What follows belongs to an exercise in optimizing a design on an open flow for small area and a short achievable clock period; a production flow would make more cautious choices. Only simulation tests tie the RTL to the original design; equivalence was not proved. Some runs may be left out. An edit can pass the tests and still lose a function that they never use.

## flow/design.v

```verilog
module FIR_Filter_16tap #(parameter N = 16)(
    input clk, reset, enable,
    input [N-1:0] data_in,
    output [31:0] data_out
);
  reg [15:0] x1;
  reg [15:0] xn2;
  reg [15:0] x3;
  reg [15:0] xn4;
  reg [15:0] x5;
  reg [15:0] xn6;
  reg [15:0] x7;
  reg [15:0] xn8;
  reg [15:0] x9;
  reg [15:0] xn10;
  reg [15:0] x11;
  reg [15:0] xn12;
  reg [15:0] x13;
  reg [15:0] xn14;
  reg [15:0] x15;
  reg [15:0] xn16;
  reg [20:0] Cc;
  reg [24:0] Cs;
  reg [24:0] y1;
  wire _h1_;
  wire _h3_;
  wire _h5_;
  wire _h7_;
  wire _h9_;
  wire _h11_;
  wire _h13_;
  wire _h15_;
  wire _h17_;
  wire _h19_;
  wire _h21_;
  wire _h23_;
  wire _h25_;
  wire _h27_;
  wire _h29_;
  wire _h31_;
  wire _h33_;
  wire _h35_;
  wire _h37_;
  wire _h39_;
  wire _h41_;
  wire _h43_;
  wire _h45_;
  wire _h47_;
  wire _h49_;
  wire _h51_;
  wire _h53_;
  wire _h55_;
  wire _h57_;
  wire _h59_;
  wire _h61_;
  wire _h63_;
  wire _h65_;
  wire _h67_;
  wire _h69_;
  wire _h71_;
  wire _h73_;
  wire _h75_;
  wire _h77_;
  wire _h79_;
  wire _h81_;
  wire _h83_;
  wire _h85_;
  wire _h87_;
  wire _h89_;
  wire _h91_;
  wire _h93_;
  wire _h95_;
  wire _h97_;
  wire _h99_;
  wire _h101_;
  wire _h103_;
  wire _h105_;
  wire _h107_;
  wire _h109_;
  wire _h111_;
  wire _h113_;
  wire _h115_;
  wire _h117_;
  wire _h119_;
  wire _h121_;
  wire _h123_;
  wire _h125_;
  wire _h127_;
  wire _h129_;
  wire _h131_;
  wire _h133_;
  wire _h135_;
  wire _h137_;
  wire _h139_;
  wire _h141_;
  wire _h143_;
  wire _h145_;
  wire _h147_;
  wire _h149_;
  wire _h151_;
  wire _h153_;
  wire _h155_;
  wire _h157_;
  wire _h159_;
  wire _h161_;
  wire _h163_;
  wire _h165_;
  wire _h167_;
  wire _h169_;
  wire _h171_;
  wire _h173_;
  wire _h175_;
  wire _h177_;
  wire _h179_;
  wire _h181_;
  wire _h183_;
  wire _h185_;
  wire _h187_;
  wire _h189_;
  wire _h191_;
  wire _h193_;
  wire _h195_;
  wire _h197_;
  wire _h199_;
  wire _h201_;
  wire _h203_;
  wire _h205_;
  wire _h207_;
  wire _h209_;
  wire _h211_;
  wire _h213_;
  wire _h215_;
  wire _h217_;
  wire _h219_;
  wire _h221_;
  wire _h223_;
  wire _h225_;
  wire _h227_;
  wire _h229_;
  wire _h231_;
  wire _h233_;
  wire _h235_;
  wire _h237_;
  wire _h239_;
  wire _h241_;
  wire _h243_;
  wire _h245_;
  wire _h247_;
  wire _h249_;
  wire _h251_;
  wire _h253_;
  wire _h255_;
  wire _h257_;
  wire _h259_;
  wire _h261_;
  wire _h263_;
  wire _h265_;
  wire _h267_;
  wire _h269_;
  wire _h271_;
  wire _h273_;
  wire _h275_;
  wire _h277_;
  wire _h279_;
  wire _h281_;
  wire _h283_;
  wire _h285_;
  wire _h287_;
  wire _h289_;
  wire _h291_;
  wire _h293_;
  wire _h295_;
  wire _h297_;
  wire _h299_;
  wire _h301_;
  wire _h303_;
  wire _h305_;
  wire _h307_;
  wire _h309_;
  wire _h311_;
  wire _h313_;
  wire _h315_;
  wire _h317_;
  wire _h319_;
  wire _h321_;
  wire _h323_;
  wire _h325_;
  wire _h327_;
  wire _h329_;
  wire _h331_;
  wire _h333_;
  wire _h335_;
  wire _h337_;
  wire _h339_;
  wire _h341_;
  wire _h343_;
  wire _h345_;
  wire _h347_;
  wire _h349_;
  wire _h351_;
  wire _h353_;
  wire _h355_;
  wire _h357_;
  wire _h359_;
  wire _h361_;
  wire _h363_;
  wire _h365_;
  wire _h367_;
  wire _h369_;
  wire _h371_;
  wire _h373_;
  wire _h375_;
  wire _h377_;
  wire _h379_;
  wire _h381_;
  wire _h383_;
  wire _h385_;
  wire _h387_;
  wire _h389_;
  wire _h391_;
  wire _h393_;
  wire _h395_;
  wire _h397_;
  wire _h399_;
  wire _h401_;
  wire _h403_;
  wire _h405_;
  wire _h407_;
  wire _h409_;
  wire _h411_;
  wire _h413_;
  wire _h415_;
  wire _h417_;
  wire _h419_;
  wire _h421_;
  wire _h423_;
  wire _h425_;
  wire _h427_;
  wire _h429_;
  wire _h431_;
  wire _h433_;
  wire _h435_;
  wire _h437_;
  wire _h439_;
  wire _h441_;
  wire _h443_;
  wire _h445_;
  wire _h447_;
  wire _h449_;
  wire _h451_;
  wire _h453_;
  wire _h455_;
  wire _h457_;
  wire _h459_;
  wire _h461_;
  wire _h463_;
  wire _h465_;
  wire _h467_;
  wire _h469_;
  wire _h471_;
  wire _h473_;
  wire _h475_;
  wire _h477_;
  wire _h479_;
  wire _h481_;
  wire _h483_;
  wire _h485_;
  wire _h487_;
  wire _h489_;
  wire _h491_;
  wire _h493_;
  wire _h495_;
  wire _h497_;
  wire _h499_;
  wire _h501_;
  wire _h503_;
  wire _h505_;
  wire _h507_;
  wire _h509_;
  wire _h511_;
  wire _h513_;
  wire _h515_;
  wire _h517_;
  wire _h518_;
  wire _h520_;
  wire _h521_;
  wire _h523_;
  wire _h524_;
  wire _h526_;
  wire _h528_;
  wire _h529_;
  wire _h531_;
  wire _h533_;
  wire _h534_;
  wire _h536_;
  wire _h537_;
  wire _h539_;
  wire _h540_;
  wire _h542_;
  wire _h543_;
  wire _h545_;
  wire _h546_;
  wire _h548_;
  wire _h549_;
  wire _h551_;
  wire _h552_;
  wire _h554_;
  wire _h555_;
  wire _h557_;
  wire _h559_;
  wire _h560_;
  wire _h562_;
  wire _h564_;
  wire _h565_;
  wire _h567_;
  wire _h568_;
  wire _h570_;
  wire _h571_;
  wire _h573_;
  wire _h574_;
  wire _h576_;
  wire _h577_;
  wire _h579_;
  wire _h580_;
  wire _h582_;
  wire _h584_;
  wire _h585_;
  wire _h587_;
  wire _h588_;
  wire _h590_;
  wire _h591_;
  wire _h593_;
  wire _h595_;
  wire _h596_;
  wire _h598_;
  wire _h600_;
  wire _h601_;
  wire _h603_;
  wire _h605_;
  wire _h606_;
  wire _h608_;
  wire _h610_;
  wire _h611_;
  wire _h613_;
  wire _h614_;
  wire _h616_;
  wire _h617_;
  wire _h619_;
  wire _h620_;
  wire _h622_;
  wire _h623_;
  wire _h625_;
  wire _h626_;
  wire _h628_;
  wire _h630_;
  wire _h631_;
  wire _h633_;
  wire _h634_;
  wire _h636_;
  wire _h637_;
  wire _h639_;
  wire _h641_;
  wire _h642_;
  wire _h644_;
  wire _h646_;
  wire _h647_;
  wire _h649_;
  wire _h651_;
  wire _h652_;
  wire _h654_;
  wire _h656_;
  wire _h657_;
  wire _h659_;
  wire _h661_;
  wire _h662_;
  wire _h664_;
  wire _h666_;
  wire _h667_;
  wire _h669_;
  wire _h670_;
  wire _h672_;
  wire _h673_;
  wire _h675_;
  wire _h676_;
  wire _h678_;
  wire _h679_;
  wire _h681_;
  wire _h682_;
  wire _h684_;
  wire _h686_;
  wire _h687_;
  wire _h689_;
  wire _h690_;
  wire _h692_;
  wire _h693_;
  wire _h695_;
  wire _h697_;
  wire _h698_;
  wire _h700_;
  wire _h702_;
  wire _h703_;
  wire _h705_;
  wire _h707_;
  wire _h708_;
  wire _h710_;
  wire _h712_;
  wire _h713_;
  wire _h715_;
  wire _h716_;
  wire _h718_;
  wire _h720_;
  wire _h721_;
  wire _h723_;
  wire _h725_;
  wire _h726_;
  wire _h728_;
  wire _h729_;
  wire _h731_;
  wire _h732_;
  wire _h734_;
  wire _h735_;
  wire _h737_;
  wire _h738_;
  wire _h740_;
  wire _h741_;
  wire _h743_;
  wire _h745_;
  wire _h746_;
  wire _h748_;
  wire _h749_;
  wire _h751_;
  wire _h752_;
  wire _h754_;
  wire _h756_;
  wire _h757_;
  wire _h759_;
  wire _h761_;
  wire _h762_;
  wire _h764_;
  wire _h766_;
  wire _h767_;
  wire _h769_;
  wire _h771_;
  wire _h772_;
  wire _h774_;
  wire _h776_;
  wire _h777_;
  wire _h779_;
  wire _h781_;
  wire _h782_;
  wire _h784_;
  wire _h786_;
  wire _h787_;
  wire _h789_;
  wire _h790_;
  wire _h792_;
  wire _h793_;
  wire _h795_;
  wire _h796_;
  wire _h798_;
  wire _h799_;
  wire _h801_;
  wire _h802_;
  wire _h804_;
  wire _h806_;
  wire _h807_;
  wire _h809_;
  wire _h810_;
  wire _h812_;
  wire _h813_;
  wire _h815_;
  wire _h817_;
  wire _h818_;
  wire _h820_;
  wire _h822_;
  wire _h823_;
  wire _h825_;
  wire _h827_;
  wire _h828_;
  wire _h830_;
  wire _h832_;
  wire _h833_;
  wire _h835_;
  wire _h837_;
  wire _h838_;
  wire _h840_;
  wire _h842_;
  wire _h843_;
  wire _h845_;
  wire _h847_;
  wire _h848_;
  wire _h850_;
  wire _h851_;
  wire _h853_;
  wire _h854_;
  wire _h856_;
  wire _h857_;
  wire _h859_;
  wire _h860_;
  wire _h862_;
  wire _h863_;
  wire _h865_;
  wire _h867_;
  wire _h868_;
  wire _h870_;
  wire _h871_;
  wire _h873_;
  wire _h874_;
  wire _h876_;
  wire _h878_;
  wire _h879_;
  wire _h881_;
  wire _h883_;
  wire _h884_;
  wire _h886_;
  wire _h888_;
  wire _h889_;
  wire _h891_;
  wire _h893_;
  wire _h894_;
  wire _h896_;
  wire _h898_;
  wire _h899_;
  wire _h901_;
  wire _h903_;
  wire _h904_;
  wire _h906_;
  wire _h908_;
  wire _h909_;
  wire _h911_;
  wire _h912_;
  wire _h914_;
  wire _h915_;
  wire _h917_;
  wire _h918_;
  wire _h920_;
  wire _h921_;
  wire _h923_;
  wire _h924_;
  wire _h926_;
  wire _h928_;
  wire _h929_;
  wire _h931_;
  wire _h932_;
  wire _h934_;
  wire _h935_;
  wire _h937_;
  wire _h939_;
  wire _h940_;
  wire _h942_;
  wire _h944_;
  wire _h945_;
  wire _h947_;
  wire _h949_;
  wire _h950_;
  wire _h952_;
  wire _h954_;
  wire _h955_;
  wire _h957_;
  wire _h959_;
  wire _h960_;
  wire _h962_;
  wire _h964_;
  wire _h965_;
  wire _h967_;
  wire _h969_;
  wire _h970_;
  wire _h972_;
  wire _h973_;
  wire _h975_;
  wire _h976_;
  wire _h978_;
  wire _h979_;
  wire _h981_;
  wire _h982_;
  wire _h984_;
  wire _h985_;
  wire _h987_;
  wire _h989_;
  wire _h990_;
  wire _h992_;
  wire _h993_;
  wire _h995_;
  wire _h996_;
  wire _h998_;
  wire _h1000_;
  wire _h1001_;
  wire _h1003_;
  wire _h1005_;
  wire _h1006_;
  wire _h1008_;
  wire _h1010_;
  wire _h1011_;
  wire _h1013_;
  wire _h1015_;
  wire _h1016_;
  wire _h1018_;
  wire _h1020_;
  wire _h1021_;
  wire _h1023_;
  wire _h1025_;
  wire _h1026_;
  wire _h1028_;
  wire _h1030_;
  wire _h1031_;
  wire _h1033_;
  wire _h1034_;
  wire _h1036_;
  wire _h1037_;
  wire _h1039_;
  wire _h1040_;
  wire _h1042_;
  wire _h1043_;
  wire _h1045_;
  wire _h1046_;
  wire _h1048_;
  wire _h1050_;
  wire _h1051_;
  wire _h1053_;
  wire _h1054_;
  wire _h1056_;
  wire _h1057_;
  wire _h1059_;
  wire _h1061_;
  wire _h1062_;
  wire _h1064_;
  wire _h1066_;
  wire _h1067_;
  wire _h1069_;
  wire _h1071_;
  wire _h1072_;
  wire _h1074_;
  wire _h1076_;
  wire _h1077_;
  wire _h1079_;
  wire _h1081_;
  wire _h1082_;
  wire _h1084_;
  wire _h1086_;
  wire _h1087_;
  wire _h1089_;
  wire _h1091_;
  wire _h1092_;
  wire _h1094_;
  wire _h1095_;
  wire _h1097_;
  wire _h1098_;
  wire _h1100_;
  wire _h1101_;
  wire _h1103_;
  wire _h1104_;
  wire _h1106_;
  wire _h1107_;
  wire _h1109_;
  wire _h1111_;
  wire _h1112_;
  wire _h1114_;
  wire _h1115_;
  wire _h1117_;
  wire _h1118_;
  wire _h1120_;
  wire _h1122_;
  wire _h1123_;
  wire _h1125_;
  wire _h1127_;
  wire _h1128_;
  wire _h1130_;
  wire _h1132_;
  wire _h1133_;
  wire _h1135_;
  wire _h1137_;
  wire _h1138_;
  wire _h1140_;
  wire _h1142_;
  wire _h1143_;
  wire _h1145_;
  wire _h1147_;
  wire _h1148_;
  wire _h1150_;
  wire _h1152_;
  wire _h1153_;
  wire _h1155_;
  wire _h1156_;
  wire _h1158_;
  wire _h1159_;
  wire _h1161_;
  wire _h1162_;
  wire _h1164_;
  wire _h1165_;
  wire _h1167_;
  wire _h1168_;
  wire _h1170_;
  wire _h1172_;
  wire _h1173_;
  wire _h1175_;
  wire _h1176_;
  wire _h1178_;
  wire _h1179_;
  wire _h1181_;
  wire _h1183_;
  wire _h1184_;
  wire _h1186_;
  wire _h1188_;
  wire _h1189_;
  wire _h1191_;
  wire _h1193_;
  wire _h1194_;
  wire _h1196_;
  wire _h1198_;
  wire _h1199_;
  wire _h1201_;
  wire _h1203_;
  wire _h1204_;
  wire _h1206_;
  wire _h1208_;
  wire _h1209_;
  wire _h1211_;
  wire _h1213_;
  wire _h1214_;
  wire _h1216_;
  wire _h1217_;
  wire _h1219_;
  wire _h1220_;
  wire _h1222_;
  wire _h1223_;
  wire _h1225_;
  wire _h1226_;
  wire _h1228_;
  wire _h1229_;
  wire _h1231_;
  wire _h1233_;
  wire _h1234_;
  wire _h1236_;
  wire _h1237_;
  wire _h1239_;
  wire _h1240_;
  wire _h1242_;
  wire _h1244_;
  wire _h1245_;
  wire _h1247_;
  wire _h1249_;
  wire _h1250_;
  wire _h1252_;
  wire _h1254_;
  wire _h1255_;
  wire _h1257_;
  wire _h1259_;
  wire _h1260_;
  wire _h1262_;
  wire _h1264_;
  wire _h1265_;
  wire _h1267_;
  wire _h1269_;
  wire _h1270_;
  wire _h1272_;
  wire _h1274_;
  wire _h1275_;
  wire _h1277_;
  wire _h1278_;
  wire _h1280_;
  wire _h1281_;
  wire _h1283_;
  wire _h1284_;
  wire _h1286_;
  wire _h1287_;
  wire _h1289_;
  wire _h1290_;
  wire _h1292_;
  wire _h1294_;
  wire _h1295_;
  wire _h1297_;
  wire _h1298_;
  wire _h1300_;
  wire _h1301_;
  wire _h1303_;
  wire _h1305_;
  wire _h1306_;
  wire _h1308_;
  wire _h1310_;
  wire _h1311_;
  wire _h1313_;
  wire _h1315_;
  wire _h1316_;
  wire _h1318_;
  wire _h1320_;
  wire _h1321_;
  wire _h1323_;
  wire _h1325_;
  wire _h1326_;
  wire _h1328_;
  wire _h1330_;
  wire _h1331_;
  wire _h1333_;
  wire _h1335_;
  wire _h1336_;
  wire _h1338_;
  wire _h1339_;
  wire _h1341_;
  wire _h1342_;
  wire _h1344_;
  wire _h1345_;
  wire _h1347_;
  wire _h1348_;
  wire _h1350_;
  wire _h1351_;
  wire _h1353_;
  wire _h1355_;
  wire _h1356_;
  wire _h1358_;
  wire _h1359_;
  wire _h1361_;
  wire _h1362_;
  wire _h1364_;
  wire _h1366_;
  wire _h1367_;
  wire _h1369_;
  wire _h1371_;
  wire _h1372_;
  wire _h1374_;
  wire _h1376_;
  wire _h1377_;
  wire _h1379_;
  wire _h1381_;
  wire _h1382_;
  wire _h1384_;
  wire _h1386_;
  wire _h1387_;
  wire _h1389_;
  wire _h1391_;
  wire _h1392_;
  wire _h1394_;
  wire _h1396_;
  wire _h1397_;
  wire _h1399_;
  wire _h1400_;
  wire _h1402_;
  wire _h1404_;
  wire _h1405_;
  wire _h1407_;
  wire _h1408_;
  wire _h1410_;
  wire _h1411_;
  wire _h1413_;
  wire _h1415_;
  wire _h1416_;
  wire _h1418_;
  wire _h1420_;
  wire _h1421_;
  wire _h1423_;
  wire _h1425_;
  wire _h1426_;
  wire _h1428_;
  wire _h1430_;
  wire _h1431_;
  wire _h1433_;
  wire _h1435_;
  wire _h1436_;
  wire _h1438_;
  wire _h1440_;
  wire _h1442_;
  wire _h1443_;
  wire _h1445_;
  wire _h1447_;
  wire _h1448_;
  wire _h1450_;
  wire _h1452_;
  wire _h1453_;
  wire _h1455_;
  wire _h1457_;
  wire _h1458_;
  wire _h1460_;
  wire _h1462_;
  wire _h1463_;
  wire _h1465_;
  wire _h1467_;
  wire _h1468_;
  wire _h1470_;
  wire _h1472_;
  wire _h1474_;
  wire _h1475_;
  wire _h1477_;
  wire _h1478_;
  wire _h1480_;
  wire _h1481_;
  wire _h1483_;
  wire _h1485_;
  wire _h1487_;
  wire _h1488_;
  wire _h1490_;
  wire _h1491_;
  wire _h1493_;
  wire _h1495_;
  wire _h1497_;
  wire _h1499_;
  wire _h1501_;
  wire _h1503_;
  wire _h1505_;
  wire _h1507_;
  wire _h1509_;
  wire _h1511_;
  wire _h1513_;
  wire _h1515_;
  wire _h1517_;
  wire _h1519_;
  wire _h1521_;
  wire _h1523_;
  wire _h1525_;
  wire _h1527_;
  wire _h1529_;
  wire _h1531_;
  wire _h1533_;
  wire _h1535_;
  wire _h1537_;
  wire _h1539_;
  wire _h1541_;
  wire _h1543_;
  wire _h1545_;
  wire _h1547_;
  wire _h1549_;
  wire _h1551_;
  wire _h1553_;
  wire _h1555_;
  wire _h1557_;
  wire _h1559_;
  wire _h1561_;
  wire _h1563_;
  wire _h1565_;
  wire _h1567_;
  wire _h1569_;
  wire _h1571_;
  wire _h1573_;
  wire _h1575_;
  wire _h1577_;
  wire _h1579_;
  wire _h1581_;
  wire _h1582_;
  wire _h1584_;
  wire _h1586_;
  wire _h1588_;
  wire _h1590_;
  wire _h1592_;
  wire _h1593_;
  wire _h1595_;
  wire _h1597_;
  wire _h1599_;
  wire _h1601_;
  wire _h1602_;
  wire _h1604_;
  wire _h1606_;
  wire _h1608_;
  wire _h1610_;
  wire _h1611_;
  wire _h1613_;
  wire _h1615_;
  wire _h1616_;
  wire _h1618_;
  wire _h1620_;
  wire _h1621_;
  wire _h1623_;
  wire _h1624_;
  wire _h1626_;
  wire _h1627_;
  wire _h1629_;
  wire _h1630_;
  wire _h1632_;
  wire _h1633_;
  wire _h1635_;
  wire _h1636_;
  wire _h1638_;
  wire _h1639_;
  wire _h1641_;
  wire _h1642_;
  wire _h1644_;
  wire _h1645_;
  wire _h1647_;
  wire _h1648_;
  wire _h1650_;
  wire _h1651_;
  wire _h1653_;
  wire _h1655_;
  wire _h1656_;
  wire _h1658_;
  wire _h1660_;
  wire _h1662_;
  wire _h1664_;
  wire _h1666_;
  wire _h1667_;
  wire _h1669_;
  wire _h1671_;
  wire _h1672_;
  wire _h1674_;
  wire _h1676_;
  wire _h1677_;
  wire _h1679_;
  wire _h1681_;
  wire _h1682_;
  wire _h1684_;
  wire _h1686_;
  wire _h1687_;
  wire _h1689_;
  wire _h1691_;
  wire _h1693_;
  wire _h1694_;
  wire _h1696_;
  wire _h1698_;
  wire _h1700_;
  wire _h1701_;
  wire _h1703_;
  wire _h1705_;
  wire _h1707_;
  wire _h1708_;
  wire _h1710_;
  wire _h1712_;
  wire _h1714_;
  wire _h1715_;
  wire _h1717_;
  wire _h1721_;
  wire _h1722_;
  wire _h1724_;
  wire _h1726_;
  wire _h1728_;
  wire _h1730_;
  wire _h1732_;
  wire _h1734_;
  wire _h1736_;
  wire _h1738_;
  wire _h1740_;
  wire _h1742_;
  wire _h1744_;
  wire _h1746_;
  wire _h1748_;
  wire _h1750_;
  wire _h1752_;
  wire _h1754_;
  wire _h1756_;
  wire _h1758_;
  wire _h1760_;
  wire _h1762_;
  wire _h1764_;
  wire _h1766_;
  wire _h1768_;
  wire _h1770_;
  wire _h1772_;
  wire _h1774_;
  wire _h1776_;
  wire _h1778_;
  wire _h1780_;
  wire _h1782_;
  wire _h1784_;
  wire _h1786_;
  wire _h1788_;
  wire _h1790_;
  wire _h1792_;
  wire _h1794_;
  wire _h1796_;
  wire _h1798_;
  wire _h1802_;
  wire _h1806_;
  wire _h1808_;
  wire _h1810_;
  wire _h1812_;
  wire _h1814_;
  wire _h1816_;
  wire _h1818_;
  wire _h1820_;
  wire _h1822_;
  wire _h1824_;
  wire _h1826_;
  wire _h1828_;
  wire _h1830_;
  wire _h1832_;
  wire _h1834_;
  wire _h1836_;
  wire _h1838_;
  wire _h1840_;
  wire _h1842_;
  wire _h1846_;
  wire _h1848_;
  wire _h1850_;
  wire _h1852_;
  wire _h1854_;
  wire _h1856_;
  wire _h1858_;
  wire _h1860_;
  wire _h1862_;
  wire _h1864_;
  wire _h1866_;
  wire _h1870_;
  wire _h1872_;
  wire _h1874_;
  wire _h1876_;
  wire _h1878_;
  wire _h1882_;
  wire _h1884_;
  wire _h1888_;
  wire _h1890_;
  wire _h1894_;
  wire _h1898_;
  wire _h1900_;
  wire _h1904_;
  wire _h1908_;
  wire _h1912_;
  wire _h1914_;
  wire _h1918_;
  wire _h1924_;
  wire _h1928_;
  wire _h1932_;
  wire _h1934_;
  wire _h1938_;
  wire _h1942_;
  wire _h1944_;
  wire _h1948_;
  wire _h1952_;
  wire _h1956_;
  wire _h1960_;
  wire _h1962_;
  wire _h1966_;
  wire _h1974_;
  wire _h1976_;
  wire _h1978_;
  wire _h1980_;
  wire _h1982_;
  wire _h1984_;
  wire _h1986_;
  wire _h1988_;
  wire _h1990_;
  wire _h1992_;
  wire _h1994_;
  wire _h1996_;
  wire _h1998_;
  wire _h2000_;
  wire _h2002_;
  wire _h2004_;
  wire _h2006_;
  wire _h2008_;
  wire _h2010_;
  wire _h2012_;
  wire _h2014_;
  wire _h2016_;
  wire _h2018_;
  wire _h2020_;
  wire _h2022_;
  wire _h2024_;
  wire _h2026_;
  wire _h2028_;
  wire _h2030_;
  wire _h2032_;
  wire _h2034_;
  wire _h2036_;
  wire _h2038_;
  wire _h2040_;
  wire _h2042_;
  wire _h2044_;
  wire _h2046_;
  wire _h2048_;
  wire _h2050_;
  wire _h2052_;
  wire _h2054_;
  wire _h2056_;
  wire _h2058_;
  wire _h2060_;
  wire _h2062_;
  wire _h2064_;
  wire _h2066_;
  wire _h2068_;
  wire _h2070_;
  wire _h2072_;
  wire _h2074_;
  wire _h2076_;
  wire _h2078_;
  wire _h2080_;
  wire _h2082_;
  wire _h2084_;
  wire _h2086_;
  wire _h2088_;
  wire _h2090_;
  wire _h2092_;
  wire _h2094_;
  wire _h2096_;
  wire _h2098_;
  wire _h2100_;
  wire _h2102_;
  wire _h2104_;
  wire _h2106_;
  wire _h2108_;
  wire _h2110_;
  wire _h2112_;
  wire _h2114_;
  wire _h2116_;
  wire _h2118_;
  wire _h2120_;
  wire _h2122_;
  wire _h2124_;
  wire _h2126_;
  wire _h2128_;
  wire _h2130_;
  wire _h2132_;
  wire _h2134_;
  wire _h2136_;
  wire _h2138_;
  wire _h2140_;
  wire _h2142_;
  wire _h2144_;
  wire _h2146_;
  wire _h2148_;
  wire _h2150_;
  wire _h2152_;
  wire _h2154_;
  wire _h2156_;
  wire _h2158_;
  wire _h2160_;
  wire _h2162_;
  wire _h2164_;
  wire _h2166_;
  wire _h2168_;
  wire _h2170_;
  wire _h2172_;
  wire _h2174_;
  wire _h2176_;
  wire _h2178_;
  wire _h2180_;
  wire _h2182_;
  wire _h2184_;
  wire _h2188_;
  wire _h2190_;
  wire _h2192_;
  wire _h2194_;
  wire _h2196_;
  wire _h2198_;
  wire _h2200_;
  wire _h2202_;
  wire _h2204_;
  wire _h2206_;
  wire _h2208_;
  wire _h2210_;
  wire _h2212_;
  wire _h2214_;
  wire _h2216_;
  wire _h2218_;
  wire _h2220_;
  wire _h2222_;
  wire _h2224_;
  wire _h2226_;
  wire _h2230_;
  wire _h2234_;
  wire _h2236_;
  wire _h2238_;
  wire _h2240_;
  wire _h2242_;
  wire _h2244_;
  wire _h2246_;
  wire _h2248_;
  wire _h2250_;
  wire _h2252_;
  wire _h2254_;
  wire _h2256_;
  wire _h2258_;
  wire _h2260_;
  wire _h2262_;
  wire _h2264_;
  wire _h2266_;
  wire _h2268_;
  wire _h2270_;
  wire _h2272_;
  wire _h2274_;
  wire _h2276_;
  wire _h2280_;
  wire _h2282_;
  wire _h2286_;
  wire _h2288_;
  wire _h2292_;
  wire _h2296_;
  wire _h2298_;
  wire _h2300_;
  wire _h2302_;
  wire _h2304_;
  wire _h2306_;
  wire _h2308_;
  wire _h2310_;
  wire _h2312_;
  wire _h2314_;
  wire _h2316_;
  wire _h2318_;
  wire _h2320_;
  wire _h2322_;
  wire _h2324_;
  wire _h2326_;
  wire _h2328_;
  wire _h2330_;
  wire _h2332_;
  wire _h2334_;
  wire _h2338_;
  wire _h2342_;
  wire _h2346_;
  wire _h2348_;
  wire _h2352_;
  wire _h2356_;
  wire _h2360_;
  wire _h2364_;
  wire _h2372_;
  wire _h2376_;
  wire _h2378_;
  wire _h2382_;
  wire _h2386_;
  wire _h2388_;
  wire _h2392_;
  wire _h2396_;
  wire _h2398_;
  wire _h2402_;
  wire _h2406_;
  wire _h2416_;
  wire _h2418_;
  wire _h2420_;
  wire _h2422_;
  wire _h2424_;
  wire _h2426_;
  wire _h2428_;
  wire _h2430_;
  wire _h2432_;
  wire _h2434_;
  wire _h2436_;
  wire _h2438_;
  wire _h2440_;
  wire _h2442_;
  wire _h2444_;
  wire _h2446_;
  wire _h2448_;
  wire _h2450_;
  wire _h2452_;
  wire _h2454_;
  wire _h2456_;
  wire _h2458_;
  wire _h2460_;
  wire _h2462_;
  wire _h2464_;
  wire _h2466_;
  wire _h2468_;
  wire _h2470_;
  wire _h2472_;
  wire _h2474_;
  wire _h2476_;
  wire _h2478_;
  wire _h2480_;
  wire _h2482_;
  wire _h2484_;
  wire _h2486_;
  wire _h2488_;
  wire _h2490_;
  wire _h2492_;
  wire _h2494_;
  wire _h2496_;
  wire _h2498_;
  wire _h2500_;
  wire _h2502_;
  wire _h2504_;
  wire _h2506_;
  wire _h2508_;
  wire _h2510_;
  wire _h2512_;
  wire _h2514_;
  wire _h2516_;
  assign _h1_ = ~(reset | ~enable);
  assign _h3_ = ~_h1_;
  assign _h5_ = data_in[0] & _h1_;
  assign _h7_ = data_in[1] & _h1_;
  assign _h9_ = data_in[2] & _h1_;
  assign _h11_ = data_in[3] & _h1_;
  assign _h13_ = data_in[4] & _h1_;
  assign _h15_ = data_in[5] & _h1_;
  assign _h17_ = data_in[6] & _h1_;
  assign _h19_ = data_in[7] & _h1_;
  assign _h21_ = data_in[8] & _h1_;
  assign _h23_ = data_in[9] & _h1_;
  assign _h25_ = data_in[10] & _h1_;
  assign _h27_ = data_in[11] & _h1_;
  assign _h29_ = data_in[12] & _h1_;
  assign _h31_ = data_in[13] & _h1_;
  assign _h33_ = data_in[14] & _h1_;
  assign _h35_ = data_in[15] & _h1_;
  assign _h37_ = ~(x1[0] & _h1_);
  assign _h39_ = ~(x1[1] & _h1_);
  assign _h41_ = ~(x1[2] & _h1_);
  assign _h43_ = ~(x1[3] & _h1_);
  assign _h45_ = ~(x1[4] & _h1_);
  assign _h47_ = ~(x1[5] & _h1_);
  assign _h49_ = ~(x1[6] & _h1_);
  assign _h51_ = ~(x1[7] & _h1_);
  assign _h53_ = ~(x1[8] & _h1_);
  assign _h55_ = ~(x1[9] & _h1_);
  assign _h57_ = ~(x1[10] & _h1_);
  assign _h59_ = ~(x1[11] & _h1_);
  assign _h61_ = ~(x1[12] & _h1_);
  assign _h63_ = ~(x1[13] & _h1_);
  assign _h65_ = ~(x1[14] & _h1_);
  assign _h67_ = ~(x1[15] & _h1_);
  assign _h69_ = ~(xn2[0] | _h3_);
  assign _h71_ = ~(xn2[1] | _h3_);
  assign _h73_ = ~(xn2[2] | _h3_);
  assign _h75_ = ~(xn2[3] | _h3_);
  assign _h77_ = ~(xn2[4] | _h3_);
  assign _h79_ = ~(xn2[5] | _h3_);
  assign _h81_ = ~(xn2[6] | _h3_);
  assign _h83_ = ~(xn2[7] | _h3_);
  assign _h85_ = ~(xn2[8] | _h3_);
  assign _h87_ = ~(xn2[9] | _h3_);
  assign _h89_ = ~(xn2[10] | _h3_);
  assign _h91_ = ~(xn2[11] | _h3_);
  assign _h93_ = ~(xn2[12] | _h3_);
  assign _h95_ = ~(xn2[13] | _h3_);
  assign _h97_ = ~(xn2[14] | _h3_);
  assign _h99_ = ~(xn2[15] | _h3_);
  assign _h101_ = ~(x3[0] & _h1_);
  assign _h103_ = ~(x3[1] & _h1_);
  assign _h105_ = ~(x3[2] & _h1_);
  assign _h107_ = ~(x3[3] & _h1_);
  assign _h109_ = ~(x3[4] & _h1_);
  assign _h111_ = ~(x3[5] & _h1_);
  assign _h113_ = ~(x3[6] & _h1_);
  assign _h115_ = ~(x3[7] & _h1_);
  assign _h117_ = ~(x3[8] & _h1_);
  assign _h119_ = ~(x3[9] & _h1_);
  assign _h121_ = ~(x3[10] & _h1_);
  assign _h123_ = ~(x3[11] & _h1_);
  assign _h125_ = ~(x3[12] & _h1_);
  assign _h127_ = ~(x3[13] & _h1_);
  assign _h129_ = ~(x3[14] & _h1_);
  assign _h131_ = ~(x3[15] & _h1_);
  assign _h133_ = ~(xn4[0] | _h3_);
  assign _h135_ = ~(xn4[1] | _h3_);
  assign _h137_ = ~(xn4[2] | _h3_);
  assign _h139_ = ~(xn4[3] | _h3_);
  assign _h141_ = ~(xn4[4] | _h3_);
  assign _h143_ = ~(xn4[5] | _h3_);
  assign _h145_ = ~(xn4[6] | _h3_);
  assign _h147_ = ~(xn4[7] | _h3_);
  assign _h149_ = ~(xn4[8] | _h3_);
  assign _h151_ = ~(xn4[9] | _h3_);
  assign _h153_ = ~(xn4[10] | _h3_);
  assign _h155_ = ~(xn4[11] | _h3_);
  assign _h157_ = ~(xn4[12] | _h3_);
  assign _h159_ = ~(xn4[13] | _h3_);
  assign _h161_ = ~(xn4[14] | _h3_);
  assign _h163_ = ~(xn4[15] | _h3_);
  assign _h165_ = ~(x5[0] & _h1_);
  assign _h167_ = ~(x5[1] & _h1_);
  assign _h169_ = ~(x5[2] & _h1_);
  assign _h171_ = ~(x5[3] & _h1_);
  assign _h173_ = ~(x5[4] & _h1_);
  assign _h175_ = ~(x5[5] & _h1_);
  assign _h177_ = ~(x5[6] & _h1_);
  assign _h179_ = ~(x5[7] & _h1_);
  assign _h181_ = ~(x5[8] & _h1_);
  assign _h183_ = ~(x5[9] & _h1_);
  assign _h185_ = ~(x5[10] & _h1_);
  assign _h187_ = ~(x5[11] & _h1_);
  assign _h189_ = ~(x5[12] & _h1_);
  assign _h191_ = ~(x5[13] & _h1_);
  assign _h193_ = ~(x5[14] & _h1_);
  assign _h195_ = ~(x5[15] & _h1_);
  assign _h197_ = ~(xn6[0] | _h3_);
  assign _h199_ = ~(xn6[1] | _h3_);
  assign _h201_ = ~(xn6[2] | _h3_);
  assign _h203_ = ~(xn6[3] | _h3_);
  assign _h205_ = ~(xn6[4] | _h3_);
  assign _h207_ = ~(xn6[5] | _h3_);
  assign _h209_ = ~(xn6[6] | _h3_);
  assign _h211_ = ~(xn6[7] | _h3_);
  assign _h213_ = ~(xn6[8] | _h3_);
  assign _h215_ = ~(xn6[9] | _h3_);
  assign _h217_ = ~(xn6[10] | _h3_);
  assign _h219_ = ~(xn6[11] | _h3_);
  assign _h221_ = ~(xn6[12] | _h3_);
  assign _h223_ = ~(xn6[13] | _h3_);
  assign _h225_ = ~(xn6[14] | _h3_);
  assign _h227_ = ~(xn6[15] | _h3_);
  assign _h229_ = ~(x7[0] & _h1_);
  assign _h231_ = ~(x7[1] & _h1_);
  assign _h233_ = ~(x7[2] & _h1_);
  assign _h235_ = ~(x7[3] & _h1_);
  assign _h237_ = ~(x7[4] & _h1_);
  assign _h239_ = ~(x7[5] & _h1_);
  assign _h241_ = ~(x7[6] & _h1_);
  assign _h243_ = ~(x7[7] & _h1_);
  assign _h245_ = ~(x7[8] & _h1_);
  assign _h247_ = ~(x7[9] & _h1_);
  assign _h249_ = ~(x7[10] & _h1_);
  assign _h251_ = ~(x7[11] & _h1_);
  assign _h253_ = ~(x7[12] & _h1_);
  assign _h255_ = ~(x7[13] & _h1_);
  assign _h257_ = ~(x7[14] & _h1_);
  assign _h259_ = ~(x7[15] & _h1_);
  assign _h261_ = ~(xn8[0] | _h3_);
  assign _h263_ = ~(xn8[1] | _h3_);
  assign _h265_ = ~(xn8[2] | _h3_);
  assign _h267_ = ~(xn8[3] | _h3_);
  assign _h269_ = ~(xn8[4] | _h3_);
  assign _h271_ = ~(xn8[5] | _h3_);
  assign _h273_ = ~(xn8[6] | _h3_);
  assign _h275_ = ~(xn8[7] | _h3_);
  assign _h277_ = ~(xn8[8] | _h3_);
  assign _h279_ = ~(xn8[9] | _h3_);
  assign _h281_ = ~(xn8[10] | _h3_);
  assign _h283_ = ~(xn8[11] | _h3_);
  assign _h285_ = ~(xn8[12] | _h3_);
  assign _h287_ = ~(xn8[13] | _h3_);
  assign _h289_ = ~(xn8[14] | _h3_);
  assign _h291_ = ~(xn8[15] | _h3_);
  assign _h293_ = ~(x9[0] & _h1_);
  assign _h295_ = ~(x9[1] & _h1_);
  assign _h297_ = ~(x9[2] & _h1_);
  assign _h299_ = ~(x9[3] & _h1_);
  assign _h301_ = ~(x9[4] & _h1_);
  assign _h303_ = ~(x9[5] & _h1_);
  assign _h305_ = ~(x9[6] & _h1_);
  assign _h307_ = ~(x9[7] & _h1_);
  assign _h309_ = ~(x9[8] & _h1_);
  assign _h311_ = ~(x9[9] & _h1_);
  assign _h313_ = ~(x9[10] & _h1_);
  assign _h315_ = ~(x9[11] & _h1_);
  assign _h317_ = ~(x9[12] & _h1_);
  assign _h319_ = ~(x9[13] & _h1_);
  assign _h321_ = ~(x9[14] & _h1_);
  assign _h323_ = ~(x9[15] & _h1_);
  assign _h325_ = ~(xn10[0] | _h3_);
  assign _h327_ = ~(xn10[1] | _h3_);
  assign _h329_ = ~(xn10[2] | _h3_);
  assign _h331_ = ~(xn10[3] | _h3_);
  assign _h333_ = ~(xn10[4] | _h3_);
  assign _h335_ = ~(xn10[5] | _h3_);
  assign _h337_ = ~(xn10[6] | _h3_);
  assign _h339_ = ~(xn10[7] | _h3_);
  assign _h341_ = ~(xn10[8] | _h3_);
  assign _h343_ = ~(xn10[9] | _h3_);
  assign _h345_ = ~(xn10[10] | _h3_);
  assign _h347_ = ~(xn10[11] | _h3_);
  assign _h349_ = ~(xn10[12] | _h3_);
  assign _h351_ = ~(xn10[13] | _h3_);
  assign _h353_ = ~(xn10[14] | _h3_);
  assign _h355_ = ~(xn10[15] | _h3_);
  assign _h357_ = ~(x11[0] & _h1_);
  assign _h359_ = ~(x11[1] & _h1_);
  assign _h361_ = ~(x11[2] & _h1_);
  assign _h363_ = ~(x11[3] & _h1_);
  assign _h365_ = ~(x11[4] & _h1_);
  assign _h367_ = ~(x11[5] & _h1_);
  assign _h369_ = ~(x11[6] & _h1_);
  assign _h371_ = ~(x11[7] & _h1_);
  assign _h373_ = ~(x11[8] & _h1_);
  assign _h375_ = ~(x11[9] & _h1_);
  assign _h377_ = ~(x11[10] & _h1_);
  assign _h379_ = ~(x11[11] & _h1_);
  assign _h381_ = ~(x11[12] & _h1_);
  assign _h383_ = ~(x11[13] & _h1_);
  assign _h385_ = ~(x11[14] & _h1_);
  assign _h387_ = ~(x11[15] & _h1_);
  assign _h389_ = ~(xn12[0] | _h3_);
  assign _h391_ = ~(xn12[1] | _h3_);
  assign _h393_ = ~(xn12[2] | _h3_);
  assign _h395_ = ~(xn12[3] | _h3_);
  assign _h397_ = ~(xn12[4] | _h3_);
  assign _h399_ = ~(xn12[5] | _h3_);
  assign _h401_ = ~(xn12[6] | _h3_);
  assign _h403_ = ~(xn12[7] | _h3_);
  assign _h405_ = ~(xn12[8] | _h3_);
  assign _h407_ = ~(xn12[9] | _h3_);
  assign _h409_ = ~(xn12[10] | _h3_);
  assign _h411_ = ~(xn12[11] | _h3_);
  assign _h413_ = ~(xn12[12] | _h3_);
  assign _h415_ = ~(xn12[13] | _h3_);
  assign _h417_ = ~(xn12[14] | _h3_);
  assign _h419_ = ~(xn12[15] | _h3_);
  assign _h421_ = ~(x13[0] & _h1_);
  assign _h423_ = ~(x13[1] & _h1_);
  assign _h425_ = ~(x13[2] & _h1_);
  assign _h427_ = ~(x13[3] & _h1_);
  assign _h429_ = ~(x13[4] & _h1_);
  assign _h431_ = ~(x13[5] & _h1_);
  assign _h433_ = ~(x13[6] & _h1_);
  assign _h435_ = ~(x13[7] & _h1_);
  assign _h437_ = ~(x13[8] & _h1_);
  assign _h439_ = ~(x13[9] & _h1_);
  assign _h441_ = ~(x13[10] & _h1_);
  assign _h443_ = ~(x13[11] & _h1_);
  assign _h445_ = ~(x13[12] & _h1_);
  assign _h447_ = ~(x13[13] & _h1_);
  assign _h449_ = ~(x13[14] & _h1_);
  assign _h451_ = ~(x13[15] & _h1_);
  assign _h453_ = ~(xn14[0] | _h3_);
  assign _h455_ = ~(xn14[1] | _h3_);
  assign _h457_ = ~(xn14[2] | _h3_);
  assign _h459_ = ~(xn14[3] | _h3_);
  assign _h461_ = ~(xn14[4] | _h3_);
  assign _h463_ = ~(xn14[5] | _h3_);
  assign _h465_ = ~(xn14[6] | _h3_);
  assign _h467_ = ~(xn14[7] | _h3_);
  assign _h469_ = ~(xn14[8] | _h3_);
  assign _h471_ = ~(xn14[9] | _h3_);
  assign _h473_ = ~(xn14[10] | _h3_);
  assign _h475_ = ~(xn14[11] | _h3_);
  assign _h477_ = ~(xn14[12] | _h3_);
  assign _h479_ = ~(xn14[13] | _h3_);
  assign _h481_ = ~(xn14[14] | _h3_);
  assign _h483_ = ~(xn14[15] | _h3_);
  assign _h485_ = ~(x15[0] & _h1_);
  assign _h487_ = ~(x15[1] & _h1_);
  assign _h489_ = ~(x15[2] & _h1_);
  assign _h491_ = ~(x15[3] & _h1_);
  assign _h493_ = ~(x15[4] & _h1_);
  assign _h495_ = ~(x15[5] & _h1_);
  assign _h497_ = ~(x15[6] & _h1_);
  assign _h499_ = ~(x15[7] & _h1_);
  assign _h501_ = ~(x15[8] & _h1_);
  assign _h503_ = ~(x15[9] & _h1_);
  assign _h505_ = ~(x15[10] & _h1_);
  assign _h507_ = ~(x15[11] & _h1_);
  assign _h509_ = ~(x15[12] & _h1_);
  assign _h511_ = ~(x15[13] & _h1_);
  assign _h513_ = ~(x15[14] & _h1_);
  assign _h515_ = ~(x15[15] & _h1_);
  assign _h517_ = y1[0] ^ xn2[0] ^ x5[0];
  assign _h518_ = (y1[0] & xn2[0]) | (y1[0] & x5[0]) | (xn2[0] & x5[0]);
  assign _h520_ = x1[0] ^ x3[0] ^ xn10[0];
  assign _h521_ = (x1[0] & x3[0]) | (x1[0] & xn10[0]) | (x3[0] & xn10[0]);
  assign _h523_ = xn12[0] ^ xn14[0] ^ xn16[0];
  assign _h524_ = (xn12[0] & xn14[0]) | (xn12[0] & xn16[0]) | (xn14[0] & xn16[0]);
  assign _h526_ = ~_h517_;
  assign _h528_ = x13[0] ^ x15[0] ^ _h526_;
  assign _h529_ = (x13[0] & x15[0]) | (x13[0] & _h526_) | (x15[0] & _h526_);
  assign _h531_ = ~_h523_;
  assign _h533_ = _h520_ ^ _h531_ ^ _h528_;
  assign _h534_ = (_h520_ & _h531_) | (_h520_ & _h528_) | (_h531_ & _h528_);
  assign _h536_ = y1[1] ^ xn2[1] ^ x5[1];
  assign _h537_ = (y1[1] & xn2[1]) | (y1[1] & x5[1]) | (xn2[1] & x5[1]);
  assign _h539_ = x1[1] ^ x3[1] ^ xn6[0];
  assign _h540_ = (x1[1] & x3[1]) | (x1[1] & xn6[0]) | (x3[1] & xn6[0]);
  assign _h542_ = x9[0] ^ xn12[1] ^ xn14[1];
  assign _h543_ = (x9[0] & xn12[1]) | (x9[0] & xn14[1]) | (xn12[1] & xn14[1]);
  assign _h545_ = xn10[1] ^ x13[1] ^ x15[1];
  assign _h546_ = (xn10[1] & x13[1]) | (xn10[1] & x15[1]) | (x13[1] & x15[1]);
  assign _h548_ = xn16[1] ^ xn16[0] ^ _h518_;
  assign _h549_ = (xn16[1] & xn16[0]) | (xn16[1] & _h518_) | (xn16[0] & _h518_);
  assign _h551_ = _h521_ ^ _h539_ ^ _h545_;
  assign _h552_ = (_h521_ & _h539_) | (_h521_ & _h545_) | (_h539_ & _h545_);
  assign _h554_ = _h524_ ^ _h536_ ^ _h542_;
  assign _h555_ = (_h524_ & _h536_) | (_h524_ & _h542_) | (_h536_ & _h542_);
  assign _h557_ = ~_h548_;
  assign _h559_ = _h529_ ^ _h557_ ^ _h551_;
  assign _h560_ = (_h529_ & _h557_) | (_h529_ & _h551_) | (_h557_ & _h551_);
  assign _h562_ = ~_h554_;
  assign _h564_ = _h562_ ^ _h534_ ^ _h559_;
  assign _h565_ = (_h562_ & _h534_) | (_h562_ & _h559_) | (_h534_ & _h559_);
  assign _h567_ = y1[2] ^ xn2[2] ^ x5[2];
  assign _h568_ = (y1[2] & xn2[2]) | (y1[2] & x5[2]) | (xn2[2] & x5[2]);
  assign _h570_ = x1[2] ^ x3[2] ^ xn6[1];
  assign _h571_ = (x1[2] & x3[2]) | (x1[2] & xn6[1]) | (x3[2] & xn6[1]);
  assign _h573_ = x7[0] ^ x9[1] ^ xn12[2];
  assign _h574_ = (x7[0] & x9[1]) | (x7[0] & xn12[2]) | (x9[1] & xn12[2]);
  assign _h576_ = xn8[0] ^ xn10[2] ^ x13[2];
  assign _h577_ = (xn8[0] & xn10[2]) | (xn8[0] & x13[2]) | (xn10[2] & x13[2]);
  assign _h579_ = xn14[2] ^ xn16[2] ^ xn16[1];
  assign _h580_ = (xn14[2] & xn16[2]) | (xn14[2] & xn16[1]) | (xn16[2] & xn16[1]);
  assign _h582_ = ~_h537_;
  assign _h584_ = x15[2] ^ _h582_ ^ _h540_;
  assign _h585_ = (x15[2] & _h582_) | (x15[2] & _h540_) | (_h582_ & _h540_);
  assign _h587_ = _h543_ ^ _h567_ ^ _h573_;
  assign _h588_ = (_h543_ & _h567_) | (_h543_ & _h573_) | (_h567_ & _h573_);
  assign _h590_ = _h546_ ^ _h570_ ^ _h576_;
  assign _h591_ = (_h546_ & _h570_) | (_h546_ & _h576_) | (_h570_ & _h576_);
  assign _h593_ = ~_h552_;
  assign _h595_ = _h579_ ^ _h549_ ^ _h593_;
  assign _h596_ = (_h579_ & _h549_) | (_h579_ & _h593_) | (_h549_ & _h593_);
  assign _h598_ = ~_h584_;
  assign _h600_ = _h555_ ^ _h598_ ^ _h587_;
  assign _h601_ = (_h555_ & _h598_) | (_h555_ & _h587_) | (_h598_ & _h587_);
  assign _h603_ = ~_h595_;
  assign _h605_ = _h590_ ^ _h560_ ^ _h603_;
  assign _h606_ = (_h590_ & _h560_) | (_h590_ & _h603_) | (_h560_ & _h603_);
  assign _h608_ = ~_h600_;
  assign _h610_ = _h608_ ^ _h565_ ^ _h605_;
  assign _h611_ = (_h608_ & _h565_) | (_h608_ & _h605_) | (_h565_ & _h605_);
  assign _h613_ = y1[3] ^ xn2[3] ^ x5[3];
  assign _h614_ = (y1[3] & xn2[3]) | (y1[3] & x5[3]) | (xn2[3] & x5[3]);
  assign _h616_ = x1[3] ^ x3[3] ^ xn6[2];
  assign _h617_ = (x1[3] & x3[3]) | (x1[3] & xn6[2]) | (x3[3] & xn6[2]);
  assign _h619_ = x7[1] ^ x9[2] ^ xn12[3];
  assign _h620_ = (x7[1] & x9[2]) | (x7[1] & xn12[3]) | (x9[2] & xn12[3]);
  assign _h622_ = xn8[1] ^ xn10[3] ^ x13[3];
  assign _h623_ = (xn8[1] & xn10[3]) | (xn8[1] & x13[3]) | (xn10[3] & x13[3]);
  assign _h625_ = xn14[3] ^ xn16[3] ^ xn16[2];
  assign _h626_ = (xn14[3] & xn16[3]) | (xn14[3] & xn16[2]) | (xn16[3] & xn16[2]);
  assign _h628_ = ~_h568_;
  assign _h630_ = x15[3] ^ _h628_ ^ _h571_;
  assign _h631_ = (x15[3] & _h628_) | (x15[3] & _h571_) | (_h628_ & _h571_);
  assign _h633_ = _h574_ ^ _h580_ ^ _h613_;
  assign _h634_ = (_h574_ & _h580_) | (_h574_ & _h613_) | (_h580_ & _h613_);
  assign _h636_ = _h577_ ^ _h616_ ^ _h622_;
  assign _h637_ = (_h577_ & _h616_) | (_h577_ & _h622_) | (_h616_ & _h622_);
  assign _h639_ = ~_h585_;
  assign _h641_ = _h619_ ^ _h625_ ^ _h639_;
  assign _h642_ = (_h619_ & _h625_) | (_h619_ & _h639_) | (_h625_ & _h639_);
  assign _h644_ = ~_h588_;
  assign _h646_ = _h644_ ^ _h591_ ^ _h630_;
  assign _h647_ = (_h644_ & _h591_) | (_h644_ & _h630_) | (_h591_ & _h630_);
  assign _h649_ = ~_h636_;
  assign _h651_ = _h633_ ^ _h649_ ^ _h596_;
  assign _h652_ = (_h633_ & _h649_) | (_h633_ & _h596_) | (_h649_ & _h596_);
  assign _h654_ = ~_h646_;
  assign _h656_ = _h641_ ^ _h601_ ^ _h654_;
  assign _h657_ = (_h641_ & _h601_) | (_h641_ & _h654_) | (_h601_ & _h654_);
  assign _h659_ = ~_h606_;
  assign _h661_ = _h659_ ^ _h651_ ^ _h656_;
  assign _h662_ = (_h659_ & _h651_) | (_h659_ & _h656_) | (_h651_ & _h656_);
  assign _h664_ = ~_h661_;
  assign _h666_ = _h611_ ^ _h664_ ^ data_in[3];
  assign _h667_ = (_h611_ & _h664_) | (_h611_ & data_in[3]) | (_h664_ & data_in[3]);
  assign _h669_ = y1[4] ^ xn2[4] ^ x5[4];
  assign _h670_ = (y1[4] & xn2[4]) | (y1[4] & x5[4]) | (xn2[4] & x5[4]);
  assign _h672_ = x1[4] ^ x3[4] ^ xn6[3];
  assign _h673_ = (x1[4] & x3[4]) | (x1[4] & xn6[3]) | (x3[4] & xn6[3]);
  assign _h675_ = x7[2] ^ x9[3] ^ xn12[4];
  assign _h676_ = (x7[2] & x9[3]) | (x7[2] & xn12[4]) | (x9[3] & xn12[4]);
  assign _h678_ = xn8[2] ^ xn10[4] ^ x13[4];
  assign _h679_ = (xn8[2] & xn10[4]) | (xn8[2] & x13[4]) | (xn10[4] & x13[4]);
  assign _h681_ = xn14[4] ^ xn16[4] ^ xn16[3];
  assign _h682_ = (xn14[4] & xn16[4]) | (xn14[4] & xn16[3]) | (xn16[4] & xn16[3]);
  assign _h684_ = ~_h614_;
  assign _h686_ = x15[4] ^ _h684_ ^ _h617_;
  assign _h687_ = (x15[4] & _h684_) | (x15[4] & _h617_) | (_h684_ & _h617_);
  assign _h689_ = _h620_ ^ _h626_ ^ _h669_;
  assign _h690_ = (_h620_ & _h626_) | (_h620_ & _h669_) | (_h626_ & _h669_);
  assign _h692_ = _h623_ ^ _h672_ ^ _h678_;
  assign _h693_ = (_h623_ & _h672_) | (_h623_ & _h678_) | (_h672_ & _h678_);
  assign _h695_ = ~_h631_;
  assign _h697_ = _h675_ ^ _h681_ ^ _h695_;
  assign _h698_ = (_h675_ & _h681_) | (_h675_ & _h695_) | (_h681_ & _h695_);
  assign _h700_ = ~_h634_;
  assign _h702_ = _h700_ ^ _h637_ ^ _h686_;
  assign _h703_ = (_h700_ & _h637_) | (_h700_ & _h686_) | (_h637_ & _h686_);
  assign _h705_ = ~_h692_;
  assign _h707_ = _h689_ ^ _h705_ ^ _h642_;
  assign _h708_ = (_h689_ & _h705_) | (_h689_ & _h642_) | (_h705_ & _h642_);
  assign _h710_ = ~_h697_;
  assign _h712_ = _h647_ ^ _h710_ ^ _h702_;
  assign _h713_ = (_h647_ & _h710_) | (_h647_ & _h702_) | (_h710_ & _h702_);
  assign _h715_ = _h652_ ^ _h707_ ^ _h657_;
  assign _h716_ = (_h652_ & _h707_) | (_h652_ & _h657_) | (_h707_ & _h657_);
  assign _h718_ = ~_h712_;
  assign _h720_ = _h718_ ^ _h662_ ^ _h715_;
  assign _h721_ = (_h718_ & _h662_) | (_h718_ & _h715_) | (_h662_ & _h715_);
  assign _h723_ = ~_h720_;
  assign _h725_ = data_in[4] ^ _h723_ ^ _h667_;
  assign _h726_ = (data_in[4] & _h723_) | (data_in[4] & _h667_) | (_h723_ & _h667_);
  assign _h728_ = y1[5] ^ xn2[5] ^ x5[5];
  assign _h729_ = (y1[5] & xn2[5]) | (y1[5] & x5[5]) | (xn2[5] & x5[5]);
  assign _h731_ = x1[5] ^ x3[5] ^ xn6[4];
  assign _h732_ = (x1[5] & x3[5]) | (x1[5] & xn6[4]) | (x3[5] & xn6[4]);
  assign _h734_ = x7[3] ^ x9[4] ^ xn12[5];
  assign _h735_ = (x7[3] & x9[4]) | (x7[3] & xn12[5]) | (x9[4] & xn12[5]);
  assign _h737_ = xn8[3] ^ xn10[5] ^ x13[5];
  assign _h738_ = (xn8[3] & xn10[5]) | (xn8[3] & x13[5]) | (xn10[5] & x13[5]);
  assign _h740_ = xn14[5] ^ xn16[5] ^ xn16[4];
  assign _h741_ = (xn14[5] & xn16[5]) | (xn14[5] & xn16[4]) | (xn16[5] & xn16[4]);
  assign _h743_ = ~_h670_;
  assign _h745_ = x15[5] ^ _h743_ ^ _h673_;
  assign _h746_ = (x15[5] & _h743_) | (x15[5] & _h673_) | (_h743_ & _h673_);
  assign _h748_ = _h676_ ^ _h682_ ^ _h728_;
  assign _h749_ = (_h676_ & _h682_) | (_h676_ & _h728_) | (_h682_ & _h728_);
  assign _h751_ = _h679_ ^ _h731_ ^ _h737_;
  assign _h752_ = (_h679_ & _h731_) | (_h679_ & _h737_) | (_h731_ & _h737_);
  assign _h754_ = ~_h687_;
  assign _h756_ = _h734_ ^ _h740_ ^ _h754_;
  assign _h757_ = (_h734_ & _h740_) | (_h734_ & _h754_) | (_h740_ & _h754_);
  assign _h759_ = ~_h690_;
  assign _h761_ = _h759_ ^ _h693_ ^ _h745_;
  assign _h762_ = (_h759_ & _h693_) | (_h759_ & _h745_) | (_h693_ & _h745_);
  assign _h764_ = ~_h751_;
  assign _h766_ = _h748_ ^ _h764_ ^ _h698_;
  assign _h767_ = (_h748_ & _h764_) | (_h748_ & _h698_) | (_h764_ & _h698_);
  assign _h769_ = ~_h756_;
  assign _h771_ = _h703_ ^ _h769_ ^ _h761_;
  assign _h772_ = (_h703_ & _h769_) | (_h703_ & _h761_) | (_h769_ & _h761_);
  assign _h774_ = ~_h713_;
  assign _h776_ = _h708_ ^ _h766_ ^ _h774_;
  assign _h777_ = (_h708_ & _h766_) | (_h708_ & _h774_) | (_h766_ & _h774_);
  assign _h779_ = ~_h771_;
  assign _h781_ = _h779_ ^ _h716_ ^ _h776_;
  assign _h782_ = (_h779_ & _h716_) | (_h779_ & _h776_) | (_h716_ & _h776_);
  assign _h784_ = ~data_in[5];
  assign _h786_ = _h784_ ^ _h721_ ^ _h781_;
  assign _h787_ = (_h784_ & _h721_) | (_h784_ & _h781_) | (_h721_ & _h781_);
  assign _h789_ = y1[6] ^ xn2[6] ^ x5[6];
  assign _h790_ = (y1[6] & xn2[6]) | (y1[6] & x5[6]) | (xn2[6] & x5[6]);
  assign _h792_ = x1[6] ^ x3[6] ^ xn6[5];
  assign _h793_ = (x1[6] & x3[6]) | (x1[6] & xn6[5]) | (x3[6] & xn6[5]);
  assign _h795_ = x7[4] ^ x9[5] ^ xn12[6];
  assign _h796_ = (x7[4] & x9[5]) | (x7[4] & xn12[6]) | (x9[5] & xn12[6]);
  assign _h798_ = xn8[4] ^ xn10[6] ^ x13[6];
  assign _h799_ = (xn8[4] & xn10[6]) | (xn8[4] & x13[6]) | (xn10[6] & x13[6]);
  assign _h801_ = xn14[6] ^ xn16[6] ^ xn16[5];
  assign _h802_ = (xn14[6] & xn16[6]) | (xn14[6] & xn16[5]) | (xn16[6] & xn16[5]);
  assign _h804_ = ~_h729_;
  assign _h806_ = x15[6] ^ _h804_ ^ _h732_;
  assign _h807_ = (x15[6] & _h804_) | (x15[6] & _h732_) | (_h804_ & _h732_);
  assign _h809_ = _h735_ ^ _h741_ ^ _h789_;
  assign _h810_ = (_h735_ & _h741_) | (_h735_ & _h789_) | (_h741_ & _h789_);
  assign _h812_ = _h738_ ^ _h792_ ^ _h798_;
  assign _h813_ = (_h738_ & _h792_) | (_h738_ & _h798_) | (_h792_ & _h798_);
  assign _h815_ = ~_h746_;
  assign _h817_ = _h795_ ^ _h801_ ^ _h815_;
  assign _h818_ = (_h795_ & _h801_) | (_h795_ & _h815_) | (_h801_ & _h815_);
  assign _h820_ = ~_h749_;
  assign _h822_ = _h820_ ^ _h752_ ^ _h806_;
  assign _h823_ = (_h820_ & _h752_) | (_h820_ & _h806_) | (_h752_ & _h806_);
  assign _h825_ = ~_h812_;
  assign _h827_ = _h809_ ^ _h825_ ^ _h757_;
  assign _h828_ = (_h809_ & _h825_) | (_h809_ & _h757_) | (_h825_ & _h757_);
  assign _h830_ = ~_h817_;
  assign _h832_ = _h762_ ^ _h830_ ^ _h822_;
  assign _h833_ = (_h762_ & _h830_) | (_h762_ & _h822_) | (_h830_ & _h822_);
  assign _h835_ = ~_h772_;
  assign _h837_ = _h767_ ^ _h827_ ^ _h835_;
  assign _h838_ = (_h767_ & _h827_) | (_h767_ & _h835_) | (_h827_ & _h835_);
  assign _h840_ = ~_h832_;
  assign _h842_ = _h840_ ^ _h777_ ^ _h837_;
  assign _h843_ = (_h840_ & _h777_) | (_h840_ & _h837_) | (_h777_ & _h837_);
  assign _h845_ = ~data_in[6];
  assign _h847_ = _h845_ ^ _h782_ ^ _h842_;
  assign _h848_ = (_h845_ & _h782_) | (_h845_ & _h842_) | (_h782_ & _h842_);
  assign _h850_ = y1[7] ^ xn2[7] ^ x5[7];
  assign _h851_ = (y1[7] & xn2[7]) | (y1[7] & x5[7]) | (xn2[7] & x5[7]);
  assign _h853_ = x1[7] ^ x3[7] ^ xn6[6];
  assign _h854_ = (x1[7] & x3[7]) | (x1[7] & xn6[6]) | (x3[7] & xn6[6]);
  assign _h856_ = x7[5] ^ x9[6] ^ xn12[7];
  assign _h857_ = (x7[5] & x9[6]) | (x7[5] & xn12[7]) | (x9[6] & xn12[7]);
  assign _h859_ = xn8[5] ^ xn10[7] ^ x13[7];
  assign _h860_ = (xn8[5] & xn10[7]) | (xn8[5] & x13[7]) | (xn10[7] & x13[7]);
  assign _h862_ = xn14[7] ^ xn16[7] ^ xn16[6];
  assign _h863_ = (xn14[7] & xn16[7]) | (xn14[7] & xn16[6]) | (xn16[7] & xn16[6]);
  assign _h865_ = ~_h790_;
  assign _h867_ = x15[7] ^ _h865_ ^ _h793_;
  assign _h868_ = (x15[7] & _h865_) | (x15[7] & _h793_) | (_h865_ & _h793_);
  assign _h870_ = _h796_ ^ _h802_ ^ _h850_;
  assign _h871_ = (_h796_ & _h802_) | (_h796_ & _h850_) | (_h802_ & _h850_);
  assign _h873_ = _h799_ ^ _h853_ ^ _h859_;
  assign _h874_ = (_h799_ & _h853_) | (_h799_ & _h859_) | (_h853_ & _h859_);
  assign _h876_ = ~_h807_;
  assign _h878_ = _h856_ ^ _h862_ ^ _h876_;
  assign _h879_ = (_h856_ & _h862_) | (_h856_ & _h876_) | (_h862_ & _h876_);
  assign _h881_ = ~_h810_;
  assign _h883_ = _h881_ ^ _h813_ ^ _h867_;
  assign _h884_ = (_h881_ & _h813_) | (_h881_ & _h867_) | (_h813_ & _h867_);
  assign _h886_ = ~_h873_;
  assign _h888_ = _h870_ ^ _h886_ ^ _h818_;
  assign _h889_ = (_h870_ & _h886_) | (_h870_ & _h818_) | (_h886_ & _h818_);
  assign _h891_ = ~_h878_;
  assign _h893_ = _h823_ ^ _h891_ ^ _h883_;
  assign _h894_ = (_h823_ & _h891_) | (_h823_ & _h883_) | (_h891_ & _h883_);
  assign _h896_ = ~_h833_;
  assign _h898_ = _h828_ ^ _h888_ ^ _h896_;
  assign _h899_ = (_h828_ & _h888_) | (_h828_ & _h896_) | (_h888_ & _h896_);
  assign _h901_ = ~_h893_;
  assign _h903_ = _h901_ ^ _h838_ ^ _h898_;
  assign _h904_ = (_h901_ & _h838_) | (_h901_ & _h898_) | (_h838_ & _h898_);
  assign _h906_ = ~data_in[7];
  assign _h908_ = _h906_ ^ _h843_ ^ _h903_;
  assign _h909_ = (_h906_ & _h843_) | (_h906_ & _h903_) | (_h843_ & _h903_);
  assign _h911_ = y1[8] ^ xn2[8] ^ x5[8];
  assign _h912_ = (y1[8] & xn2[8]) | (y1[8] & x5[8]) | (xn2[8] & x5[8]);
  assign _h914_ = x1[8] ^ x3[8] ^ xn6[7];
  assign _h915_ = (x1[8] & x3[8]) | (x1[8] & xn6[7]) | (x3[8] & xn6[7]);
  assign _h917_ = x7[6] ^ x9[7] ^ xn12[8];
  assign _h918_ = (x7[6] & x9[7]) | (x7[6] & xn12[8]) | (x9[7] & xn12[8]);
  assign _h920_ = xn8[6] ^ xn10[8] ^ x13[8];
  assign _h921_ = (xn8[6] & xn10[8]) | (xn8[6] & x13[8]) | (xn10[8] & x13[8]);
  assign _h923_ = xn14[8] ^ xn16[8] ^ xn16[7];
  assign _h924_ = (xn14[8] & xn16[8]) | (xn14[8] & xn16[7]) | (xn16[8] & xn16[7]);
  assign _h926_ = ~_h851_;
  assign _h928_ = x15[8] ^ _h926_ ^ _h854_;
  assign _h929_ = (x15[8] & _h926_) | (x15[8] & _h854_) | (_h926_ & _h854_);
  assign _h931_ = _h857_ ^ _h863_ ^ _h911_;
  assign _h932_ = (_h857_ & _h863_) | (_h857_ & _h911_) | (_h863_ & _h911_);
  assign _h934_ = _h860_ ^ _h914_ ^ _h920_;
  assign _h935_ = (_h860_ & _h914_) | (_h860_ & _h920_) | (_h914_ & _h920_);
  assign _h937_ = ~_h868_;
  assign _h939_ = _h917_ ^ _h923_ ^ _h937_;
  assign _h940_ = (_h917_ & _h923_) | (_h917_ & _h937_) | (_h923_ & _h937_);
  assign _h942_ = ~_h871_;
  assign _h944_ = _h942_ ^ _h874_ ^ _h928_;
  assign _h945_ = (_h942_ & _h874_) | (_h942_ & _h928_) | (_h874_ & _h928_);
  assign _h947_ = ~_h934_;
  assign _h949_ = _h931_ ^ _h947_ ^ _h879_;
  assign _h950_ = (_h931_ & _h947_) | (_h931_ & _h879_) | (_h947_ & _h879_);
  assign _h952_ = ~_h939_;
  assign _h954_ = _h884_ ^ _h952_ ^ _h944_;
  assign _h955_ = (_h884_ & _h952_) | (_h884_ & _h944_) | (_h952_ & _h944_);
  assign _h957_ = ~_h894_;
  assign _h959_ = _h889_ ^ _h949_ ^ _h957_;
  assign _h960_ = (_h889_ & _h949_) | (_h889_ & _h957_) | (_h949_ & _h957_);
  assign _h962_ = ~_h954_;
  assign _h964_ = _h962_ ^ _h899_ ^ _h959_;
  assign _h965_ = (_h962_ & _h899_) | (_h962_ & _h959_) | (_h899_ & _h959_);
  assign _h967_ = ~data_in[8];
  assign _h969_ = _h967_ ^ _h904_ ^ _h964_;
  assign _h970_ = (_h967_ & _h904_) | (_h967_ & _h964_) | (_h904_ & _h964_);
  assign _h972_ = y1[9] ^ xn2[9] ^ x5[9];
  assign _h973_ = (y1[9] & xn2[9]) | (y1[9] & x5[9]) | (xn2[9] & x5[9]);
  assign _h975_ = x1[9] ^ x3[9] ^ xn6[8];
  assign _h976_ = (x1[9] & x3[9]) | (x1[9] & xn6[8]) | (x3[9] & xn6[8]);
  assign _h978_ = x7[7] ^ x9[8] ^ xn12[9];
  assign _h979_ = (x7[7] & x9[8]) | (x7[7] & xn12[9]) | (x9[8] & xn12[9]);
  assign _h981_ = xn8[7] ^ xn10[9] ^ x13[9];
  assign _h982_ = (xn8[7] & xn10[9]) | (xn8[7] & x13[9]) | (xn10[9] & x13[9]);
  assign _h984_ = xn14[9] ^ xn16[9] ^ xn16[8];
  assign _h985_ = (xn14[9] & xn16[9]) | (xn14[9] & xn16[8]) | (xn16[9] & xn16[8]);
  assign _h987_ = ~_h912_;
  assign _h989_ = x15[9] ^ _h987_ ^ _h915_;
  assign _h990_ = (x15[9] & _h987_) | (x15[9] & _h915_) | (_h987_ & _h915_);
  assign _h992_ = _h918_ ^ _h924_ ^ _h972_;
  assign _h993_ = (_h918_ & _h924_) | (_h918_ & _h972_) | (_h924_ & _h972_);
  assign _h995_ = _h921_ ^ _h975_ ^ _h981_;
  assign _h996_ = (_h921_ & _h975_) | (_h921_ & _h981_) | (_h975_ & _h981_);
  assign _h998_ = ~_h929_;
  assign _h1000_ = _h978_ ^ _h984_ ^ _h998_;
  assign _h1001_ = (_h978_ & _h984_) | (_h978_ & _h998_) | (_h984_ & _h998_);
  assign _h1003_ = ~_h932_;
  assign _h1005_ = _h1003_ ^ _h935_ ^ _h989_;
  assign _h1006_ = (_h1003_ & _h935_) | (_h1003_ & _h989_) | (_h935_ & _h989_);
  assign _h1008_ = ~_h995_;
  assign _h1010_ = _h992_ ^ _h1008_ ^ _h940_;
  assign _h1011_ = (_h992_ & _h1008_) | (_h992_ & _h940_) | (_h1008_ & _h940_);
  assign _h1013_ = ~_h1000_;
  assign _h1015_ = _h945_ ^ _h1013_ ^ _h1005_;
  assign _h1016_ = (_h945_ & _h1013_) | (_h945_ & _h1005_) | (_h1013_ & _h1005_);
  assign _h1018_ = ~_h955_;
  assign _h1020_ = _h950_ ^ _h1010_ ^ _h1018_;
  assign _h1021_ = (_h950_ & _h1010_) | (_h950_ & _h1018_) | (_h1010_ & _h1018_);
  assign _h1023_ = ~_h1015_;
  assign _h1025_ = _h1023_ ^ _h960_ ^ _h1020_;
  assign _h1026_ = (_h1023_ & _h960_) | (_h1023_ & _h1020_) | (_h960_ & _h1020_);
  assign _h1028_ = ~data_in[9];
  assign _h1030_ = _h1028_ ^ _h965_ ^ _h1025_;
  assign _h1031_ = (_h1028_ & _h965_) | (_h1028_ & _h1025_) | (_h965_ & _h1025_);
  assign _h1033_ = y1[10] ^ xn2[10] ^ x5[10];
  assign _h1034_ = (y1[10] & xn2[10]) | (y1[10] & x5[10]) | (xn2[10] & x5[10]);
  assign _h1036_ = x1[10] ^ x3[10] ^ xn6[9];
  assign _h1037_ = (x1[10] & x3[10]) | (x1[10] & xn6[9]) | (x3[10] & xn6[9]);
  assign _h1039_ = x7[8] ^ x9[9] ^ xn12[10];
  assign _h1040_ = (x7[8] & x9[9]) | (x7[8] & xn12[10]) | (x9[9] & xn12[10]);
  assign _h1042_ = xn8[8] ^ xn10[10] ^ x13[10];
  assign _h1043_ = (xn8[8] & xn10[10]) | (xn8[8] & x13[10]) | (xn10[10] & x13[10]);
  assign _h1045_ = xn14[10] ^ xn16[10] ^ xn16[9];
  assign _h1046_ = (xn14[10] & xn16[10]) | (xn14[10] & xn16[9]) | (xn16[10] & xn16[9]);
  assign _h1048_ = ~_h973_;
  assign _h1050_ = x15[10] ^ _h1048_ ^ _h976_;
  assign _h1051_ = (x15[10] & _h1048_) | (x15[10] & _h976_) | (_h1048_ & _h976_);
  assign _h1053_ = _h979_ ^ _h985_ ^ _h1033_;
  assign _h1054_ = (_h979_ & _h985_) | (_h979_ & _h1033_) | (_h985_ & _h1033_);
  assign _h1056_ = _h982_ ^ _h1036_ ^ _h1042_;
  assign _h1057_ = (_h982_ & _h1036_) | (_h982_ & _h1042_) | (_h1036_ & _h1042_);
  assign _h1059_ = ~_h990_;
  assign _h1061_ = _h1039_ ^ _h1045_ ^ _h1059_;
  assign _h1062_ = (_h1039_ & _h1045_) | (_h1039_ & _h1059_) | (_h1045_ & _h1059_);
  assign _h1064_ = ~_h993_;
  assign _h1066_ = _h1064_ ^ _h996_ ^ _h1050_;
  assign _h1067_ = (_h1064_ & _h996_) | (_h1064_ & _h1050_) | (_h996_ & _h1050_);
  assign _h1069_ = ~_h1056_;
  assign _h1071_ = _h1053_ ^ _h1069_ ^ _h1001_;
  assign _h1072_ = (_h1053_ & _h1069_) | (_h1053_ & _h1001_) | (_h1069_ & _h1001_);
  assign _h1074_ = ~_h1061_;
  assign _h1076_ = _h1006_ ^ _h1074_ ^ _h1066_;
  assign _h1077_ = (_h1006_ & _h1074_) | (_h1006_ & _h1066_) | (_h1074_ & _h1066_);
  assign _h1079_ = ~_h1016_;
  assign _h1081_ = _h1011_ ^ _h1071_ ^ _h1079_;
  assign _h1082_ = (_h1011_ & _h1071_) | (_h1011_ & _h1079_) | (_h1071_ & _h1079_);
  assign _h1084_ = ~_h1076_;
  assign _h1086_ = _h1084_ ^ _h1021_ ^ _h1081_;
  assign _h1087_ = (_h1084_ & _h1021_) | (_h1084_ & _h1081_) | (_h1021_ & _h1081_);
  assign _h1089_ = ~data_in[10];
  assign _h1091_ = _h1089_ ^ _h1026_ ^ _h1086_;
  assign _h1092_ = (_h1089_ & _h1026_) | (_h1089_ & _h1086_) | (_h1026_ & _h1086_);
  assign _h1094_ = y1[11] ^ xn2[11] ^ x5[11];
  assign _h1095_ = (y1[11] & xn2[11]) | (y1[11] & x5[11]) | (xn2[11] & x5[11]);
  assign _h1097_ = x1[11] ^ x3[11] ^ xn6[10];
  assign _h1098_ = (x1[11] & x3[11]) | (x1[11] & xn6[10]) | (x3[11] & xn6[10]);
  assign _h1100_ = x7[9] ^ x9[10] ^ xn12[11];
  assign _h1101_ = (x7[9] & x9[10]) | (x7[9] & xn12[11]) | (x9[10] & xn12[11]);
  assign _h1103_ = xn8[9] ^ xn10[11] ^ x13[11];
  assign _h1104_ = (xn8[9] & xn10[11]) | (xn8[9] & x13[11]) | (xn10[11] & x13[11]);
  assign _h1106_ = xn14[11] ^ xn16[11] ^ xn16[10];
  assign _h1107_ = (xn14[11] & xn16[11]) | (xn14[11] & xn16[10]) | (xn16[11] & xn16[10]);
  assign _h1109_ = ~_h1034_;
  assign _h1111_ = x15[11] ^ _h1109_ ^ _h1037_;
  assign _h1112_ = (x15[11] & _h1109_) | (x15[11] & _h1037_) | (_h1109_ & _h1037_);
  assign _h1114_ = _h1040_ ^ _h1046_ ^ _h1094_;
  assign _h1115_ = (_h1040_ & _h1046_) | (_h1040_ & _h1094_) | (_h1046_ & _h1094_);
  assign _h1117_ = _h1043_ ^ _h1097_ ^ _h1103_;
  assign _h1118_ = (_h1043_ & _h1097_) | (_h1043_ & _h1103_) | (_h1097_ & _h1103_);
  assign _h1120_ = ~_h1051_;
  assign _h1122_ = _h1100_ ^ _h1106_ ^ _h1120_;
  assign _h1123_ = (_h1100_ & _h1106_) | (_h1100_ & _h1120_) | (_h1106_ & _h1120_);
  assign _h1125_ = ~_h1054_;
  assign _h1127_ = _h1125_ ^ _h1057_ ^ _h1111_;
  assign _h1128_ = (_h1125_ & _h1057_) | (_h1125_ & _h1111_) | (_h1057_ & _h1111_);
  assign _h1130_ = ~_h1117_;
  assign _h1132_ = _h1114_ ^ _h1130_ ^ _h1062_;
  assign _h1133_ = (_h1114_ & _h1130_) | (_h1114_ & _h1062_) | (_h1130_ & _h1062_);
  assign _h1135_ = ~_h1122_;
  assign _h1137_ = _h1067_ ^ _h1135_ ^ _h1127_;
  assign _h1138_ = (_h1067_ & _h1135_) | (_h1067_ & _h1127_) | (_h1135_ & _h1127_);
  assign _h1140_ = ~_h1077_;
  assign _h1142_ = _h1072_ ^ _h1132_ ^ _h1140_;
  assign _h1143_ = (_h1072_ & _h1132_) | (_h1072_ & _h1140_) | (_h1132_ & _h1140_);
  assign _h1145_ = ~_h1137_;
  assign _h1147_ = _h1145_ ^ _h1082_ ^ _h1142_;
  assign _h1148_ = (_h1145_ & _h1082_) | (_h1145_ & _h1142_) | (_h1082_ & _h1142_);
  assign _h1150_ = ~data_in[11];
  assign _h1152_ = _h1150_ ^ _h1087_ ^ _h1147_;
  assign _h1153_ = (_h1150_ & _h1087_) | (_h1150_ & _h1147_) | (_h1087_ & _h1147_);
  assign _h1155_ = y1[12] ^ xn2[12] ^ x5[12];
  assign _h1156_ = (y1[12] & xn2[12]) | (y1[12] & x5[12]) | (xn2[12] & x5[12]);
  assign _h1158_ = x1[12] ^ x3[12] ^ xn6[11];
  assign _h1159_ = (x1[12] & x3[12]) | (x1[12] & xn6[11]) | (x3[12] & xn6[11]);
  assign _h1161_ = x7[10] ^ x9[11] ^ xn12[12];
  assign _h1162_ = (x7[10] & x9[11]) | (x7[10] & xn12[12]) | (x9[11] & xn12[12]);
  assign _h1164_ = xn8[10] ^ xn10[12] ^ x13[12];
  assign _h1165_ = (xn8[10] & xn10[12]) | (xn8[10] & x13[12]) | (xn10[12] & x13[12]);
  assign _h1167_ = xn14[12] ^ xn16[12] ^ xn16[11];
  assign _h1168_ = (xn14[12] & xn16[12]) | (xn14[12] & xn16[11]) | (xn16[12] & xn16[11]);
  assign _h1170_ = ~_h1095_;
  assign _h1172_ = x15[12] ^ _h1170_ ^ _h1098_;
  assign _h1173_ = (x15[12] & _h1170_) | (x15[12] & _h1098_) | (_h1170_ & _h1098_);
  assign _h1175_ = _h1101_ ^ _h1107_ ^ _h1155_;
  assign _h1176_ = (_h1101_ & _h1107_) | (_h1101_ & _h1155_) | (_h1107_ & _h1155_);
  assign _h1178_ = _h1104_ ^ _h1158_ ^ _h1164_;
  assign _h1179_ = (_h1104_ & _h1158_) | (_h1104_ & _h1164_) | (_h1158_ & _h1164_);
  assign _h1181_ = ~_h1112_;
  assign _h1183_ = _h1161_ ^ _h1167_ ^ _h1181_;
  assign _h1184_ = (_h1161_ & _h1167_) | (_h1161_ & _h1181_) | (_h1167_ & _h1181_);
  assign _h1186_ = ~_h1115_;
  assign _h1188_ = _h1186_ ^ _h1118_ ^ _h1172_;
  assign _h1189_ = (_h1186_ & _h1118_) | (_h1186_ & _h1172_) | (_h1118_ & _h1172_);
  assign _h1191_ = ~_h1178_;
  assign _h1193_ = _h1175_ ^ _h1191_ ^ _h1123_;
  assign _h1194_ = (_h1175_ & _h1191_) | (_h1175_ & _h1123_) | (_h1191_ & _h1123_);
  assign _h1196_ = ~_h1183_;
  assign _h1198_ = _h1128_ ^ _h1196_ ^ _h1188_;
  assign _h1199_ = (_h1128_ & _h1196_) | (_h1128_ & _h1188_) | (_h1196_ & _h1188_);
  assign _h1201_ = ~_h1138_;
  assign _h1203_ = _h1133_ ^ _h1193_ ^ _h1201_;
  assign _h1204_ = (_h1133_ & _h1193_) | (_h1133_ & _h1201_) | (_h1193_ & _h1201_);
  assign _h1206_ = ~_h1198_;
  assign _h1208_ = _h1206_ ^ _h1143_ ^ _h1203_;
  assign _h1209_ = (_h1206_ & _h1143_) | (_h1206_ & _h1203_) | (_h1143_ & _h1203_);
  assign _h1211_ = ~data_in[12];
  assign _h1213_ = _h1211_ ^ _h1148_ ^ _h1208_;
  assign _h1214_ = (_h1211_ & _h1148_) | (_h1211_ & _h1208_) | (_h1148_ & _h1208_);
  assign _h1216_ = y1[13] ^ xn2[13] ^ x5[13];
  assign _h1217_ = (y1[13] & xn2[13]) | (y1[13] & x5[13]) | (xn2[13] & x5[13]);
  assign _h1219_ = x1[13] ^ x3[13] ^ xn6[12];
  assign _h1220_ = (x1[13] & x3[13]) | (x1[13] & xn6[12]) | (x3[13] & xn6[12]);
  assign _h1222_ = x7[11] ^ x9[12] ^ xn12[13];
  assign _h1223_ = (x7[11] & x9[12]) | (x7[11] & xn12[13]) | (x9[12] & xn12[13]);
  assign _h1225_ = xn8[11] ^ xn10[13] ^ x13[13];
  assign _h1226_ = (xn8[11] & xn10[13]) | (xn8[11] & x13[13]) | (xn10[13] & x13[13]);
  assign _h1228_ = xn14[13] ^ xn16[13] ^ xn16[12];
  assign _h1229_ = (xn14[13] & xn16[13]) | (xn14[13] & xn16[12]) | (xn16[13] & xn16[12]);
  assign _h1231_ = ~_h1156_;
  assign _h1233_ = x15[13] ^ _h1231_ ^ _h1159_;
  assign _h1234_ = (x15[13] & _h1231_) | (x15[13] & _h1159_) | (_h1231_ & _h1159_);
  assign _h1236_ = _h1162_ ^ _h1168_ ^ _h1216_;
  assign _h1237_ = (_h1162_ & _h1168_) | (_h1162_ & _h1216_) | (_h1168_ & _h1216_);
  assign _h1239_ = _h1165_ ^ _h1219_ ^ _h1225_;
  assign _h1240_ = (_h1165_ & _h1219_) | (_h1165_ & _h1225_) | (_h1219_ & _h1225_);
  assign _h1242_ = ~_h1173_;
  assign _h1244_ = _h1222_ ^ _h1228_ ^ _h1242_;
  assign _h1245_ = (_h1222_ & _h1228_) | (_h1222_ & _h1242_) | (_h1228_ & _h1242_);
  assign _h1247_ = ~_h1176_;
  assign _h1249_ = _h1247_ ^ _h1179_ ^ _h1233_;
  assign _h1250_ = (_h1247_ & _h1179_) | (_h1247_ & _h1233_) | (_h1179_ & _h1233_);
  assign _h1252_ = ~_h1239_;
  assign _h1254_ = _h1236_ ^ _h1252_ ^ _h1184_;
  assign _h1255_ = (_h1236_ & _h1252_) | (_h1236_ & _h1184_) | (_h1252_ & _h1184_);
  assign _h1257_ = ~_h1244_;
  assign _h1259_ = _h1189_ ^ _h1257_ ^ _h1249_;
  assign _h1260_ = (_h1189_ & _h1257_) | (_h1189_ & _h1249_) | (_h1257_ & _h1249_);
  assign _h1262_ = ~_h1199_;
  assign _h1264_ = _h1194_ ^ _h1254_ ^ _h1262_;
  assign _h1265_ = (_h1194_ & _h1254_) | (_h1194_ & _h1262_) | (_h1254_ & _h1262_);
  assign _h1267_ = ~_h1259_;
  assign _h1269_ = _h1267_ ^ _h1204_ ^ _h1264_;
  assign _h1270_ = (_h1267_ & _h1204_) | (_h1267_ & _h1264_) | (_h1204_ & _h1264_);
  assign _h1272_ = ~data_in[13];
  assign _h1274_ = _h1272_ ^ _h1209_ ^ _h1269_;
  assign _h1275_ = (_h1272_ & _h1209_) | (_h1272_ & _h1269_) | (_h1209_ & _h1269_);
  assign _h1277_ = y1[14] ^ xn2[14] ^ x5[14];
  assign _h1278_ = (y1[14] & xn2[14]) | (y1[14] & x5[14]) | (xn2[14] & x5[14]);
  assign _h1280_ = x1[14] ^ x3[14] ^ xn6[13];
  assign _h1281_ = (x1[14] & x3[14]) | (x1[14] & xn6[13]) | (x3[14] & xn6[13]);
  assign _h1283_ = x7[12] ^ x9[13] ^ xn12[14];
  assign _h1284_ = (x7[12] & x9[13]) | (x7[12] & xn12[14]) | (x9[13] & xn12[14]);
  assign _h1286_ = xn8[12] ^ xn10[14] ^ x13[14];
  assign _h1287_ = (xn8[12] & xn10[14]) | (xn8[12] & x13[14]) | (xn10[14] & x13[14]);
  assign _h1289_ = xn14[14] ^ xn16[14] ^ xn16[13];
  assign _h1290_ = (xn14[14] & xn16[14]) | (xn14[14] & xn16[13]) | (xn16[14] & xn16[13]);
  assign _h1292_ = ~_h1217_;
  assign _h1294_ = x15[14] ^ _h1292_ ^ _h1220_;
  assign _h1295_ = (x15[14] & _h1292_) | (x15[14] & _h1220_) | (_h1292_ & _h1220_);
  assign _h1297_ = _h1223_ ^ _h1229_ ^ _h1277_;
  assign _h1298_ = (_h1223_ & _h1229_) | (_h1223_ & _h1277_) | (_h1229_ & _h1277_);
  assign _h1300_ = _h1226_ ^ _h1280_ ^ _h1286_;
  assign _h1301_ = (_h1226_ & _h1280_) | (_h1226_ & _h1286_) | (_h1280_ & _h1286_);
  assign _h1303_ = ~_h1234_;
  assign _h1305_ = _h1283_ ^ _h1289_ ^ _h1303_;
  assign _h1306_ = (_h1283_ & _h1289_) | (_h1283_ & _h1303_) | (_h1289_ & _h1303_);
  assign _h1308_ = ~_h1237_;
  assign _h1310_ = _h1308_ ^ _h1240_ ^ _h1294_;
  assign _h1311_ = (_h1308_ & _h1240_) | (_h1308_ & _h1294_) | (_h1240_ & _h1294_);
  assign _h1313_ = ~_h1300_;
  assign _h1315_ = _h1297_ ^ _h1313_ ^ _h1245_;
  assign _h1316_ = (_h1297_ & _h1313_) | (_h1297_ & _h1245_) | (_h1313_ & _h1245_);
  assign _h1318_ = ~_h1305_;
  assign _h1320_ = _h1250_ ^ _h1318_ ^ _h1310_;
  assign _h1321_ = (_h1250_ & _h1318_) | (_h1250_ & _h1310_) | (_h1318_ & _h1310_);
  assign _h1323_ = ~_h1260_;
  assign _h1325_ = _h1255_ ^ _h1315_ ^ _h1323_;
  assign _h1326_ = (_h1255_ & _h1315_) | (_h1255_ & _h1323_) | (_h1315_ & _h1323_);
  assign _h1328_ = ~_h1320_;
  assign _h1330_ = _h1328_ ^ _h1265_ ^ _h1325_;
  assign _h1331_ = (_h1328_ & _h1265_) | (_h1328_ & _h1325_) | (_h1265_ & _h1325_);
  assign _h1333_ = ~data_in[14];
  assign _h1335_ = _h1333_ ^ _h1270_ ^ _h1330_;
  assign _h1336_ = (_h1333_ & _h1270_) | (_h1333_ & _h1330_) | (_h1270_ & _h1330_);
  assign _h1338_ = y1[15] ^ xn2[15] ^ x5[15];
  assign _h1339_ = (y1[15] & xn2[15]) | (y1[15] & x5[15]) | (xn2[15] & x5[15]);
  assign _h1341_ = x1[15] ^ x3[15] ^ xn6[14];
  assign _h1342_ = (x1[15] & x3[15]) | (x1[15] & xn6[14]) | (x3[15] & xn6[14]);
  assign _h1344_ = x7[13] ^ x9[14] ^ xn12[15];
  assign _h1345_ = (x7[13] & x9[14]) | (x7[13] & xn12[15]) | (x9[14] & xn12[15]);
  assign _h1347_ = xn8[13] ^ xn10[15] ^ x13[15];
  assign _h1348_ = (xn8[13] & xn10[15]) | (xn8[13] & x13[15]) | (xn10[15] & x13[15]);
  assign _h1350_ = xn14[15] ^ xn16[15] ^ xn16[14];
  assign _h1351_ = (xn14[15] & xn16[15]) | (xn14[15] & xn16[14]) | (xn16[15] & xn16[14]);
  assign _h1353_ = ~_h1278_;
  assign _h1355_ = x15[15] ^ _h1353_ ^ _h1281_;
  assign _h1356_ = (x15[15] & _h1353_) | (x15[15] & _h1281_) | (_h1353_ & _h1281_);
  assign _h1358_ = _h1284_ ^ _h1290_ ^ _h1338_;
  assign _h1359_ = (_h1284_ & _h1290_) | (_h1284_ & _h1338_) | (_h1290_ & _h1338_);
  assign _h1361_ = _h1287_ ^ _h1341_ ^ _h1347_;
  assign _h1362_ = (_h1287_ & _h1341_) | (_h1287_ & _h1347_) | (_h1341_ & _h1347_);
  assign _h1364_ = ~_h1295_;
  assign _h1366_ = _h1344_ ^ _h1350_ ^ _h1364_;
  assign _h1367_ = (_h1344_ & _h1350_) | (_h1344_ & _h1364_) | (_h1350_ & _h1364_);
  assign _h1369_ = ~_h1298_;
  assign _h1371_ = _h1369_ ^ _h1301_ ^ _h1355_;
  assign _h1372_ = (_h1369_ & _h1301_) | (_h1369_ & _h1355_) | (_h1301_ & _h1355_);
  assign _h1374_ = ~_h1361_;
  assign _h1376_ = _h1358_ ^ _h1374_ ^ _h1306_;
  assign _h1377_ = (_h1358_ & _h1374_) | (_h1358_ & _h1306_) | (_h1374_ & _h1306_);
  assign _h1379_ = ~_h1366_;
  assign _h1381_ = _h1311_ ^ _h1379_ ^ _h1371_;
  assign _h1382_ = (_h1311_ & _h1379_) | (_h1311_ & _h1371_) | (_h1379_ & _h1371_);
  assign _h1384_ = ~_h1321_;
  assign _h1386_ = _h1316_ ^ _h1376_ ^ _h1384_;
  assign _h1387_ = (_h1316_ & _h1376_) | (_h1316_ & _h1384_) | (_h1376_ & _h1384_);
  assign _h1389_ = ~_h1381_;
  assign _h1391_ = _h1389_ ^ _h1326_ ^ _h1386_;
  assign _h1392_ = (_h1389_ & _h1326_) | (_h1389_ & _h1386_) | (_h1326_ & _h1386_);
  assign _h1394_ = ~data_in[15];
  assign _h1396_ = _h1394_ ^ _h1331_ ^ _h1391_;
  assign _h1397_ = (_h1394_ & _h1331_) | (_h1394_ & _h1391_) | (_h1331_ & _h1391_);
  assign _h1399_ = y1[16] ^ x7[14] ^ x9[15];
  assign _h1400_ = (y1[16] & x7[14]) | (y1[16] & x9[15]) | (x7[14] & x9[15]);
  assign _h1402_ = ~xn16[15];
  assign _h1404_ = xn6[15] ^ xn8[14] ^ _h1402_;
  assign _h1405_ = (xn6[15] & xn8[14]) | (xn6[15] & _h1402_) | (xn8[14] & _h1402_);
  assign _h1407_ = _h1339_ ^ _h1345_ ^ _h1351_;
  assign _h1408_ = (_h1339_ & _h1345_) | (_h1339_ & _h1351_) | (_h1345_ & _h1351_);
  assign _h1410_ = _h1342_ ^ _h1348_ ^ _h1404_;
  assign _h1411_ = (_h1342_ & _h1348_) | (_h1342_ & _h1404_) | (_h1348_ & _h1404_);
  assign _h1413_ = ~_h1356_;
  assign _h1415_ = _h1399_ ^ _h1413_ ^ _h1359_;
  assign _h1416_ = (_h1399_ & _h1413_) | (_h1399_ & _h1359_) | (_h1413_ & _h1359_);
  assign _h1418_ = ~_h1407_;
  assign _h1420_ = _h1362_ ^ _h1418_ ^ _h1410_;
  assign _h1421_ = (_h1362_ & _h1418_) | (_h1362_ & _h1410_) | (_h1418_ & _h1410_);
  assign _h1423_ = ~_h1372_;
  assign _h1425_ = _h1367_ ^ _h1423_ ^ _h1415_;
  assign _h1426_ = (_h1367_ & _h1423_) | (_h1367_ & _h1415_) | (_h1423_ & _h1415_);
  assign _h1428_ = ~_h1377_;
  assign _h1430_ = _h1420_ ^ _h1428_ ^ _h1382_;
  assign _h1431_ = (_h1420_ & _h1428_) | (_h1420_ & _h1382_) | (_h1428_ & _h1382_);
  assign _h1433_ = ~_h1430_;
  assign _h1435_ = _h1425_ ^ _h1387_ ^ _h1433_;
  assign _h1436_ = (_h1425_ & _h1387_) | (_h1425_ & _h1433_) | (_h1387_ & _h1433_);
  assign _h1438_ = ~_h1392_;
  assign _h1440_ = ~_h1435_;
  assign _h1442_ = _h1438_ ^ _h1440_;
  assign _h1443_ = _h1438_ & _h1440_;
  assign _h1445_ = ~xn8[15];
  assign _h1447_ = y1[17] ^ x7[15] ^ _h1445_;
  assign _h1448_ = (y1[17] & x7[15]) | (y1[17] & _h1445_) | (x7[15] & _h1445_);
  assign _h1450_ = ~_h1405_;
  assign _h1452_ = _h1400_ ^ _h1450_ ^ _h1447_;
  assign _h1453_ = (_h1400_ & _h1450_) | (_h1400_ & _h1447_) | (_h1450_ & _h1447_);
  assign _h1455_ = ~_h1411_;
  assign _h1457_ = _h1408_ ^ _h1455_ ^ _h1452_;
  assign _h1458_ = (_h1408_ & _h1455_) | (_h1408_ & _h1452_) | (_h1455_ & _h1452_);
  assign _h1460_ = ~_h1421_;
  assign _h1462_ = _h1416_ ^ _h1460_ ^ _h1457_;
  assign _h1463_ = (_h1416_ & _h1460_) | (_h1416_ & _h1457_) | (_h1460_ & _h1457_);
  assign _h1465_ = ~_h1431_;
  assign _h1467_ = _h1426_ ^ _h1462_ ^ _h1465_;
  assign _h1468_ = (_h1426_ & _h1462_) | (_h1426_ & _h1465_) | (_h1462_ & _h1465_);
  assign _h1470_ = ~_h1436_;
  assign _h1472_ = ~_h1467_;
  assign _h1474_ = _h1470_ ^ _h1472_;
  assign _h1475_ = _h1470_ & _h1472_;
  assign _h1477_ = y1[18] ^ _h1448_ ^ _h1453_;
  assign _h1478_ = (y1[18] & _h1448_) | (y1[18] & _h1453_) | (_h1448_ & _h1453_);
  assign _h1480_ = _h1458_ ^ _h1477_ ^ _h1463_;
  assign _h1481_ = (_h1458_ & _h1477_) | (_h1458_ & _h1463_) | (_h1477_ & _h1463_);
  assign _h1483_ = ~_h1480_;
  assign _h1485_ = ~_h1468_;
  assign _h1487_ = _h1483_ ^ _h1485_;
  assign _h1488_ = _h1483_ & _h1485_;
  assign _h1490_ = y1[19] ^ _h1478_ ^ _h1481_;
  assign _h1491_ = (y1[19] & _h1478_) | (y1[19] & _h1481_) | (_h1478_ & _h1481_);
  assign _h1493_ = ~(data_in[0] | _h3_);
  assign _h1495_ = ~(_h533_ & _h1_);
  assign _h1497_ = ~(data_in[1] & _h1_);
  assign _h1499_ = ~(_h564_ & _h1_);
  assign _h1501_ = ~(data_in[2] & _h1_);
  assign _h1503_ = ~(_h610_ & _h1_);
  assign _h1505_ = ~(_h666_ & _h1_);
  assign _h1507_ = ~(_h725_ | _h3_);
  assign _h1509_ = ~(_h726_ | _h3_);
  assign _h1511_ = ~(_h786_ | _h3_);
  assign _h1513_ = ~(_h787_ & _h1_);
  assign _h1515_ = ~(_h847_ | _h3_);
  assign _h1517_ = ~(_h848_ & _h1_);
  assign _h1519_ = ~(_h908_ | _h3_);
  assign _h1521_ = ~(_h909_ & _h1_);
  assign _h1523_ = ~(_h969_ | _h3_);
  assign _h1525_ = ~(_h970_ & _h1_);
  assign _h1527_ = ~(_h1030_ | _h3_);
  assign _h1529_ = ~(_h1031_ & _h1_);
  assign _h1531_ = ~(_h1091_ | _h3_);
  assign _h1533_ = ~(_h1092_ & _h1_);
  assign _h1535_ = ~(_h1152_ | _h3_);
  assign _h1537_ = ~(_h1153_ & _h1_);
  assign _h1539_ = ~(_h1213_ | _h3_);
  assign _h1541_ = ~(_h1214_ & _h1_);
  assign _h1543_ = ~(_h1274_ | _h3_);
  assign _h1545_ = ~(_h1275_ & _h1_);
  assign _h1547_ = ~(_h1335_ | _h3_);
  assign _h1549_ = ~(_h1336_ & _h1_);
  assign _h1551_ = ~(_h1396_ | _h3_);
  assign _h1553_ = ~(_h1397_ & _h1_);
  assign _h1555_ = ~(_h1442_ & _h1_);
  assign _h1557_ = ~(_h1443_ & _h1_);
  assign _h1559_ = ~(_h1474_ & _h1_);
  assign _h1561_ = ~(_h1475_ | _h3_);
  assign _h1563_ = ~(_h1487_ & _h1_);
  assign _h1565_ = ~(_h1488_ | _h3_);
  assign _h1567_ = ~(_h1490_ | _h3_);
  assign _h1569_ = ~(y1[20] | _h3_);
  assign _h1571_ = ~(_h1491_ | _h3_);
  assign _h1573_ = ~(y1[21] | _h3_);
  assign _h1575_ = ~(y1[22] | _h3_);
  assign _h1577_ = ~(y1[23] | _h3_);
  assign _h1579_ = ~(y1[24] | _h3_);
  assign _h1581_ = Cs[0] ^ Cc[0];
  assign _h1582_ = Cs[0] & Cc[0];
  assign _h1584_ = ~Cs[1];
  assign _h1586_ = ~(y1[0] ^ _h1584_);
  assign _h1588_ = y1[0] | _h1584_;
  assign _h1590_ = ~_h1586_;
  assign _h1592_ = Cc[1] ^ _h1582_ ^ _h1590_;
  assign _h1593_ = (Cc[1] & _h1582_) | (Cc[1] & _h1590_) | (_h1582_ & _h1590_);
  assign _h1595_ = ~(y1[1] ^ _h1588_);
  assign _h1597_ = y1[1] | _h1588_;
  assign _h1599_ = ~_h1595_;
  assign _h1601_ = Cs[2] ^ Cc[2] ^ _h1599_;
  assign _h1602_ = (Cs[2] & Cc[2]) | (Cs[2] & _h1599_) | (Cc[2] & _h1599_);
  assign _h1604_ = ~Cs[3];
  assign _h1606_ = ~(y1[2] ^ _h1604_);
  assign _h1608_ = y1[2] | _h1604_;
  assign _h1610_ = _h1606_ ^ _h1597_;
  assign _h1611_ = _h1606_ & _h1597_;
  assign _h1613_ = ~Cs[4];
  assign _h1615_ = y1[3] ^ _h1613_ ^ _h1608_;
  assign _h1616_ = (y1[3] & _h1613_) | (y1[3] & _h1608_) | (_h1613_ & _h1608_);
  assign _h1618_ = ~Cs[5];
  assign _h1620_ = y1[4] ^ _h1618_ ^ Cc[5];
  assign _h1621_ = (y1[4] & _h1618_) | (y1[4] & Cc[5]) | (_h1618_ & Cc[5]);
  assign _h1623_ = y1[5] ^ Cs[6] ^ Cc[6];
  assign _h1624_ = (y1[5] & Cs[6]) | (y1[5] & Cc[6]) | (Cs[6] & Cc[6]);
  assign _h1626_ = y1[6] ^ Cs[7] ^ Cc[7];
  assign _h1627_ = (y1[6] & Cs[7]) | (y1[6] & Cc[7]) | (Cs[7] & Cc[7]);
  assign _h1629_ = y1[7] ^ Cs[8] ^ Cc[8];
  assign _h1630_ = (y1[7] & Cs[8]) | (y1[7] & Cc[8]) | (Cs[8] & Cc[8]);
  assign _h1632_ = y1[8] ^ Cs[9] ^ Cc[9];
  assign _h1633_ = (y1[8] & Cs[9]) | (y1[8] & Cc[9]) | (Cs[9] & Cc[9]);
  assign _h1635_ = y1[9] ^ Cs[10] ^ Cc[10];
  assign _h1636_ = (y1[9] & Cs[10]) | (y1[9] & Cc[10]) | (Cs[10] & Cc[10]);
  assign _h1638_ = y1[10] ^ Cs[11] ^ Cc[11];
  assign _h1639_ = (y1[10] & Cs[11]) | (y1[10] & Cc[11]) | (Cs[11] & Cc[11]);
  assign _h1641_ = y1[11] ^ Cs[12] ^ Cc[12];
  assign _h1642_ = (y1[11] & Cs[12]) | (y1[11] & Cc[12]) | (Cs[12] & Cc[12]);
  assign _h1644_ = y1[12] ^ Cs[13] ^ Cc[13];
  assign _h1645_ = (y1[12] & Cs[13]) | (y1[12] & Cc[13]) | (Cs[13] & Cc[13]);
  assign _h1647_ = y1[13] ^ Cs[14] ^ Cc[14];
  assign _h1648_ = (y1[13] & Cs[14]) | (y1[13] & Cc[14]) | (Cs[14] & Cc[14]);
  assign _h1650_ = y1[14] ^ Cs[15] ^ Cc[15];
  assign _h1651_ = (y1[14] & Cs[15]) | (y1[14] & Cc[15]) | (Cs[15] & Cc[15]);
  assign _h1653_ = ~Cc[16];
  assign _h1655_ = y1[15] ^ Cs[16] ^ _h1653_;
  assign _h1656_ = (y1[15] & Cs[16]) | (y1[15] & _h1653_) | (Cs[16] & _h1653_);
  assign _h1658_ = ~Cs[17];
  assign _h1660_ = ~(y1[16] ^ _h1658_);
  assign _h1662_ = y1[16] | _h1658_;
  assign _h1664_ = ~Cc[17];
  assign _h1666_ = _h1664_ ^ _h1660_ ^ _h1656_;
  assign _h1667_ = (_h1664_ & _h1660_) | (_h1664_ & _h1656_) | (_h1660_ & _h1656_);
  assign _h1669_ = ~y1[17];
  assign _h1671_ = _h1669_ ^ Cs[18] ^ Cc[18];
  assign _h1672_ = (_h1669_ & Cs[18]) | (_h1669_ & Cc[18]) | (Cs[18] & Cc[18]);
  assign _h1674_ = ~_h1671_;
  assign _h1676_ = _h1662_ ^ _h1674_;
  assign _h1677_ = _h1662_ & _h1674_;
  assign _h1679_ = ~Cs[19];
  assign _h1681_ = y1[18] ^ _h1679_ ^ Cc[19];
  assign _h1682_ = (y1[18] & _h1679_) | (y1[18] & Cc[19]) | (_h1679_ & Cc[19]);
  assign _h1684_ = ~_h1672_;
  assign _h1686_ = _h1684_ ^ _h1681_ ^ _h1677_;
  assign _h1687_ = (_h1684_ & _h1681_) | (_h1684_ & _h1677_) | (_h1681_ & _h1677_);
  assign _h1689_ = ~(y1[19] ^ Cs[20]);
  assign _h1691_ = y1[19] | Cs[20];
  assign _h1693_ = Cc[20] ^ _h1689_ ^ _h1682_;
  assign _h1694_ = (Cc[20] & _h1689_) | (Cc[20] & _h1682_) | (_h1689_ & _h1682_);
  assign _h1696_ = ~(y1[20] ^ Cs[21]);
  assign _h1698_ = y1[20] | Cs[21];
  assign _h1700_ = _h1691_ ^ _h1696_;
  assign _h1701_ = _h1691_ & _h1696_;
  assign _h1703_ = ~(y1[21] ^ Cs[22]);
  assign _h1705_ = y1[21] | Cs[22];
  assign _h1707_ = _h1698_ ^ _h1703_ ^ _h1701_;
  assign _h1708_ = (_h1698_ & _h1703_) | (_h1698_ & _h1701_) | (_h1703_ & _h1701_);
  assign _h1710_ = ~(y1[22] ^ Cs[23]);
  assign _h1712_ = y1[22] | Cs[23];
  assign _h1714_ = _h1705_ ^ _h1710_;
  assign _h1715_ = _h1705_ & _h1710_;
  assign _h1717_ = ~(y1[23] ^ Cs[24]);
  assign _h1721_ = _h1712_ ^ _h1717_ ^ _h1715_;
  assign _h1722_ = (_h1712_ & _h1717_) | (_h1712_ & _h1715_) | (_h1717_ & _h1715_);
  assign _h1724_ = ~(_h1593_ | _h1601_);
  assign _h1726_ = ~(_h1593_ ^ _h1601_);
  assign _h1728_ = ~(_h1602_ | ~_h1610_);
  assign _h1730_ = ~(_h1602_ ^ _h1610_);
  assign _h1732_ = ~(_h1611_ & _h1615_);
  assign _h1734_ = ~(_h1611_ ^ _h1615_);
  assign _h1736_ = ~(_h1616_ & _h1620_);
  assign _h1738_ = ~(_h1616_ ^ _h1620_);
  assign _h1740_ = ~(_h1621_ & _h1623_);
  assign _h1742_ = ~(_h1621_ ^ _h1623_);
  assign _h1744_ = ~(_h1624_ & _h1626_);
  assign _h1746_ = ~(_h1624_ ^ _h1626_);
  assign _h1748_ = ~(_h1627_ & _h1629_);
  assign _h1750_ = ~(_h1627_ ^ _h1629_);
  assign _h1752_ = ~(_h1630_ & _h1632_);
  assign _h1754_ = ~(_h1630_ ^ _h1632_);
  assign _h1756_ = ~(_h1633_ & _h1635_);
  assign _h1758_ = ~(_h1633_ ^ _h1635_);
  assign _h1760_ = ~(_h1636_ & _h1638_);
  assign _h1762_ = ~(_h1636_ ^ _h1638_);
  assign _h1764_ = ~(_h1639_ & _h1641_);
  assign _h1766_ = ~(_h1639_ ^ _h1641_);
  assign _h1768_ = ~(_h1642_ & _h1644_);
  assign _h1770_ = ~(_h1642_ ^ _h1644_);
  assign _h1772_ = ~(_h1645_ & _h1647_);
  assign _h1774_ = ~(_h1645_ ^ _h1647_);
  assign _h1776_ = ~(_h1648_ & _h1650_);
  assign _h1778_ = ~(_h1648_ ^ _h1650_);
  assign _h1780_ = ~(_h1651_ & _h1655_);
  assign _h1782_ = ~(_h1651_ ^ _h1655_);
  assign _h1784_ = ~(_h1667_ & _h1676_);
  assign _h1786_ = ~(_h1667_ ^ _h1676_);
  assign _h1788_ = ~(_h1687_ & _h1693_);
  assign _h1790_ = ~(_h1687_ ^ _h1693_);
  assign _h1792_ = ~(_h1694_ & _h1700_);
  assign _h1794_ = ~(_h1694_ ^ _h1700_);
  assign _h1796_ = ~(_h1708_ & _h1714_);
  assign _h1798_ = ~(_h1708_ ^ _h1714_);
  assign _h1802_ = ~((_h1730_ & _h1724_) | _h1728_);
  assign _h1806_ = ~((_h1738_ | _h1732_) & _h1736_);
  assign _h1808_ = ~(_h1738_ | _h1734_);
  assign _h1810_ = ~((_h1746_ | _h1740_) & _h1744_);
  assign _h1812_ = ~(_h1746_ | _h1742_);
  assign _h1814_ = ~((_h1754_ | _h1748_) & _h1752_);
  assign _h1816_ = ~(_h1754_ | _h1750_);
  assign _h1818_ = ~((_h1762_ | _h1756_) & _h1760_);
  assign _h1820_ = ~(_h1762_ | _h1758_);
  assign _h1822_ = ~((_h1770_ | _h1764_) & _h1768_);
  assign _h1824_ = ~(_h1770_ | _h1766_);
  assign _h1826_ = ~((_h1778_ | _h1772_) & _h1776_);
  assign _h1828_ = ~(_h1778_ | _h1774_);
  assign _h1830_ = ~(_h1780_ | ~_h1666_);
  assign _h1832_ = ~(_h1782_ | ~_h1666_);
  assign _h1834_ = ~(_h1784_ | ~_h1686_);
  assign _h1836_ = ~(_h1786_ | ~_h1686_);
  assign _h1838_ = ~((_h1794_ | _h1788_) & _h1792_);
  assign _h1840_ = ~(_h1794_ | _h1790_);
  assign _h1842_ = ~(_h1798_ | ~_h1707_);
  assign _h1846_ = ~((_h1812_ & _h1806_) | _h1810_);
  assign _h1848_ = ~(_h1812_ & _h1808_);
  assign _h1850_ = ~((_h1820_ & _h1814_) | _h1818_);
  assign _h1852_ = ~(_h1820_ & _h1816_);
  assign _h1854_ = ~((_h1828_ & _h1822_) | _h1826_);
  assign _h1856_ = ~(_h1828_ & _h1824_);
  assign _h1858_ = ~((_h1836_ & _h1830_) | _h1834_);
  assign _h1860_ = ~(_h1836_ & _h1832_);
  assign _h1862_ = ~((_h1842_ & _h1838_) | ~_h1796_);
  assign _h1864_ = ~(_h1842_ & _h1840_);
  assign _h1866_ = ~((_h1848_ | _h1802_) & _h1846_);
  assign _h1870_ = ~((_h1856_ | _h1850_) & _h1854_);
  assign _h1872_ = ~(_h1856_ | _h1852_);
  assign _h1874_ = ~((_h1864_ | _h1858_) & _h1862_);
  assign _h1876_ = ~(_h1864_ | _h1860_);
  assign _h1878_ = ~((_h1872_ & _h1866_) | _h1870_);
  assign _h1882_ = ~_h1878_;
  assign _h1884_ = ~((_h1876_ & _h1882_) | _h1874_);
  assign _h1888_ = ~_h1866_;
  assign _h1890_ = ~((_h1852_ | _h1888_) & _h1850_);
  assign _h1894_ = ~((_h1860_ | _h1878_) & _h1858_);
  assign _h1898_ = ~_h1802_;
  assign _h1900_ = ~((_h1808_ & _h1898_) | _h1806_);
  assign _h1904_ = ~((_h1816_ & _h1866_) | _h1814_);
  assign _h1908_ = ~((_h1824_ & _h1890_) | _h1822_);
  assign _h1912_ = ~_h1878_;
  assign _h1914_ = ~((_h1832_ & _h1912_) | _h1830_);
  assign _h1918_ = ~((_h1840_ & _h1894_) | _h1838_);
  assign _h1924_ = ~((_h1734_ | _h1802_) & _h1732_);
  assign _h1928_ = ~((_h1742_ | _h1900_) & _h1740_);
  assign _h1932_ = ~_h1866_;
  assign _h1934_ = ~((_h1750_ | _h1932_) & _h1748_);
  assign _h1938_ = ~((_h1758_ | _h1904_) & _h1756_);
  assign _h1942_ = ~_h1890_;
  assign _h1944_ = ~((_h1766_ | _h1942_) & _h1764_);
  assign _h1948_ = ~((_h1774_ | _h1908_) & _h1772_);
  assign _h1952_ = ~((_h1782_ | _h1878_) & _h1780_);
  assign _h1956_ = ~((_h1786_ | _h1914_) & _h1784_);
  assign _h1960_ = ~_h1894_;
  assign _h1962_ = ~((_h1790_ | _h1960_) & _h1788_);
  assign _h1966_ = ~(_h1918_ | ~_h1707_);
  assign _h1974_ = ~_h1581_;
  assign _h1976_ = ~_h1592_;
  assign _h1978_ = ~_h1726_;
  assign _h1980_ = _h1730_ ^ _h1724_;
  assign _h1982_ = _h1734_ ^ _h1802_;
  assign _h1984_ = ~(_h1738_ ^ _h1924_);
  assign _h1986_ = _h1742_ ^ _h1900_;
  assign _h1988_ = ~(_h1746_ ^ _h1928_);
  assign _h1990_ = ~(_h1750_ ^ _h1866_);
  assign _h1992_ = ~(_h1754_ ^ _h1934_);
  assign _h1994_ = _h1758_ ^ _h1904_;
  assign _h1996_ = ~(_h1762_ ^ _h1938_);
  assign _h1998_ = ~(_h1766_ ^ _h1890_);
  assign _h2000_ = ~(_h1770_ ^ _h1944_);
  assign _h2002_ = _h1774_ ^ _h1908_;
  assign _h2004_ = ~(_h1778_ ^ _h1948_);
  assign _h2006_ = _h1782_ ^ _h1878_;
  assign _h2008_ = _h1666_ ^ _h1952_;
  assign _h2010_ = _h1786_ ^ _h1914_;
  assign _h2012_ = _h1686_ ^ _h1956_;
  assign _h2014_ = ~(_h1790_ ^ _h1894_);
  assign _h2016_ = ~(_h1794_ ^ _h1962_);
  assign _h2018_ = ~(_h1707_ ^ _h1918_);
  assign _h2020_ = ~(_h1798_ ^ _h1966_);
  assign _h2022_ = ~(_h1721_ ^ _h1884_);
  assign _h2024_ = data_in[1] ^ data_in[0];
  assign _h2026_ = _h2024_ ^ _h1976_;
  assign _h2028_ = (data_in[1] & data_in[0]) | (data_in[1] & _h1976_) | (data_in[0] & _h1976_);
  assign _h2030_ = data_in[2] ^ data_in[1];
  assign _h2032_ = _h2030_ ^ _h1978_;
  assign _h2034_ = (data_in[2] & data_in[1]) | (data_in[2] & _h1978_) | (data_in[1] & _h1978_);
  assign _h2036_ = data_in[3] ^ data_in[2];
  assign _h2038_ = _h2036_ ^ _h1980_;
  assign _h2040_ = (data_in[3] & data_in[2]) | (data_in[3] & _h1980_) | (data_in[2] & _h1980_);
  assign _h2042_ = data_in[4] ^ data_in[3];
  assign _h2044_ = _h2042_ ^ _h1982_;
  assign _h2046_ = (data_in[4] & data_in[3]) | (data_in[4] & _h1982_) | (data_in[3] & _h1982_);
  assign _h2048_ = data_in[5] ^ data_in[4];
  assign _h2050_ = _h2048_ ^ _h1984_;
  assign _h2052_ = (data_in[5] & data_in[4]) | (data_in[5] & _h1984_) | (data_in[4] & _h1984_);
  assign _h2054_ = data_in[6] ^ data_in[5];
  assign _h2056_ = _h2054_ ^ _h1986_;
  assign _h2058_ = (data_in[6] & data_in[5]) | (data_in[6] & _h1986_) | (data_in[5] & _h1986_);
  assign _h2060_ = data_in[7] ^ data_in[6];
  assign _h2062_ = _h2060_ ^ _h1988_;
  assign _h2064_ = (data_in[7] & data_in[6]) | (data_in[7] & _h1988_) | (data_in[6] & _h1988_);
  assign _h2066_ = data_in[8] ^ data_in[7];
  assign _h2068_ = _h2066_ ^ _h1990_;
  assign _h2070_ = (data_in[8] & data_in[7]) | (data_in[8] & _h1990_) | (data_in[7] & _h1990_);
  assign _h2072_ = data_in[9] ^ data_in[8];
  assign _h2074_ = _h2072_ ^ _h1992_;
  assign _h2076_ = (data_in[9] & data_in[8]) | (data_in[9] & _h1992_) | (data_in[8] & _h1992_);
  assign _h2078_ = data_in[10] ^ data_in[9];
  assign _h2080_ = _h2078_ ^ _h1994_;
  assign _h2082_ = (data_in[10] & data_in[9]) | (data_in[10] & _h1994_) | (data_in[9] & _h1994_);
  assign _h2084_ = data_in[11] ^ data_in[10];
  assign _h2086_ = _h2084_ ^ _h1996_;
  assign _h2088_ = (data_in[11] & data_in[10]) | (data_in[11] & _h1996_) | (data_in[10] & _h1996_);
  assign _h2090_ = data_in[12] ^ data_in[11];
  assign _h2092_ = _h2090_ ^ _h1998_;
  assign _h2094_ = (data_in[12] & data_in[11]) | (data_in[12] & _h1998_) | (data_in[11] & _h1998_);
  assign _h2096_ = data_in[13] ^ data_in[12];
  assign _h2098_ = _h2096_ ^ _h2000_;
  assign _h2100_ = (data_in[13] & data_in[12]) | (data_in[13] & _h2000_) | (data_in[12] & _h2000_);
  assign _h2102_ = data_in[14] ^ data_in[13];
  assign _h2104_ = _h2102_ ^ _h2002_;
  assign _h2106_ = (data_in[14] & data_in[13]) | (data_in[14] & _h2002_) | (data_in[13] & _h2002_);
  assign _h2108_ = data_in[15] ^ data_in[14];
  assign _h2110_ = _h2108_ ^ _h2004_;
  assign _h2112_ = (data_in[15] & data_in[14]) | (data_in[15] & _h2004_) | (data_in[14] & _h2004_);
  assign _h2114_ = data_in[15] ^ _h2112_;
  assign _h2116_ = _h2114_ ^ _h2006_;
  assign _h2118_ = (data_in[15] & _h2112_) | (data_in[15] & _h2006_) | (_h2112_ & _h2006_);
  assign _h2120_ = ~(data_in[0] & _h1974_);
  assign _h2122_ = ~(data_in[0] ^ _h1974_);
  assign _h2124_ = ~(_h2028_ & _h2032_);
  assign _h2126_ = ~(_h2028_ ^ _h2032_);
  assign _h2128_ = ~(_h2034_ & _h2038_);
  assign _h2130_ = ~(_h2034_ ^ _h2038_);
  assign _h2132_ = ~(_h2040_ & _h2044_);
  assign _h2134_ = ~(_h2040_ ^ _h2044_);
  assign _h2136_ = ~(_h2046_ & _h2050_);
  assign _h2138_ = ~(_h2046_ ^ _h2050_);
  assign _h2140_ = ~(_h2052_ & _h2056_);
  assign _h2142_ = ~(_h2052_ ^ _h2056_);
  assign _h2144_ = ~(_h2058_ & _h2062_);
  assign _h2146_ = ~(_h2058_ ^ _h2062_);
  assign _h2148_ = ~(_h2064_ & _h2068_);
  assign _h2150_ = ~(_h2064_ ^ _h2068_);
  assign _h2152_ = ~(_h2070_ & _h2074_);
  assign _h2154_ = ~(_h2070_ ^ _h2074_);
  assign _h2156_ = ~(_h2076_ & _h2080_);
  assign _h2158_ = ~(_h2076_ ^ _h2080_);
  assign _h2160_ = ~(_h2082_ & _h2086_);
  assign _h2162_ = ~(_h2082_ ^ _h2086_);
  assign _h2164_ = ~(_h2088_ & _h2092_);
  assign _h2166_ = ~(_h2088_ ^ _h2092_);
  assign _h2168_ = ~(_h2094_ & _h2098_);
  assign _h2170_ = ~(_h2094_ ^ _h2098_);
  assign _h2172_ = ~(_h2100_ & _h2104_);
  assign _h2174_ = ~(_h2100_ ^ _h2104_);
  assign _h2176_ = ~(_h2106_ & _h2110_);
  assign _h2178_ = ~(_h2106_ ^ _h2110_);
  assign _h2180_ = ~(_h2118_ & _h2008_);
  assign _h2182_ = ~(_h2118_ ^ _h2008_);
  assign _h2184_ = ~(_h2120_ | ~_h2026_);
  assign _h2188_ = ~((_h2130_ | _h2124_) & _h2128_);
  assign _h2190_ = ~(_h2130_ | _h2126_);
  assign _h2192_ = ~((_h2138_ | _h2132_) & _h2136_);
  assign _h2194_ = ~(_h2138_ | _h2134_);
  assign _h2196_ = ~((_h2146_ | _h2140_) & _h2144_);
  assign _h2198_ = ~(_h2146_ | _h2142_);
  assign _h2200_ = ~((_h2154_ | _h2148_) & _h2152_);
  assign _h2202_ = ~(_h2154_ | _h2150_);
  assign _h2204_ = ~((_h2162_ | _h2156_) & _h2160_);
  assign _h2206_ = ~(_h2162_ | _h2158_);
  assign _h2208_ = ~((_h2170_ | _h2164_) & _h2168_);
  assign _h2210_ = ~(_h2170_ | _h2166_);
  assign _h2212_ = ~((_h2178_ | _h2172_) & _h2176_);
  assign _h2214_ = ~(_h2178_ | _h2174_);
  assign _h2216_ = ~(_h2182_ | ~_h2116_);
  assign _h2218_ = ~(_h2012_ & _h2010_);
  assign _h2220_ = ~(_h2016_ & _h2014_);
  assign _h2222_ = ~(_h2020_ & _h2018_);
  assign _h2224_ = ~_h2184_;
  assign _h2226_ = ~((_h2126_ | _h2224_) & _h2124_);
  assign _h2230_ = ~((_h2190_ & _h2184_) | _h2188_);
  assign _h2234_ = ~_h2192_;
  assign _h2236_ = ~((_h2142_ | _h2234_) & _h2140_);
  assign _h2238_ = ~(_h2142_ | ~_h2194_);
  assign _h2240_ = ~((_h2198_ & _h2192_) | _h2196_);
  assign _h2242_ = ~(_h2198_ & _h2194_);
  assign _h2244_ = ~_h2200_;
  assign _h2246_ = ~((_h2158_ | _h2244_) & _h2156_);
  assign _h2248_ = ~(_h2158_ | ~_h2202_);
  assign _h2250_ = ~((_h2206_ & _h2200_) | _h2204_);
  assign _h2252_ = ~(_h2206_ & _h2202_);
  assign _h2254_ = ~_h2208_;
  assign _h2256_ = ~((_h2174_ | _h2254_) & _h2172_);
  assign _h2258_ = ~(_h2174_ | ~_h2210_);
  assign _h2260_ = ~((_h2214_ & _h2208_) | _h2212_);
  assign _h2262_ = ~(_h2214_ & _h2210_);
  assign _h2264_ = ~(_h2180_ | ~_h2010_);
  assign _h2266_ = ~(_h2010_ & _h2216_);
  assign _h2268_ = ~(_h2218_ | _h2180_);
  assign _h2270_ = ~(_h2218_ | ~_h2216_);
  assign _h2272_ = ~(_h2220_ | ~_h2018_);
  assign _h2274_ = ~(_h2222_ | _h2220_);
  assign _h2276_ = ~((_h2134_ | _h2230_) & _h2132_);
  assign _h2280_ = ~_h2230_;
  assign _h2282_ = ~((_h2194_ & _h2280_) | _h2192_);
  assign _h2286_ = ~_h2230_;
  assign _h2288_ = ~((_h2238_ & _h2286_) | _h2236_);
  assign _h2292_ = ~((_h2242_ | _h2230_) & _h2240_);
  assign _h2296_ = ~((_h2166_ | _h2250_) & _h2164_);
  assign _h2298_ = ~(_h2166_ | _h2252_);
  assign _h2300_ = ~_h2250_;
  assign _h2302_ = ~((_h2210_ & _h2300_) | _h2208_);
  assign _h2304_ = ~(_h2252_ | ~_h2210_);
  assign _h2306_ = ~_h2250_;
  assign _h2308_ = ~((_h2258_ & _h2306_) | _h2256_);
  assign _h2310_ = ~(_h2252_ | ~_h2258_);
  assign _h2312_ = ~((_h2262_ | _h2250_) & _h2260_);
  assign _h2314_ = ~(_h2262_ | _h2252_);
  assign _h2316_ = ~(_h2014_ & _h2268_);
  assign _h2318_ = ~(_h2014_ & _h2270_);
  assign _h2320_ = ~(_h2220_ | ~_h2268_);
  assign _h2322_ = ~(_h2220_ | ~_h2270_);
  assign _h2324_ = ~(_h2272_ & _h2268_);
  assign _h2326_ = ~(_h2272_ & _h2270_);
  assign _h2328_ = ~(_h2274_ & _h2268_);
  assign _h2330_ = ~(_h2274_ & _h2270_);
  assign _h2332_ = ~_h2292_;
  assign _h2334_ = ~((_h2150_ | _h2332_) & _h2148_);
  assign _h2338_ = ~((_h2202_ & _h2292_) | _h2200_);
  assign _h2342_ = ~((_h2248_ & _h2292_) | _h2246_);
  assign _h2346_ = ~_h2292_;
  assign _h2348_ = ~((_h2252_ | _h2346_) & _h2250_);
  assign _h2352_ = ~((_h2298_ & _h2292_) | _h2296_);
  assign _h2356_ = ~((_h2304_ & _h2292_) | ~_h2302_);
  assign _h2360_ = ~((_h2310_ & _h2292_) | ~_h2308_);
  assign _h2364_ = ~((_h2314_ & _h2292_) | _h2312_);
  assign _h2372_ = ~(_h2364_ | ~_h2116_);
  assign _h2376_ = ~_h2216_;
  assign _h2378_ = ~((_h2376_ | _h2364_) & _h2180_);
  assign _h2382_ = ~((_h2266_ | _h2364_) & ~_h2264_);
  assign _h2386_ = ~_h2364_;
  assign _h2388_ = ~((_h2270_ & _h2386_) | _h2268_);
  assign _h2392_ = ~((_h2318_ | _h2364_) & _h2316_);
  assign _h2396_ = ~_h2364_;
  assign _h2398_ = ~((_h2322_ & _h2396_) | _h2320_);
  assign _h2402_ = ~((_h2326_ | _h2364_) & _h2324_);
  assign _h2406_ = ~((_h2330_ | _h2364_) & _h2328_);
  assign _h2416_ = ~_h2122_;
  assign _h2418_ = ~_h2416_;
  assign _h2420_ = _h2026_ ^ _h2120_;
  assign _h2422_ = _h2126_ ^ _h2184_;
  assign _h2424_ = _h2130_ ^ _h2226_;
  assign _h2426_ = ~(_h2134_ ^ _h2230_);
  assign _h2428_ = _h2138_ ^ _h2276_;
  assign _h2430_ = ~(_h2142_ ^ _h2282_);
  assign _h2432_ = ~(_h2146_ ^ _h2288_);
  assign _h2434_ = _h2150_ ^ _h2292_;
  assign _h2436_ = _h2154_ ^ _h2334_;
  assign _h2438_ = ~(_h2158_ ^ _h2338_);
  assign _h2440_ = ~(_h2162_ ^ _h2342_);
  assign _h2442_ = _h2166_ ^ _h2348_;
  assign _h2444_ = ~(_h2170_ ^ _h2352_);
  assign _h2446_ = ~(_h2174_ ^ _h2356_);
  assign _h2448_ = ~(_h2178_ ^ _h2360_);
  assign _h2450_ = _h2116_ ^ _h2364_;
  assign _h2452_ = _h2182_ ^ _h2372_;
  assign _h2454_ = ~(_h2010_ ^ _h2378_);
  assign _h2456_ = ~(_h2012_ ^ _h2382_);
  assign _h2458_ = _h2014_ ^ _h2388_;
  assign _h2460_ = ~(_h2016_ ^ _h2392_);
  assign _h2462_ = _h2018_ ^ _h2398_;
  assign _h2464_ = ~(_h2020_ ^ _h2402_);
  assign _h2466_ = ~(_h2022_ ^ _h2406_);
  assign _h2468_ = ~(_h2418_ | _h3_);
  assign _h2470_ = ~(_h2420_ | _h3_);
  assign _h2472_ = ~(_h2422_ | _h3_);
  assign _h2474_ = ~(_h2424_ | _h3_);
  assign _h2476_ = ~(_h2426_ | _h3_);
  assign _h2478_ = ~(_h2428_ | _h3_);
  assign _h2480_ = ~(_h2430_ | _h3_);
  assign _h2482_ = ~(_h2432_ | _h3_);
  assign _h2484_ = ~(_h2434_ | _h3_);
  assign _h2486_ = ~(_h2436_ | _h3_);
  assign _h2488_ = ~(_h2438_ | _h3_);
  assign _h2490_ = ~(_h2440_ | _h3_);
  assign _h2492_ = ~(_h2442_ | _h3_);
  assign _h2494_ = ~(_h2444_ | _h3_);
  assign _h2496_ = ~(_h2446_ | _h3_);
  assign _h2498_ = ~(_h2448_ | _h3_);
  assign _h2500_ = ~(_h2450_ | _h3_);
  assign _h2502_ = ~(_h2452_ | _h3_);
  assign _h2504_ = ~(_h2454_ | _h3_);
  assign _h2506_ = ~(_h2456_ | _h3_);
  assign _h2508_ = ~(_h2458_ | _h3_);
  assign _h2510_ = ~(_h2460_ | _h3_);
  assign _h2512_ = ~(_h2462_ | _h3_);
  assign _h2514_ = ~(_h2464_ | _h3_);
  assign _h2516_ = ~(_h2466_ | _h3_);
  always @(posedge clk) begin
    x1[0] <= _h5_;
    x1[1] <= _h7_;
    x1[2] <= _h9_;
    x1[3] <= _h11_;
    x1[4] <= _h13_;
    x1[5] <= _h15_;
    x1[6] <= _h17_;
    x1[7] <= _h19_;
    x1[8] <= _h21_;
    x1[9] <= _h23_;
    x1[10] <= _h25_;
    x1[11] <= _h27_;
    x1[12] <= _h29_;
    x1[13] <= _h31_;
    x1[14] <= _h33_;
    x1[15] <= _h35_;
    xn2[0] <= _h37_;
    xn2[1] <= _h39_;
    xn2[2] <= _h41_;
    xn2[3] <= _h43_;
    xn2[4] <= _h45_;
    xn2[5] <= _h47_;
    xn2[6] <= _h49_;
    xn2[7] <= _h51_;
    xn2[8] <= _h53_;
    xn2[9] <= _h55_;
    xn2[10] <= _h57_;
    xn2[11] <= _h59_;
    xn2[12] <= _h61_;
    xn2[13] <= _h63_;
    xn2[14] <= _h65_;
    xn2[15] <= _h67_;
    x3[0] <= _h69_;
    x3[1] <= _h71_;
    x3[2] <= _h73_;
    x3[3] <= _h75_;
    x3[4] <= _h77_;
    x3[5] <= _h79_;
    x3[6] <= _h81_;
    x3[7] <= _h83_;
    x3[8] <= _h85_;
    x3[9] <= _h87_;
    x3[10] <= _h89_;
    x3[11] <= _h91_;
    x3[12] <= _h93_;
    x3[13] <= _h95_;
    x3[14] <= _h97_;
    x3[15] <= _h99_;
    xn4[0] <= _h101_;
    xn4[1] <= _h103_;
    xn4[2] <= _h105_;
    xn4[3] <= _h107_;
    xn4[4] <= _h109_;
    xn4[5] <= _h111_;
    xn4[6] <= _h113_;
    xn4[7] <= _h115_;
    xn4[8] <= _h117_;
    xn4[9] <= _h119_;
    xn4[10] <= _h121_;
    xn4[11] <= _h123_;
    xn4[12] <= _h125_;
    xn4[13] <= _h127_;
    xn4[14] <= _h129_;
    xn4[15] <= _h131_;
    x5[0] <= _h133_;
    x5[1] <= _h135_;
    x5[2] <= _h137_;
    x5[3] <= _h139_;
    x5[4] <= _h141_;
    x5[5] <= _h143_;
    x5[6] <= _h145_;
    x5[7] <= _h147_;
    x5[8] <= _h149_;
    x5[9] <= _h151_;
    x5[10] <= _h153_;
    x5[11] <= _h155_;
    x5[12] <= _h157_;
    x5[13] <= _h159_;
    x5[14] <= _h161_;
    x5[15] <= _h163_;
    xn6[0] <= _h165_;
    xn6[1] <= _h167_;
    xn6[2] <= _h169_;
    xn6[3] <= _h171_;
    xn6[4] <= _h173_;
    xn6[5] <= _h175_;
    xn6[6] <= _h177_;
    xn6[7] <= _h179_;
    xn6[8] <= _h181_;
    xn6[9] <= _h183_;
    xn6[10] <= _h185_;
    xn6[11] <= _h187_;
    xn6[12] <= _h189_;
    xn6[13] <= _h191_;
    xn6[14] <= _h193_;
    xn6[15] <= _h195_;
    x7[0] <= _h197_;
    x7[1] <= _h199_;
    x7[2] <= _h201_;
    x7[3] <= _h203_;
    x7[4] <= _h205_;
    x7[5] <= _h207_;
    x7[6] <= _h209_;
    x7[7] <= _h211_;
    x7[8] <= _h213_;
    x7[9] <= _h215_;
    x7[10] <= _h217_;
    x7[11] <= _h219_;
    x7[12] <= _h221_;
    x7[13] <= _h223_;
    x7[14] <= _h225_;
    x7[15] <= _h227_;
    xn8[0] <= _h229_;
    xn8[1] <= _h231_;
    xn8[2] <= _h233_;
    xn8[3] <= _h235_;
    xn8[4] <= _h237_;
    xn8[5] <= _h239_;
    xn8[6] <= _h241_;
    xn8[7] <= _h243_;
    xn8[8] <= _h245_;
    xn8[9] <= _h247_;
    xn8[10] <= _h249_;
    xn8[11] <= _h251_;
    xn8[12] <= _h253_;
    xn8[13] <= _h255_;
    xn8[14] <= _h257_;
    xn8[15] <= _h259_;
    x9[0] <= _h261_;
    x9[1] <= _h263_;
    x9[2] <= _h265_;
    x9[3] <= _h267_;
    x9[4] <= _h269_;
    x9[5] <= _h271_;
    x9[6] <= _h273_;
    x9[7] <= _h275_;
    x9[8] <= _h277_;
    x9[9] <= _h279_;
    x9[10] <= _h281_;
    x9[11] <= _h283_;
    x9[12] <= _h285_;
    x9[13] <= _h287_;
    x9[14] <= _h289_;
    x9[15] <= _h291_;
    xn10[0] <= _h293_;
    xn10[1] <= _h295_;
    xn10[2] <= _h297_;
    xn10[3] <= _h299_;
    xn10[4] <= _h301_;
    xn10[5] <= _h303_;
    xn10[6] <= _h305_;
    xn10[7] <= _h307_;
    xn10[8] <= _h309_;
    xn10[9] <= _h311_;
    xn10[10] <= _h313_;
    xn10[11] <= _h315_;
    xn10[12] <= _h317_;
    xn10[13] <= _h319_;
    xn10[14] <= _h321_;
    xn10[15] <= _h323_;
    x11[0] <= _h325_;
    x11[1] <= _h327_;
    x11[2] <= _h329_;
    x11[3] <= _h331_;
    x11[4] <= _h333_;
    x11[5] <= _h335_;
    x11[6] <= _h337_;
    x11[7] <= _h339_;
    x11[8] <= _h341_;
    x11[9] <= _h343_;
    x11[10] <= _h345_;
    x11[11] <= _h347_;
    x11[12] <= _h349_;
    x11[13] <= _h351_;
    x11[14] <= _h353_;
    x11[15] <= _h355_;
    xn12[0] <= _h357_;
    xn12[1] <= _h359_;
    xn12[2] <= _h361_;
    xn12[3] <= _h363_;
    xn12[4] <= _h365_;
    xn12[5] <= _h367_;
    xn12[6] <= _h369_;
    xn12[7] <= _h371_;
    xn12[8] <= _h373_;
    xn12[9] <= _h375_;
    xn12[10] <= _h377_;
    xn12[11] <= _h379_;
    xn12[12] <= _h381_;
    xn12[13] <= _h383_;
    xn12[14] <= _h385_;
    xn12[15] <= _h387_;
    x13[0] <= _h389_;
    x13[1] <= _h391_;
    x13[2] <= _h393_;
    x13[3] <= _h395_;
    x13[4] <= _h397_;
    x13[5] <= _h399_;
    x13[6] <= _h401_;
    x13[7] <= _h403_;
    x13[8] <= _h405_;
    x13[9] <= _h407_;
    x13[10] <= _h409_;
    x13[11] <= _h411_;
    x13[12] <= _h413_;
    x13[13] <= _h415_;
    x13[14] <= _h417_;
    x13[15] <= _h419_;
    xn14[0] <= _h421_;
    xn14[1] <= _h423_;
    xn14[2] <= _h425_;
    xn14[3] <= _h427_;
    xn14[4] <= _h429_;
    xn14[5] <= _h431_;
    xn14[6] <= _h433_;
    xn14[7] <= _h435_;
    xn14[8] <= _h437_;
    xn14[9] <= _h439_;
    xn14[10] <= _h441_;
    xn14[11] <= _h443_;
    xn14[12] <= _h445_;
    xn14[13] <= _h447_;
    xn14[14] <= _h449_;
    xn14[15] <= _h451_;
    x15[0] <= _h453_;
    x15[1] <= _h455_;
    x15[2] <= _h457_;
    x15[3] <= _h459_;
    x15[4] <= _h461_;
    x15[5] <= _h463_;
    x15[6] <= _h465_;
    x15[7] <= _h467_;
    x15[8] <= _h469_;
    x15[9] <= _h471_;
    x15[10] <= _h473_;
    x15[11] <= _h475_;
    x15[12] <= _h477_;
    x15[13] <= _h479_;
    x15[14] <= _h481_;
    x15[15] <= _h483_;
    xn16[0] <= _h485_;
    xn16[1] <= _h487_;
    xn16[2] <= _h489_;
    xn16[3] <= _h491_;
    xn16[4] <= _h493_;
    xn16[5] <= _h495_;
    xn16[6] <= _h497_;
    xn16[7] <= _h499_;
    xn16[8] <= _h501_;
    xn16[9] <= _h503_;
    xn16[10] <= _h505_;
    xn16[11] <= _h507_;
    xn16[12] <= _h509_;
    xn16[13] <= _h511_;
    xn16[14] <= _h513_;
    xn16[15] <= _h515_;
    Cs[0] <= _h1493_;
    Cc[0] <= _h1495_;
    Cs[1] <= _h1497_;
    Cc[1] <= _h1499_;
    Cs[2] <= _h1501_;
    Cc[2] <= _h1503_;
    Cs[3] <= _h1505_;
    Cs[4] <= _h1507_;
    Cs[5] <= _h1509_;
    Cc[5] <= _h1511_;
    Cs[6] <= _h1513_;
    Cc[6] <= _h1515_;
    Cs[7] <= _h1517_;
    Cc[7] <= _h1519_;
    Cs[8] <= _h1521_;
    Cc[8] <= _h1523_;
    Cs[9] <= _h1525_;
    Cc[9] <= _h1527_;
    Cs[10] <= _h1529_;
    Cc[10] <= _h1531_;
    Cs[11] <= _h1533_;
    Cc[11] <= _h1535_;
    Cs[12] <= _h1537_;
    Cc[12] <= _h1539_;
    Cs[13] <= _h1541_;
    Cc[13] <= _h1543_;
    Cs[14] <= _h1545_;
    Cc[14] <= _h1547_;
    Cs[15] <= _h1549_;
    Cc[15] <= _h1551_;
    Cs[16] <= _h1553_;
    Cc[16] <= _h1555_;
    Cs[17] <= _h1557_;
    Cc[17] <= _h1559_;
    Cs[18] <= _h1561_;
    Cc[18] <= _h1563_;
    Cs[19] <= _h1565_;
    Cc[19] <= _h1567_;
    Cs[20] <= _h1569_;
    Cc[20] <= _h1571_;
    Cs[21] <= _h1573_;
    Cs[22] <= _h1575_;
    Cs[23] <= _h1577_;
    Cs[24] <= _h1579_;
    y1[0] <= _h2468_;
    y1[1] <= _h2470_;
    y1[2] <= _h2472_;
    y1[3] <= _h2474_;
    y1[4] <= _h2476_;
    y1[5] <= _h2478_;
    y1[6] <= _h2480_;
    y1[7] <= _h2482_;
    y1[8] <= _h2484_;
    y1[9] <= _h2486_;
    y1[10] <= _h2488_;
    y1[11] <= _h2490_;
    y1[12] <= _h2492_;
    y1[13] <= _h2494_;
    y1[14] <= _h2496_;
    y1[15] <= _h2498_;
    y1[16] <= _h2500_;
    y1[17] <= _h2502_;
    y1[18] <= _h2504_;
    y1[19] <= _h2506_;
    y1[20] <= _h2508_;
    y1[21] <= _h2510_;
    y1[22] <= _h2512_;
    y1[23] <= _h2514_;
    y1[24] <= _h2516_;
  end
  assign data_out = {7'd0, y1};
endmodule
```

## flow/flow/run.sh

```bash
#!/bin/bash
# Layout flow: the standard flow with its synthesis netlist replaced by a
# hand-built gate netlist of the same design (flow/hand.py), then
#  - flow/fixpol.py removes inverters around full adders (a full adder is
#    self-dual); the logic function is unchanged;
#  - timing repair aims at a tighter setup margin than the 16 ns clock needs;
#  - ports are buffered with buf_2, and the clock tree uses clkbuf_4/8 with
#    larger sink clusters and no dummy loads.
# The standard synthesis still runs first; if its registers (names and cell
# types) differ from the hand netlist's, its own netlist is kept instead.
set -euo pipefail
MARGIN=${MARGIN:-11.5}
CTS="-sink_clustering_enable -repair_clock_nets -dont_use_dummy_load -buf_list {sky130_fd_sc_hd__clkbuf_8} -sink_clustering_size 15 -sink_clustering_max_diameter 60"
R=orfs/results/sky130hd/FIR_Filter_16tap/base
bash standard.sh synth > make_synth.log 2>&1
cp $R/1_2_yosys.v std_synth.v
python3 flow/hand.py --pol alt --csC --x1c --cpaA bk -o hand.v > hand.log 2>&1
regs() { grep -o 'dfxtp_1 [^ ]*' "$1" | sort; }
if [[ "$(regs std_synth.v)" == "$(regs hand.v)" ]] && [[ $(regs hand.v | wc -l) -gt 0 ]]; then
  echo "using hand netlist" >> hand.log
  cp hand.v $R/1_2_yosys.v
else
  echo "register mismatch: keeping the standard netlist" >> hand.log
fi
python3 flow/fixpol.py $R/1_2_yosys.v > fixpol.log 2>&1
touch $R/1_2_yosys.v
bash standard.sh finish SETUP_SLACK_MARGIN=$MARGIN "BUFFER_PORTS_ARGS=-buffer_cell sky130_fd_sc_hd__buf_2" "CTS_ARGS=$CTS" > make_finish.log 2>&1
```

## flow/flow/fixpol.py

```python
#!/usr/bin/env python3
"""Remove inverters around full adders in a mapped sky130hd netlist.

A full adder is self-dual: FA(~a,~b,~c) = (~cout, ~sum).  Yosys' extract_fa
often leaves inverters between adders; this picks, for every fa cell, whether
it works on true or complemented signals so that as few inverters as
possible remain.  The logic function of the netlist is unchanged.
usage: fixpol.py netlist.v  (rewritten in place)
"""
import re, sys, os, collections, random

path = sys.argv[1]
text = open(path).read()
m = re.search(r'^module\s.*?^endmodule', text, re.S | re.M)
body = m.group(0)

cell_re = re.compile(r'^\s*(sky130_fd_sc_hd__\w+)\s+(\S+)\s*\((.*?)\);\s*$', re.S | re.M)
pin_re = re.compile(r'\.(\w+)\(\s*(.*?)\s*\)\s*(?:,|$)', re.S)
OUTPINS = {'X', 'Y', 'Q', 'Q_N', 'SUM', 'COUT', 'HI', 'LO'}

cells = []
for cm in cell_re.finditer(body):
    typ, name, pins = cm.group(1), cm.group(2), cm.group(3)
    pl = [(p, n.strip()) for p, n in pin_re.findall(pins.strip())]
    cells.append([typ, name, pl, cm.start(), cm.end()])

assigns = [(a.start(), a.end(), a.group(1).strip(), a.group(2).strip())
           for a in re.finditer(r'^\s*assign\s+(.*?)\s*=\s*(.*?)\s*;\s*$', body, re.M)]
ports = set()
for pm in re.finditer(r'^\s*(?:input|output|inout)\s+(?:\[[^\]]*\]\s*)?(.*?);', body, re.M):
    for n in pm.group(1).split(','):
        ports.add(n.strip())
def is_port(net):
    base = net.split('[')[0].strip()
    return base in ports or net in ports

inv_of = {}                      # inverter output net -> input net
inv_cells = set()
for i, c in enumerate(cells):
    if re.match(r'sky130_fd_sc_hd__inv_\d+$', c[0]):
        d = dict(c[2])
        if is_port(d['Y']):
            continue             # keep: drives a port
        inv_of[d['Y']] = d['A']
        inv_cells.add(i)

def resolve(n):
    pol = 0
    while n in inv_of:
        n = inv_of[n]; pol ^= 1
    return n, pol

driver_fa = {}                   # root net -> fa cell index
fas = [i for i, c in enumerate(cells) if re.match(r'sky130_fd_sc_hd__fa_\d+$', c[0])]
for i in fas:
    for p, n in cells[i][2]:
        if p in ('SUM', 'COUT'):
            driver_fa[n] = i

# consumers: (cell index or None, pin index or assign idx, root, pol, is_fa)
cons = []
for i, c in enumerate(cells):
    if i in inv_cells: continue
    isfa = i in driver_fa.values() or c[0].startswith('sky130_fd_sc_hd__fa_')
    for k, (p, n) in enumerate(c[2]):
        if p in OUTPINS: continue
        if not n or n.startswith("1'") or n.startswith("'"): continue
        r, pol = resolve(n)
        cons.append(('c', i, k, r, pol, isfa))
for k, (s, e, lhs, rhs) in enumerate(assigns):
    if rhs.startswith("1'") or rhs.startswith('{'): continue
    r, pol = resolve(rhs)
    cons.append(('a', k, None, r, pol, False))

flip = collections.defaultdict(int)
by_root = collections.defaultdict(list)
by_cell = collections.defaultdict(list)
for ci, cn in enumerate(cons):
    by_root[cn[3]].append(ci)
    if cn[0] == 'c' and cn[5]: by_cell[cn[1]].append(ci)

def parity(ci):
    kind, i, k, r, pol, isfa = cons[ci]
    p = pol ^ (flip[driver_fa[r]] if r in driver_fa else 0)
    if isfa: p ^= flip[i]
    return p
def root_cost(r):
    return 1 if any(parity(ci) for ci in by_root[r]) else 0
def fa_roots(i):
    rs = set(cons[ci][3] for ci in by_cell[i])
    for p, n in cells[i][2]:
        if p in ('SUM', 'COUT'): rs.add(n)
    return rs
def total():
    return sum(root_cost(r) for r in by_root)

before = total()
rng = random.Random(1)
roots_of = {i: fa_roots(i) for i in fas}
def delta(i):
    rs = roots_of[i]
    c0 = sum(root_cost(r) for r in rs)
    flip[i] ^= 1
    c1 = sum(root_cost(r) for r in rs)
    flip[i] ^= 1
    return c1 - c0
def greedy():
    improved = True
    while improved:
        improved = False
        for i in fas:
            if delta(i) < 0:
                flip[i] ^= 1; improved = True
greedy()
cur = total(); best = cur; bestflip = dict(flip)
if fas:
    T = 2.0
    steps = int(os.environ.get("FIXPOL_STEPS", "1000")) * len(fas)
    for step in range(steps):
        T = 2.0 * (1 - step / steps) + 0.05
        i = rng.choice(fas)
        d = delta(i)
        if d <= 0 or rng.random() < pow(2.718, -d / T):
            flip[i] ^= 1; cur += d
            if cur < best:
                best = cur; bestflip = dict(flip)
    flip.clear(); flip.update(bestflip)
    greedy()
after = total()

# rewrite
invnet = {}
newcells = []
def comp(r):
    if r not in invnet:
        invnet[r] = '_fixpol_%d_' % len(invnet)
    return invnet[r]
pinrep = {}
for ci, cn in enumerate(cons):
    kind, i, k, r, pol, isfa = cn
    net = comp(r) if parity(ci) else r
    pinrep[(kind, i, k)] = net

out = []
pos = 0
edits = []
for i, c in enumerate(cells):
    if i in inv_cells:
        edits.append((c[3], c[4], ''))
        continue
    pl = []
    for k, (p, n) in enumerate(c[2]):
        pl.append((p, pinrep.get(('c', i, k), n)))
    s = '  %s %s (\n%s\n  );' % (c[0], c[1], ',\n'.join('    .%s(%s)' % (p, n if not n.startswith('\\') else n + ' ') for p, n in pl))
    edits.append((c[3], c[4], s))
for k, (s, e, lhs, rhs) in enumerate(assigns):
    if ('a', k, None) in pinrep:
        n = pinrep[('a', k, None)]
        edits.append((s, e, '  assign %s = %s;' % (lhs, n if not n.startswith('\\') else n + ' ')))
edits.sort()
nb = []
for s, e, rep in edits:
    nb.append(body[pos:s]); nb.append(rep); pos = e
nb.append(body[pos:])
nb = ''.join(nb)
decl = ''.join('  wire %s;\n' % w for w in invnet.values())
invs = ''.join('  sky130_fd_sc_hd__inv_1 _fixpol_inv_%d_ (\n    .A(%s),\n    .Y(%s)\n  );\n' % (j, r if not r.startswith('\\') else r + ' ', w) for j, (r, w) in enumerate(invnet.items()))
nb = nb.replace('endmodule', decl + invs + 'endmodule')
# declarations must come before use for some readers: insert after the port list
hdr_end = nb.index(');') + 2
nb = nb[:hdr_end] + '\n' + decl + nb[hdr_end:].replace(decl + invs + 'endmodule', invs + 'endmodule')
open(path, 'w').write(text[:m.start()] + nb + text[m.end():])
print('fixpol: fa %d, inverters %d -> %d' % (len(fas), len(inv_cells), len(invnet)), file=sys.stderr)
```

## flow/flow/hand.py

```python
#!/usr/bin/env python3
"""Write a sky130hd gate netlist of the same design as gen2.py's RTL.

The registers (names, cell type dfxtp_1) and what each one holds are exactly
those of the RTL; only the logic between them is built here by hand:
polarity-aware full-adder trees (a full adder is self-dual, so adders work on
complemented bits without inverters), Sklansky carry-propagate adders made of
alternating a21oi/o21ai cells, and nand/nor clear gates.
usage: hand.py --pol alt --khi 20 -o hand.v
"""
import sys, argparse

W = 25
B = [3,7,12,18,25,32,38,42,42,38,32,25,18,12,7,3]
ap = argparse.ArgumentParser()
ap.add_argument('-o', default='hand.v')
ap.add_argument('--rtl', default=None, help='also write the RTL with the same structure')
ap.add_argument('--pol', default='alt')
ap.add_argument('--khi', type=int, default=20)
ap.add_argument('--cpaA', default='sk')
ap.add_argument('--csC', action='store_true')
ap.add_argument('--x1c', action='store_true')
ap.add_argument('--cpaC', default='sk')
ap.add_argument('--cpaY', default='sk')
args = ap.parse_args()

def polymul(p, q):
    r = [0]*(len(p)+len(q)-1)
    for i, a in enumerate(p):
        for j, c in enumerate(q):
            r[i+j] += a*c
    return r
P = polymul(B, [1, -2, 1])
NX = 16
coef = {j: P[j+1] for j in range(1, NX+1)}
inv = {0: False}
for j in range(1, NX+1):
    inv[j] = coef[j] < 0
for j in range(1, NX+1):
    if coef[j] == 0:
        inv[j] = not inv[j-1]
if args.pol == 'alt':
    for j in range(1, NX+1): inv[j] = (j % 2 == 0)
elif args.pol == 'alt2':
    for j in range(1, NX+1): inv[j] = (j % 2 == 1)
elif args.pol != 'sign':
    for j in range(1, NX+1): inv[j] = args.pol[j-1] == 'I'
def xname(j):
    if j == 0: return 'data_in'
    return ('xn%d' if inv[j] else 'x%d') % j

# ---------------------------------------------------------------- netlist
cells = []
wires = []
nid = [0]
def net():
    nid[0] += 1
    n = '_h%d_' % nid[0]
    wires.append(n)
    return n
def esc(n):
    return n
def cell(typ, **pins):
    nid[0] += 1
    cells.append((typ, '_hc%d_' % nid[0], pins))
def gate(typ, outpin='Y', **ins):
    o = net()
    cell(typ, **dict(ins, **{outpin: o}))
    return o
def INV(a): return gate('inv_1', A=a)
def NAND2(a, b): return gate('nand2_1', A=a, B=b)
def NOR2(a, b): return gate('nor2_1', A=a, B=b)
def AND2(a, b): return gate('and2_1', 'X', A=a, B=b)
def OR2(a, b): return gate('or2_1', 'X', A=a, B=b)
def XOR2(a, b): return gate('xor2_1', 'X', A=a, B=b)
def XNOR2(a, b): return gate('xnor2_1', 'Y', A=a, B=b)
def MAJ3(a, b, c): return gate('maj3_1', 'X', A=a, B=b, C=c)
def A21OI(a1, a2, b1): return gate('a21oi_1', A1=a1, A2=a2, B1=b1)   # ~(a1&a2 | b1)
def O21AI(a1, a2, b1): return gate('o21ai_0', A1=a1, A2=a2, B1=b1)   # ~((a1|a2) & b1)
def FA(a, b, c):
    s, co = net(), net()
    cell('fa_1', A=a, B=b, CIN=c, SUM=s, COUT=co)
    return s, co
def HA(a, b):
    s, co = net(), net()
    cell('ha_1', A=a, B=b, SUM=s, COUT=co)
    return s, co

# a signal value is (net, pol): pol=1 means the net holds the complement.
# constants are ('0'|'1', None)
def lit(sig, p):
    n, sp = sig
    if sp is None:
        v = int(n) ^ p
        return ('1', None) if v else ('0', None)
    if sp == p: return sig
    return (INV(n), p)

DS, DC, HS, HC = 0.50, 0.42, 0.30, 0.22
T_REG = 0.40
T_IN = 2.85
HAGAP = 0.25
import os
WIN = float(os.environ.get('HAND_WIN', '0.3'))
WINC = float(os.environ.get('HAND_WINC', str(WIN)))

def tree(cols, name):
    """reduce columns of (sig, time) to two rows; returns list per column of
    up to two (sig, time) items, all with pol 0 or constants."""
    cols = [list(c) for c in cols]
    for j in range(W):
        col = cols[j]
        # fold constants: sum of constant ones in the column
        ones = sum(1 for s, t in col if s[1] is None and s[0] == '1')
        col[:] = [e for e in col if e[0][1] is not None]
        if ones >= 2 and j+1 < W:
            cols[j+1].extend([(('1', None), -1.0)] * (ones // 2))
        if ones % 2:
            col.append((('1', None), -1.0))
        while len(col) > 2:
            col.sort(key=lambda e: e[1])
            real = [e for e in col if e[0][1] is not None]
            const = [e for e in col if e[0][1] is None]
            if len(col) == 3 and not const and col[2][1] - col[1][1] > HAGAP:
                # half adder on the two early bits; the late bit waits
                a, b = lit(col[0][0], 0), lit(col[1][0], 0)
                t = max(col[0][1], col[1][1])
                del col[:2]
                s_, c_ = HA(a[0], b[0])
                col.append(((s_, 0), t + HS))
                if j+1 < W: cols[j+1].append(((c_, 0), t + HC))
                continue
            e0 = real[0]
            p = e0[0][1]
            rest = [e for e in real[1:] if e[1] <= e0[1] + (WINC if name == 'C' else WIN)]
            same = [e for e in rest if e[0][1] == p]
            if const and len(real) >= 2:
                # adder with a constant input: FA(a,b,1) = (xnor, or)
                other = (same + [e for e in rest if e not in same] + real[1:])[0]
                pick = [e0, other]
                a, b = lit(e0[0], p), lit(other[0], p)
                cv = 1 ^ p                      # physical constant value
                for e in pick: col.remove(e)
                col.remove(const[0])
                t = max(e0[1], other[1])
                if cv == 1:
                    s = (XNOR2(a[0], b[0]), p); co = (OR2(a[0], b[0]), p)
                    ts, tc = t + 0.25, t + 0.2
                else:
                    s_, c_ = HA(a[0], b[0]); s = (s_, p); co = (c_, p)
                    ts, tc = t + HS, t + HC
                col.append((s, ts))
                if j+1 < W: cols[j+1].append((co, tc))
                continue
            if len(same) >= 2:
                pick = [e0, same[0], same[1]]
            else:
                pick = (real + const)[:3]
                ps = [e[0][1] for e in pick if e[0][1] is not None]
                p = 1 if ps.count(1) > ps.count(0) else 0
            for e in pick: col.remove(e)
            a, b, c = [lit(e[0], p) for e in pick]
            s_, c_ = FA(a[0], b[0], c[0])
            t = max(e[1] for e in pick)
            col.append(((s_, p), t + DS))
            if j+1 < W: cols[j+1].append(((c_, p), t + DC))
    return cols

def sklansky(rows, want_inv_sum, kind='sk'):
    """rows: per column list of <=2 signals (pol 0 or const).  returns per-bit
    sum nets, complemented when want_inv_sum."""
    n = W
    # bitwise generate / propagate, each as (net-or-const, pol)
    g, p = [], []
    for j in range(n):
        bits = [s for s, t in rows[j]]
        consts = [s for s in bits if s[1] is None]
        real = [s for s in bits if s[1] is not None]
        cval = sum(int(s[0]) for s in consts)
        assert len(bits) <= 2 and cval <= 1
        if len(real) == 2:
            (a, pa), (b, pb) = real[0], real[1]
            if pa == 0 and pb == 0:
                g.append((NAND2(a, b), 1))    # inverted generate
            elif pa == 1 and pb == 1:
                g.append((NOR2(a, b), 0))     # ~an & ~bn
            else:
                if pa == 0: a, b = b, a       # a complemented, b true
                g.append((gate('nor2b_1', A=a, B_N=b), 0))
            # xnor of the nets: inverted propagate when the pols agree
            p.append((XNOR2(a, b), 1 ^ (pa ^ pb)))
        elif len(real) == 1 and cval == 1:
            g.append(real[0])
            p.append((real[0][0], 1 ^ real[0][1]))   # p = ~a
        elif len(real) == 1:
            g.append(('0', None)); p.append(real[0])
        elif cval == 1:
            g.append(('0', None)); p.append(('1', None))
        else:
            g.append(('0', None)); p.append(('0', None))
    bitp = list(p)
    G = list(g); Pp = list(p)
    def isc(x): return x[1] is None
    def val(x): return int(x[0])
    def AND(a, b):
        if isc(a): return b if val(a) else ('0', None)
        if isc(b): return a if val(b) else ('0', None)
        if a[1] == 1 and b[1] == 1: return (NOR2(a[0], b[0]), 0)
        if a[1] == 0 and b[1] == 0: return (NAND2(a[0], b[0]), 1)
        if a[1] == 0: a, b = b, a                 # a complemented, b true
        return (gate('nor2b_1', A=a[0], B_N=b[0]), 0)   # ~an & b
    def OR(a, b):
        if isc(a): return ('1', None) if val(a) else b
        if isc(b): return ('1', None) if val(b) else a
        if a[1] == 0 and b[1] == 0: return (NOR2(a[0], b[0]), 1)
        if a[1] == 1 and b[1] == 1: return (NAND2(a[0], b[0]), 0)
        if a[1] == 0: a, b = b, a                 # a complemented, b true
        return (gate('nand2b_1', A_N=b[0], B=a[0]), 0)  # ~(~b & an) = b | a
    def combine(gi, pi, gj, pj):
        if isc(gi) and val(gi) == 1: gnew = ('1', None)
        elif (isc(pi) and val(pi) == 0) or (isc(gj) and val(gj) == 0): gnew = gi
        elif isc(gi): gnew = AND(pi, gj)
        elif isc(pi): gnew = OR(gi, gj)
        else:
            if pi[1] != gj[1]:
                # make the pair agree with gi if possible
                if pi[1] == gi[1]: gj = lit(gj, gi[1])
                else: pi = lit(pi, gi[1])
            pp = pi[1]
            if pp == 0 and gi[1] == 0: gnew = (A21OI(pi[0], gj[0], gi[0]), 1)
            elif pp == 1 and gi[1] == 1: gnew = (O21AI(pi[0], gj[0], gi[0]), 0)
            elif pp == 0:   # gi complemented
                gnew = (gate('a21boi_0', A1=pi[0], A2=gj[0], B1_N=gi[0]), 1)
            else:           # pi, gj complemented, gi true
                gnew = (gate('o21bai_1', A1=pi[0], A2=gj[0], B1_N=gi[0]), 0)
        return gnew, AND(pi, pj)
    if kind == 'bk':
        d = 1
        while d < n:
            for i in range(2*d-1, n, 2*d):
                G[i], Pp[i] = combine(G[i], Pp[i], G[i-d], Pp[i-d])
            d *= 2
        d //= 2
        while d >= 1:
            for i in range(3*d-1, n, 2*d):
                G[i], Pp[i] = combine(G[i], Pp[i], G[i-d], Pp[i-d])
            d //= 2
    d = 1 if kind != 'bk' else n
    while d < n:
        NG, NP = list(G), list(Pp)
        for i in range(n):
            if kind == 'ks':
                if i >= d: NG[i], NP[i] = combine(G[i], Pp[i], G[i-d], Pp[i-d])
            elif (i // d) % 2 == 1:
                j = (i // d) * d - 1
                NG[i], NP[i] = combine(G[i], Pp[i], G[j], Pp[j])
        G, Pp = NG, NP
        d *= 2
    sums = []
    for i in range(n):
        pi = bitp[i]
        ci = G[i-1] if i > 0 else ('0', None)
        # sum = pi ^ ci ; produce it in polarity want_inv_sum
        if ci[1] is None:
            s = lit(pi, 0) if int(ci[0]) == 0 else lit(pi, 1)
            if s[1] is None:
                sums.append(('%s' % s[0], None))
                continue
            s = lit((s[0], 0), 1 if want_inv_sum else 0) if False else s
            # s holds value pi^ci in pol s[1]; convert to wanted polarity
            s = lit(s, 1 if want_inv_sum else 0)
            sums.append(s)
            continue
        if pi[1] is None:
            v = int(pi[0])
            s = lit(ci, v ^ (1 if want_inv_sum else 0))
            sums.append(s)
            continue
        # xor of two nets with pols; result pol = pi.pol ^ ci.pol for XOR2
        rp = pi[1] ^ ci[1]
        want = 1 if want_inv_sum else 0
        if rp == want:
            sums.append((XOR2(pi[0], ci[0]), want))
        else:
            sums.append((XNOR2(pi[0], ci[0]), want))
    return sums

# ---------------------------------------------------------------- design
clrn = gate('nor2b_1', A='reset', B_N='enable')      # ~reset & enable
clr = INV(clrn)

def xbit(j, i):
    """signal for bit i of sample x_j as stored: (net, pol) where pol=1 when
    the register holds the complement"""
    if j == 0: return ('data_in[%d]' % i, 0)
    return ('%s[%d]' % (xname(j), i), 1 if inv[j] else 0)
def y1bit(i): return ('data_out[%d]' % i, 0)
def Cbit(i): return ('C[%d]' % i, 0)

# flops: name -> D net
flops = []
# delay line
for j in range(1, NX+1):
    for i in range(16):
        src = xbit(j-1, i)
        if not inv[j-1] and not inv[j]: d = AND2(src[0], clrn)
        elif not inv[j-1] and inv[j]: d = NAND2(src[0], clrn)
        elif inv[j-1] and not inv[j]: d = NOR2(src[0], clr)
        else: d = OR2(src[0], clr)
        flops.append(('%s[%d]' % (xname(j), i), d, '%s[%d]' % (xname(j), i)))

# C tree: -y1 + sum P[j+1] x_j, constant less KHI
colsC = [[] for _ in range(W)]
const = 0
def addrow(cols, bits, shift, neg, t):
    """bits: list of (net,pol) of the value (LSB first); adds +-value<<shift"""
    global const
    for i, s in enumerate(bits):
        if i + shift >= W: continue
        cols[i+shift].append(((s[0], s[1] ^ (1 if neg else 0)), t))
    if neg:
        const += (1 << shift) - (1 << (shift + len(bits)))
addrow(colsC, [y1bit(i) for i in range(W)], 0, True, T_REG)
for j in range(1, NX+1):
    c = coef[j]
    if c == 0: continue
    m = abs(c); sh = 0
    while m:
        if m & 1: addrow(colsC, [xbit(j, i) for i in range(16)], sh, c < 0, T_REG)
        m >>= 1; sh += 1
if args.x1c:
    # P[1]*x[n-1] goes into C one cycle early, from data_in
    assert P[1] == 1 and args.csC
    addrow(colsC, [('data_in[%d]' % i, 0) for i in range(16)], 0, False, T_IN)
K = const % (1 << W)
if args.csC: args.khi = W
KHI = K & ~((1 << args.khi) - 1) & ((1 << W) - 1)
KLO = K - KHI
CCLR = (-KHI) % (1 << W)
def addconst(cols, k):
    for i in range(W):
        if (k >> i) & 1: cols[i].append((('1', None), -1.0))
if args.csC:
    # C kept in carry-save form: the tree's two rows are registered as they
    # are (Cs, Cc); the tree's constant K is added in the A tree instead, so
    # the pair holds C - K and clears to -K.
    rowsC = tree(colsC, 'C')
    CCLR2 = (-K) % (1 << W)
    cregs = []                       # (name, pol) per column
    for i in range(W):
        bits = rowsC[i]
        assert all(b[0][1] is not None for b in bits)
        for k, (sig, t) in enumerate(bits):
            name = ('Cs[%d]' if k == 0 else 'Cc[%d]') % i
            regpol = 1 ^ sig[1]          # the register holds ~net
            lclr = ((CCLR2 >> i) & 1) if k == 0 else 0
            if lclr ^ regpol: d = NAND2(sig[0], clrn)
            else: d = NOR2(sig[0], clr)
            flops.append((name, d, name))
            cregs.append((i, name, regpol))
        if len(bits) == 0 and (CCLR2 >> i) & 1:
            raise SystemExit('no register for the clear value in column %d' % i)
else:
    addconst(colsC, KLO)
    rowsC = tree(colsC, 'C')
    sC = sklansky(rowsC, True, args.cpaC)          # complemented sums
    for i in range(W):
        s = sC[i]
        if s[1] is None:
            v = int(s[0]) ^ 1            # value of the sum bit
            # D = clr ? CCLR_i : v
            cb = (CCLR >> i) & 1
            if v == cb: d = gate('conb_1', 'HI' if v else 'LO')
            else: d = clr if cb else clrn
        elif (CCLR >> i) & 1:
            d = NAND2(s[0], clrn)        # ~(~sum & clrn) = sum | clr
        else:
            d = NOR2(s[0], clr)          # ~(~sum | clr) = sum & clrn
        flops.append(('C[%d]' % i, d, 'C[%d]' % i))


# A = 2*y1 + x1 + C
colsA = [[] for _ in range(W)]
addrow(colsA, [y1bit(i) for i in range(W)], 1, False, T_REG)
if not args.x1c:
    addrow(colsA, [xbit(1, i) for i in range(16)], 0, False, T_REG)
if args.csC:
    for i, name, regpol in cregs:
        colsA[i].append(((name, regpol), T_REG))
    addconst(colsA, K)
else:
    addrow(colsA, [Cbit(i) for i in range(W)], 0, False, T_REG)
rowsA = tree(colsA, 'A')
sA = sklansky(rowsA, False, args.cpaA)
# y = 3*data_in + A + KHI : one level of xor/maj, then Sklansky
colsY = [[] for _ in range(W)]
carry = None
for i in range(W):
    xs = []
    if i < 16: xs.append(('data_in[%d]' % i, 0))
    if 1 <= i <= 16: xs.append(('data_in[%d]' % (i-1), 0))
    if carry is not None: xs.append(carry)
    carry = None
    a = sA[i]
    assert len(xs) <= 2
    if len(xs) == 2:
        x0, x1 = lit(xs[0], 0), lit(xs[1], 0)
        u = XOR2(x0[0], x1[0])
        av = lit(a, 0)
        if av[1] is None:
            s = (u, 0) if av[0] == '0' else (u, 1)
            c = (AND2(x0[0], x1[0]), 0) if av[0] == '0' else (OR2(x0[0], x1[0]), 0)
        else:
            s = (XOR2(u, av[0]), 0)
            c = (MAJ3(x0[0], x1[0], av[0]), 0)
        colsY[i].append((s, 1.0))
        if i+1 < W:
            if i+1 == 16: carry = c       # joins column 16 (a single data_in bit)
            else: colsY[i+1].append((c, 1.0))
    else:
        for x in xs: colsY[i].append((x, 1.0))
        colsY[i].append((a, 0.5))
addconst(colsY, KHI)
rowsY = tree(colsY, 'Y')
sY = sklansky(rowsY, True, args.cpaY)
for i in range(W):
    s = sY[i]
    if s[1] is None:
        v = int(s[0]) ^ 1
        d = clrn if v else gate('conb_1', 'LO')
    else:
        d = NOR2(s[0], clr)
    flops.append(('y1[%d]' % i, d, 'data_out[%d]' % i))

# ---------------------------------------------------------------- cleanup
OUTP = {'X', 'Y', 'Q', 'SUM', 'COUT', 'HI', 'LO'}
while True:
    used = set(d for name, d, qn in flops)
    for typ, name, pins in cells:
        for k, v in pins.items():
            if k not in OUTP: used.add(v)
    keep = [c for c in cells if any(v in used for k, v in c[2].items() if k in OUTP)]
    if len(keep) == len(cells): break
    cells[:] = keep
live = set()
for typ, name, pins in cells:
    live.update(pins.values())
live.update(d for name, d, qn in flops)
wires[:] = [w for w in wires if w in live]

# ---------------------------------------------------------------- emit
def q(n):
    if n in ('0', '1'): raise SystemExit('constant reached a pin')
    if '[' in n and not n.startswith('data_in[') and not n.startswith('data_out['):
        return '\\' + n + ' '
    return n
out = []
out.append('module FIR_Filter_16tap(clk, reset, enable, data_in, data_out);')
out.append('  input clk;\n  input reset;\n  input enable;\n  input [15:0] data_in;\n  output [31:0] data_out;')
regs = set()
for name, d, qn in flops:
    if not qn.startswith('data_out'):
        regs.add(qn)
for r in sorted(regs): out.append('  wire %s;' % q(r))
for w in wires: out.append('  wire %s;' % w)
for name, d, qn in flops:
    out.append('  sky130_fd_sc_hd__dfxtp_1 %s (\n    .CLK(clk),\n    .D(%s),\n    .Q(%s)\n  );' % (q(name + '$_DFF_P_'), q(d), q(qn)))
for i in range(W, 32):
    out.append('  sky130_fd_sc_hd__conb_1 _hlo%d_ (\n    .LO(data_out[%d])\n  );' % (i, i))
for typ, name, pins in cells:
    for k, v in pins.items():
        if v in ('0', '1'): raise SystemExit('constant on %s.%s' % (typ, k))
    out.append('  sky130_fd_sc_hd__%s %s (\n%s\n  );' % (typ, name, ',\n'.join('    .%s(%s)' % (k, q(v)) for k, v in pins.items())))
out.append('endmodule')
open(args.o, 'w').write('\n'.join(out) + '\n')
import collections
cnt = collections.Counter(t for t, n, p in cells)
print('hand: %d flops, cells %s' % (len(flops), dict(cnt)), file=sys.stderr)

# ---------------------------------------------------------------- RTL
FUN = {
    'inv_1': lambda p: ('Y', '~%s' % p['A']),
    'nand2_1': lambda p: ('Y', '~(%s & %s)' % (p['A'], p['B'])),
    'nor2_1': lambda p: ('Y', '~(%s | %s)' % (p['A'], p['B'])),
    'and2_1': lambda p: ('X', '%s & %s' % (p['A'], p['B'])),
    'or2_1': lambda p: ('X', '%s | %s' % (p['A'], p['B'])),
    'xor2_1': lambda p: ('X', '%s ^ %s' % (p['A'], p['B'])),
    'xnor2_1': lambda p: ('Y', '~(%s ^ %s)' % (p['A'], p['B'])),
    'maj3_1': lambda p: ('X', '(%s & %s) | (%s & %s) | (%s & %s)' % (p['A'], p['B'], p['A'], p['C'], p['B'], p['C'])),
    'a21oi_1': lambda p: ('Y', '~((%s & %s) | %s)' % (p['A1'], p['A2'], p['B1'])),
    'o21ai_0': lambda p: ('Y', '~((%s | %s) & %s)' % (p['A1'], p['A2'], p['B1'])),
    'a21boi_0': lambda p: ('Y', '~((%s & %s) | ~%s)' % (p['A1'], p['A2'], p['B1_N'])),
    'o21bai_1': lambda p: ('Y', '~((%s | %s) & ~%s)' % (p['A1'], p['A2'], p['B1_N'])),
    'nor2b_1': lambda p: ('Y', '~(%s | ~%s)' % (p['A'], p['B_N'])),
    'nand2b_1': lambda p: ('Y', '~(~%s & %s)' % (p['A_N'], p['B'])),
}
def rn(n):
    if n.startswith('data_out['): return 'y1' + n[len('data_out'):]
    return n
if args.rtl:
    r = []
    r.append('// Generated by gen/hand.py -- see gen/README.md')
    r.append('// 16-tap FIR filter, b = 3,7,12,18,25,32,38,42,42,38,32,25,18,12,7,3.')
    r.append('// All arithmetic is mod 2^25 (the exact output always fits in 25 bits).')
    r.append('// With P = B*(1-z^-1)^2 = [3,1,1,1,1,0,-1,-2,-4,-4,-2,-1,0,1,1,1,1,3]:')
    r.append('//   y[n] = 2*y[n-1] - y[n-2] + sum_k P[k]*x[n-k]')
    r.append('// Registers: x_j = x[n-j] (j=1..16; xnJ hold the complement), y1 = y[n-1]')
    if args.csC and args.x1c:
        r.append('// (= data_out), Cs + Cc = -y[n-2] + sum_{k>=1} P[k]*x[n-k] - K (carry-save).')
        r.append('// Logic: A = 2*y1 + Cs + Cc + K;  y[n] = 3*data_in + A;')
        r.append('//        Cs, Cc = the two rows of the tree for')
        r.append('//        -y1 + data_in + sum_j P[j+1]*x_j  (K = %d).' % K)
    elif args.csC:
        r.append('// (= data_out), Cs + Cc = -y[n-2] + sum_{k>=2} P[k]*x[n-k] - K (carry-save).')
        r.append('// Logic: A = 2*y1 + x1 + Cs + Cc + K;  y[n] = 3*data_in + A;')
        r.append('//        Cs, Cc = the two rows of the tree for -y1 + sum_j P[j+1]*x_j (K = %d).' % K)
    else:
        r.append('// (= data_out), C = -y[n-2] + sum_{k>=2} P[k]*x[n-k] - KHI.')
    if not args.csC:
        r.append('// Logic: A = 2*y1 + x1 + C;  y[n] = 3*data_in + A + KHI;')
        r.append('//        C_next = -y1 + sum_j P[j+1]*x_j - KHI  (KHI = %d).' % KHI)
    r.append('// Each sum is a full-adder tree and a parallel-prefix adder written out')
    r.append('// gate by gate; reset or enable low clears every register (C to -KHI).')
    r.append('module FIR_Filter_16tap #(parameter N = 16)(')
    r.append('    input clk, reset, enable,')
    r.append('    input [N-1:0] data_in,')
    r.append('    output [31:0] data_out')
    r.append(');')
    for j in range(1, NX+1):
        r.append('  reg [15:0] %s;' % xname(j))
    bases = {}
    for name, d, qn in flops:
        b, i = name.split('[')
        bases[b] = max(bases.get(b, 0), int(i.rstrip(']')))
    for b in sorted(bases):
        if not b.startswith('x'):
            r.append('  reg [%d:0] %s;' % (bases[b], b))
    for w in wires:
        r.append('  wire %s;' % w)
    for typ, name, pins in cells:
        pp = dict((k, rn(v)) for k, v in pins.items())
        if typ in ('fa_1', 'ha_1'):
            if typ == 'fa_1':
                r.append('  assign %s = %s ^ %s ^ %s;' % (pp['SUM'], pp['A'], pp['B'], pp['CIN']))
                r.append('  assign %s = (%s & %s) | (%s & %s) | (%s & %s);' % (pp['COUT'], pp['A'], pp['B'], pp['A'], pp['CIN'], pp['B'], pp['CIN']))
            else:
                r.append('  assign %s = %s ^ %s;' % (pp['SUM'], pp['A'], pp['B']))
                r.append('  assign %s = %s & %s;' % (pp['COUT'], pp['A'], pp['B']))
        elif typ == 'conb_1':
            for k, v in pp.items():
                r.append("  assign %s = 1'b%d;" % (v, 1 if k == 'HI' else 0))
        else:
            o, e = FUN[typ](pp)
            r.append('  assign %s = %s;' % (pp[o], e))
    r.append('  always @(posedge clk) begin')
    for name, d, qn in flops:
        r.append('    %s <= %s;' % (name, rn(d)))
    r.append('  end')
    r.append("  assign data_out = {%d'd0, y1};" % (32 - W))
    r.append('endmodule')
    open(args.rtl, 'w').write('\n'.join(r) + '\n')
```

## flow/standard.sh

```bash
#!/bin/bash
# synth_recipe.tcl (not shown) runs the flow's synth.tcl, then flattens the netlist and writes it again
# the make line also repeats each setting of config.mk as NAME=value (left out here)
make -C /OpenROAD-flow-scripts/flow DESIGN_CONFIG=/design/flow/config.mk WORK_HOME=/design/flow/orfs CLKGATE_MAP_FILE= SYNTH_SCRIPT=/design/flow/synth_recipe.tcl "${@:-finish}"
```

## flow/config.mk

```make
export PLATFORM = sky130hd
export DESIGN_NAME = FIR_Filter_16tap
export DESIGN_NICKNAME = FIR_Filter_16tap
export VERILOG_FILES = /design/flow/design.v
export SDC_FILE = /design/flow/constraint.sdc
export NUM_CORES = 4
export LEC_CHECK = 0
export CAP_MARGIN = 20
export CORE_MARGIN = 2
export CORE_UTILIZATION = 70
export SLEW_MARGIN = 20
```

## flow/constraint.sdc

```tcl
create_clock -name core_clock -period 16.0 [get_ports {clk}]
set_input_delay 3.2000 -clock core_clock [delete_from_list [all_inputs] [get_ports {clk}]]
set_output_delay 3.2000 -clock core_clock [all_outputs]
set_load 0.01 [all_outputs]
```

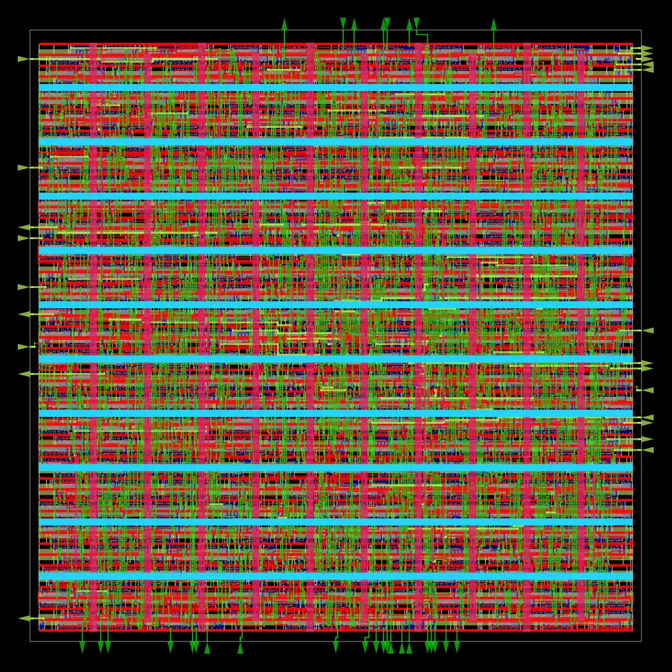
Run 1: the whole layout, all layers
die height: 153.1 um
non-filler instance count after layout: 1,749
Post-Route Utilization: 80.48%
Final Cell Area: 17,560 um^2
Rows: 54

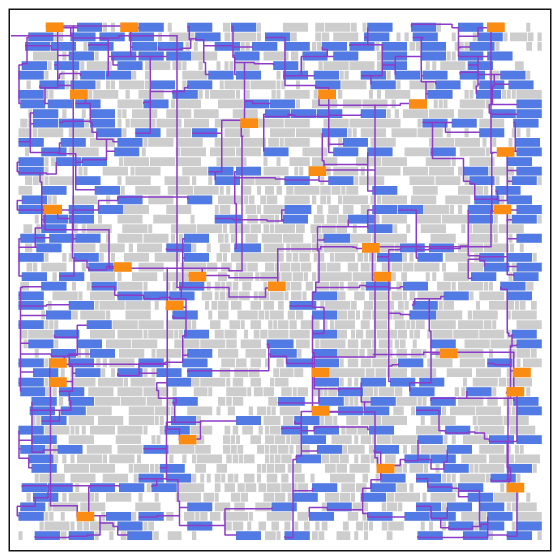
Run 1: clock distribution
[blue] flip-flops | count: 325
[orange] clock drivers | count: 28
[purple] clock wires | length: 3,450 um
flops lie	widely spread
Skew-Pair Late Insertion Delay: 0.60 ns

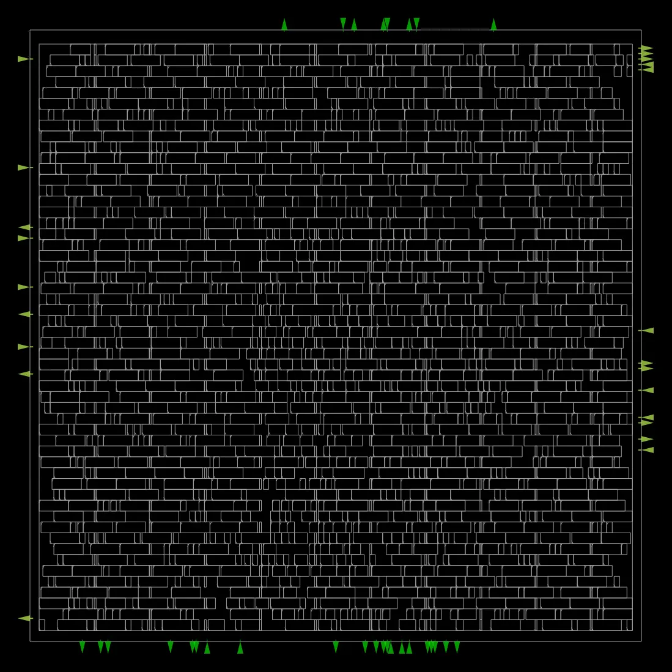
Run 1: placement view
Tap Count: 280
Core Region: 21,820 um^2

==> summary.md, run 1 <==
| Metric | Value |
|---|---|
| Status | `no timing/DRC/antenna violations` |
| Worst EP arrival | `5.15 ns` |
| Routability cong. | `0.8237` |
| PostCTS Resize Cnt | `93` |
| GRT Total Usage | `26.32%` |
| TritonCTS clock tree | `done` |
| Final setup TNS | `0 ns` |
| DR DRC count | `0` |
| Reg2Reg Capture Point | `y1[22]$_DFF_P_` |
| RSZ-0062 raised after global routing | `yes` |
| Worst hold stages | `1` |
| Sink Count | `325` |
| Clock-pin slew on the worst setup and hold paths | `0.10 ns` |
| Top Layer Used | `met4` |
| Placed Cells | `1,678` |
| Slew margin rel. | `29.64%` |
| Startpoint Class | `primary input` |
| Synth Instances | `1,352` |
| Hold EP | `xn12[2]$_DFF_P_` |
| Initial Util | `71.33%` |
| Final min period | `4.718 ns` |
| Final nets | `1,757` |
| # IOs | `51` |
| WS Path Type | `in2reg` |
| Input/output buffers | `43` |
| R2r startpoint | `y1[2]$_DFF_P_` |
| Post-DP Area | `16,170 um^2` |
| Worst-Margin Slew | `1.055 ns` |
| First-pass GRT wire length | `49,290 um` |
| Met2 global-route usage | `45.71%` |
| Syn_area_per_cell | `11.51 um^2` |
| Post-CTS Setup Inserts | `17` |
| Reg area | `6521 um^2` |
| TritonRoute pass-1 iters | `6` |
| Layout cells sized above 1 | `14.84%` |
| PnR worst setup slack | `11.28 ns` |
| Vias in the first global route | `9,938` |
| Vias per Instance | `5.222` |
| Worst clock skew | `0.06109 ns` |
| Met3 Wirelength | `975 um` |
| CP Capture Type | `flip-flop` |
| Critical Path End | `y1[22]$_DFF_P_` |
| Biggest regs | `Cs (25), y1 (25), Cc (19)` |
| Mapped Area | `15,570 um^2` |
| Hold Slack | `0.3629 ns` |
| WL final | `29,970 um` |
| CP max FO | `6` |
| Num CTS Buffers | `28` |
| Pins over their slew limit | `0` |
| Hold-fix buffers, CTS | `0` |
| Max Cap Viol | `0` |
| GRT met3 Usage | `3.289%` |
[run 1: final cells by class]
type / instances / area share [%]
clock buffer: 28 / 2.194
inverter: 117 / 2.529
multi-input combinational: 910 / 52.06
sequential: 325 / 37.13
tap: 280 / 1.995
timing repair buffer: 89 / 4.096
[run 1: cell usage in the layout (no fill, tap or decap), drive strengths merged]
cell type  count
o21bai         1
xnor2         70
nor2         181
xor2          52
maj3          16
fa           259
dfxtp        325
and2          16
clkbuf        28
a21oi         26
buf           89
ha             8
conb           7
or2            8
inv          117
o21ai         42
a21boi         3
nor2b         21
nand2        200
[run 1: worst max-delay path, stage by stage]
cell and delay (ns):
buf_12 0.12, xor2_4 0.18, xor2_2 0.20, xnor2_2 0.31, nor2_2 0.10, a21oi_2 0.20, o21ai_4 0.10, a21oi_4 0.25
inv_2 0.09, a21oi_2 0.17, xor2_1 0.18, nor2_1 0.06
==> run 1 -> run 2 <==
--- a/flow/flow/run.sh
+++ b/flow/flow/run.sh
@@ -9,7 +9,7 @@
 # The standard synthesis still runs first; if its registers (names and cell
 # types) differ from the hand netlist's, its own netlist is kept instead.
 set -euo pipefail
-MARGIN=${MARGIN:-11.5}
+MARGIN=${MARGIN:-11.3}
 CTS="-sink_clustering_enable -repair_clock_nets -dont_use_dummy_load -buf_list {sky130_fd_sc_hd__clkbuf_8} -sink_clustering_size 15 -sink_clustering_max_diameter 60"
 R=orfs/results/sky130hd/FIR_Filter_16tap/base
 bash standard.sh synth > make_synth.log 2>&1
--- a/flow/config.mk
+++ b/flow/config.mk
@@ -7,5 +7,5 @@
 export LEC_CHECK = 0
 export CAP_MARGIN = 20
 export CORE_MARGIN = 2
-export CORE_UTILIZATION = 70
+export CORE_UTILIZATION = 80
 export SLEW_MARGIN = 20
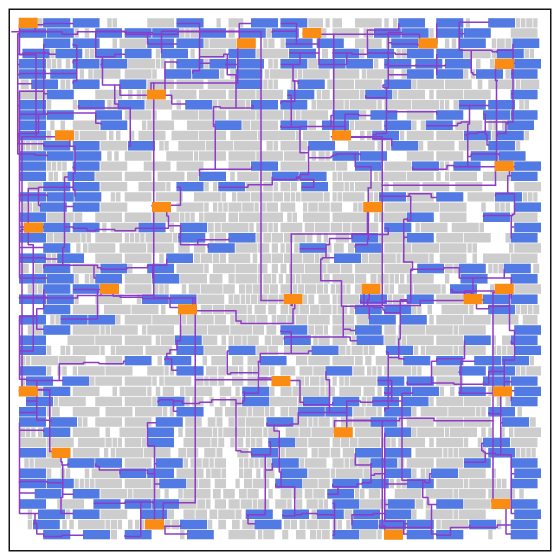
Run 2: clock distribution
Skew-Pair Late Insertion Delay: 0.61 ns

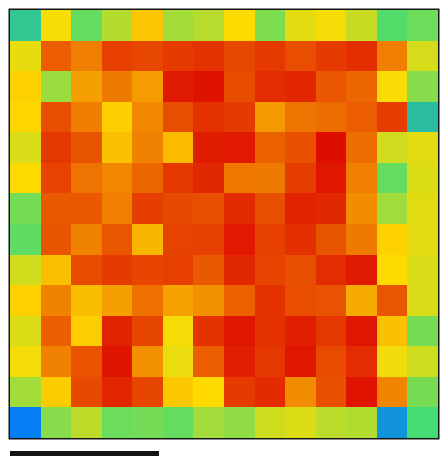
Run 2: cell density map
Scale bar: 50 um. 14 x 14 tiles, from dark blue (low) to red (high), 0 to 100% covered.
mean over tiles	82%
fullest tile	99%
tiles over 75% full	72%
Core Region: 19,270 um^2
Initial Util: 80.78%

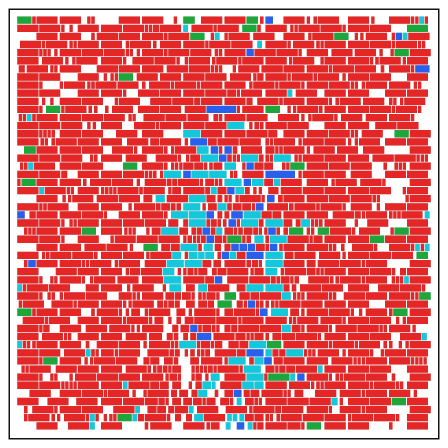
Run 2: sizing map
color	size	cells	share	most used
red	_0 and _1 cells	1,276	88%	dfxtp_1
green	_6 and larger	35	2.4%	clkbuf_8
cyan	_2 cells	98	6.8%	buf_2
blue	_3 and _4 cells	40	2.8%	buf_4
PnR worst setup slack: 11.19 ns
Layout area overhead: 10.54%

==> summary.md, run 2 <==
| Metric | Value |
|---|---|
| R2R setup slack | `11.20 ns` |
| GRT Total Usage | `34.03%` |
| Vias in the first global route | `10,620` |
| Hold-fix buffers, CTS | `0` |
| Metal2 WL | `21,150 um` |
| TritonRoute pass-1 iters | `5` |
| Biggest regs | `Cs (25), y1 (25), Cc (19)` |
| Top Layer Used | `met5` |
| Mapped Area | `15,570 um^2` |
| Pins over their slew limit | `0` |
| Startpoint Class | `primary input` |
| Reg area | `6506 um^2` |
| WS Path Type | `in2reg` |
| RSZ-0062 raised after global routing | `no` |
| H-tree depth | `1` |
| Routed WL per cell | `23.37 um` |
| Worst EP arrival | `5.31 ns` |
| Layout cells sized above 1 | `11.94%` |
| Max Clk Rate | `207.8 MHz` |
| Hold EP | `xn12[9]$_DFF_P_` |
| Met3 Wirelength | `2276 um` |
| Final setup TNS | `0 ns` |
| Final min period | `4.813 ns` |
| Leading cell types in the layout, fill and taps excluded | `dfxtp_1, fa_1, nand2_1` |
| Sink Count | `325` |
| WL final | `40,060 um` |
| CP Cell Sequence | `clkbuf_4, xor2_1, xor2_1, xnor2_1, nor2_1, nand2_1, o21ai_4, a21oi_2, buf_6, buf_4, nor2b_1, xor2_1, nor2_1` |
| Status | `no timing/DRC/antenna violations` |
| First-pass GRT wire length | `52,870 um` |
| N_diodes | `0` |
| Slew margin rel. | `50.87%` |
| Reg2Reg Capture Point | `y1[17]$_DFF_P_` |
| Vias per Instance | `5.943` |
| Max Cap Viol | `0` |
| Worst hold stages | `1` |
| Syn_area_per_cell | `11.51 um^2` |
| TritonCTS clock tree | `done` |
| Die height | `143.5 um` |
| Input/output buffers | `43` |
| Stages on worst setup path | `13` |
| CP Capture Type | `flip-flop` |
| Clock-pin slew on the worst setup and hold paths | `0.11 ns` |
| Post-Route Utilization | `89.29%` |
| Worst path max stage delay | `0.25 ns` |
| Critical Path End | `y1[17]$_DFF_P_` |
| Synth Instances | `1,352` |
| Rows | `51` |
| Most common cell after layout, fill and taps aside | `dfxtp_1` |
| WP buf/inv | `3` |
| CP dominant cell by count | `xor2_1` |
| Slowest cell on crit path | `xor2_1` |
| R2r startpoint | `y1[2]$_DFF_P_` |
| # IOs | `51` |
| DR DRC count | `0` |
| Kind of cell with the highest combined delay on the critical path | `XOR/XNOR gates` |
| Met1 wire length | `13,630 um` |
| Root Driver | `clkbuf_8` |
| GRT met3 Usage | `4.132%` |
| Num CTS Buffers | `26` |
| Routability cong. | `0.8245` |
| Worst clock skew | `0.04327 ns` |
run 2: per-stage QoR:
step / area, um^2 / instances / hold slack (ns)
after floorplan: 15570 / 1352 / 0.3517
after global placement: 16150 / 1662 / 0.3526
after detailed placement: 16150 / 1662 / 0.3558
after CTS: 16680 / 1696 / 0.3728
after global routing: 17210 / 1714 / 0.3919
final: 17210 / 1714 / 0.3844
run 2: layout make-up:
type | count | share of cell area, %
timing repair buffer | 71 | 2.945
inverter | 117 | 2.567
sequential | 325 | 37.81
multi-input combinational | 910 | 52.67
clock buffer | 26 | 2.080
tap | 265 | 1.927
run 2: timing repair:
action,in CTS,in global routing
pin swaps,6,36
gates cloned,0,0
endpoints found under the setup margin,17,15
resized for setup,31,90
setup buffers,8,17
==> run 2 -> run 3 <==
--- a/flow/config.mk
+++ b/flow/config.mk
@@ -7,5 +7,5 @@
 export LEC_CHECK = 0
 export CAP_MARGIN = 20
 export CORE_MARGIN = 2
-export CORE_UTILIZATION = 80
+export CORE_UTILIZATION = 62
 export SLEW_MARGIN = 20
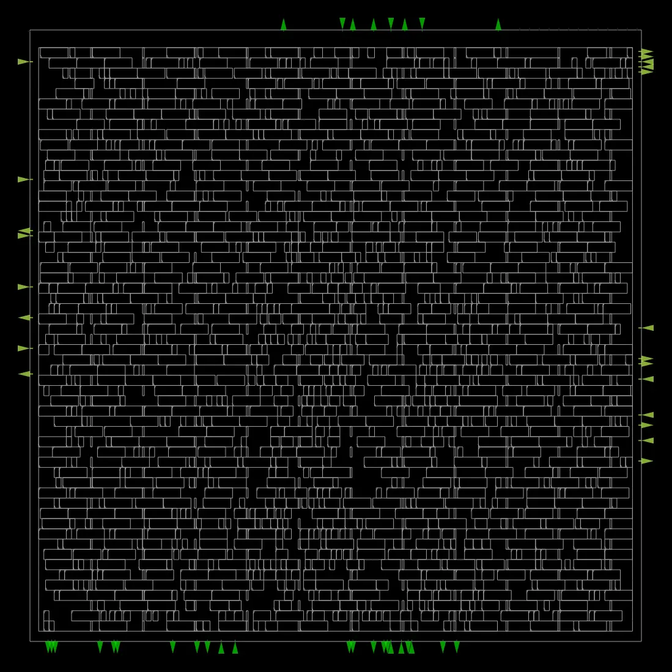
Run 3: placement view
Post-Route Utilization: 70.93%
fraction of area in registers: 37.50%
Seq Cell Count: 325
Core Region: 24,460 um^2

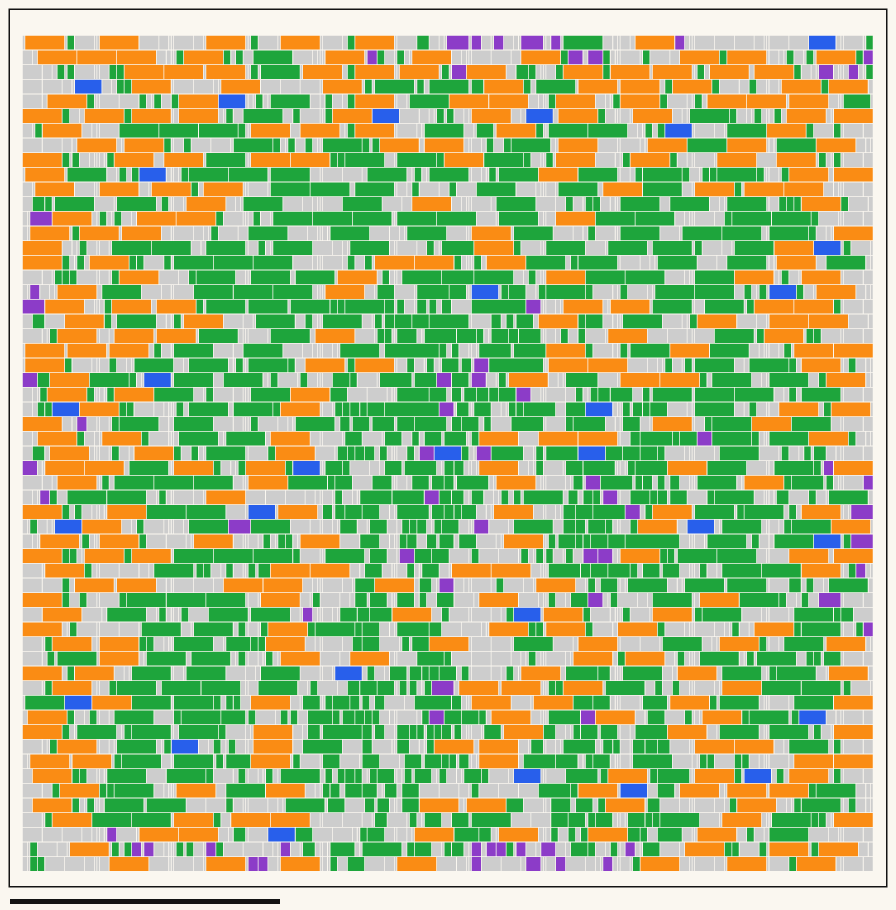
Run 3: cells colored by class
Scale bar: 50 um. Fill, decap, tap and diode cells in gray.
color	class	cells
purple	other buffers and delay cells	68
orange	flops	325
green	combinational and other logic	1,027
blue	clock drivers	29
Final Cell Area: 17,350 um^2
Rows: 57

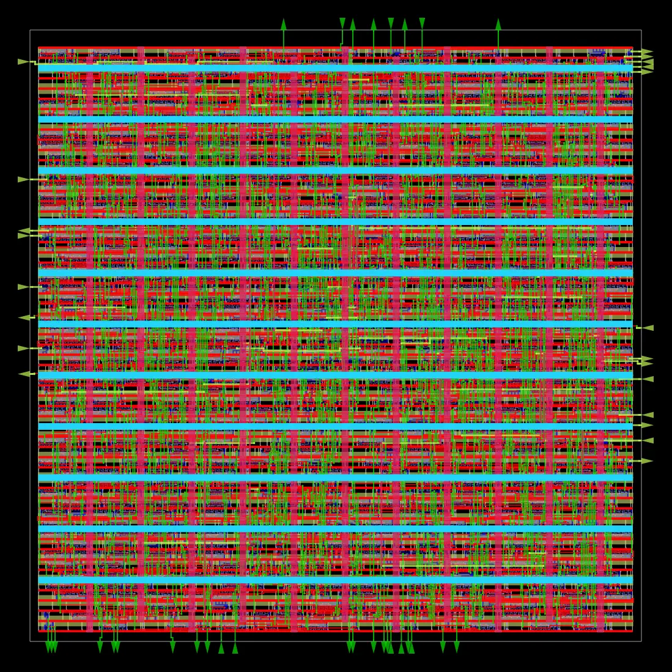
Run 3: the whole layout, all layers
# IOs: 51
full die area: 26,390 um^2

==> summary.md, run 3 <==
| Metric | Value |
|---|---|
| Skew-Pair Late Insertion Delay | `0.60 ns` |
| Biggest regs | `Cs (25), y1 (25), Cc (19)` |
| DR DRC count | `0` |
| N_diodes | `0` |
| Vias in the first global route | `9,655` |
| PostCTS Resize Cnt | `39` |
| Layout cells sized above 1 | `12.01%` |
| Die height | `162.5 um` |
| CP Capture Type | `flip-flop` |
| Worst path max stage delay | `0.39 ns` |
| Sink Count | `325` |
| Hold-fix buffers, CTS | `0` |
| WL final | `29,200 um` |
| Num CTS Buffers | `29` |
| Leading cell types in the layout, fill and taps excluded | `dfxtp_1, fa_1, nand2_1` |
| Hold EP | `x5[4]$_DFF_P_` |
| Post-DP Area | `16,230 um^2` |
| WP buf/inv | `1` |
| Routability cong. | `0.7963` |
| GRT Total Usage | `23.56%` |
| Met2 global-route usage | `40.14%` |
| Startpoint Class | `primary input` |
| TritonCTS clock tree | `done` |
| Max Cap Viol | `0` |
| Placed Cells | `1,723` |
| Non-filler instance count after layout | `1,773` |
| R2R setup slack | `11.58 ns` |
| Critical Path End | `y1[22]$_DFF_P_` |
| Slowest cell on crit path | `maj3_1` |
| Post-CTS Setup Inserts | `7` |
| Hold Fails Final Rpt | `0` |
| Stages on worst setup path | `10` |
| Reg2Reg Capture Point | `y1[22]$_DFF_P_` |
| Worst hold stages | `1` |
| Final nets | `1,737` |
| Vias per Instance | `5.023` |
| H-tree depth | `1` |
| Initial Util | `63.64%` |
| WS Path Type | `in2reg` |
| Final min period | `4.655 ns` |
| Max Clk Rate | `214.8 MHz` |
| TritonRoute pass-1 iters | `4` |
| Layout area overhead | `11.46%` |
| Clock-pin slew on the worst setup and hold paths | `0.09 ns` |
| CP Cell Sequence | `buf_2, maj3_1, maj3_2, xnor2_2, nor2b_2, nor2b_4, nor2b_2, a21oi_2, xor2_1, nor2_1` |
| Mapped Area | `15,570 um^2` |
| Routed WL per cell | `16.47 um` |
| Pins over their slew limit | `0` |
| CP dominant cell by count | `nor2b_2` |
| Most common cell after layout, fill and taps aside | `dfxtp_1` |
| Final setup TNS | `0 ns` |
| Syn_area_per_cell | `11.51 um^2` |
| Worst-Margin Slew | `0.8727 ns` |
| Root Driver | `clkbuf_8` |
| Input/output buffers | `43` |
| Worst clock skew | `0.05221 ns` |
| Status | `no timing/DRC/antenna violations` |
| CP max FO | `6` |
| GRT met3 Usage | `2.903%` |
| Hold Slack | `0.3710 ns` |
run 3: per-layer routing:
metal	routed length, um	part of all wire (%)
met5	0	0
met4	686	2.3
met3	698	2.4
met2	14650	50
met1	13170	45
run 3: area by class of cell:
cell class | count | area (um^2)
inverter | 117 | 444.2
tap | 324 | 405.4
timing repair buffer | 68 | 469.2
clock buffer | 29 | 399.1
sequential | 325 | 6506
multi-input combinational | 910 | 9128
fill | 1828 | 7111
run 3: worst register-to-register path, stage by stage, from the launching register on:
cell     delay (ns)
dfxtp_1        0.39
or2_1          0.26
fa_1           0.44
xnor2_2        0.28
o21ai_0        0.19
a21oi_2        0.20
o21ai_4        0.10
inv_1          0.14
o21ai_4        0.08
a21oi_2        0.20
o21ai_1        0.09
xnor2_1        0.17
maj3_1         0.40
maj3_2         0.34
xnor2_2        0.17
nor2b_2        0.16
nor2b_4        0.22
nor2b_2        0.18
a21oi_2        0.07
xor2_1         0.13
nor2_1         0.05
==> run 3 -> run 4 <==
--- a/flow/flow/run.sh
+++ b/flow/flow/run.sh
@@ -24,4 +24,4 @@
 fi
 python3 flow/fixpol.py $R/1_2_yosys.v > fixpol.log 2>&1
 touch $R/1_2_yosys.v
-bash standard.sh finish SETUP_SLACK_MARGIN=$MARGIN "BUFFER_PORTS_ARGS=-buffer_cell sky130_fd_sc_hd__buf_2" "CTS_ARGS=$CTS" > make_finish.log 2>&1
+bash standard.sh finish SETUP_SLACK_MARGIN=$MARGIN "BUFFER_PORTS_ARGS=-buffer_cell sky130_fd_sc_hd__buf_4" "CTS_ARGS=$CTS" > make_finish.log 2>&1
--- a/flow/config.mk
+++ b/flow/config.mk
@@ -7,5 +7,5 @@
 export LEC_CHECK = 0
 export CAP_MARGIN = 20
 export CORE_MARGIN = 2
-export CORE_UTILIZATION = 62
+export CORE_UTILIZATION = 70
 export SLEW_MARGIN = 20
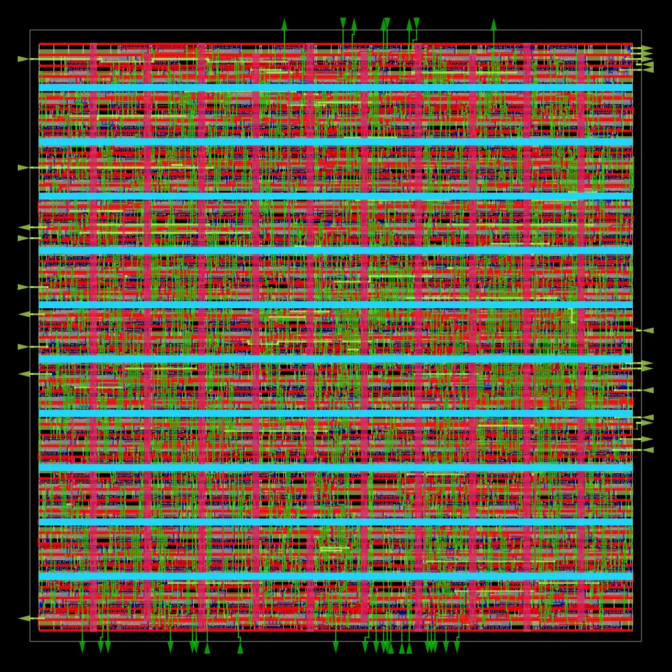
Run 4: the whole layout, all layers
DIE WIDTH: 153.1 um
WL final: 28,320 um

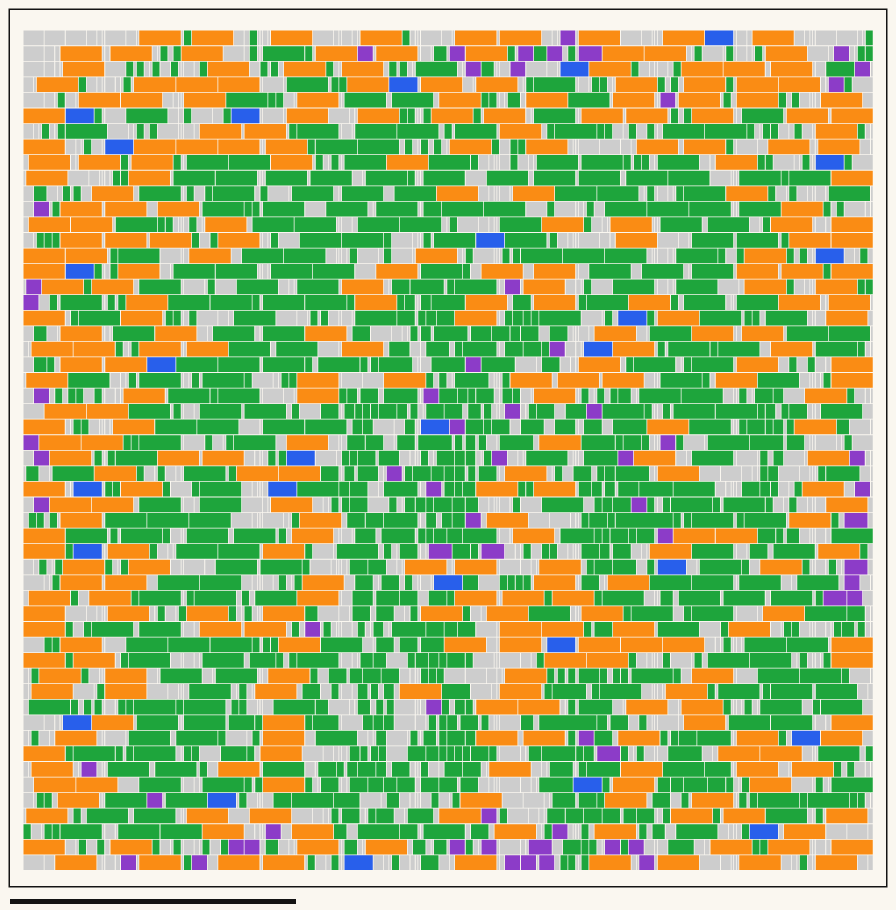
Run 4: cells colored by class
Scale bar: 50 um. Fill, decap, tap and diode cells in gray.
color	class	cells
blue	clock drivers	27
green	combinational and other logic	1,027
purple	other buffers and delay cells	65
orange	flops	325

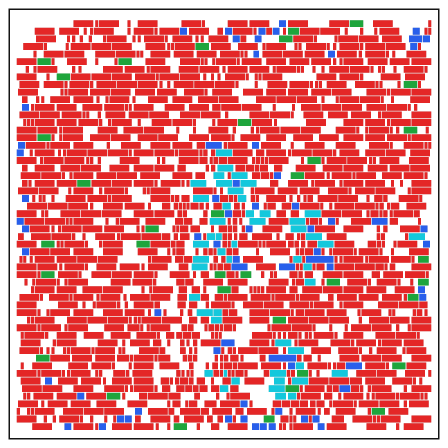
Run 4: sizing map
color	size	cells	share	most used
blue	_3 and _4 cells	68	4.7%	buf_4
red	_0 and _1 cells	1,291	89%	dfxtp_1
cyan	_2 cells	50	3.5%	xnor2_2
green	_6 and larger	35	2.4%	clkbuf_8

==> summary.md, run 4 <==
| Metric | Value |
|---|---|
| First-pass GRT wire length | `47,780 um` |
| Status | `no timing/DRC/antenna violations` |
| Startpoint Class | `primary input` |
| WP buf/inv | `2` |
| Worst EP arrival | `5.10 ns` |
| GRT Total Usage | `25.62%` |
| Met1 wire length | `12,530 um` |
| TritonRoute pass-1 iters | `4` |
| CP Cell Sequence | `buf_4, xor2_2, xor2_2, xnor2_2, nor2_2, a21oi_2, o21ai_2, a21oi_4, buf_6, o21bai_2, xnor2_1, nor2_1` |
| Vias in the first global route | `9,590` |
| Fill cells | `1,405` |
| Skew-Pair Late Insertion Delay | `0.58 ns` |
| CP Capture Type | `flip-flop` |
| Worst clock skew | `0.03804 ns` |
| DR DRC count | `0` |
| Most common cell after layout, fill and taps aside | `dfxtp_1` |
| PnR worst setup slack | `11.32 ns` |
| Layout area overhead | `10.39%` |
| Top Layer Used | `met4` |
| Kind of cell with the highest combined delay on the critical path | `XOR/XNOR gates` |
| Max Cap Viol | `0` |
| Multi-input gate area | `8997 um^2` |
| Post-DP Area | `16,270 um^2` |
| Clock-pin slew on the worst setup and hold paths | `0.09 ns` |
| Worst-Margin Slew | `0.7595 ns` |
| Hold-fix buffers, CTS | `0` |
| Reg area | `6506 um^2` |
| Rows | `54` |
| Sink Count | `325` |
| Worst path max stage delay | `0.30 ns` |
| Met2 global-route usage | `43.45%` |
| # IOs | `51` |
| Synth Instances | `1,352` |
| Biggest regs | `Cs (25), y1 (25), Cc (19)` |
==> run 4: timing repair <==
item,in CTS,in global routing
setup buffers,5,14
setup endpoints to repair,41,103
resized for setup,32,60
pin swaps,6,24
==> run 4: final cells by class <==
cell class	instances	area share [%]
well taps	280	2.039
repair buffers	65	3.014
multi-input cells	910	52.36
clock buffers	27	2.162
inverters	117	2.570
flip-flops and latches	325	37.86
==> run 4: through the flow <==
stage                     util, %  cells  hold WS, ns
after floorplan                 -   1352       0.3517
after global placement      74.57   1678       0.3535
after detailed placement    74.57   1678       0.3555
after CTS                   76.97   1710       0.3734
after global routing        78.75   1724       0.3794
final                       78.75   1724       0.3703
==> run 4: final timing paths <==
| check | startpoint | endpoint | slack (ns) | cells past startpoint |
|---|---|---|---|---|
| max | data_in[11] | y1[19]$_DFF_P_ | 11.32 | 12 |
| min | x11[8]$_DFF_P_ | xn12[8]$_DFF_P_ | 0.37 | 1 |
| max reg2reg | y1[2]$_DFF_P_ | y1[23]$_DFF_P_ | 11.49 | 20 |
| min reg2reg | x11[8]$_DFF_P_ | xn12[8]$_DFF_P_ | 0.37 | 1 |
==> run 4 -> run 5 <==
--- a/flow/config.mk
+++ b/flow/config.mk
@@ -7,5 +7,5 @@
 export LEC_CHECK = 0
 export CAP_MARGIN = 20
 export CORE_MARGIN = 2
-export CORE_UTILIZATION = 70
+export CORE_UTILIZATION = 62
 export SLEW_MARGIN = 20
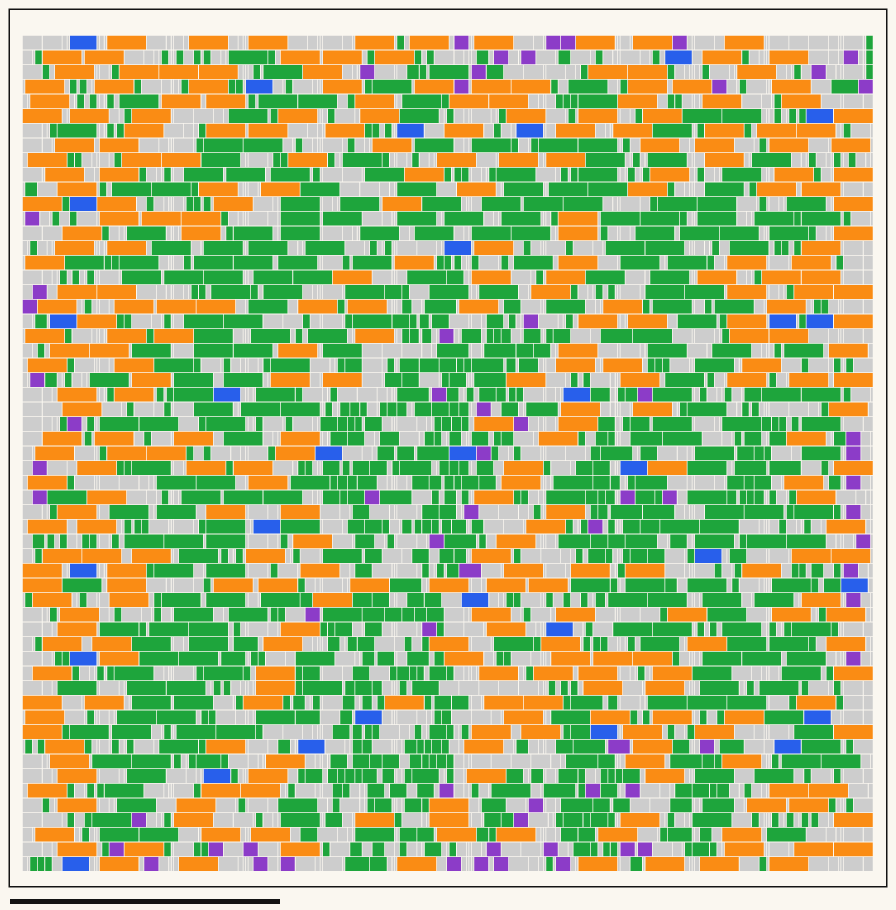
Run 5: cells colored by class
Scale bar: 50 um. Fill, decap, tap and diode cells in gray.
Final Cell Area: 17,230 um^2
Post-Route Utilization: 70.42%
fraction of area in registers: 37.77%

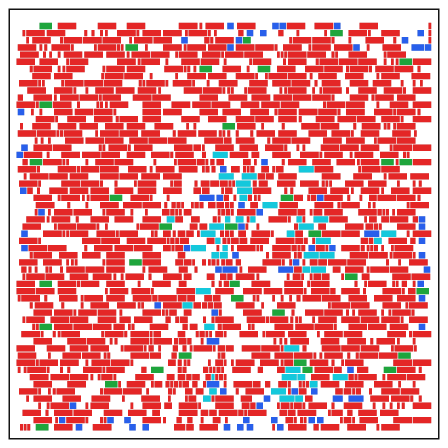
Run 5: sizing map
color	size	cells	share	most used
cyan	_2 cells	45	3.1%	xnor2_2
blue	_3 and _4 cells	73	5.0%	buf_4
green	_6 and larger	33	2.3%	clkbuf_8
red	_0 and _1 cells	1,297	90%	dfxtp_1
Layout area overhead: 10.65%
PnR worst setup slack: 11.34 ns
Repair and plain buffers: 66

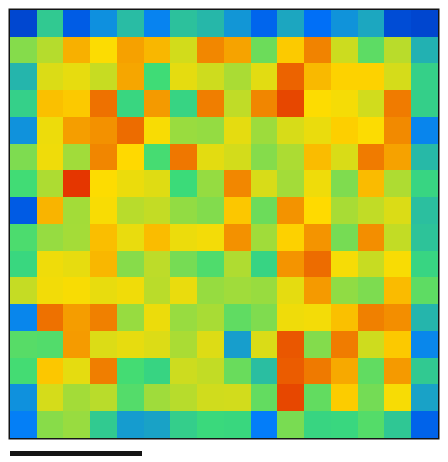
Run 5: cell density map
Scale bar: 50 um. 16 x 16 tiles, from dark blue (low) to red (high), 0 to 100% covered.
tiles over 75% full	26%
mean over tiles	64%
fullest tile	94%
Initial Util: 63.64%

==> summary.md, run 5 <==
| Metric | Value |
|---|---|
| Kind of cell with the highest combined delay on the critical path | `compound AO/OA/AOI/OAI gates` |
| Stages on worst setup path | `10` |
| WL final | `28,890 um` |
| Status | `no timing/DRC/antenna violations` |
| Full die area | `26,390 um^2` |
| CP Cell Sequence | `buf_4, maj3_1, xnor2_2, nor2_1, a21oi_2, inv_1, a21oi_1, a21boi_0, xnor2_1, nor2_1` |
| Vias in the first global route | `9,532` |
| Reg2Reg Capture Point | `y1[21]$_DFF_P_` |
| Die height | `162.5 um` |
| Biggest regs | `Cs (25), y1 (25), Cc (19)` |
| Vias per Instance | `5.017` |
| # IOs | `51` |
| WP buf/inv | `2` |
| Rows | `57` |
| Routed WL per cell | `16.30 um` |
| R2R setup slack | `11.59 ns` |
| Sink Count | `325` |
| CP max FO | `6` |
| Max Clk Rate | `214.8 MHz` |
| Final min period | `4.656 ns` |
| N_diodes | `0` |
| Slowest cell on crit path | `maj3_1` |
| Startpoint Class | `primary input` |
| Syn_area_per_cell | `11.51 um^2` |
| TritonCTS clock tree | `done` |
| Skew-Pair Late Insertion Delay | `0.61 ns` |
| Layout cells sized above 1 | `10.43%` |
| Mapped Area | `15,570 um^2` |
| DR DRC count | `0` |
| TritonRoute pass-1 iters | `4` |
| Pins over their slew limit | `0` |
| Worst Min Path Start | `x9[15]$_DFF_P_` |
| Core Region | `24,460 um^2` |
| Num CTS Buffers | `30` |
| WS Path Type | `in2reg` |
| Routability cong. | `0.7899` |
| Critical path startpoint | `data_in[10]` |
| Slew margin rel. | `38.97%` |
| CP Capture Type | `flip-flop` |
| Most common cell after layout, fill and taps aside | `dfxtp_1` |
| Worst clock skew | `0.05242 ns` |
| R2r startpoint | `y1[0]$_DFF_P_` |
| Input/output buffers | `43` |
| RSZ-0062 raised after global routing | `yes` |
| Register-to-Register Path Depth | `21` |
| Hold Slack | `0.3643 ns` |
| GRT Total Usage | `23.26%` |
| DIE WIDTH | `162.5 um` |
| H-tree depth | `1` |
| Worst path max stage delay | `0.41 ns` |
| Root Driver | `clkbuf_8` |
| Synth Instances | `1,352` |
| Worst hold stages | `1` |
## run 5: what timing repair did
action,in CTS,in global routing
pin swaps,5,20
setup buffers,5,14
resized for setup,27,54
endpoints found under the setup margin,102,15
hold buffers,0,0
## run 5: cell type report
class	count	area (um^2)
multi-input cells	910	8954
fillers	1866	7237
flip-flops and latches	325	6506
repair buffers	66	503.0
inverters	117	444.2
clock buffers	30	412.9
well taps	324	405.4
## run 5: stage by stage
stage          util (%)  cells  setup WS [ns]  instance area [um^2]
2_1_floorplan         -   1352          8.347                 15570
3_3_place_gp      66.78   1723          9.824                 16340
3_5_place_dp      66.78   1723          9.767                 16340
4_1_cts           69.02   1758          11.32                 16880
5_1_grt           70.42   1772          11.22                 17230
6_report          70.42   1772          11.34                 17230
## run 5: metal layers
layer | GRT usage (%) | wire [um]
met3 | 3.005 | 919
met1 | 33.30 | 13060
met2 | 38.84 | 14310
met4 | 4.787 | 591
met5 | 0 | 0
==> run 5 -> run 6 <==
--- a/flow/config.mk
+++ b/flow/config.mk
@@ -7,5 +7,5 @@
 export LEC_CHECK = 0
 export CAP_MARGIN = 20
 export CORE_MARGIN = 2
-export CORE_UTILIZATION = 62
+export CORE_UTILIZATION = 55
 export SLEW_MARGIN = 20
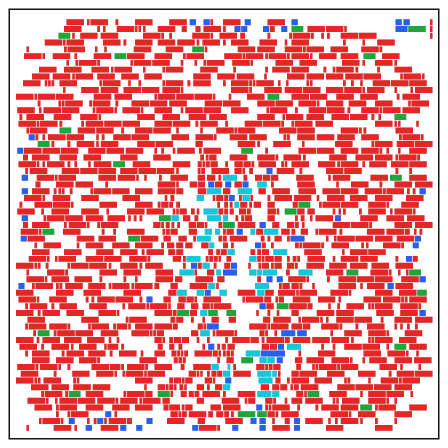
Run 6: sizing map
color	size	cells	share	most used
red	_0 and _1 cells	1,295	90%	dfxtp_1
green	_6 and larger	35	2.4%	clkbuf_8
blue	_3 and _4 cells	66	4.6%	buf_4
cyan	_2 cells	49	3.4%	xnor2_2

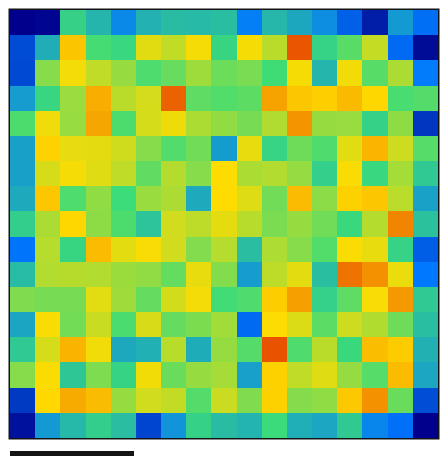
Run 6: cell density map
Scale bar: 50 um. 17 x 17 tiles, from dark blue (low) to red (high), 0 to 100% covered.
nearly empty tiles	1.0%
fullest tile	91%
tiles over 75% full	13%
mean over tiles	57%
Core Region: 27,860 um^2
Post-Route Utilization: 61.99%
Initial Util: 55.88%

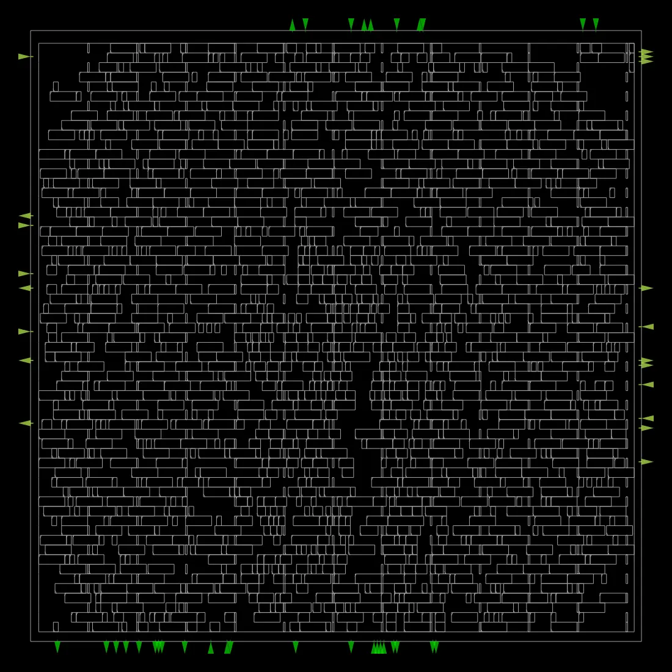
Run 6: placement view
Fill cells: 2,374
Rows: 61
non-filler instance count after layout: 1,823
fraction of area in registers: 37.68%
Tap Count: 378

==> summary.md, run 6 <==
| Metric | Value |
|---|---|
| Slowest cell on crit path | `xor2_1` |
| ANT nets after route | `0` |
| YS warnings | `1` |
| Layout area overhead | `10.92%` |
| Synth Instances | `1,352` |
| Max Cap Viol | `0` |
| # IOs | `51` |
| Register-to-Register Path Depth | `21` |
| H-tree depth | `1` |
| Pins over their slew limit | `0` |
| Vias in the first global route | `9,358` |
| WL final | `28,380 um` |
| Total gr overflow | `0` |
| R2r startpoint | `y1[0]$_DFF_P_` |
| Worst clock skew | `0.04517 ns` |
| Hold Fails Final Rpt | `0` |
| CP Cell Sequence | `buf_4, xor2_1, xor2_1, xnor2_2, o21ai_2, a21oi_2, o21ai_2, a21oi_4, inv_2, a21oi_2, xor2_1, nor2_1` |
| Max Root-Sink Buffers | `3` |
| Hold EP | `xn12[15]$_DFF_P_` |
| WP buf/inv | `2` |
| Final nets | `1,733` |
| Routed WL per cell | `15.57 um` |
| CP dominant cell by count | `xor2_1` |
| Die height | `172.2 um` |
| Syn_area_per_cell | `11.51 um^2` |
| Max Clk Rate | `212.1 MHz` |
| Num CTS Buffers | `29` |
| Hold Slack | `0.3657 ns` |
| Critical Path End | `y1[20]$_DFF_P_` |
| Skew-Pair Late Insertion Delay | `0.61 ns` |
| Reg2Reg Capture Point | `y1[22]$_DFF_P_` |
| Final setup TNS | `0 ns` |
| Final min period | `4.716 ns` |
| First-pass GRT wire length | `47,180 um` |
| Worst-Margin Slew | `0.7874 ns` |
| Worst EP arrival | `5.16 ns` |
| Final setup fails | `0` |
| Final worst-path cycle share | `29.47%` |
| Post-synth net total | `1,638` |
| DR DRC count | `0` |
| HPWL after DPL | `21,190 um` |
| Input/output buffers | `43` |
| CP Capture Type | `flip-flop` |
| Placed Cells | `1,775` |
| R2R setup slack | `11.62 ns` |
| Worst path max stage delay | `0.32 ns` |
| DIE WIDTH | `172.2 um` |
| Number of DRC markers in iteration 0 | `354` |
| PnR worst setup slack | `11.28 ns` |
| TritonRoute pass-1 iters | `4` |
| Mapped Area | `15,570 um^2` |
| Via count | `8,757` |
| WS Path Type | `in2reg` |
| CP required | `16.45 ns` |
| Hold-fix buffers, CTS | `0` |
| Leading cell types in the layout, fill and taps excluded | `dfxtp_1, fa_1, nand2_1` |
| Min-Delay Path Class | `reg2reg` |
| Critical path startpoint | `data_in[9]` |
| Final Cell Area | `17,270 um^2` |
| Post-DP Area | `16,400 um^2` |
| Routability cong. | `0.7953` |
| Sink Count | `325` |
| Vias per Instance | `4.804` |
| Stages on worst setup path | `12` |
| RSZ-0062 raised after global routing | `yes` |
| Clock-pin slew on the worst setup and hold paths | `0.09 ns` |
| Biggest regs | `Cs (25), y1 (25), Cc (19)` |
| Layout cells sized above 1 | `10.38%` |
| Full die area | `29,670 um^2` |
| CP max FO | `6` |
| GRT Total Usage | `20.47%` |
| N_diodes | `0` |
| Slew margin rel. | `47.51%` |
| TritonCTS clock tree | `done` |
| Root Driver | `clkbuf_8` |
| Kind of cell with the highest combined delay on the critical path | `XOR/XNOR gates` |
| Worst Min Path Start | `x11[15]$_DFF_P_` |
| Worst hold stages | `1` |
| Largest net degree at the start of global routing | `167` |
| Status | `no timing/DRC/antenna violations` |
| Most common cell after layout, fill and taps aside | `dfxtp_1` |
| Startpoint Class | `primary input` |
| Pre-CTS WS | `9.786 ns` |
| Initial antenna violation count | `0` |
[run 6: metal layers]
metal  wire, um  track usage [%]  up-vias
met5          0                0        -
met4        591            4.311        0
met3        668            2.472       42
met2      14140            35.04       80
met1      12990            28.38     4408
li1           -                -     4227
[run 6: final cells by class]
class	instances	area, um^2	share of cell area [%]
clock buffer	29	399.1	2.311
inverter	117	446.7	2.587
multi-input combinational	910	8926	51.69
sequential	325	6506	37.68
tap	378	473.0	2.739
timing repair buffer	64	516.7	2.993
[run 6: worst reg2reg max path, cell delays in order (launching register included)]
cell     delay, ns
dfxtp_1       0.37
or2_1         0.27
xnor2_1       0.15
inv_1         0.07
fa_1          0.42
xnor2_2       0.25
a21oi_4       0.12
o21ai_4       0.18
inv_1         0.10
o21ai_2       0.21
a21oi_2       0.10
o21ai_1       0.15
xnor2_1       0.12
maj3_1        0.40
maj3_2        0.33
xnor2_1       0.26
nor2b_2       0.09
nor2b_4       0.15
nor2b_1       0.14
a21oi_2       0.15
xor2_1        0.15
nor2_1        0.05
[run 6: what timing repair did]
item	CTS	global route
resized for setup	26	58
pin swaps	5	33
buffers inserted	6	13
endpoints found under the setup margin	71	70
==> run 6 -> run 7 <==
--- a/flow/flow/run.sh
+++ b/flow/flow/run.sh
@@ -9,7 +9,7 @@
 # The standard synthesis still runs first; if its registers (names and cell
 # types) differ from the hand netlist's, its own netlist is kept instead.
 set -euo pipefail
-MARGIN=${MARGIN:-11.3}
+MARGIN=${MARGIN:-11}
 CTS="-sink_clustering_enable -repair_clock_nets -dont_use_dummy_load -buf_list {sky130_fd_sc_hd__clkbuf_8} -sink_clustering_size 15 -sink_clustering_max_diameter 60"
 R=orfs/results/sky130hd/FIR_Filter_16tap/base
 bash standard.sh synth > make_synth.log 2>&1
@@ -24,4 +24,4 @@
 fi
 python3 flow/fixpol.py $R/1_2_yosys.v > fixpol.log 2>&1
 touch $R/1_2_yosys.v
-bash standard.sh finish SETUP_SLACK_MARGIN=$MARGIN "BUFFER_PORTS_ARGS=-buffer_cell sky130_fd_sc_hd__buf_4" "CTS_ARGS=$CTS" > make_finish.log 2>&1
+bash standard.sh finish SETUP_SLACK_MARGIN=$MARGIN "BUFFER_PORTS_ARGS=-buffer_cell sky130_fd_sc_hd__buf_2" "CTS_ARGS=$CTS" > make_finish.log 2>&1
--- a/flow/flow/hand.py
+++ b/flow/flow/hand.py
@@ -520,7 +520,10 @@
         r.append('// Logic: A = 2*y1 + x1 + C;  y[n] = 3*data_in + A + KHI;')
         r.append('//        C_next = -y1 + sum_j P[j+1]*x_j - KHI  (KHI = %d).' % KHI)
     r.append('// Each sum is a full-adder tree and a parallel-prefix adder written out')
-    r.append('// gate by gate; reset or enable low clears every register (C to -KHI).')
+    if args.csC:
+        r.append('// gate by gate; reset or enable low clears every register (Cs to -K).')
+    else:
+        r.append('// gate by gate; reset or enable low clears every register (C to -KHI).')
     r.append('module FIR_Filter_16tap #(parameter N = 16)(')
     r.append('    input clk, reset, enable,')
     r.append('    input [N-1:0] data_in,')
--- a/flow/config.mk
+++ b/flow/config.mk
@@ -7,5 +7,5 @@
 export LEC_CHECK = 0
 export CAP_MARGIN = 20
 export CORE_MARGIN = 2
-export CORE_UTILIZATION = 55
+export CORE_UTILIZATION = 70
 export SLEW_MARGIN = 20
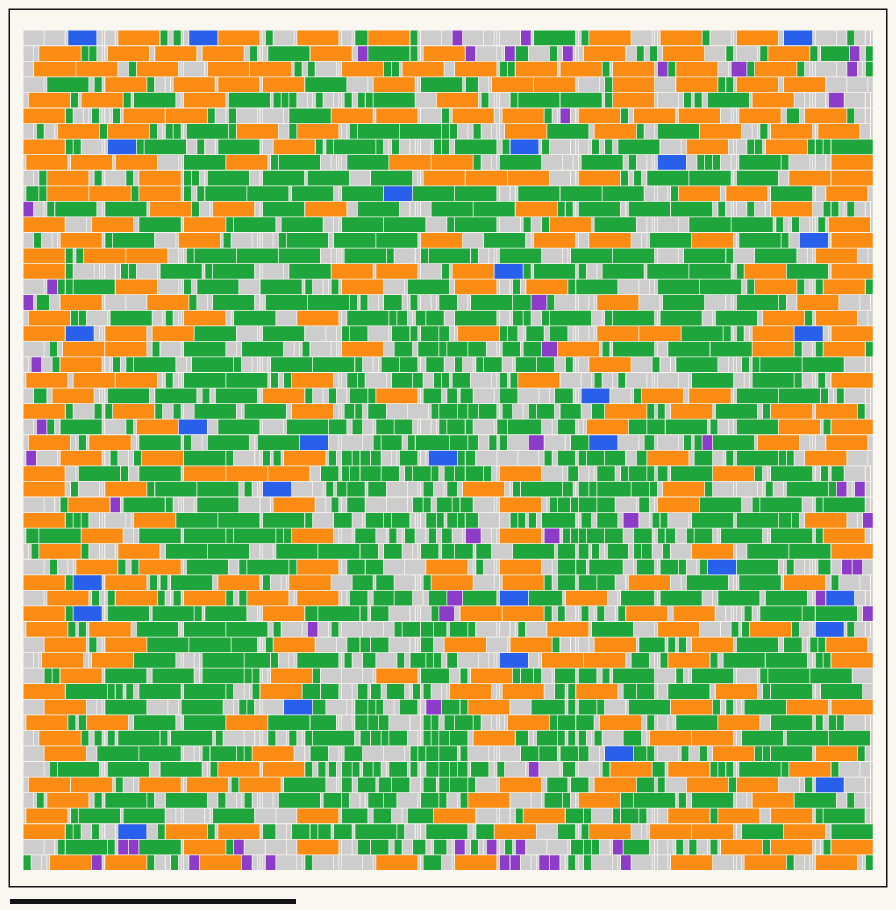
Run 7: cells colored by class
Scale bar: 50 um. Fill, decap, tap and diode cells in gray.
color	class	cells
purple	other buffers and delay cells	54
orange	flops	325
blue	clock drivers	28
green	combinational and other logic	1,027

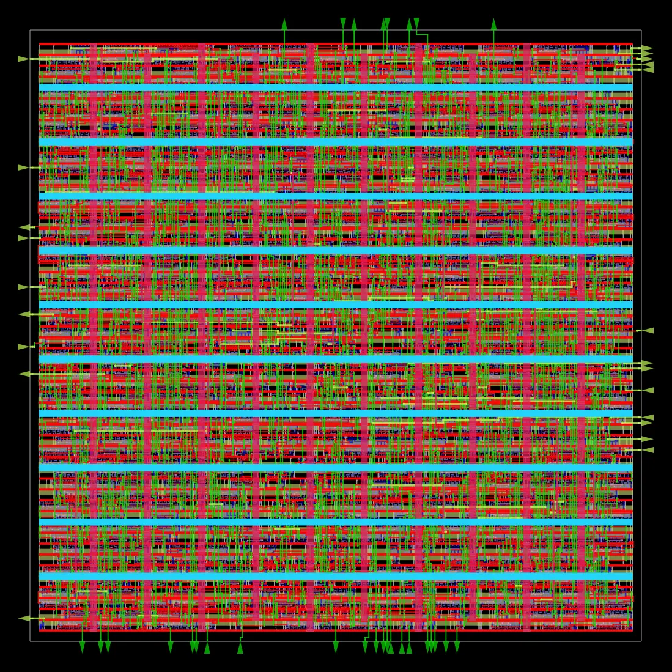
Run 7: the whole layout, all layers
WL final: 28,000 um
Post-Route Utilization: 76.61%

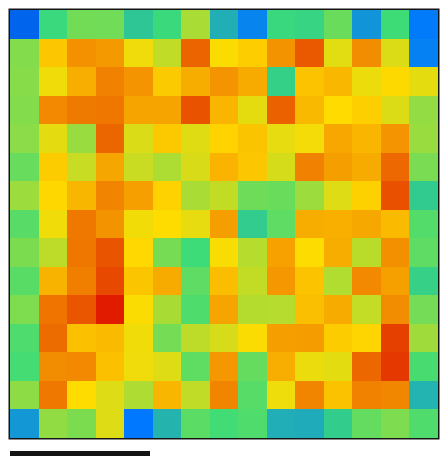
Run 7: cell density map
Scale bar: 50 um. 15 x 15 tiles, from dark blue (low) to red (high), 0 to 100% covered.
mean over tiles	70%
tiles over 75% full	46%
fullest tile	97%

==> summary.md, run 7 <==
| Metric | Value |
|---|---|
| Status | `no timing/DRC/antenna violations` |
| Fill cells | `1,435` |
| Input/output buffers | `43` |
| PnR worst setup slack | `11.16 ns` |
| DIE WIDTH | `153.1 um` |
| WS Path Type | `in2reg` |
| Hold Fails Final Rpt | `0` |
| Worst path max stage delay | `0.29 ns` |
| Skew-Pair Late Insertion Delay | `0.59 ns` |
| Reg area | `6506 um^2` |
| Non-filler instance count after layout | `1,714` |
| Routed WL per cell | `16.33 um` |
| Synth Instances | `1,352` |
| Biggest regs | `Cs (25), y1 (25), Cc (19)` |
| CP dominant cell by count | `xor2_1` |
| TritonRoute pass-1 iters | `4` |
| Initial Util | `71.33%` |
| Root Driver | `clkbuf_8` |
| Routability cong. | `0.8237` |
| HPWL after DPL | `21,510 um` |
| Final setup TNS | `0 ns` |
| TritonCTS clock tree | `done` |
| Vias per Instance | `5.169` |
| Post-DP Area | `16,170 um^2` |
| Syn_area_per_cell | `11.51 um^2` |
| Full die area | `23,450 um^2` |
| Largest net degree at the start of global routing | `100` |
| RSZ-0062 raised after global routing | `no` |
| Rows | `54` |
| Worst EP arrival | `5.27 ns` |
| Initial antenna violation count | `0` |
| N_diodes | `0` |
| CP required | `16.43 ns` |
| Final min period | `4.838 ns` |
| Max Cap Viol | `0` |
| Hold Slack | `0.3630 ns` |
| Layout cells sized above 1 | `7.043%` |
| DR DRC count | `0` |
| Placed Cells | `1,678` |
| Total gr overflow | `0` |
| Core Region | `21,820 um^2` |
| Sink Count | `325` |
| Final nets | `1,722` |
| Post-synth net total | `1,638` |
| CP Cell Sequence | `buf_2, xor2_1, xor2_1, xnor2_2, o21ai_0, a21oi_2, o21ai_4, a21oi_4, inv_1, a21oi_1, xor2_1, nor2_1` |
| Final setup fails | `0` |
| Worst clock skew | `0.05819 ns` |
| R2R setup slack | `11.38 ns` |
| YS warnings | `1` |
| Max Root-Sink Buffers | `3` |
| Max Clk Rate | `206.7 MHz` |
| Mapped Area | `15,570 um^2` |
| Final worst-path cycle share | `30.24%` |
| ANT nets after route | `0` |
| Leading cell types in the layout, fill and taps excluded | `dfxtp_1, fa_1, nand2_1` |
| Slew margin rel. | `30.18%` |
| # IOs | `51` |
| Num CTS Buffers | `28` |
| Vias in the first global route | `9,754` |
| Multi-input gate area | `8737 um^2` |
| Pins over their slew limit | `0` |
| Min-Delay Path Class | `reg2reg` |
| CP Capture Type | `flip-flop` |
| First-pass GRT wire length | `48,360 um` |
| Worst-Margin Slew | `1.047 ns` |
| Kind of cell with the highest combined delay on the critical path | `compound AO/OA/AOI/OAI gates` |
| GRT Total Usage | `25.74%` |
| Layout area overhead | `7.394%` |
| Number of DRC markers in iteration 0 | `374` |
| H-tree depth | `1` |
| Most common cell after layout, fill and taps aside | `dfxtp_1` |
| Pre-CTS WS | `9.757 ns` |
| Via count | `8,859` |
| CP max FO | `6` |
| Hold-fix buffers, CTS | `0` |
| Clock-pin slew on the worst setup and hold paths | `0.07 ns` |
| Die height | `153.1 um` |
| Startpoint Class | `primary input` |
| Slowest cell on crit path | `xor2_1` |
| WP buf/inv | `2` |
run 7: repair_timing:
| action | in CTS | in global routing |
|---|---|---|
| buffers inserted | 3 | 5 |
| pin swaps | 2 | 5 |
| endpoints found under the setup margin | 15 | 9 |
| gates resized for setup | 7 | 19 |
run 7: worst paths after layout:
kind,cells after the start,endpoint,start
setup / recovery,12,y1[20]$_DFF_P_,data_in[4]
setup reg to reg,21,y1[18]$_DFF_P_,y1[2]$_DFF_P_
hold / removal,1,xn12[2]$_DFF_P_,x11[2]$_DFF_P_
hold reg to reg,1,xn12[2]$_DFF_P_,x11[2]$_DFF_P_
run 7: layer usage:
metal	track usage [%]	share of wire (%)	vias up
met2	44.20	51	115
met5	0	0	-
met4	5.247	1.8	0
li1	-	-	4204
met1	36.10	44	4499
met3	3.147	3.1	41
run 7: layout make-up:
type	instances	share of cell area, %
multi-input combinational	910	52.26
tap	280	2.095
timing repair buffer	54	1.781
inverter	117	2.642
sequential	325	38.92
clock buffer	28	2.305
==> run 7 -> run 8 <==
==> flow/flow/run.sh (replaced) <==
#!/bin/bash
# Layout flow: the standard flow with its synthesis netlist replaced by a
# hand-built gate netlist of the same design (flow/hand.py, the script that
# also wrote rtl/fir_filter_16tap.v, so registers and adder structure match
# the RTL one for one), then
#  - flow/fixpol.py removes inverters around full adders (a full adder is
#    self-dual); the logic function is unchanged;
#  - timing repair aims at a setup margin of 11.3 ns (about a 4.7 ns period)
#    instead of the bare 16 ns clock;
#  - ports are buffered with buf_4 cells, and the clock tree uses clkbuf_8
#    cells, sink clusters of 15 and no dummy loads.
# The standard synthesis still runs first; if its registers (names and cell
# types) differ from the hand netlist's, its own netlist is kept instead.
# Logs: make_synth.log, hand.log, fixpol.log, make_finish.log here, and the
# ORFS logs under orfs/logs.
set -euo pipefail
MARGIN=${MARGIN:-11.3}
CTS="-sink_clustering_enable -repair_clock_nets -dont_use_dummy_load -buf_list {sky130_fd_sc_hd__clkbuf_8} -sink_clustering_size 15 -sink_clustering_max_diameter 60"
R=orfs/results/sky130hd/FIR_Filter_16tap/base
bash standard.sh synth > make_synth.log 2>&1
cp $R/1_2_yosys.v std_synth.v
python3 flow/hand.py --pol alt --csC --x1c --cpaA bk -o hand.v > hand.log 2>&1
regs() { grep -o 'dfxtp_1 [^ ]*' "$1" | sort; }
if [[ "$(regs std_synth.v)" == "$(regs hand.v)" ]] && [[ $(regs hand.v | wc -l) -gt 0 ]]; then
  echo "using hand netlist" >> hand.log
  cp hand.v $R/1_2_yosys.v
else
  echo "register mismatch: keeping the standard netlist" >> hand.log
fi
python3 flow/fixpol.py $R/1_2_yosys.v > fixpol.log 2>&1
touch $R/1_2_yosys.v
bash standard.sh finish SETUP_SLACK_MARGIN=$MARGIN "BUFFER_PORTS_ARGS=-buffer_cell sky130_fd_sc_hd__buf_4" "CTS_ARGS=$CTS" > make_finish.log 2>&1
--- a/flow/config.mk
+++ b/flow/config.mk
@@ -7,5 +7,6 @@
 export LEC_CHECK = 0
 export CAP_MARGIN = 20
 export CORE_MARGIN = 2
-export CORE_UTILIZATION = 70
+export CORE_UTILIZATION = 62
+export PLACE_DENSITY = 0.75
 export SLEW_MARGIN = 20
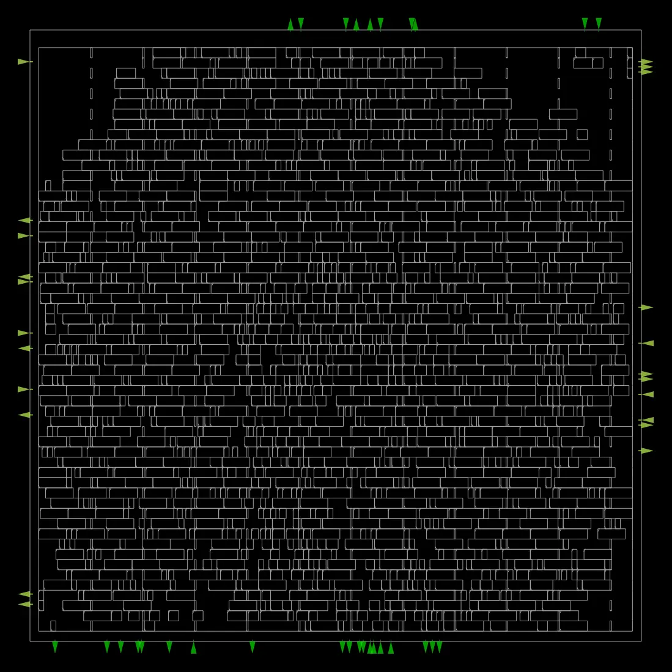
Run 8: placement view
Tap Count: 324
non-filler instance count after layout: 1,776

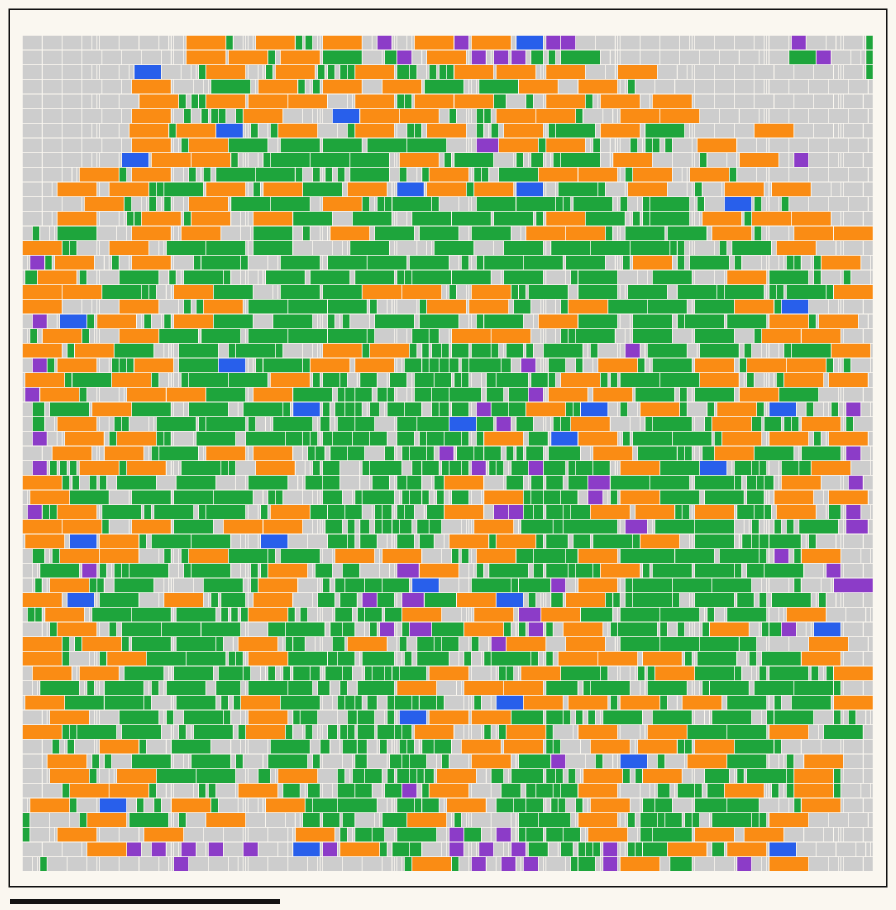
Run 8: cells colored by class
Scale bar: 50 um. Fill, decap, tap and diode cells in gray.
color	class	cells
purple	other buffers and delay cells	71
orange	flops	325
blue	clock drivers	29
green	combinational and other logic	1,027
Final Cell Area: 17,300 um^2
Post-Route Utilization: 70.70%

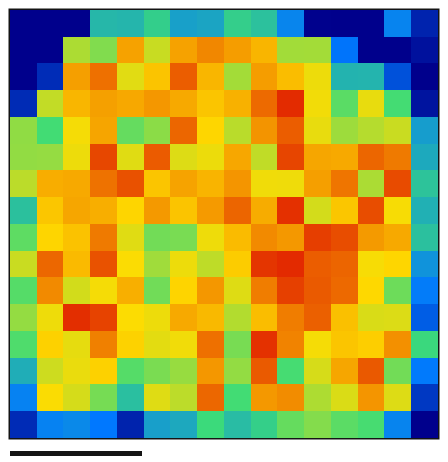
Run 8: cell density map
Scale bar: 50 um. 16 x 16 tiles, from dark blue (low) to red (high), 0 to 100% covered.
nearly empty tiles	5.1%
mean over tiles	64%
tiles over 75% full	43%
emptiest ninth of the die	upper right
fullest tile	95%

==> summary.md, run 8 <==
| Metric | Value |
|---|---|
| Status | `no timing/DRC/antenna violations` |
| Max Root-Sink Buffers | `3` |
| GRT Max-Usage Layer | `met2` |
| Reg area | `6506 um^2` |
| Num CTS Buffers | `29` |
| Input/output buffers | `43` |
| Top Layer Used | `met4` |
| Worst path max stage delay | `0.32 ns` |
| Kind of cell with the highest combined delay on the critical path | `XOR/XNOR gates` |
| Reg2Reg Capture Point | `y1[22]$_DFF_P_` |
| Clock-pin slew on the worst setup and hold paths | `0.09 ns` |
| Hold Fails Final Rpt | `0` |
| WL final | `29,330 um` |
| Layout area overhead | `11.10%` |
| # IOs | `51` |
| Register-to-Register Path Depth | `21` |
| TritonRoute pass-1 iters | `5` |
| TritonCTS clock tree | `done` |
| Die height | `162.5 um` |
| Most common cell after layout, fill and taps aside | `dfxtp_1` |
| Critical Path End | `y1[17]$_DFF_P_` |
| Worst EP arrival | `5.24 ns` |
| Rows | `57` |
| Pins over their slew limit | `0` |
| Multi-input gate area | `8967 um^2` |
| Max Clk Rate | `208.0 MHz` |
| Startpoint Class | `primary input` |
| Metal2 WL | `15,000 um` |
| Number of DRC markers in iteration 0 | `488` |
| Largest net degree at the start of global routing | `99` |
| Root Driver | `clkbuf_8` |
| Hold-fix buffers, CTS | `0` |
| Initial antenna violation count | `0` |
| Syn_area_per_cell | `11.51 um^2` |
| Vias in the first global route | `9,851` |
| Hold EP | `xn12[11]$_DFF_P_` |
| Final nets | `1,740` |
| Full die area | `26,390 um^2` |
| Initial Util | `63.64%` |
| CP max FO | `6` |
| Skew-Pair Late Insertion Delay | `0.60 ns` |
| H-tree depth | `1` |
| Met2 global-route usage | `40.77%` |
| Biggest regs | `Cs (25), y1 (25), Cc (19)` |
| HPWL after DPL | `21,660 um` |
| Met1 wire length | `12,720 um` |
| Vias per Instance | `5.098` |
| DIE WIDTH | `162.5 um` |
| N_diodes | `0` |
| WP buf/inv | `3` |
| Final worst-path cycle share | `30.04%` |
| WS Path Type | `in2reg` |
| Routability cong. | `0.8374` |
| Layout cells sized above 1 | `10.54%` |
| Met3 Wirelength | `993 um` |
-- run 8: worst register-to-register path, cell delays in order, from the launching register on --
cell     delay, ns
dfxtp_1       0.37
or2_1         0.27
xnor2_1       0.14
inv_1         0.07
fa_1          0.52
nor2_4        0.17
a21oi_4       0.10
o21ai_2       0.25
inv_1         0.12
o21ai_2       0.19
a21oi_1       0.13
o21ai_1       0.17
xnor2_1       0.12
maj3_1        0.40
maj3_1        0.38
xnor2_1       0.27
nor2b_2       0.08
nor2b_4       0.15
nor2b_1       0.14
a21oi_2       0.15
xor2_1        0.16
nor2_1        0.05
-- run 8: through the flow --
stage | worst slack (ns) | util, %
after global placement | 9.824 | 66.75
after detailed placement | 9.701 | 66.75
after floorplan | 8.347 | -
after global routing | 11.10 | 70.70
after CTS | 11.30 | 69.27
final | 11.19 | 70.70
-- run 8: area by class of cell --
class / count / share of cell area [%]
flip-flops and latches: 325 / 37.62
repair buffers: 71 / 3.328
well taps: 324 / 2.344
multi-input cells: 910 / 51.85
inverters: 117 / 2.554
clock buffers: 29 / 2.308
-- run 8: timing repair --
action,4_1_cts,5_1_grt
setup buffers,9,16
gates resized for setup,35,54
setup endpoints to repair,32,109
pin swaps,7,24
==> run 8 -> run 9 <==
--- a/flow/config.mk
+++ b/flow/config.mk
@@ -8,5 +8,4 @@
 export CAP_MARGIN = 20
 export CORE_MARGIN = 2
 export CORE_UTILIZATION = 62
-export PLACE_DENSITY = 0.75
 export SLEW_MARGIN = 20
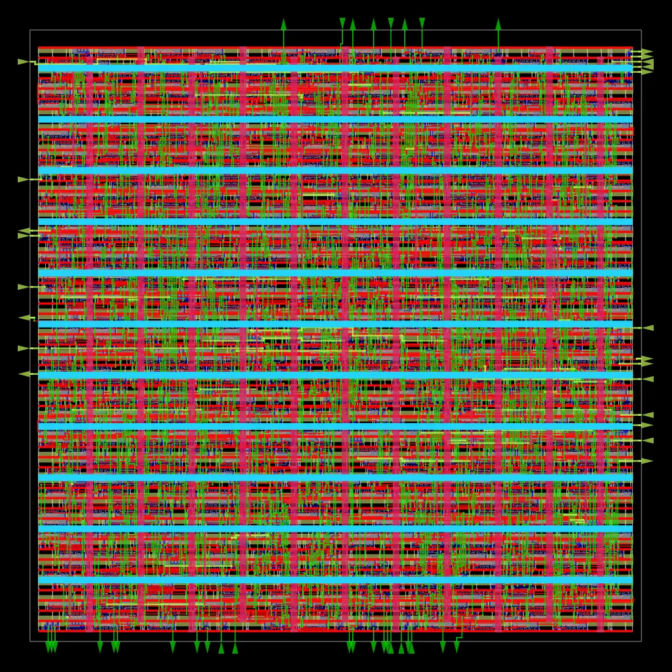
Run 9: the whole layout, all layers
DIE WIDTH: 162.5 um
WL final: 28,890 um
non-filler instance count after layout: 1,772

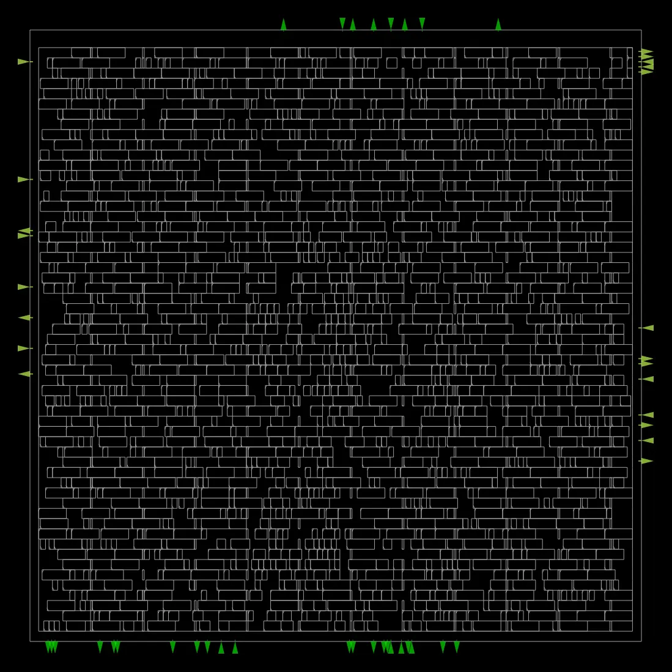
Run 9: placement view
Fill cells: 1,866
fraction of area in registers: 37.77%
Rows: 57

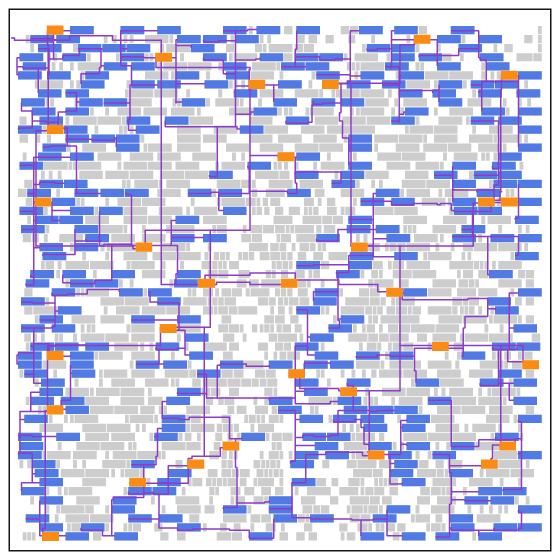
Run 9: clock distribution
[blue] flip-flops | count: 325
[orange] clock drivers | count: 30
[purple] clock wires | length: 3,720 um
flops lie	widely spread
worst clock skew: 0.05242 ns

==> summary.md, run 9 <==
| Metric | Value |
|---|---|
| Number of non-clock inverters | `117` |
| Post-synth net total | `1,638` |
| Met3 Wirelength | `919 um` |
| Repair and plain buffers | `66` |
| Skew-Pair Late Insertion Delay | `0.61 ns` |
| First-pass GRT wire length | `48,160 um` |
| TritonRoute pass-1 iters | `4` |
| CP dominant cell by count | `nor2_1` |
| Layout area overhead | `10.65%` |
| CP Cell Sequence | `buf_4, maj3_1, xnor2_2, nor2_1, a21oi_2, inv_1, a21oi_1, a21boi_0, xnor2_1, nor2_1` |
| Tap Count | `324` |
| # IOs | `51` |
| Vias in the first global route | `9,532` |
| Clock-pin slew on the worst setup and hold paths | `0.10 ns` |
| Pins over their slew limit | `0` |
| Worst path max stage delay | `0.41 ns` |
| Via count | `8,890` |
| Final setup TNS | `0 ns` |
| Met1 Use GR | `33.30%` |
| Mapped Area | `15,570 um^2` |
| Reg area | `6506 um^2` |
| Syn_area_per_cell | `11.51 um^2` |
| PostCTS Resize Cnt | `27` |
| Final nets | `1,736` |
| Core Region | `24,460 um^2` |
| Root Driver | `clkbuf_8` |
| Min-Delay Path Class | `reg2reg` |
| Pre-CTS WS | `9.767 ns` |
| DR DRC count | `0` |
| Routability cong. | `0.7899` |
| R2r startpoint | `y1[0]$_DFF_P_` |
| Non-clk buf share | `2.920%` |
| Post-CTS Setup Inserts | `5` |
| Top Layer Used | `met4` |
| Synth Instances | `1,352` |
| Multi-input gates | `910` |
| Metal2 WL | `14,310 um` |
| Vias per Instance | `5.017` |
| Sink Count | `325` |
| R2R setup slack | `11.59 ns` |
| Total gr overflow | `0` |
| Leading cell types in the layout, fill and taps excluded | `dfxtp_1, fa_1, nand2_1` |
| GRT met3 Usage | `3.005%` |
| Max Root-Sink Buffers | `3` |
| Kind of cell with the highest combined delay on the critical path | `compound AO/OA/AOI/OAI gates` |
| Register-to-Register Path Depth | `21` |
| Max Clk Rate | `214.8 MHz` |
| Final setup fails | `0` |
| Critical Path End | `y1[14]$_DFF_P_` |
| ANT nets after route | `0` |
| Slowest cell on crit path | `maj3_1` |
| TritonCTS clock tree | `done` |
| Hold Fails Final Rpt | `0` |
| CP Capture Type | `flip-flop` |
| WP buf/inv | `2` |
| Initial Util | `63.64%` |
| Status | `no timing/DRC/antenna violations` |
| YS warnings | `1` |
| Layout cells sized above 1 | `10.43%` |
| N_diodes | `0` |
| Largest net degree at the start of global routing | `90` |
| PnR worst setup slack | `11.34 ns` |
| Worst-Margin Slew | `0.9154 ns` |
| Max Cap Viol | `0` |
## run 9: changes by cell type in the layout (fill, tap and decap cells not counted), moves of 3 or more
cell | previous run | this run
xnor2_2 | 12 | 15
o21ai_1 | 6 | 10
buf_6 | 8 | 2
nor2_2 | 1 | 4
o21ai_0 | 28 | 25
## run 9: how the worst min path moves through the flow
stage | from | to | slack [ns] | cells past startpoint
final | x9[15]$_DFF_P_ | xn10[15]$_DFF_P_ | 0.36 | 1
after global routing | x9[15]$_DFF_P_ | xn10[15]$_DFF_P_ | 0.38 | 1
after CTS | x9[15]$_DFF_P_ | xn10[15]$_DFF_P_ | 0.36 | 1
after detailed placement | x11[11]$_DFF_P_ | xn12[11]$_DFF_P_ | 0.36 | 1
after global placement | x11[4]$_DFF_P_ | xn12[4]$_DFF_P_ | 0.35 | 1
after floorplan | x11[0]$_DFF_P_ | xn12[0]$_DFF_P_ | 0.35 | 1
## run 9: stage by stage
stage	instance area (um^2)	cells	util (%)
floorplan	15570	1352	-
global placement	16340	1723	66.78
detailed placement	16340	1723	66.78
CTS	16880	1758	69.02
global route	17230	1772	70.42
finish	17230	1772	70.42
==> run 9 -> run 10 <==
--- a/flow/flow/run.sh
+++ b/flow/flow/run.sh
@@ -29,4 +29,4 @@
 fi
 python3 flow/fixpol.py $R/1_2_yosys.v > fixpol.log 2>&1
 touch $R/1_2_yosys.v
-bash standard.sh finish SETUP_SLACK_MARGIN=$MARGIN "BUFFER_PORTS_ARGS=-buffer_cell sky130_fd_sc_hd__buf_4" "CTS_ARGS=$CTS" > make_finish.log 2>&1
+bash standard.sh finish SETUP_SLACK_MARGIN=$MARGIN "BUFFER_PORTS_ARGS=-buffer_cell sky130_fd_sc_hd__buf_4" "CTS_ARGS=$CTS" RECOVER_POWER=100 > make_finish.log 2>&1
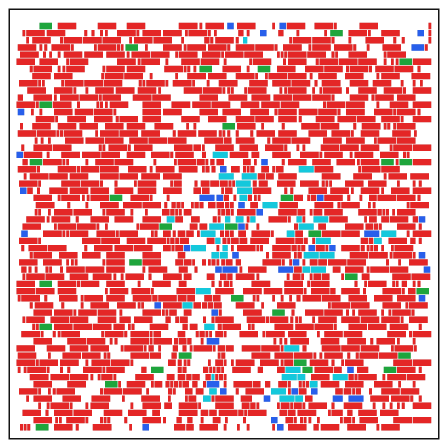
Run 10: sizing map
color	size	cells	share	most used
red	_0 and _1 cells	1,327	92%	dfxtp_1
green	_6 and larger	31	2.1%	clkbuf_8
blue	_3 and _4 cells	44	3.0%	buf_4
cyan	_2 cells	46	3.2%	xnor2_2

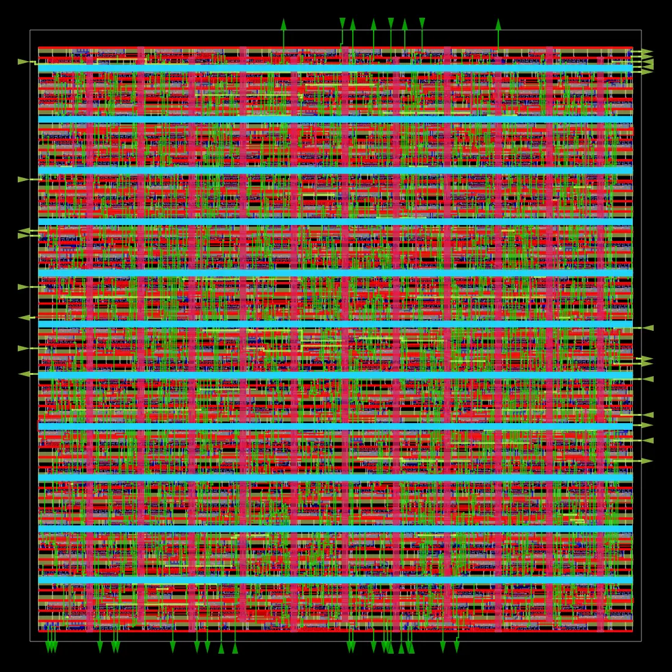
Run 10: the whole layout, all layers
Post-Route Utilization: 69.92%
Final Cell Area: 17,110 um^2
die height: 162.5 um
WL final: 28,860 um

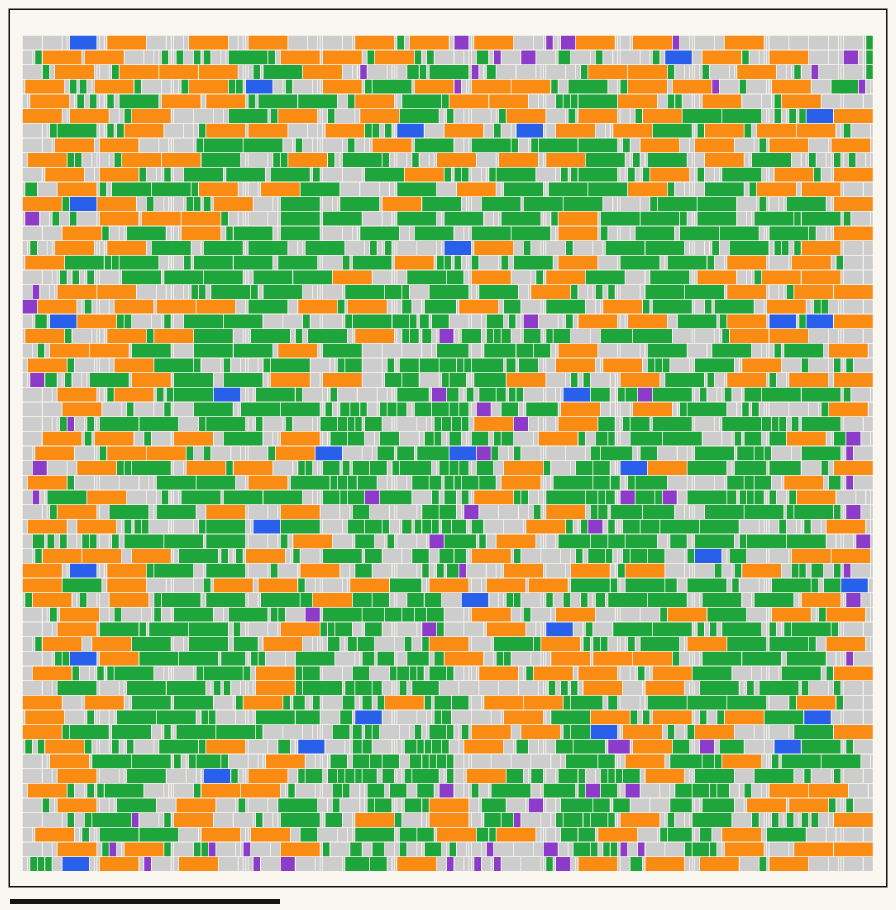
Run 10: cells colored by class
Scale bar: 50 um. Fill, decap, tap and diode cells in gray.
color	class	cells
orange	flops	325
purple	other buffers and delay cells	66
blue	clock drivers	30
green	combinational and other logic	1,027

==> summary.md, run 10 <==
| Metric | Value |
|---|---|
| Status | `failed layout checks` |
| Layout Check Fails | `max-capacitance violations, max-slew violations` |
| PnR worst setup slack | `7.044 ns` |
| Number of DRC markers in iteration 0 | `425` |
| Vias per Instance | `5.008` |
| Initial Util | `63.64%` |
| R2r startpoint | `y1[2]$_DFF_P_` |
| Worst clock skew | `0.05207 ns` |
| Rows | `57` |
| Synth Instances | `1,352` |
| YS warnings | `1` |
| Max Cap Viol | `4` |
| Placed Cells | `1,723` |
| H-tree depth | `1` |
| TritonRoute pass-1 iters | `4` |
| Syn_area_per_cell | `11.51 um^2` |
| DIE WIDTH | `162.5 um` |
| Register-to-Register Path Depth | `20` |
| Post-DP Area | `16,340 um^2` |
| Post-synth net total | `1,638` |
| Hold Slack | `0.3683 ns` |
| Hold Fails Final Rpt | `0` |
| # IOs | `51` |
| Worst Min Path Start | `x11[8]$_DFF_P_` |
| Final min period | `8.956 ns` |
| Critical Path End | `y1[3]$_DFF_P_` |
| Max Root-Sink Buffers | `3` |
| HPWL after DPL | `21,690 um` |
| CP Capture Type | `flip-flop` |
| ANT nets after route | `0` |
| First-pass GRT wire length | `48,160 um` |
| Root Driver | `clkbuf_8` |
| Pins over their slew limit | `307` |
| Mapped Area | `15,570 um^2` |
| Reg2Reg Capture Point | `y1[21]$_DFF_P_` |
| Final nets | `1,736` |
| Non-filler instance count after layout | `1,772` |
| Vias in the first global route | `9,532` |
| Layout area overhead | `9.878%` |
## run 10: worst max-delay path: cells and delay by family
kind | cells | cell delay [ns]
buf+inv | 4 | 5.33
simple gates | 2 | 0.73
## run 10: repair_timing
action | in CTS | in global routing
hold buffers | 0 | 0
buffers inserted | 5 | 14
gates resized for setup | 27 | 54
pin swaps | 5 | 20
endpoints found under the setup margin | 102 | 15
## run 10: metal layers
metal / track usage (%) / share of wire, % / vias up
li1: - / - / 4235
met5: 0 / 0 / -
met3: 3.005 / 2.8 / 40
met2: 38.84 / 50 / 104
met4: 4.787 / 2.0 / 0
met1: 33.30 / 46 / 4496
## run 10: layout make-up
type | count | area [um^2] | share of cell area, %
Inverter | 117 | 440.4 | 2.575
Sequential cell | 325 | 6506 | 38.04
Tap cell | 324 | 405.4 | 2.370
Timing Repair Buffer | 66 | 386.6 | 2.260
Clock buffer | 30 | 412.9 | 2.414
Multi-Input combinational cell | 910 | 8954 | 52.34
==> run 11: too many edits to list; what changed since run 10 <==
flow/design.v: 3027 -> 3023 lines; modules unchanged: 0
  FIR_Filter_16tap: edited, 3027 -> 3023 lines
--- a/flow/flow/run.sh
+++ b/flow/flow/run.sh
@@ -15,10 +15,10 @@
 # ORFS logs under orfs/logs.
 set -euo pipefail
-MARGIN=${MARGIN:-11.3}
+MARGIN=${MARGIN:-11.5}
 CTS="-sink_clustering_enable -repair_clock_nets -dont_use_dummy_load -buf_list {sky130_fd_sc_hd__clkbuf_8} -sink_clustering_size 15 -sink_clustering_max_diameter 60"
 R=orfs/results/sky130hd/FIR_Filter_16tap/base
 bash standard.sh synth > make_synth.log 2>&1
 cp $R/1_2_yosys.v std_synth.v
-python3 flow/hand.py --pol alt --csC --x1c --cpaA bk -o hand.v > hand.log 2>&1
+python3 flow/hand.py --pol alt --csC --x1c --cpaA bk --gclr -o hand.v > hand.log 2>&1
 regs() { grep -o 'dfxtp_1 [^ ]*' "$1" | sort; }
 if [[ "$(regs std_synth.v)" == "$(regs hand.v)" ]] && [[ $(regs hand.v | wc -l) -gt 0 ]]; then
@@ -30,3 +30,3 @@
 python3 flow/fixpol.py $R/1_2_yosys.v > fixpol.log 2>&1
 touch $R/1_2_yosys.v
-bash standard.sh finish SETUP_SLACK_MARGIN=$MARGIN "BUFFER_PORTS_ARGS=-buffer_cell sky130_fd_sc_hd__buf_4" "CTS_ARGS=$CTS" RECOVER_POWER=100 > make_finish.log 2>&1
+bash standard.sh finish SETUP_SLACK_MARGIN=$MARGIN "BUFFER_PORTS_ARGS=-buffer_cell sky130_fd_sc_hd__buf_4" "CTS_ARGS=$CTS" > make_finish.log 2>&1
--- a/flow/flow/hand.py
+++ b/flow/flow/hand.py
@@ -21,4 +21,6 @@
 ap.add_argument('--csC', action='store_true')
 ap.add_argument('--x1c', action='store_true')
+ap.add_argument('--fast3', action='store_true')
+ap.add_argument('--gclr', action='store_true')
 ap.add_argument('--cpaC', default='sk')
 ap.add_argument('--cpaY', default='sk')
@@ -167,5 +169,5 @@
     return cols
 
-def sklansky(rows, want_inv_sum, kind='sk'):
+def sklansky(rows, want_inv_sum, kind='sk', gclr=False):
     """rows: per column list of <=2 signals (pol 0 or const).  returns per-bit
     sum nets, complemented when want_inv_sum."""
@@ -179,5 +181,16 @@
         cval = sum(int(s[0]) for s in consts)
         assert len(bits) <= 2 and cval <= 1
-        if len(real) == 2:
+        if len(real) == 2 and gclr:
+            # generates are forced to 0 while clr: then every carry is 0
+            (a, pa), (b, pb) = real[0], real[1]
+            if pa == 0 and pb == 0:
+                g.append((gate('nand3_1', A=a, B=b, C=clrn), 1))
+            elif pa == 1 and pb == 1:
+                g.append((gate('nor3_1', A=a, B=b, C=clr), 0))
+            else:
+                if pa == 0: a, b = b, a       # a complemented, b true
+                g.append((gate('nor3b_1', A=a, B=clr, C_N=b), 0))
+            p.append((XNOR2(a, b), 1 ^ (pa ^ pb)))
+        elif len(real) == 2:
             (a, pa), (b, pb) = real[0], real[1]
             if pa == 0 and pb == 0:
@@ -191,5 +204,9 @@
             p.append((XNOR2(a, b), 1 ^ (pa ^ pb)))
         elif len(real) == 1 and cval == 1:
-            g.append(real[0])
+            if gclr:
+                a, pa = real[0]
+                g.append((NAND2(a, clrn), 1) if pa == 0 else (NOR2(a, clr), 0))
+            else:
+                g.append(real[0])
             p.append((real[0][0], 1 ^ real[0][1]))   # p = ~a
         elif len(real) == 1:
@@ -257,4 +274,12 @@
         G, Pp = NG, NP
         d *= 2
+    if gclr:
+        # the propagate bits used in the sums are forced to 0 while clr
+        gp = []
+        for q in bitp:
+            if q[1] is None: gp.append((clrn, 0) if int(q[0]) else q)
+            elif q[1] == 0: gp.append((NAND2(q[0], clrn), 1))
+            else: gp.append((NOR2(q[0], clr), 0))
+        bitp = gp
     sums = []
     for i in range(n):
@@ -411,4 +436,10 @@
             s = (u, 0) if av[0] == '0' else (u, 1)
             c = (AND2(x0[0], x1[0]), 0) if av[0] == '0' else (OR2(x0[0], x1[0]), 0)
+        elif args.fast3:
+            # the late bits take the fast pins; a (= A_i, early) selects
+            # or/and of the late pair for the carry
+            s = (gate('xor3_1', 'X', A=av[0], B=x1[0], C=x0[0]), 0)
+            an = INV(av[0])
+            c = (O21AI(an, NOR2(x0[0], x1[0]), NAND2(x0[0], x1[0])), 0)
         else:
             s = (XOR2(u, av[0]), 0)
@@ -423,8 +454,14 @@
 addconst(colsY, KHI)
 rowsY = tree(colsY, 'Y')
-sY = sklansky(rowsY, True, args.cpaY)
+sY = sklansky(rowsY, not args.gclr, args.cpaY, args.gclr)
 for i in range(W):
     s = sY[i]
-    if s[1] is None:
+    if args.gclr:
+        # sums already 0 while clr
+        if s[1] is None:
+            d = gate('conb_1', 'HI' if int(s[0]) else 'LO')
+        else:
+            d = lit(s, 0)[0]
+    elif s[1] is None:
         v = int(s[0]) ^ 1
         d = clrn if v else gate('conb_1', 'LO')
@@ -486,4 +523,8 @@
     'or2_1': lambda p: ('X', '%s | %s' % (p['A'], p['B'])),
     'xor2_1': lambda p: ('X', '%s ^ %s' % (p['A'], p['B'])),
+    'xor3_1': lambda p: ('X', '%s ^ %s ^ %s' % (p['A'], p['B'], p['C'])),
+    'nand3_1': lambda p: ('Y', '~(%s & %s & %s)' % (p['A'], p['B'], p['C'])),
+    'nor3_1': lambda p: ('Y', '~(%s | %s | %s)' % (p['A'], p['B'], p['C'])),
+    'nor3b_1': lambda p: ('Y', '~(%s | %s | ~%s)' % (p['A'], p['B'], p['C_N'])),
     'xnor2_1': lambda p: ('Y', '~(%s ^ %s)' % (p['A'], p['B'])),
     'maj3_1': lambda p: ('X', '(%s & %s) | (%s & %s) | (%s & %s)' % (p['A'], p['B'], p['A'], p['C'], p['B'], p['C'])),
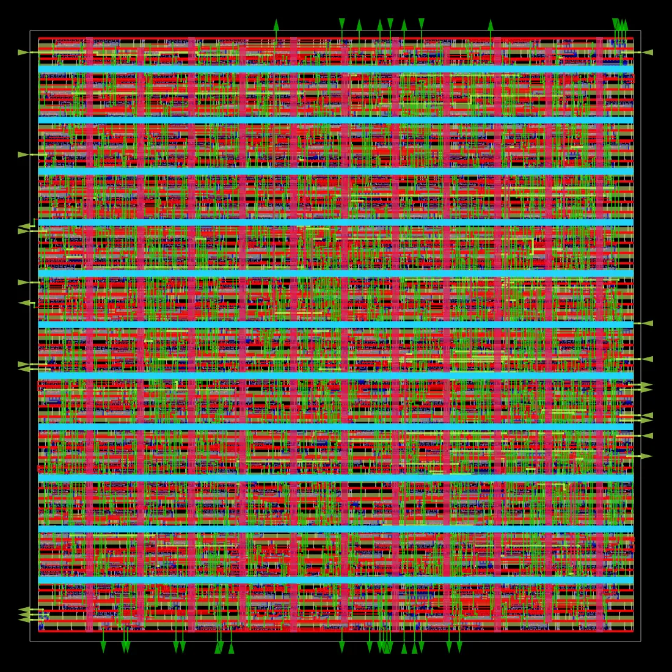
Run 11: the whole layout, all layers
DIE WIDTH: 162.6 um
die height: 162.6 um
Post-Route Utilization: 71.43%

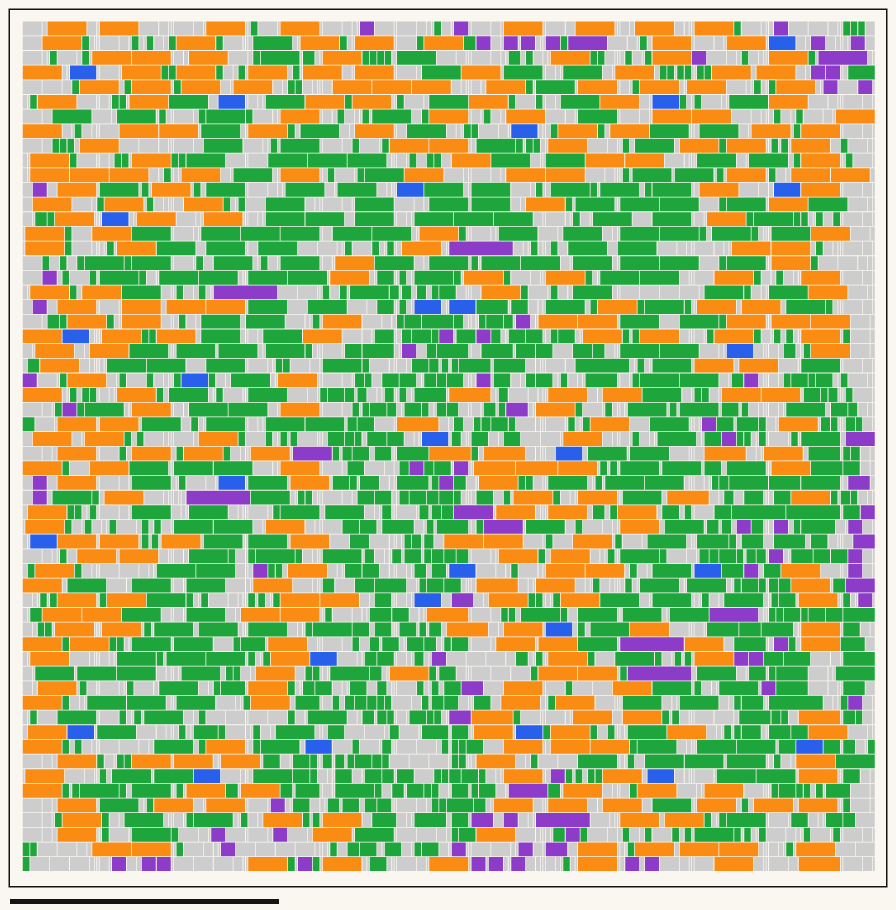
Run 11: cells colored by class
Scale bar: 50 um. Fill, decap, tap and diode cells in gray.
color	class	cells
purple	other buffers and delay cells	89
orange	flops	325
blue	clock drivers	28
green	combinational and other logic	1,027
Rows: 58
fraction of area in registers: 36.59%
Final Cell Area: 17,830 um^2

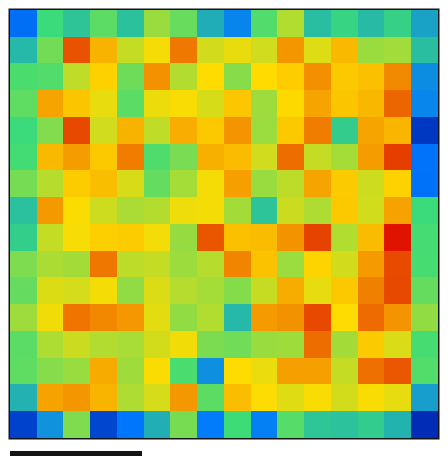
Run 11: cell density map
Scale bar: 50 um. 16 x 16 tiles, from dark blue (low) to red (high), 0 to 100% covered.
fullest tile	98%
tiles over 75% full	34%
mean over tiles	66%
Core Region: 24,960 um^2
Initial Util: 62.44%

==> summary.md, run 11 <==
| Metric | Value |
|---|---|
| Status | `no timing/DRC/antenna violations` |
| Register-to-Register Path Depth | `20` |
| Placed Cells | `1,728` |
| Initial antenna violation count | `1` |
| Worst-Margin Slew | `0.6266 ns` |
| TritonRoute pass-1 iters | `4` |
| WS Path Type | `in2reg` |
| WL final | `31,170 um` |
| Skew-Pair Late Insertion Delay | `0.59 ns` |
| CP Capture Type | `flip-flop` |
| Input/output buffers | `43` |
| YS warnings | `1` |
| Hold-fix buffers, CTS | `0` |
| Reg area | `6524 um^2` |
| Pins over their slew limit | `0` |
| Full die area | `26,430 um^2` |
| Clock-pin slew on the worst setup and hold paths | `0.09 ns` |
| Vias per Instance | `5.069` |
| Number of DRC markers in iteration 0 | `440` |
| # IOs | `51` |
| HPWL after DPL | `21,670 um` |
| Via count | `9,125` |
| DR DRC count | `0` |
| Final setup fails | `0` |
| Post-DP Area | `16,430 um^2` |
| Layout area overhead | `14.39%` |
| Slew margin rel. | `58.23%` |
| Multi-input gate area | `9109 um^2` |
| Pre-CTS WS | `9.849 ns` |
| Vias in the first global route | `9,722` |
| Slowest cell on crit path | `xnor2_2` |
| Startpoint Class | `primary input` |
| Synth Instances | `1,352` |
| Final nets | `1,757` |
| Worst clock skew | `0.05702 ns` |
| GRT Total Usage | `24.59%` |
| Final worst-path cycle share | `28.62%` |
| Worst hold stages | `1` |
| Post-CTS Setup Inserts | `17` |
| Hold Slack | `0.3732 ns` |
| Routability cong. | `0.8303` |
| Post-synth net total | `1,638` |
| Routed WL per cell | `17.31 um` |
| Final setup TNS | `0 ns` |
| Mapped Area | `15,590 um^2` |
| Layout cells sized above 1 | `13.89%` |
| Leading cell types in the layout, fill and taps excluded | `dfxtp_1, fa_1, nand2_1` |
| Most common cell after layout, fill and taps aside | `dfxtp_1` |
| Hold EP | `xn12[9]$_DFF_P_` |
| Num CTS Buffers | `28` |
| Non-filler instance count after layout | `1,800` |
| Reg2Reg Capture Point | `y1[21]$_DFF_P_` |
| Sink Count | `325` |
| Max Cap Viol | `0` |
| Worst Min Path Start | `x11[9]$_DFF_P_` |
| Final min period | `4.579 ns` |
| CP required | `16.51 ns` |
| TritonCTS clock tree | `done` |
| Fill cells | `1,879` |
| Root Driver | `clkbuf_8` |
| Total gr overflow | `0` |
| Worst EP arrival | `5.09 ns` |
| First-pass GRT wire length | `50,010 um` |
| Worst path max stage delay | `0.26 ns` |
| H-tree depth | `1` |
| CP max FO | `7` |
| Hold Fails Final Rpt | `0` |
| RSZ-0062 raised after global routing | `yes` |
| R2r startpoint | `y1[2]$_DFF_P_` |
| PostCTS Resize Cnt | `58` |
| PnR worst setup slack | `11.42 ns` |
| Largest net degree at the start of global routing | `93` |
| Biggest regs | `Cs (25), y1 (25), Cc (19)` |
| Min-Delay Path Class | `reg2reg` |
| ANT nets after route | `0` |
| Max Root-Sink Buffers | `3` |
| CP Cell Sequence | `buf_4, xor2_2, xor2_2, xnor2_2, o21ai_2, a21oi_2, o21ai_2, a21oi_4, buf_12, inv_2, a21oi_2, xor2_1` |
| R2R setup slack | `11.65 ns` |
| Max Clk Rate | `218.4 MHz` |
| Syn_area_per_cell | `11.53 um^2` |
## run 11: worst max-delay path: cells and delay by family
family	cells	cell delay (ns)
compound gates	5	0.73
xor+xnor	4	0.79
buf+inv	3	0.35
## run 11: area by class of cell
class	instances	area share, %
diodes	1	0.01403
repair buffers	89	5.361
flip-flops and latches	325	36.59
well taps	330	2.316
inverters	117	2.477
clock buffers	28	2.161
multi-input cells	910	51.08
## run 11: per-layer routing
layer	GRT usage [%]	wire [um]	up-vias
li1	-	-	4293
met1	34.10	13730	4652
met2	41.33	15560	130
met3	3.896	1230	50
met4	5.953	642	0
met5	0	0	-
## run 11: worst max path at each step
stage,slack [ns],endpoint,cells past startpoint,from
4_1_cts,11.45,y1[22]$_DFF_P_,9,data_in[15]
3_3_place_gp,9.90,y1[20]$_DFF_P_,12,reset
6_report,11.42,y1[20]$_DFF_P_,12,data_in[9]
3_5_place_dp,9.85,y1[20]$_DFF_P_,12,reset
2_1_floorplan,7.77,y1[10]$_DFF_P_,4,enable
5_1_grt,11.36,y1[20]$_DFF_P_,12,data_in[9]

==> gallery <==
Clock distribution.
(a)
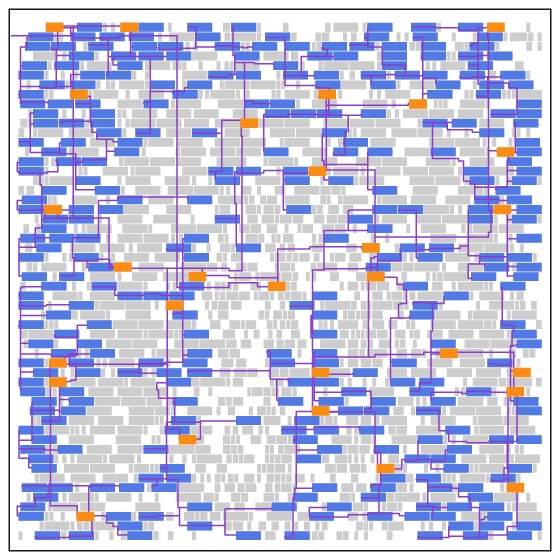
(b)
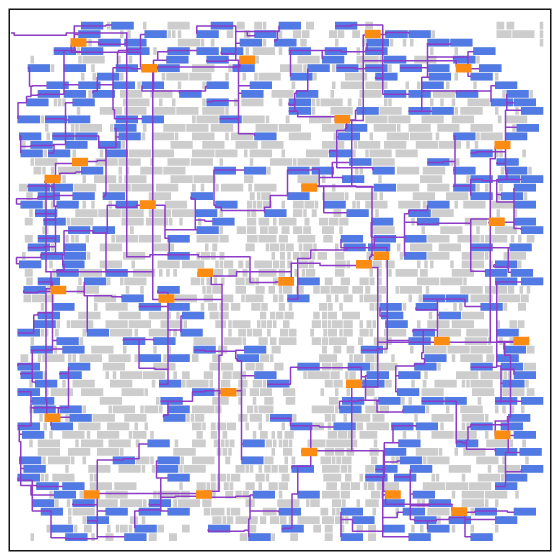
(c)
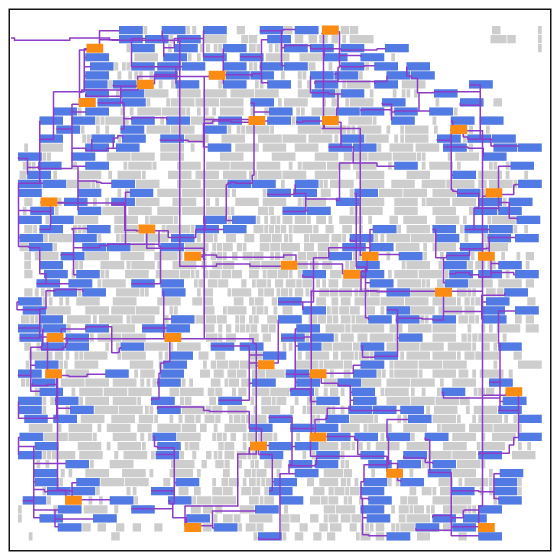
(a) comes from run 7.
(b) comes from run 6.
(c) comes from run 8.


==> screenshots <==
Sizing map.
picture 1
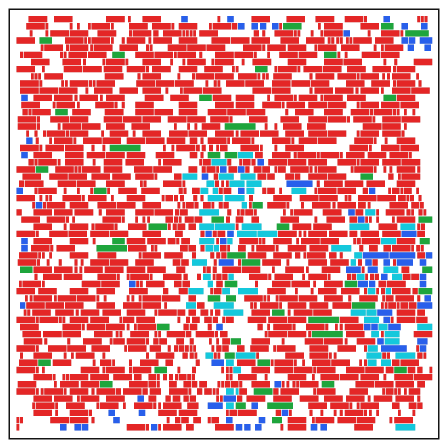
picture 2
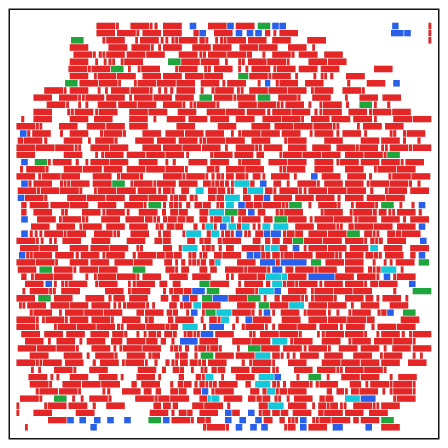
picture 3
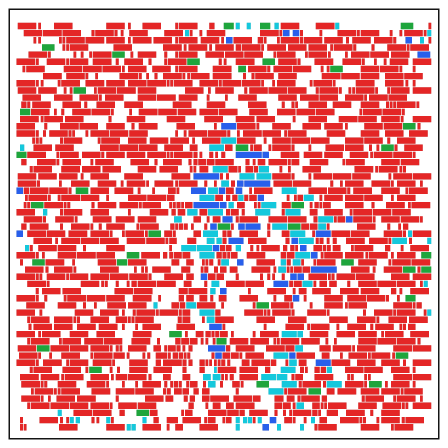
picture 4
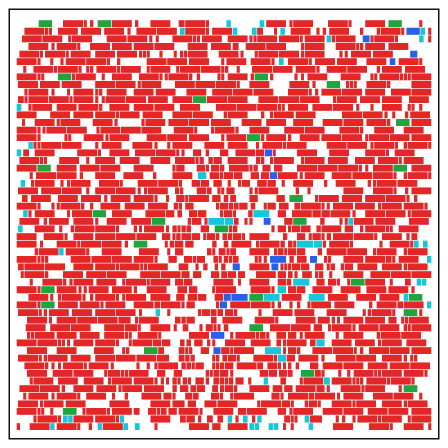
- run 11 = picture 1
- run 7 = picture 4
- run 3 = picture 3
- run 8 = picture 2

what the ideal ports hide:
No port has a modelled driver above. Below, the same layouts with a new extraction and two added sets of constraints. Step 1 (the two cells are an assumption about what drives the block):
set clk [get_ports {clk}]
set_driving_cell -lib_cell sky130_fd_sc_hd__clkbuf_16 $clk
set_driving_cell -lib_cell sky130_fd_sc_hd__buf_2 [delete_from_list [all_inputs] $clk]
Step 2 also shifts input and output timing later by t, the mid clock arrival at the registers, as if the neighbouring blocks saw the same clock. Three values: ideal, step 1, step 2; two values: the first two.
run	t, ns	slack for setup (ns)	worst setup path after step 2	slew at the worst register clock pin (ns)	pins driven straight from the clock port
run 1	0.613	11.282 / 11.277 / 10.664	input to register	0.10 / 0.10	1
run 2	0.640	11.187 / 11.197 / 10.563	input to register	0.11 / 0.11	1
run 3	0.616	11.345 / 11.361 / 10.745	input to register	0.10 / 0.10	1
run 4	0.606	11.319 / 11.342 / 10.736	input to register	0.09 / 0.09	1
run 5	0.630	11.344 / 11.372 / 10.742	input to register	0.10 / 0.10	1
run 6	0.629	11.285 / 11.306 / 10.677	input to register	0.10 / 0.10	1
run 7	0.609	11.162 / 11.186 / 10.577	input to register	0.10 / 0.10	1
run 8	0.624	11.193 / 11.215 / 10.591	input to register	0.10 / 0.10	1
run 9	0.630	11.344 / 11.372 / 10.742	input to register	0.10 / 0.10	1
run 10	0.631	7.044 / 7.071 / 6.440	input to register	0.10 / 0.10	1
run 11	0.604	11.421 / 11.446 / 10.842	input to register	0.10 / 0.10	1
The setup slack of run 2, which loses most, moves by +0.010 ns with the drivers and by -0.624 ns with both steps.
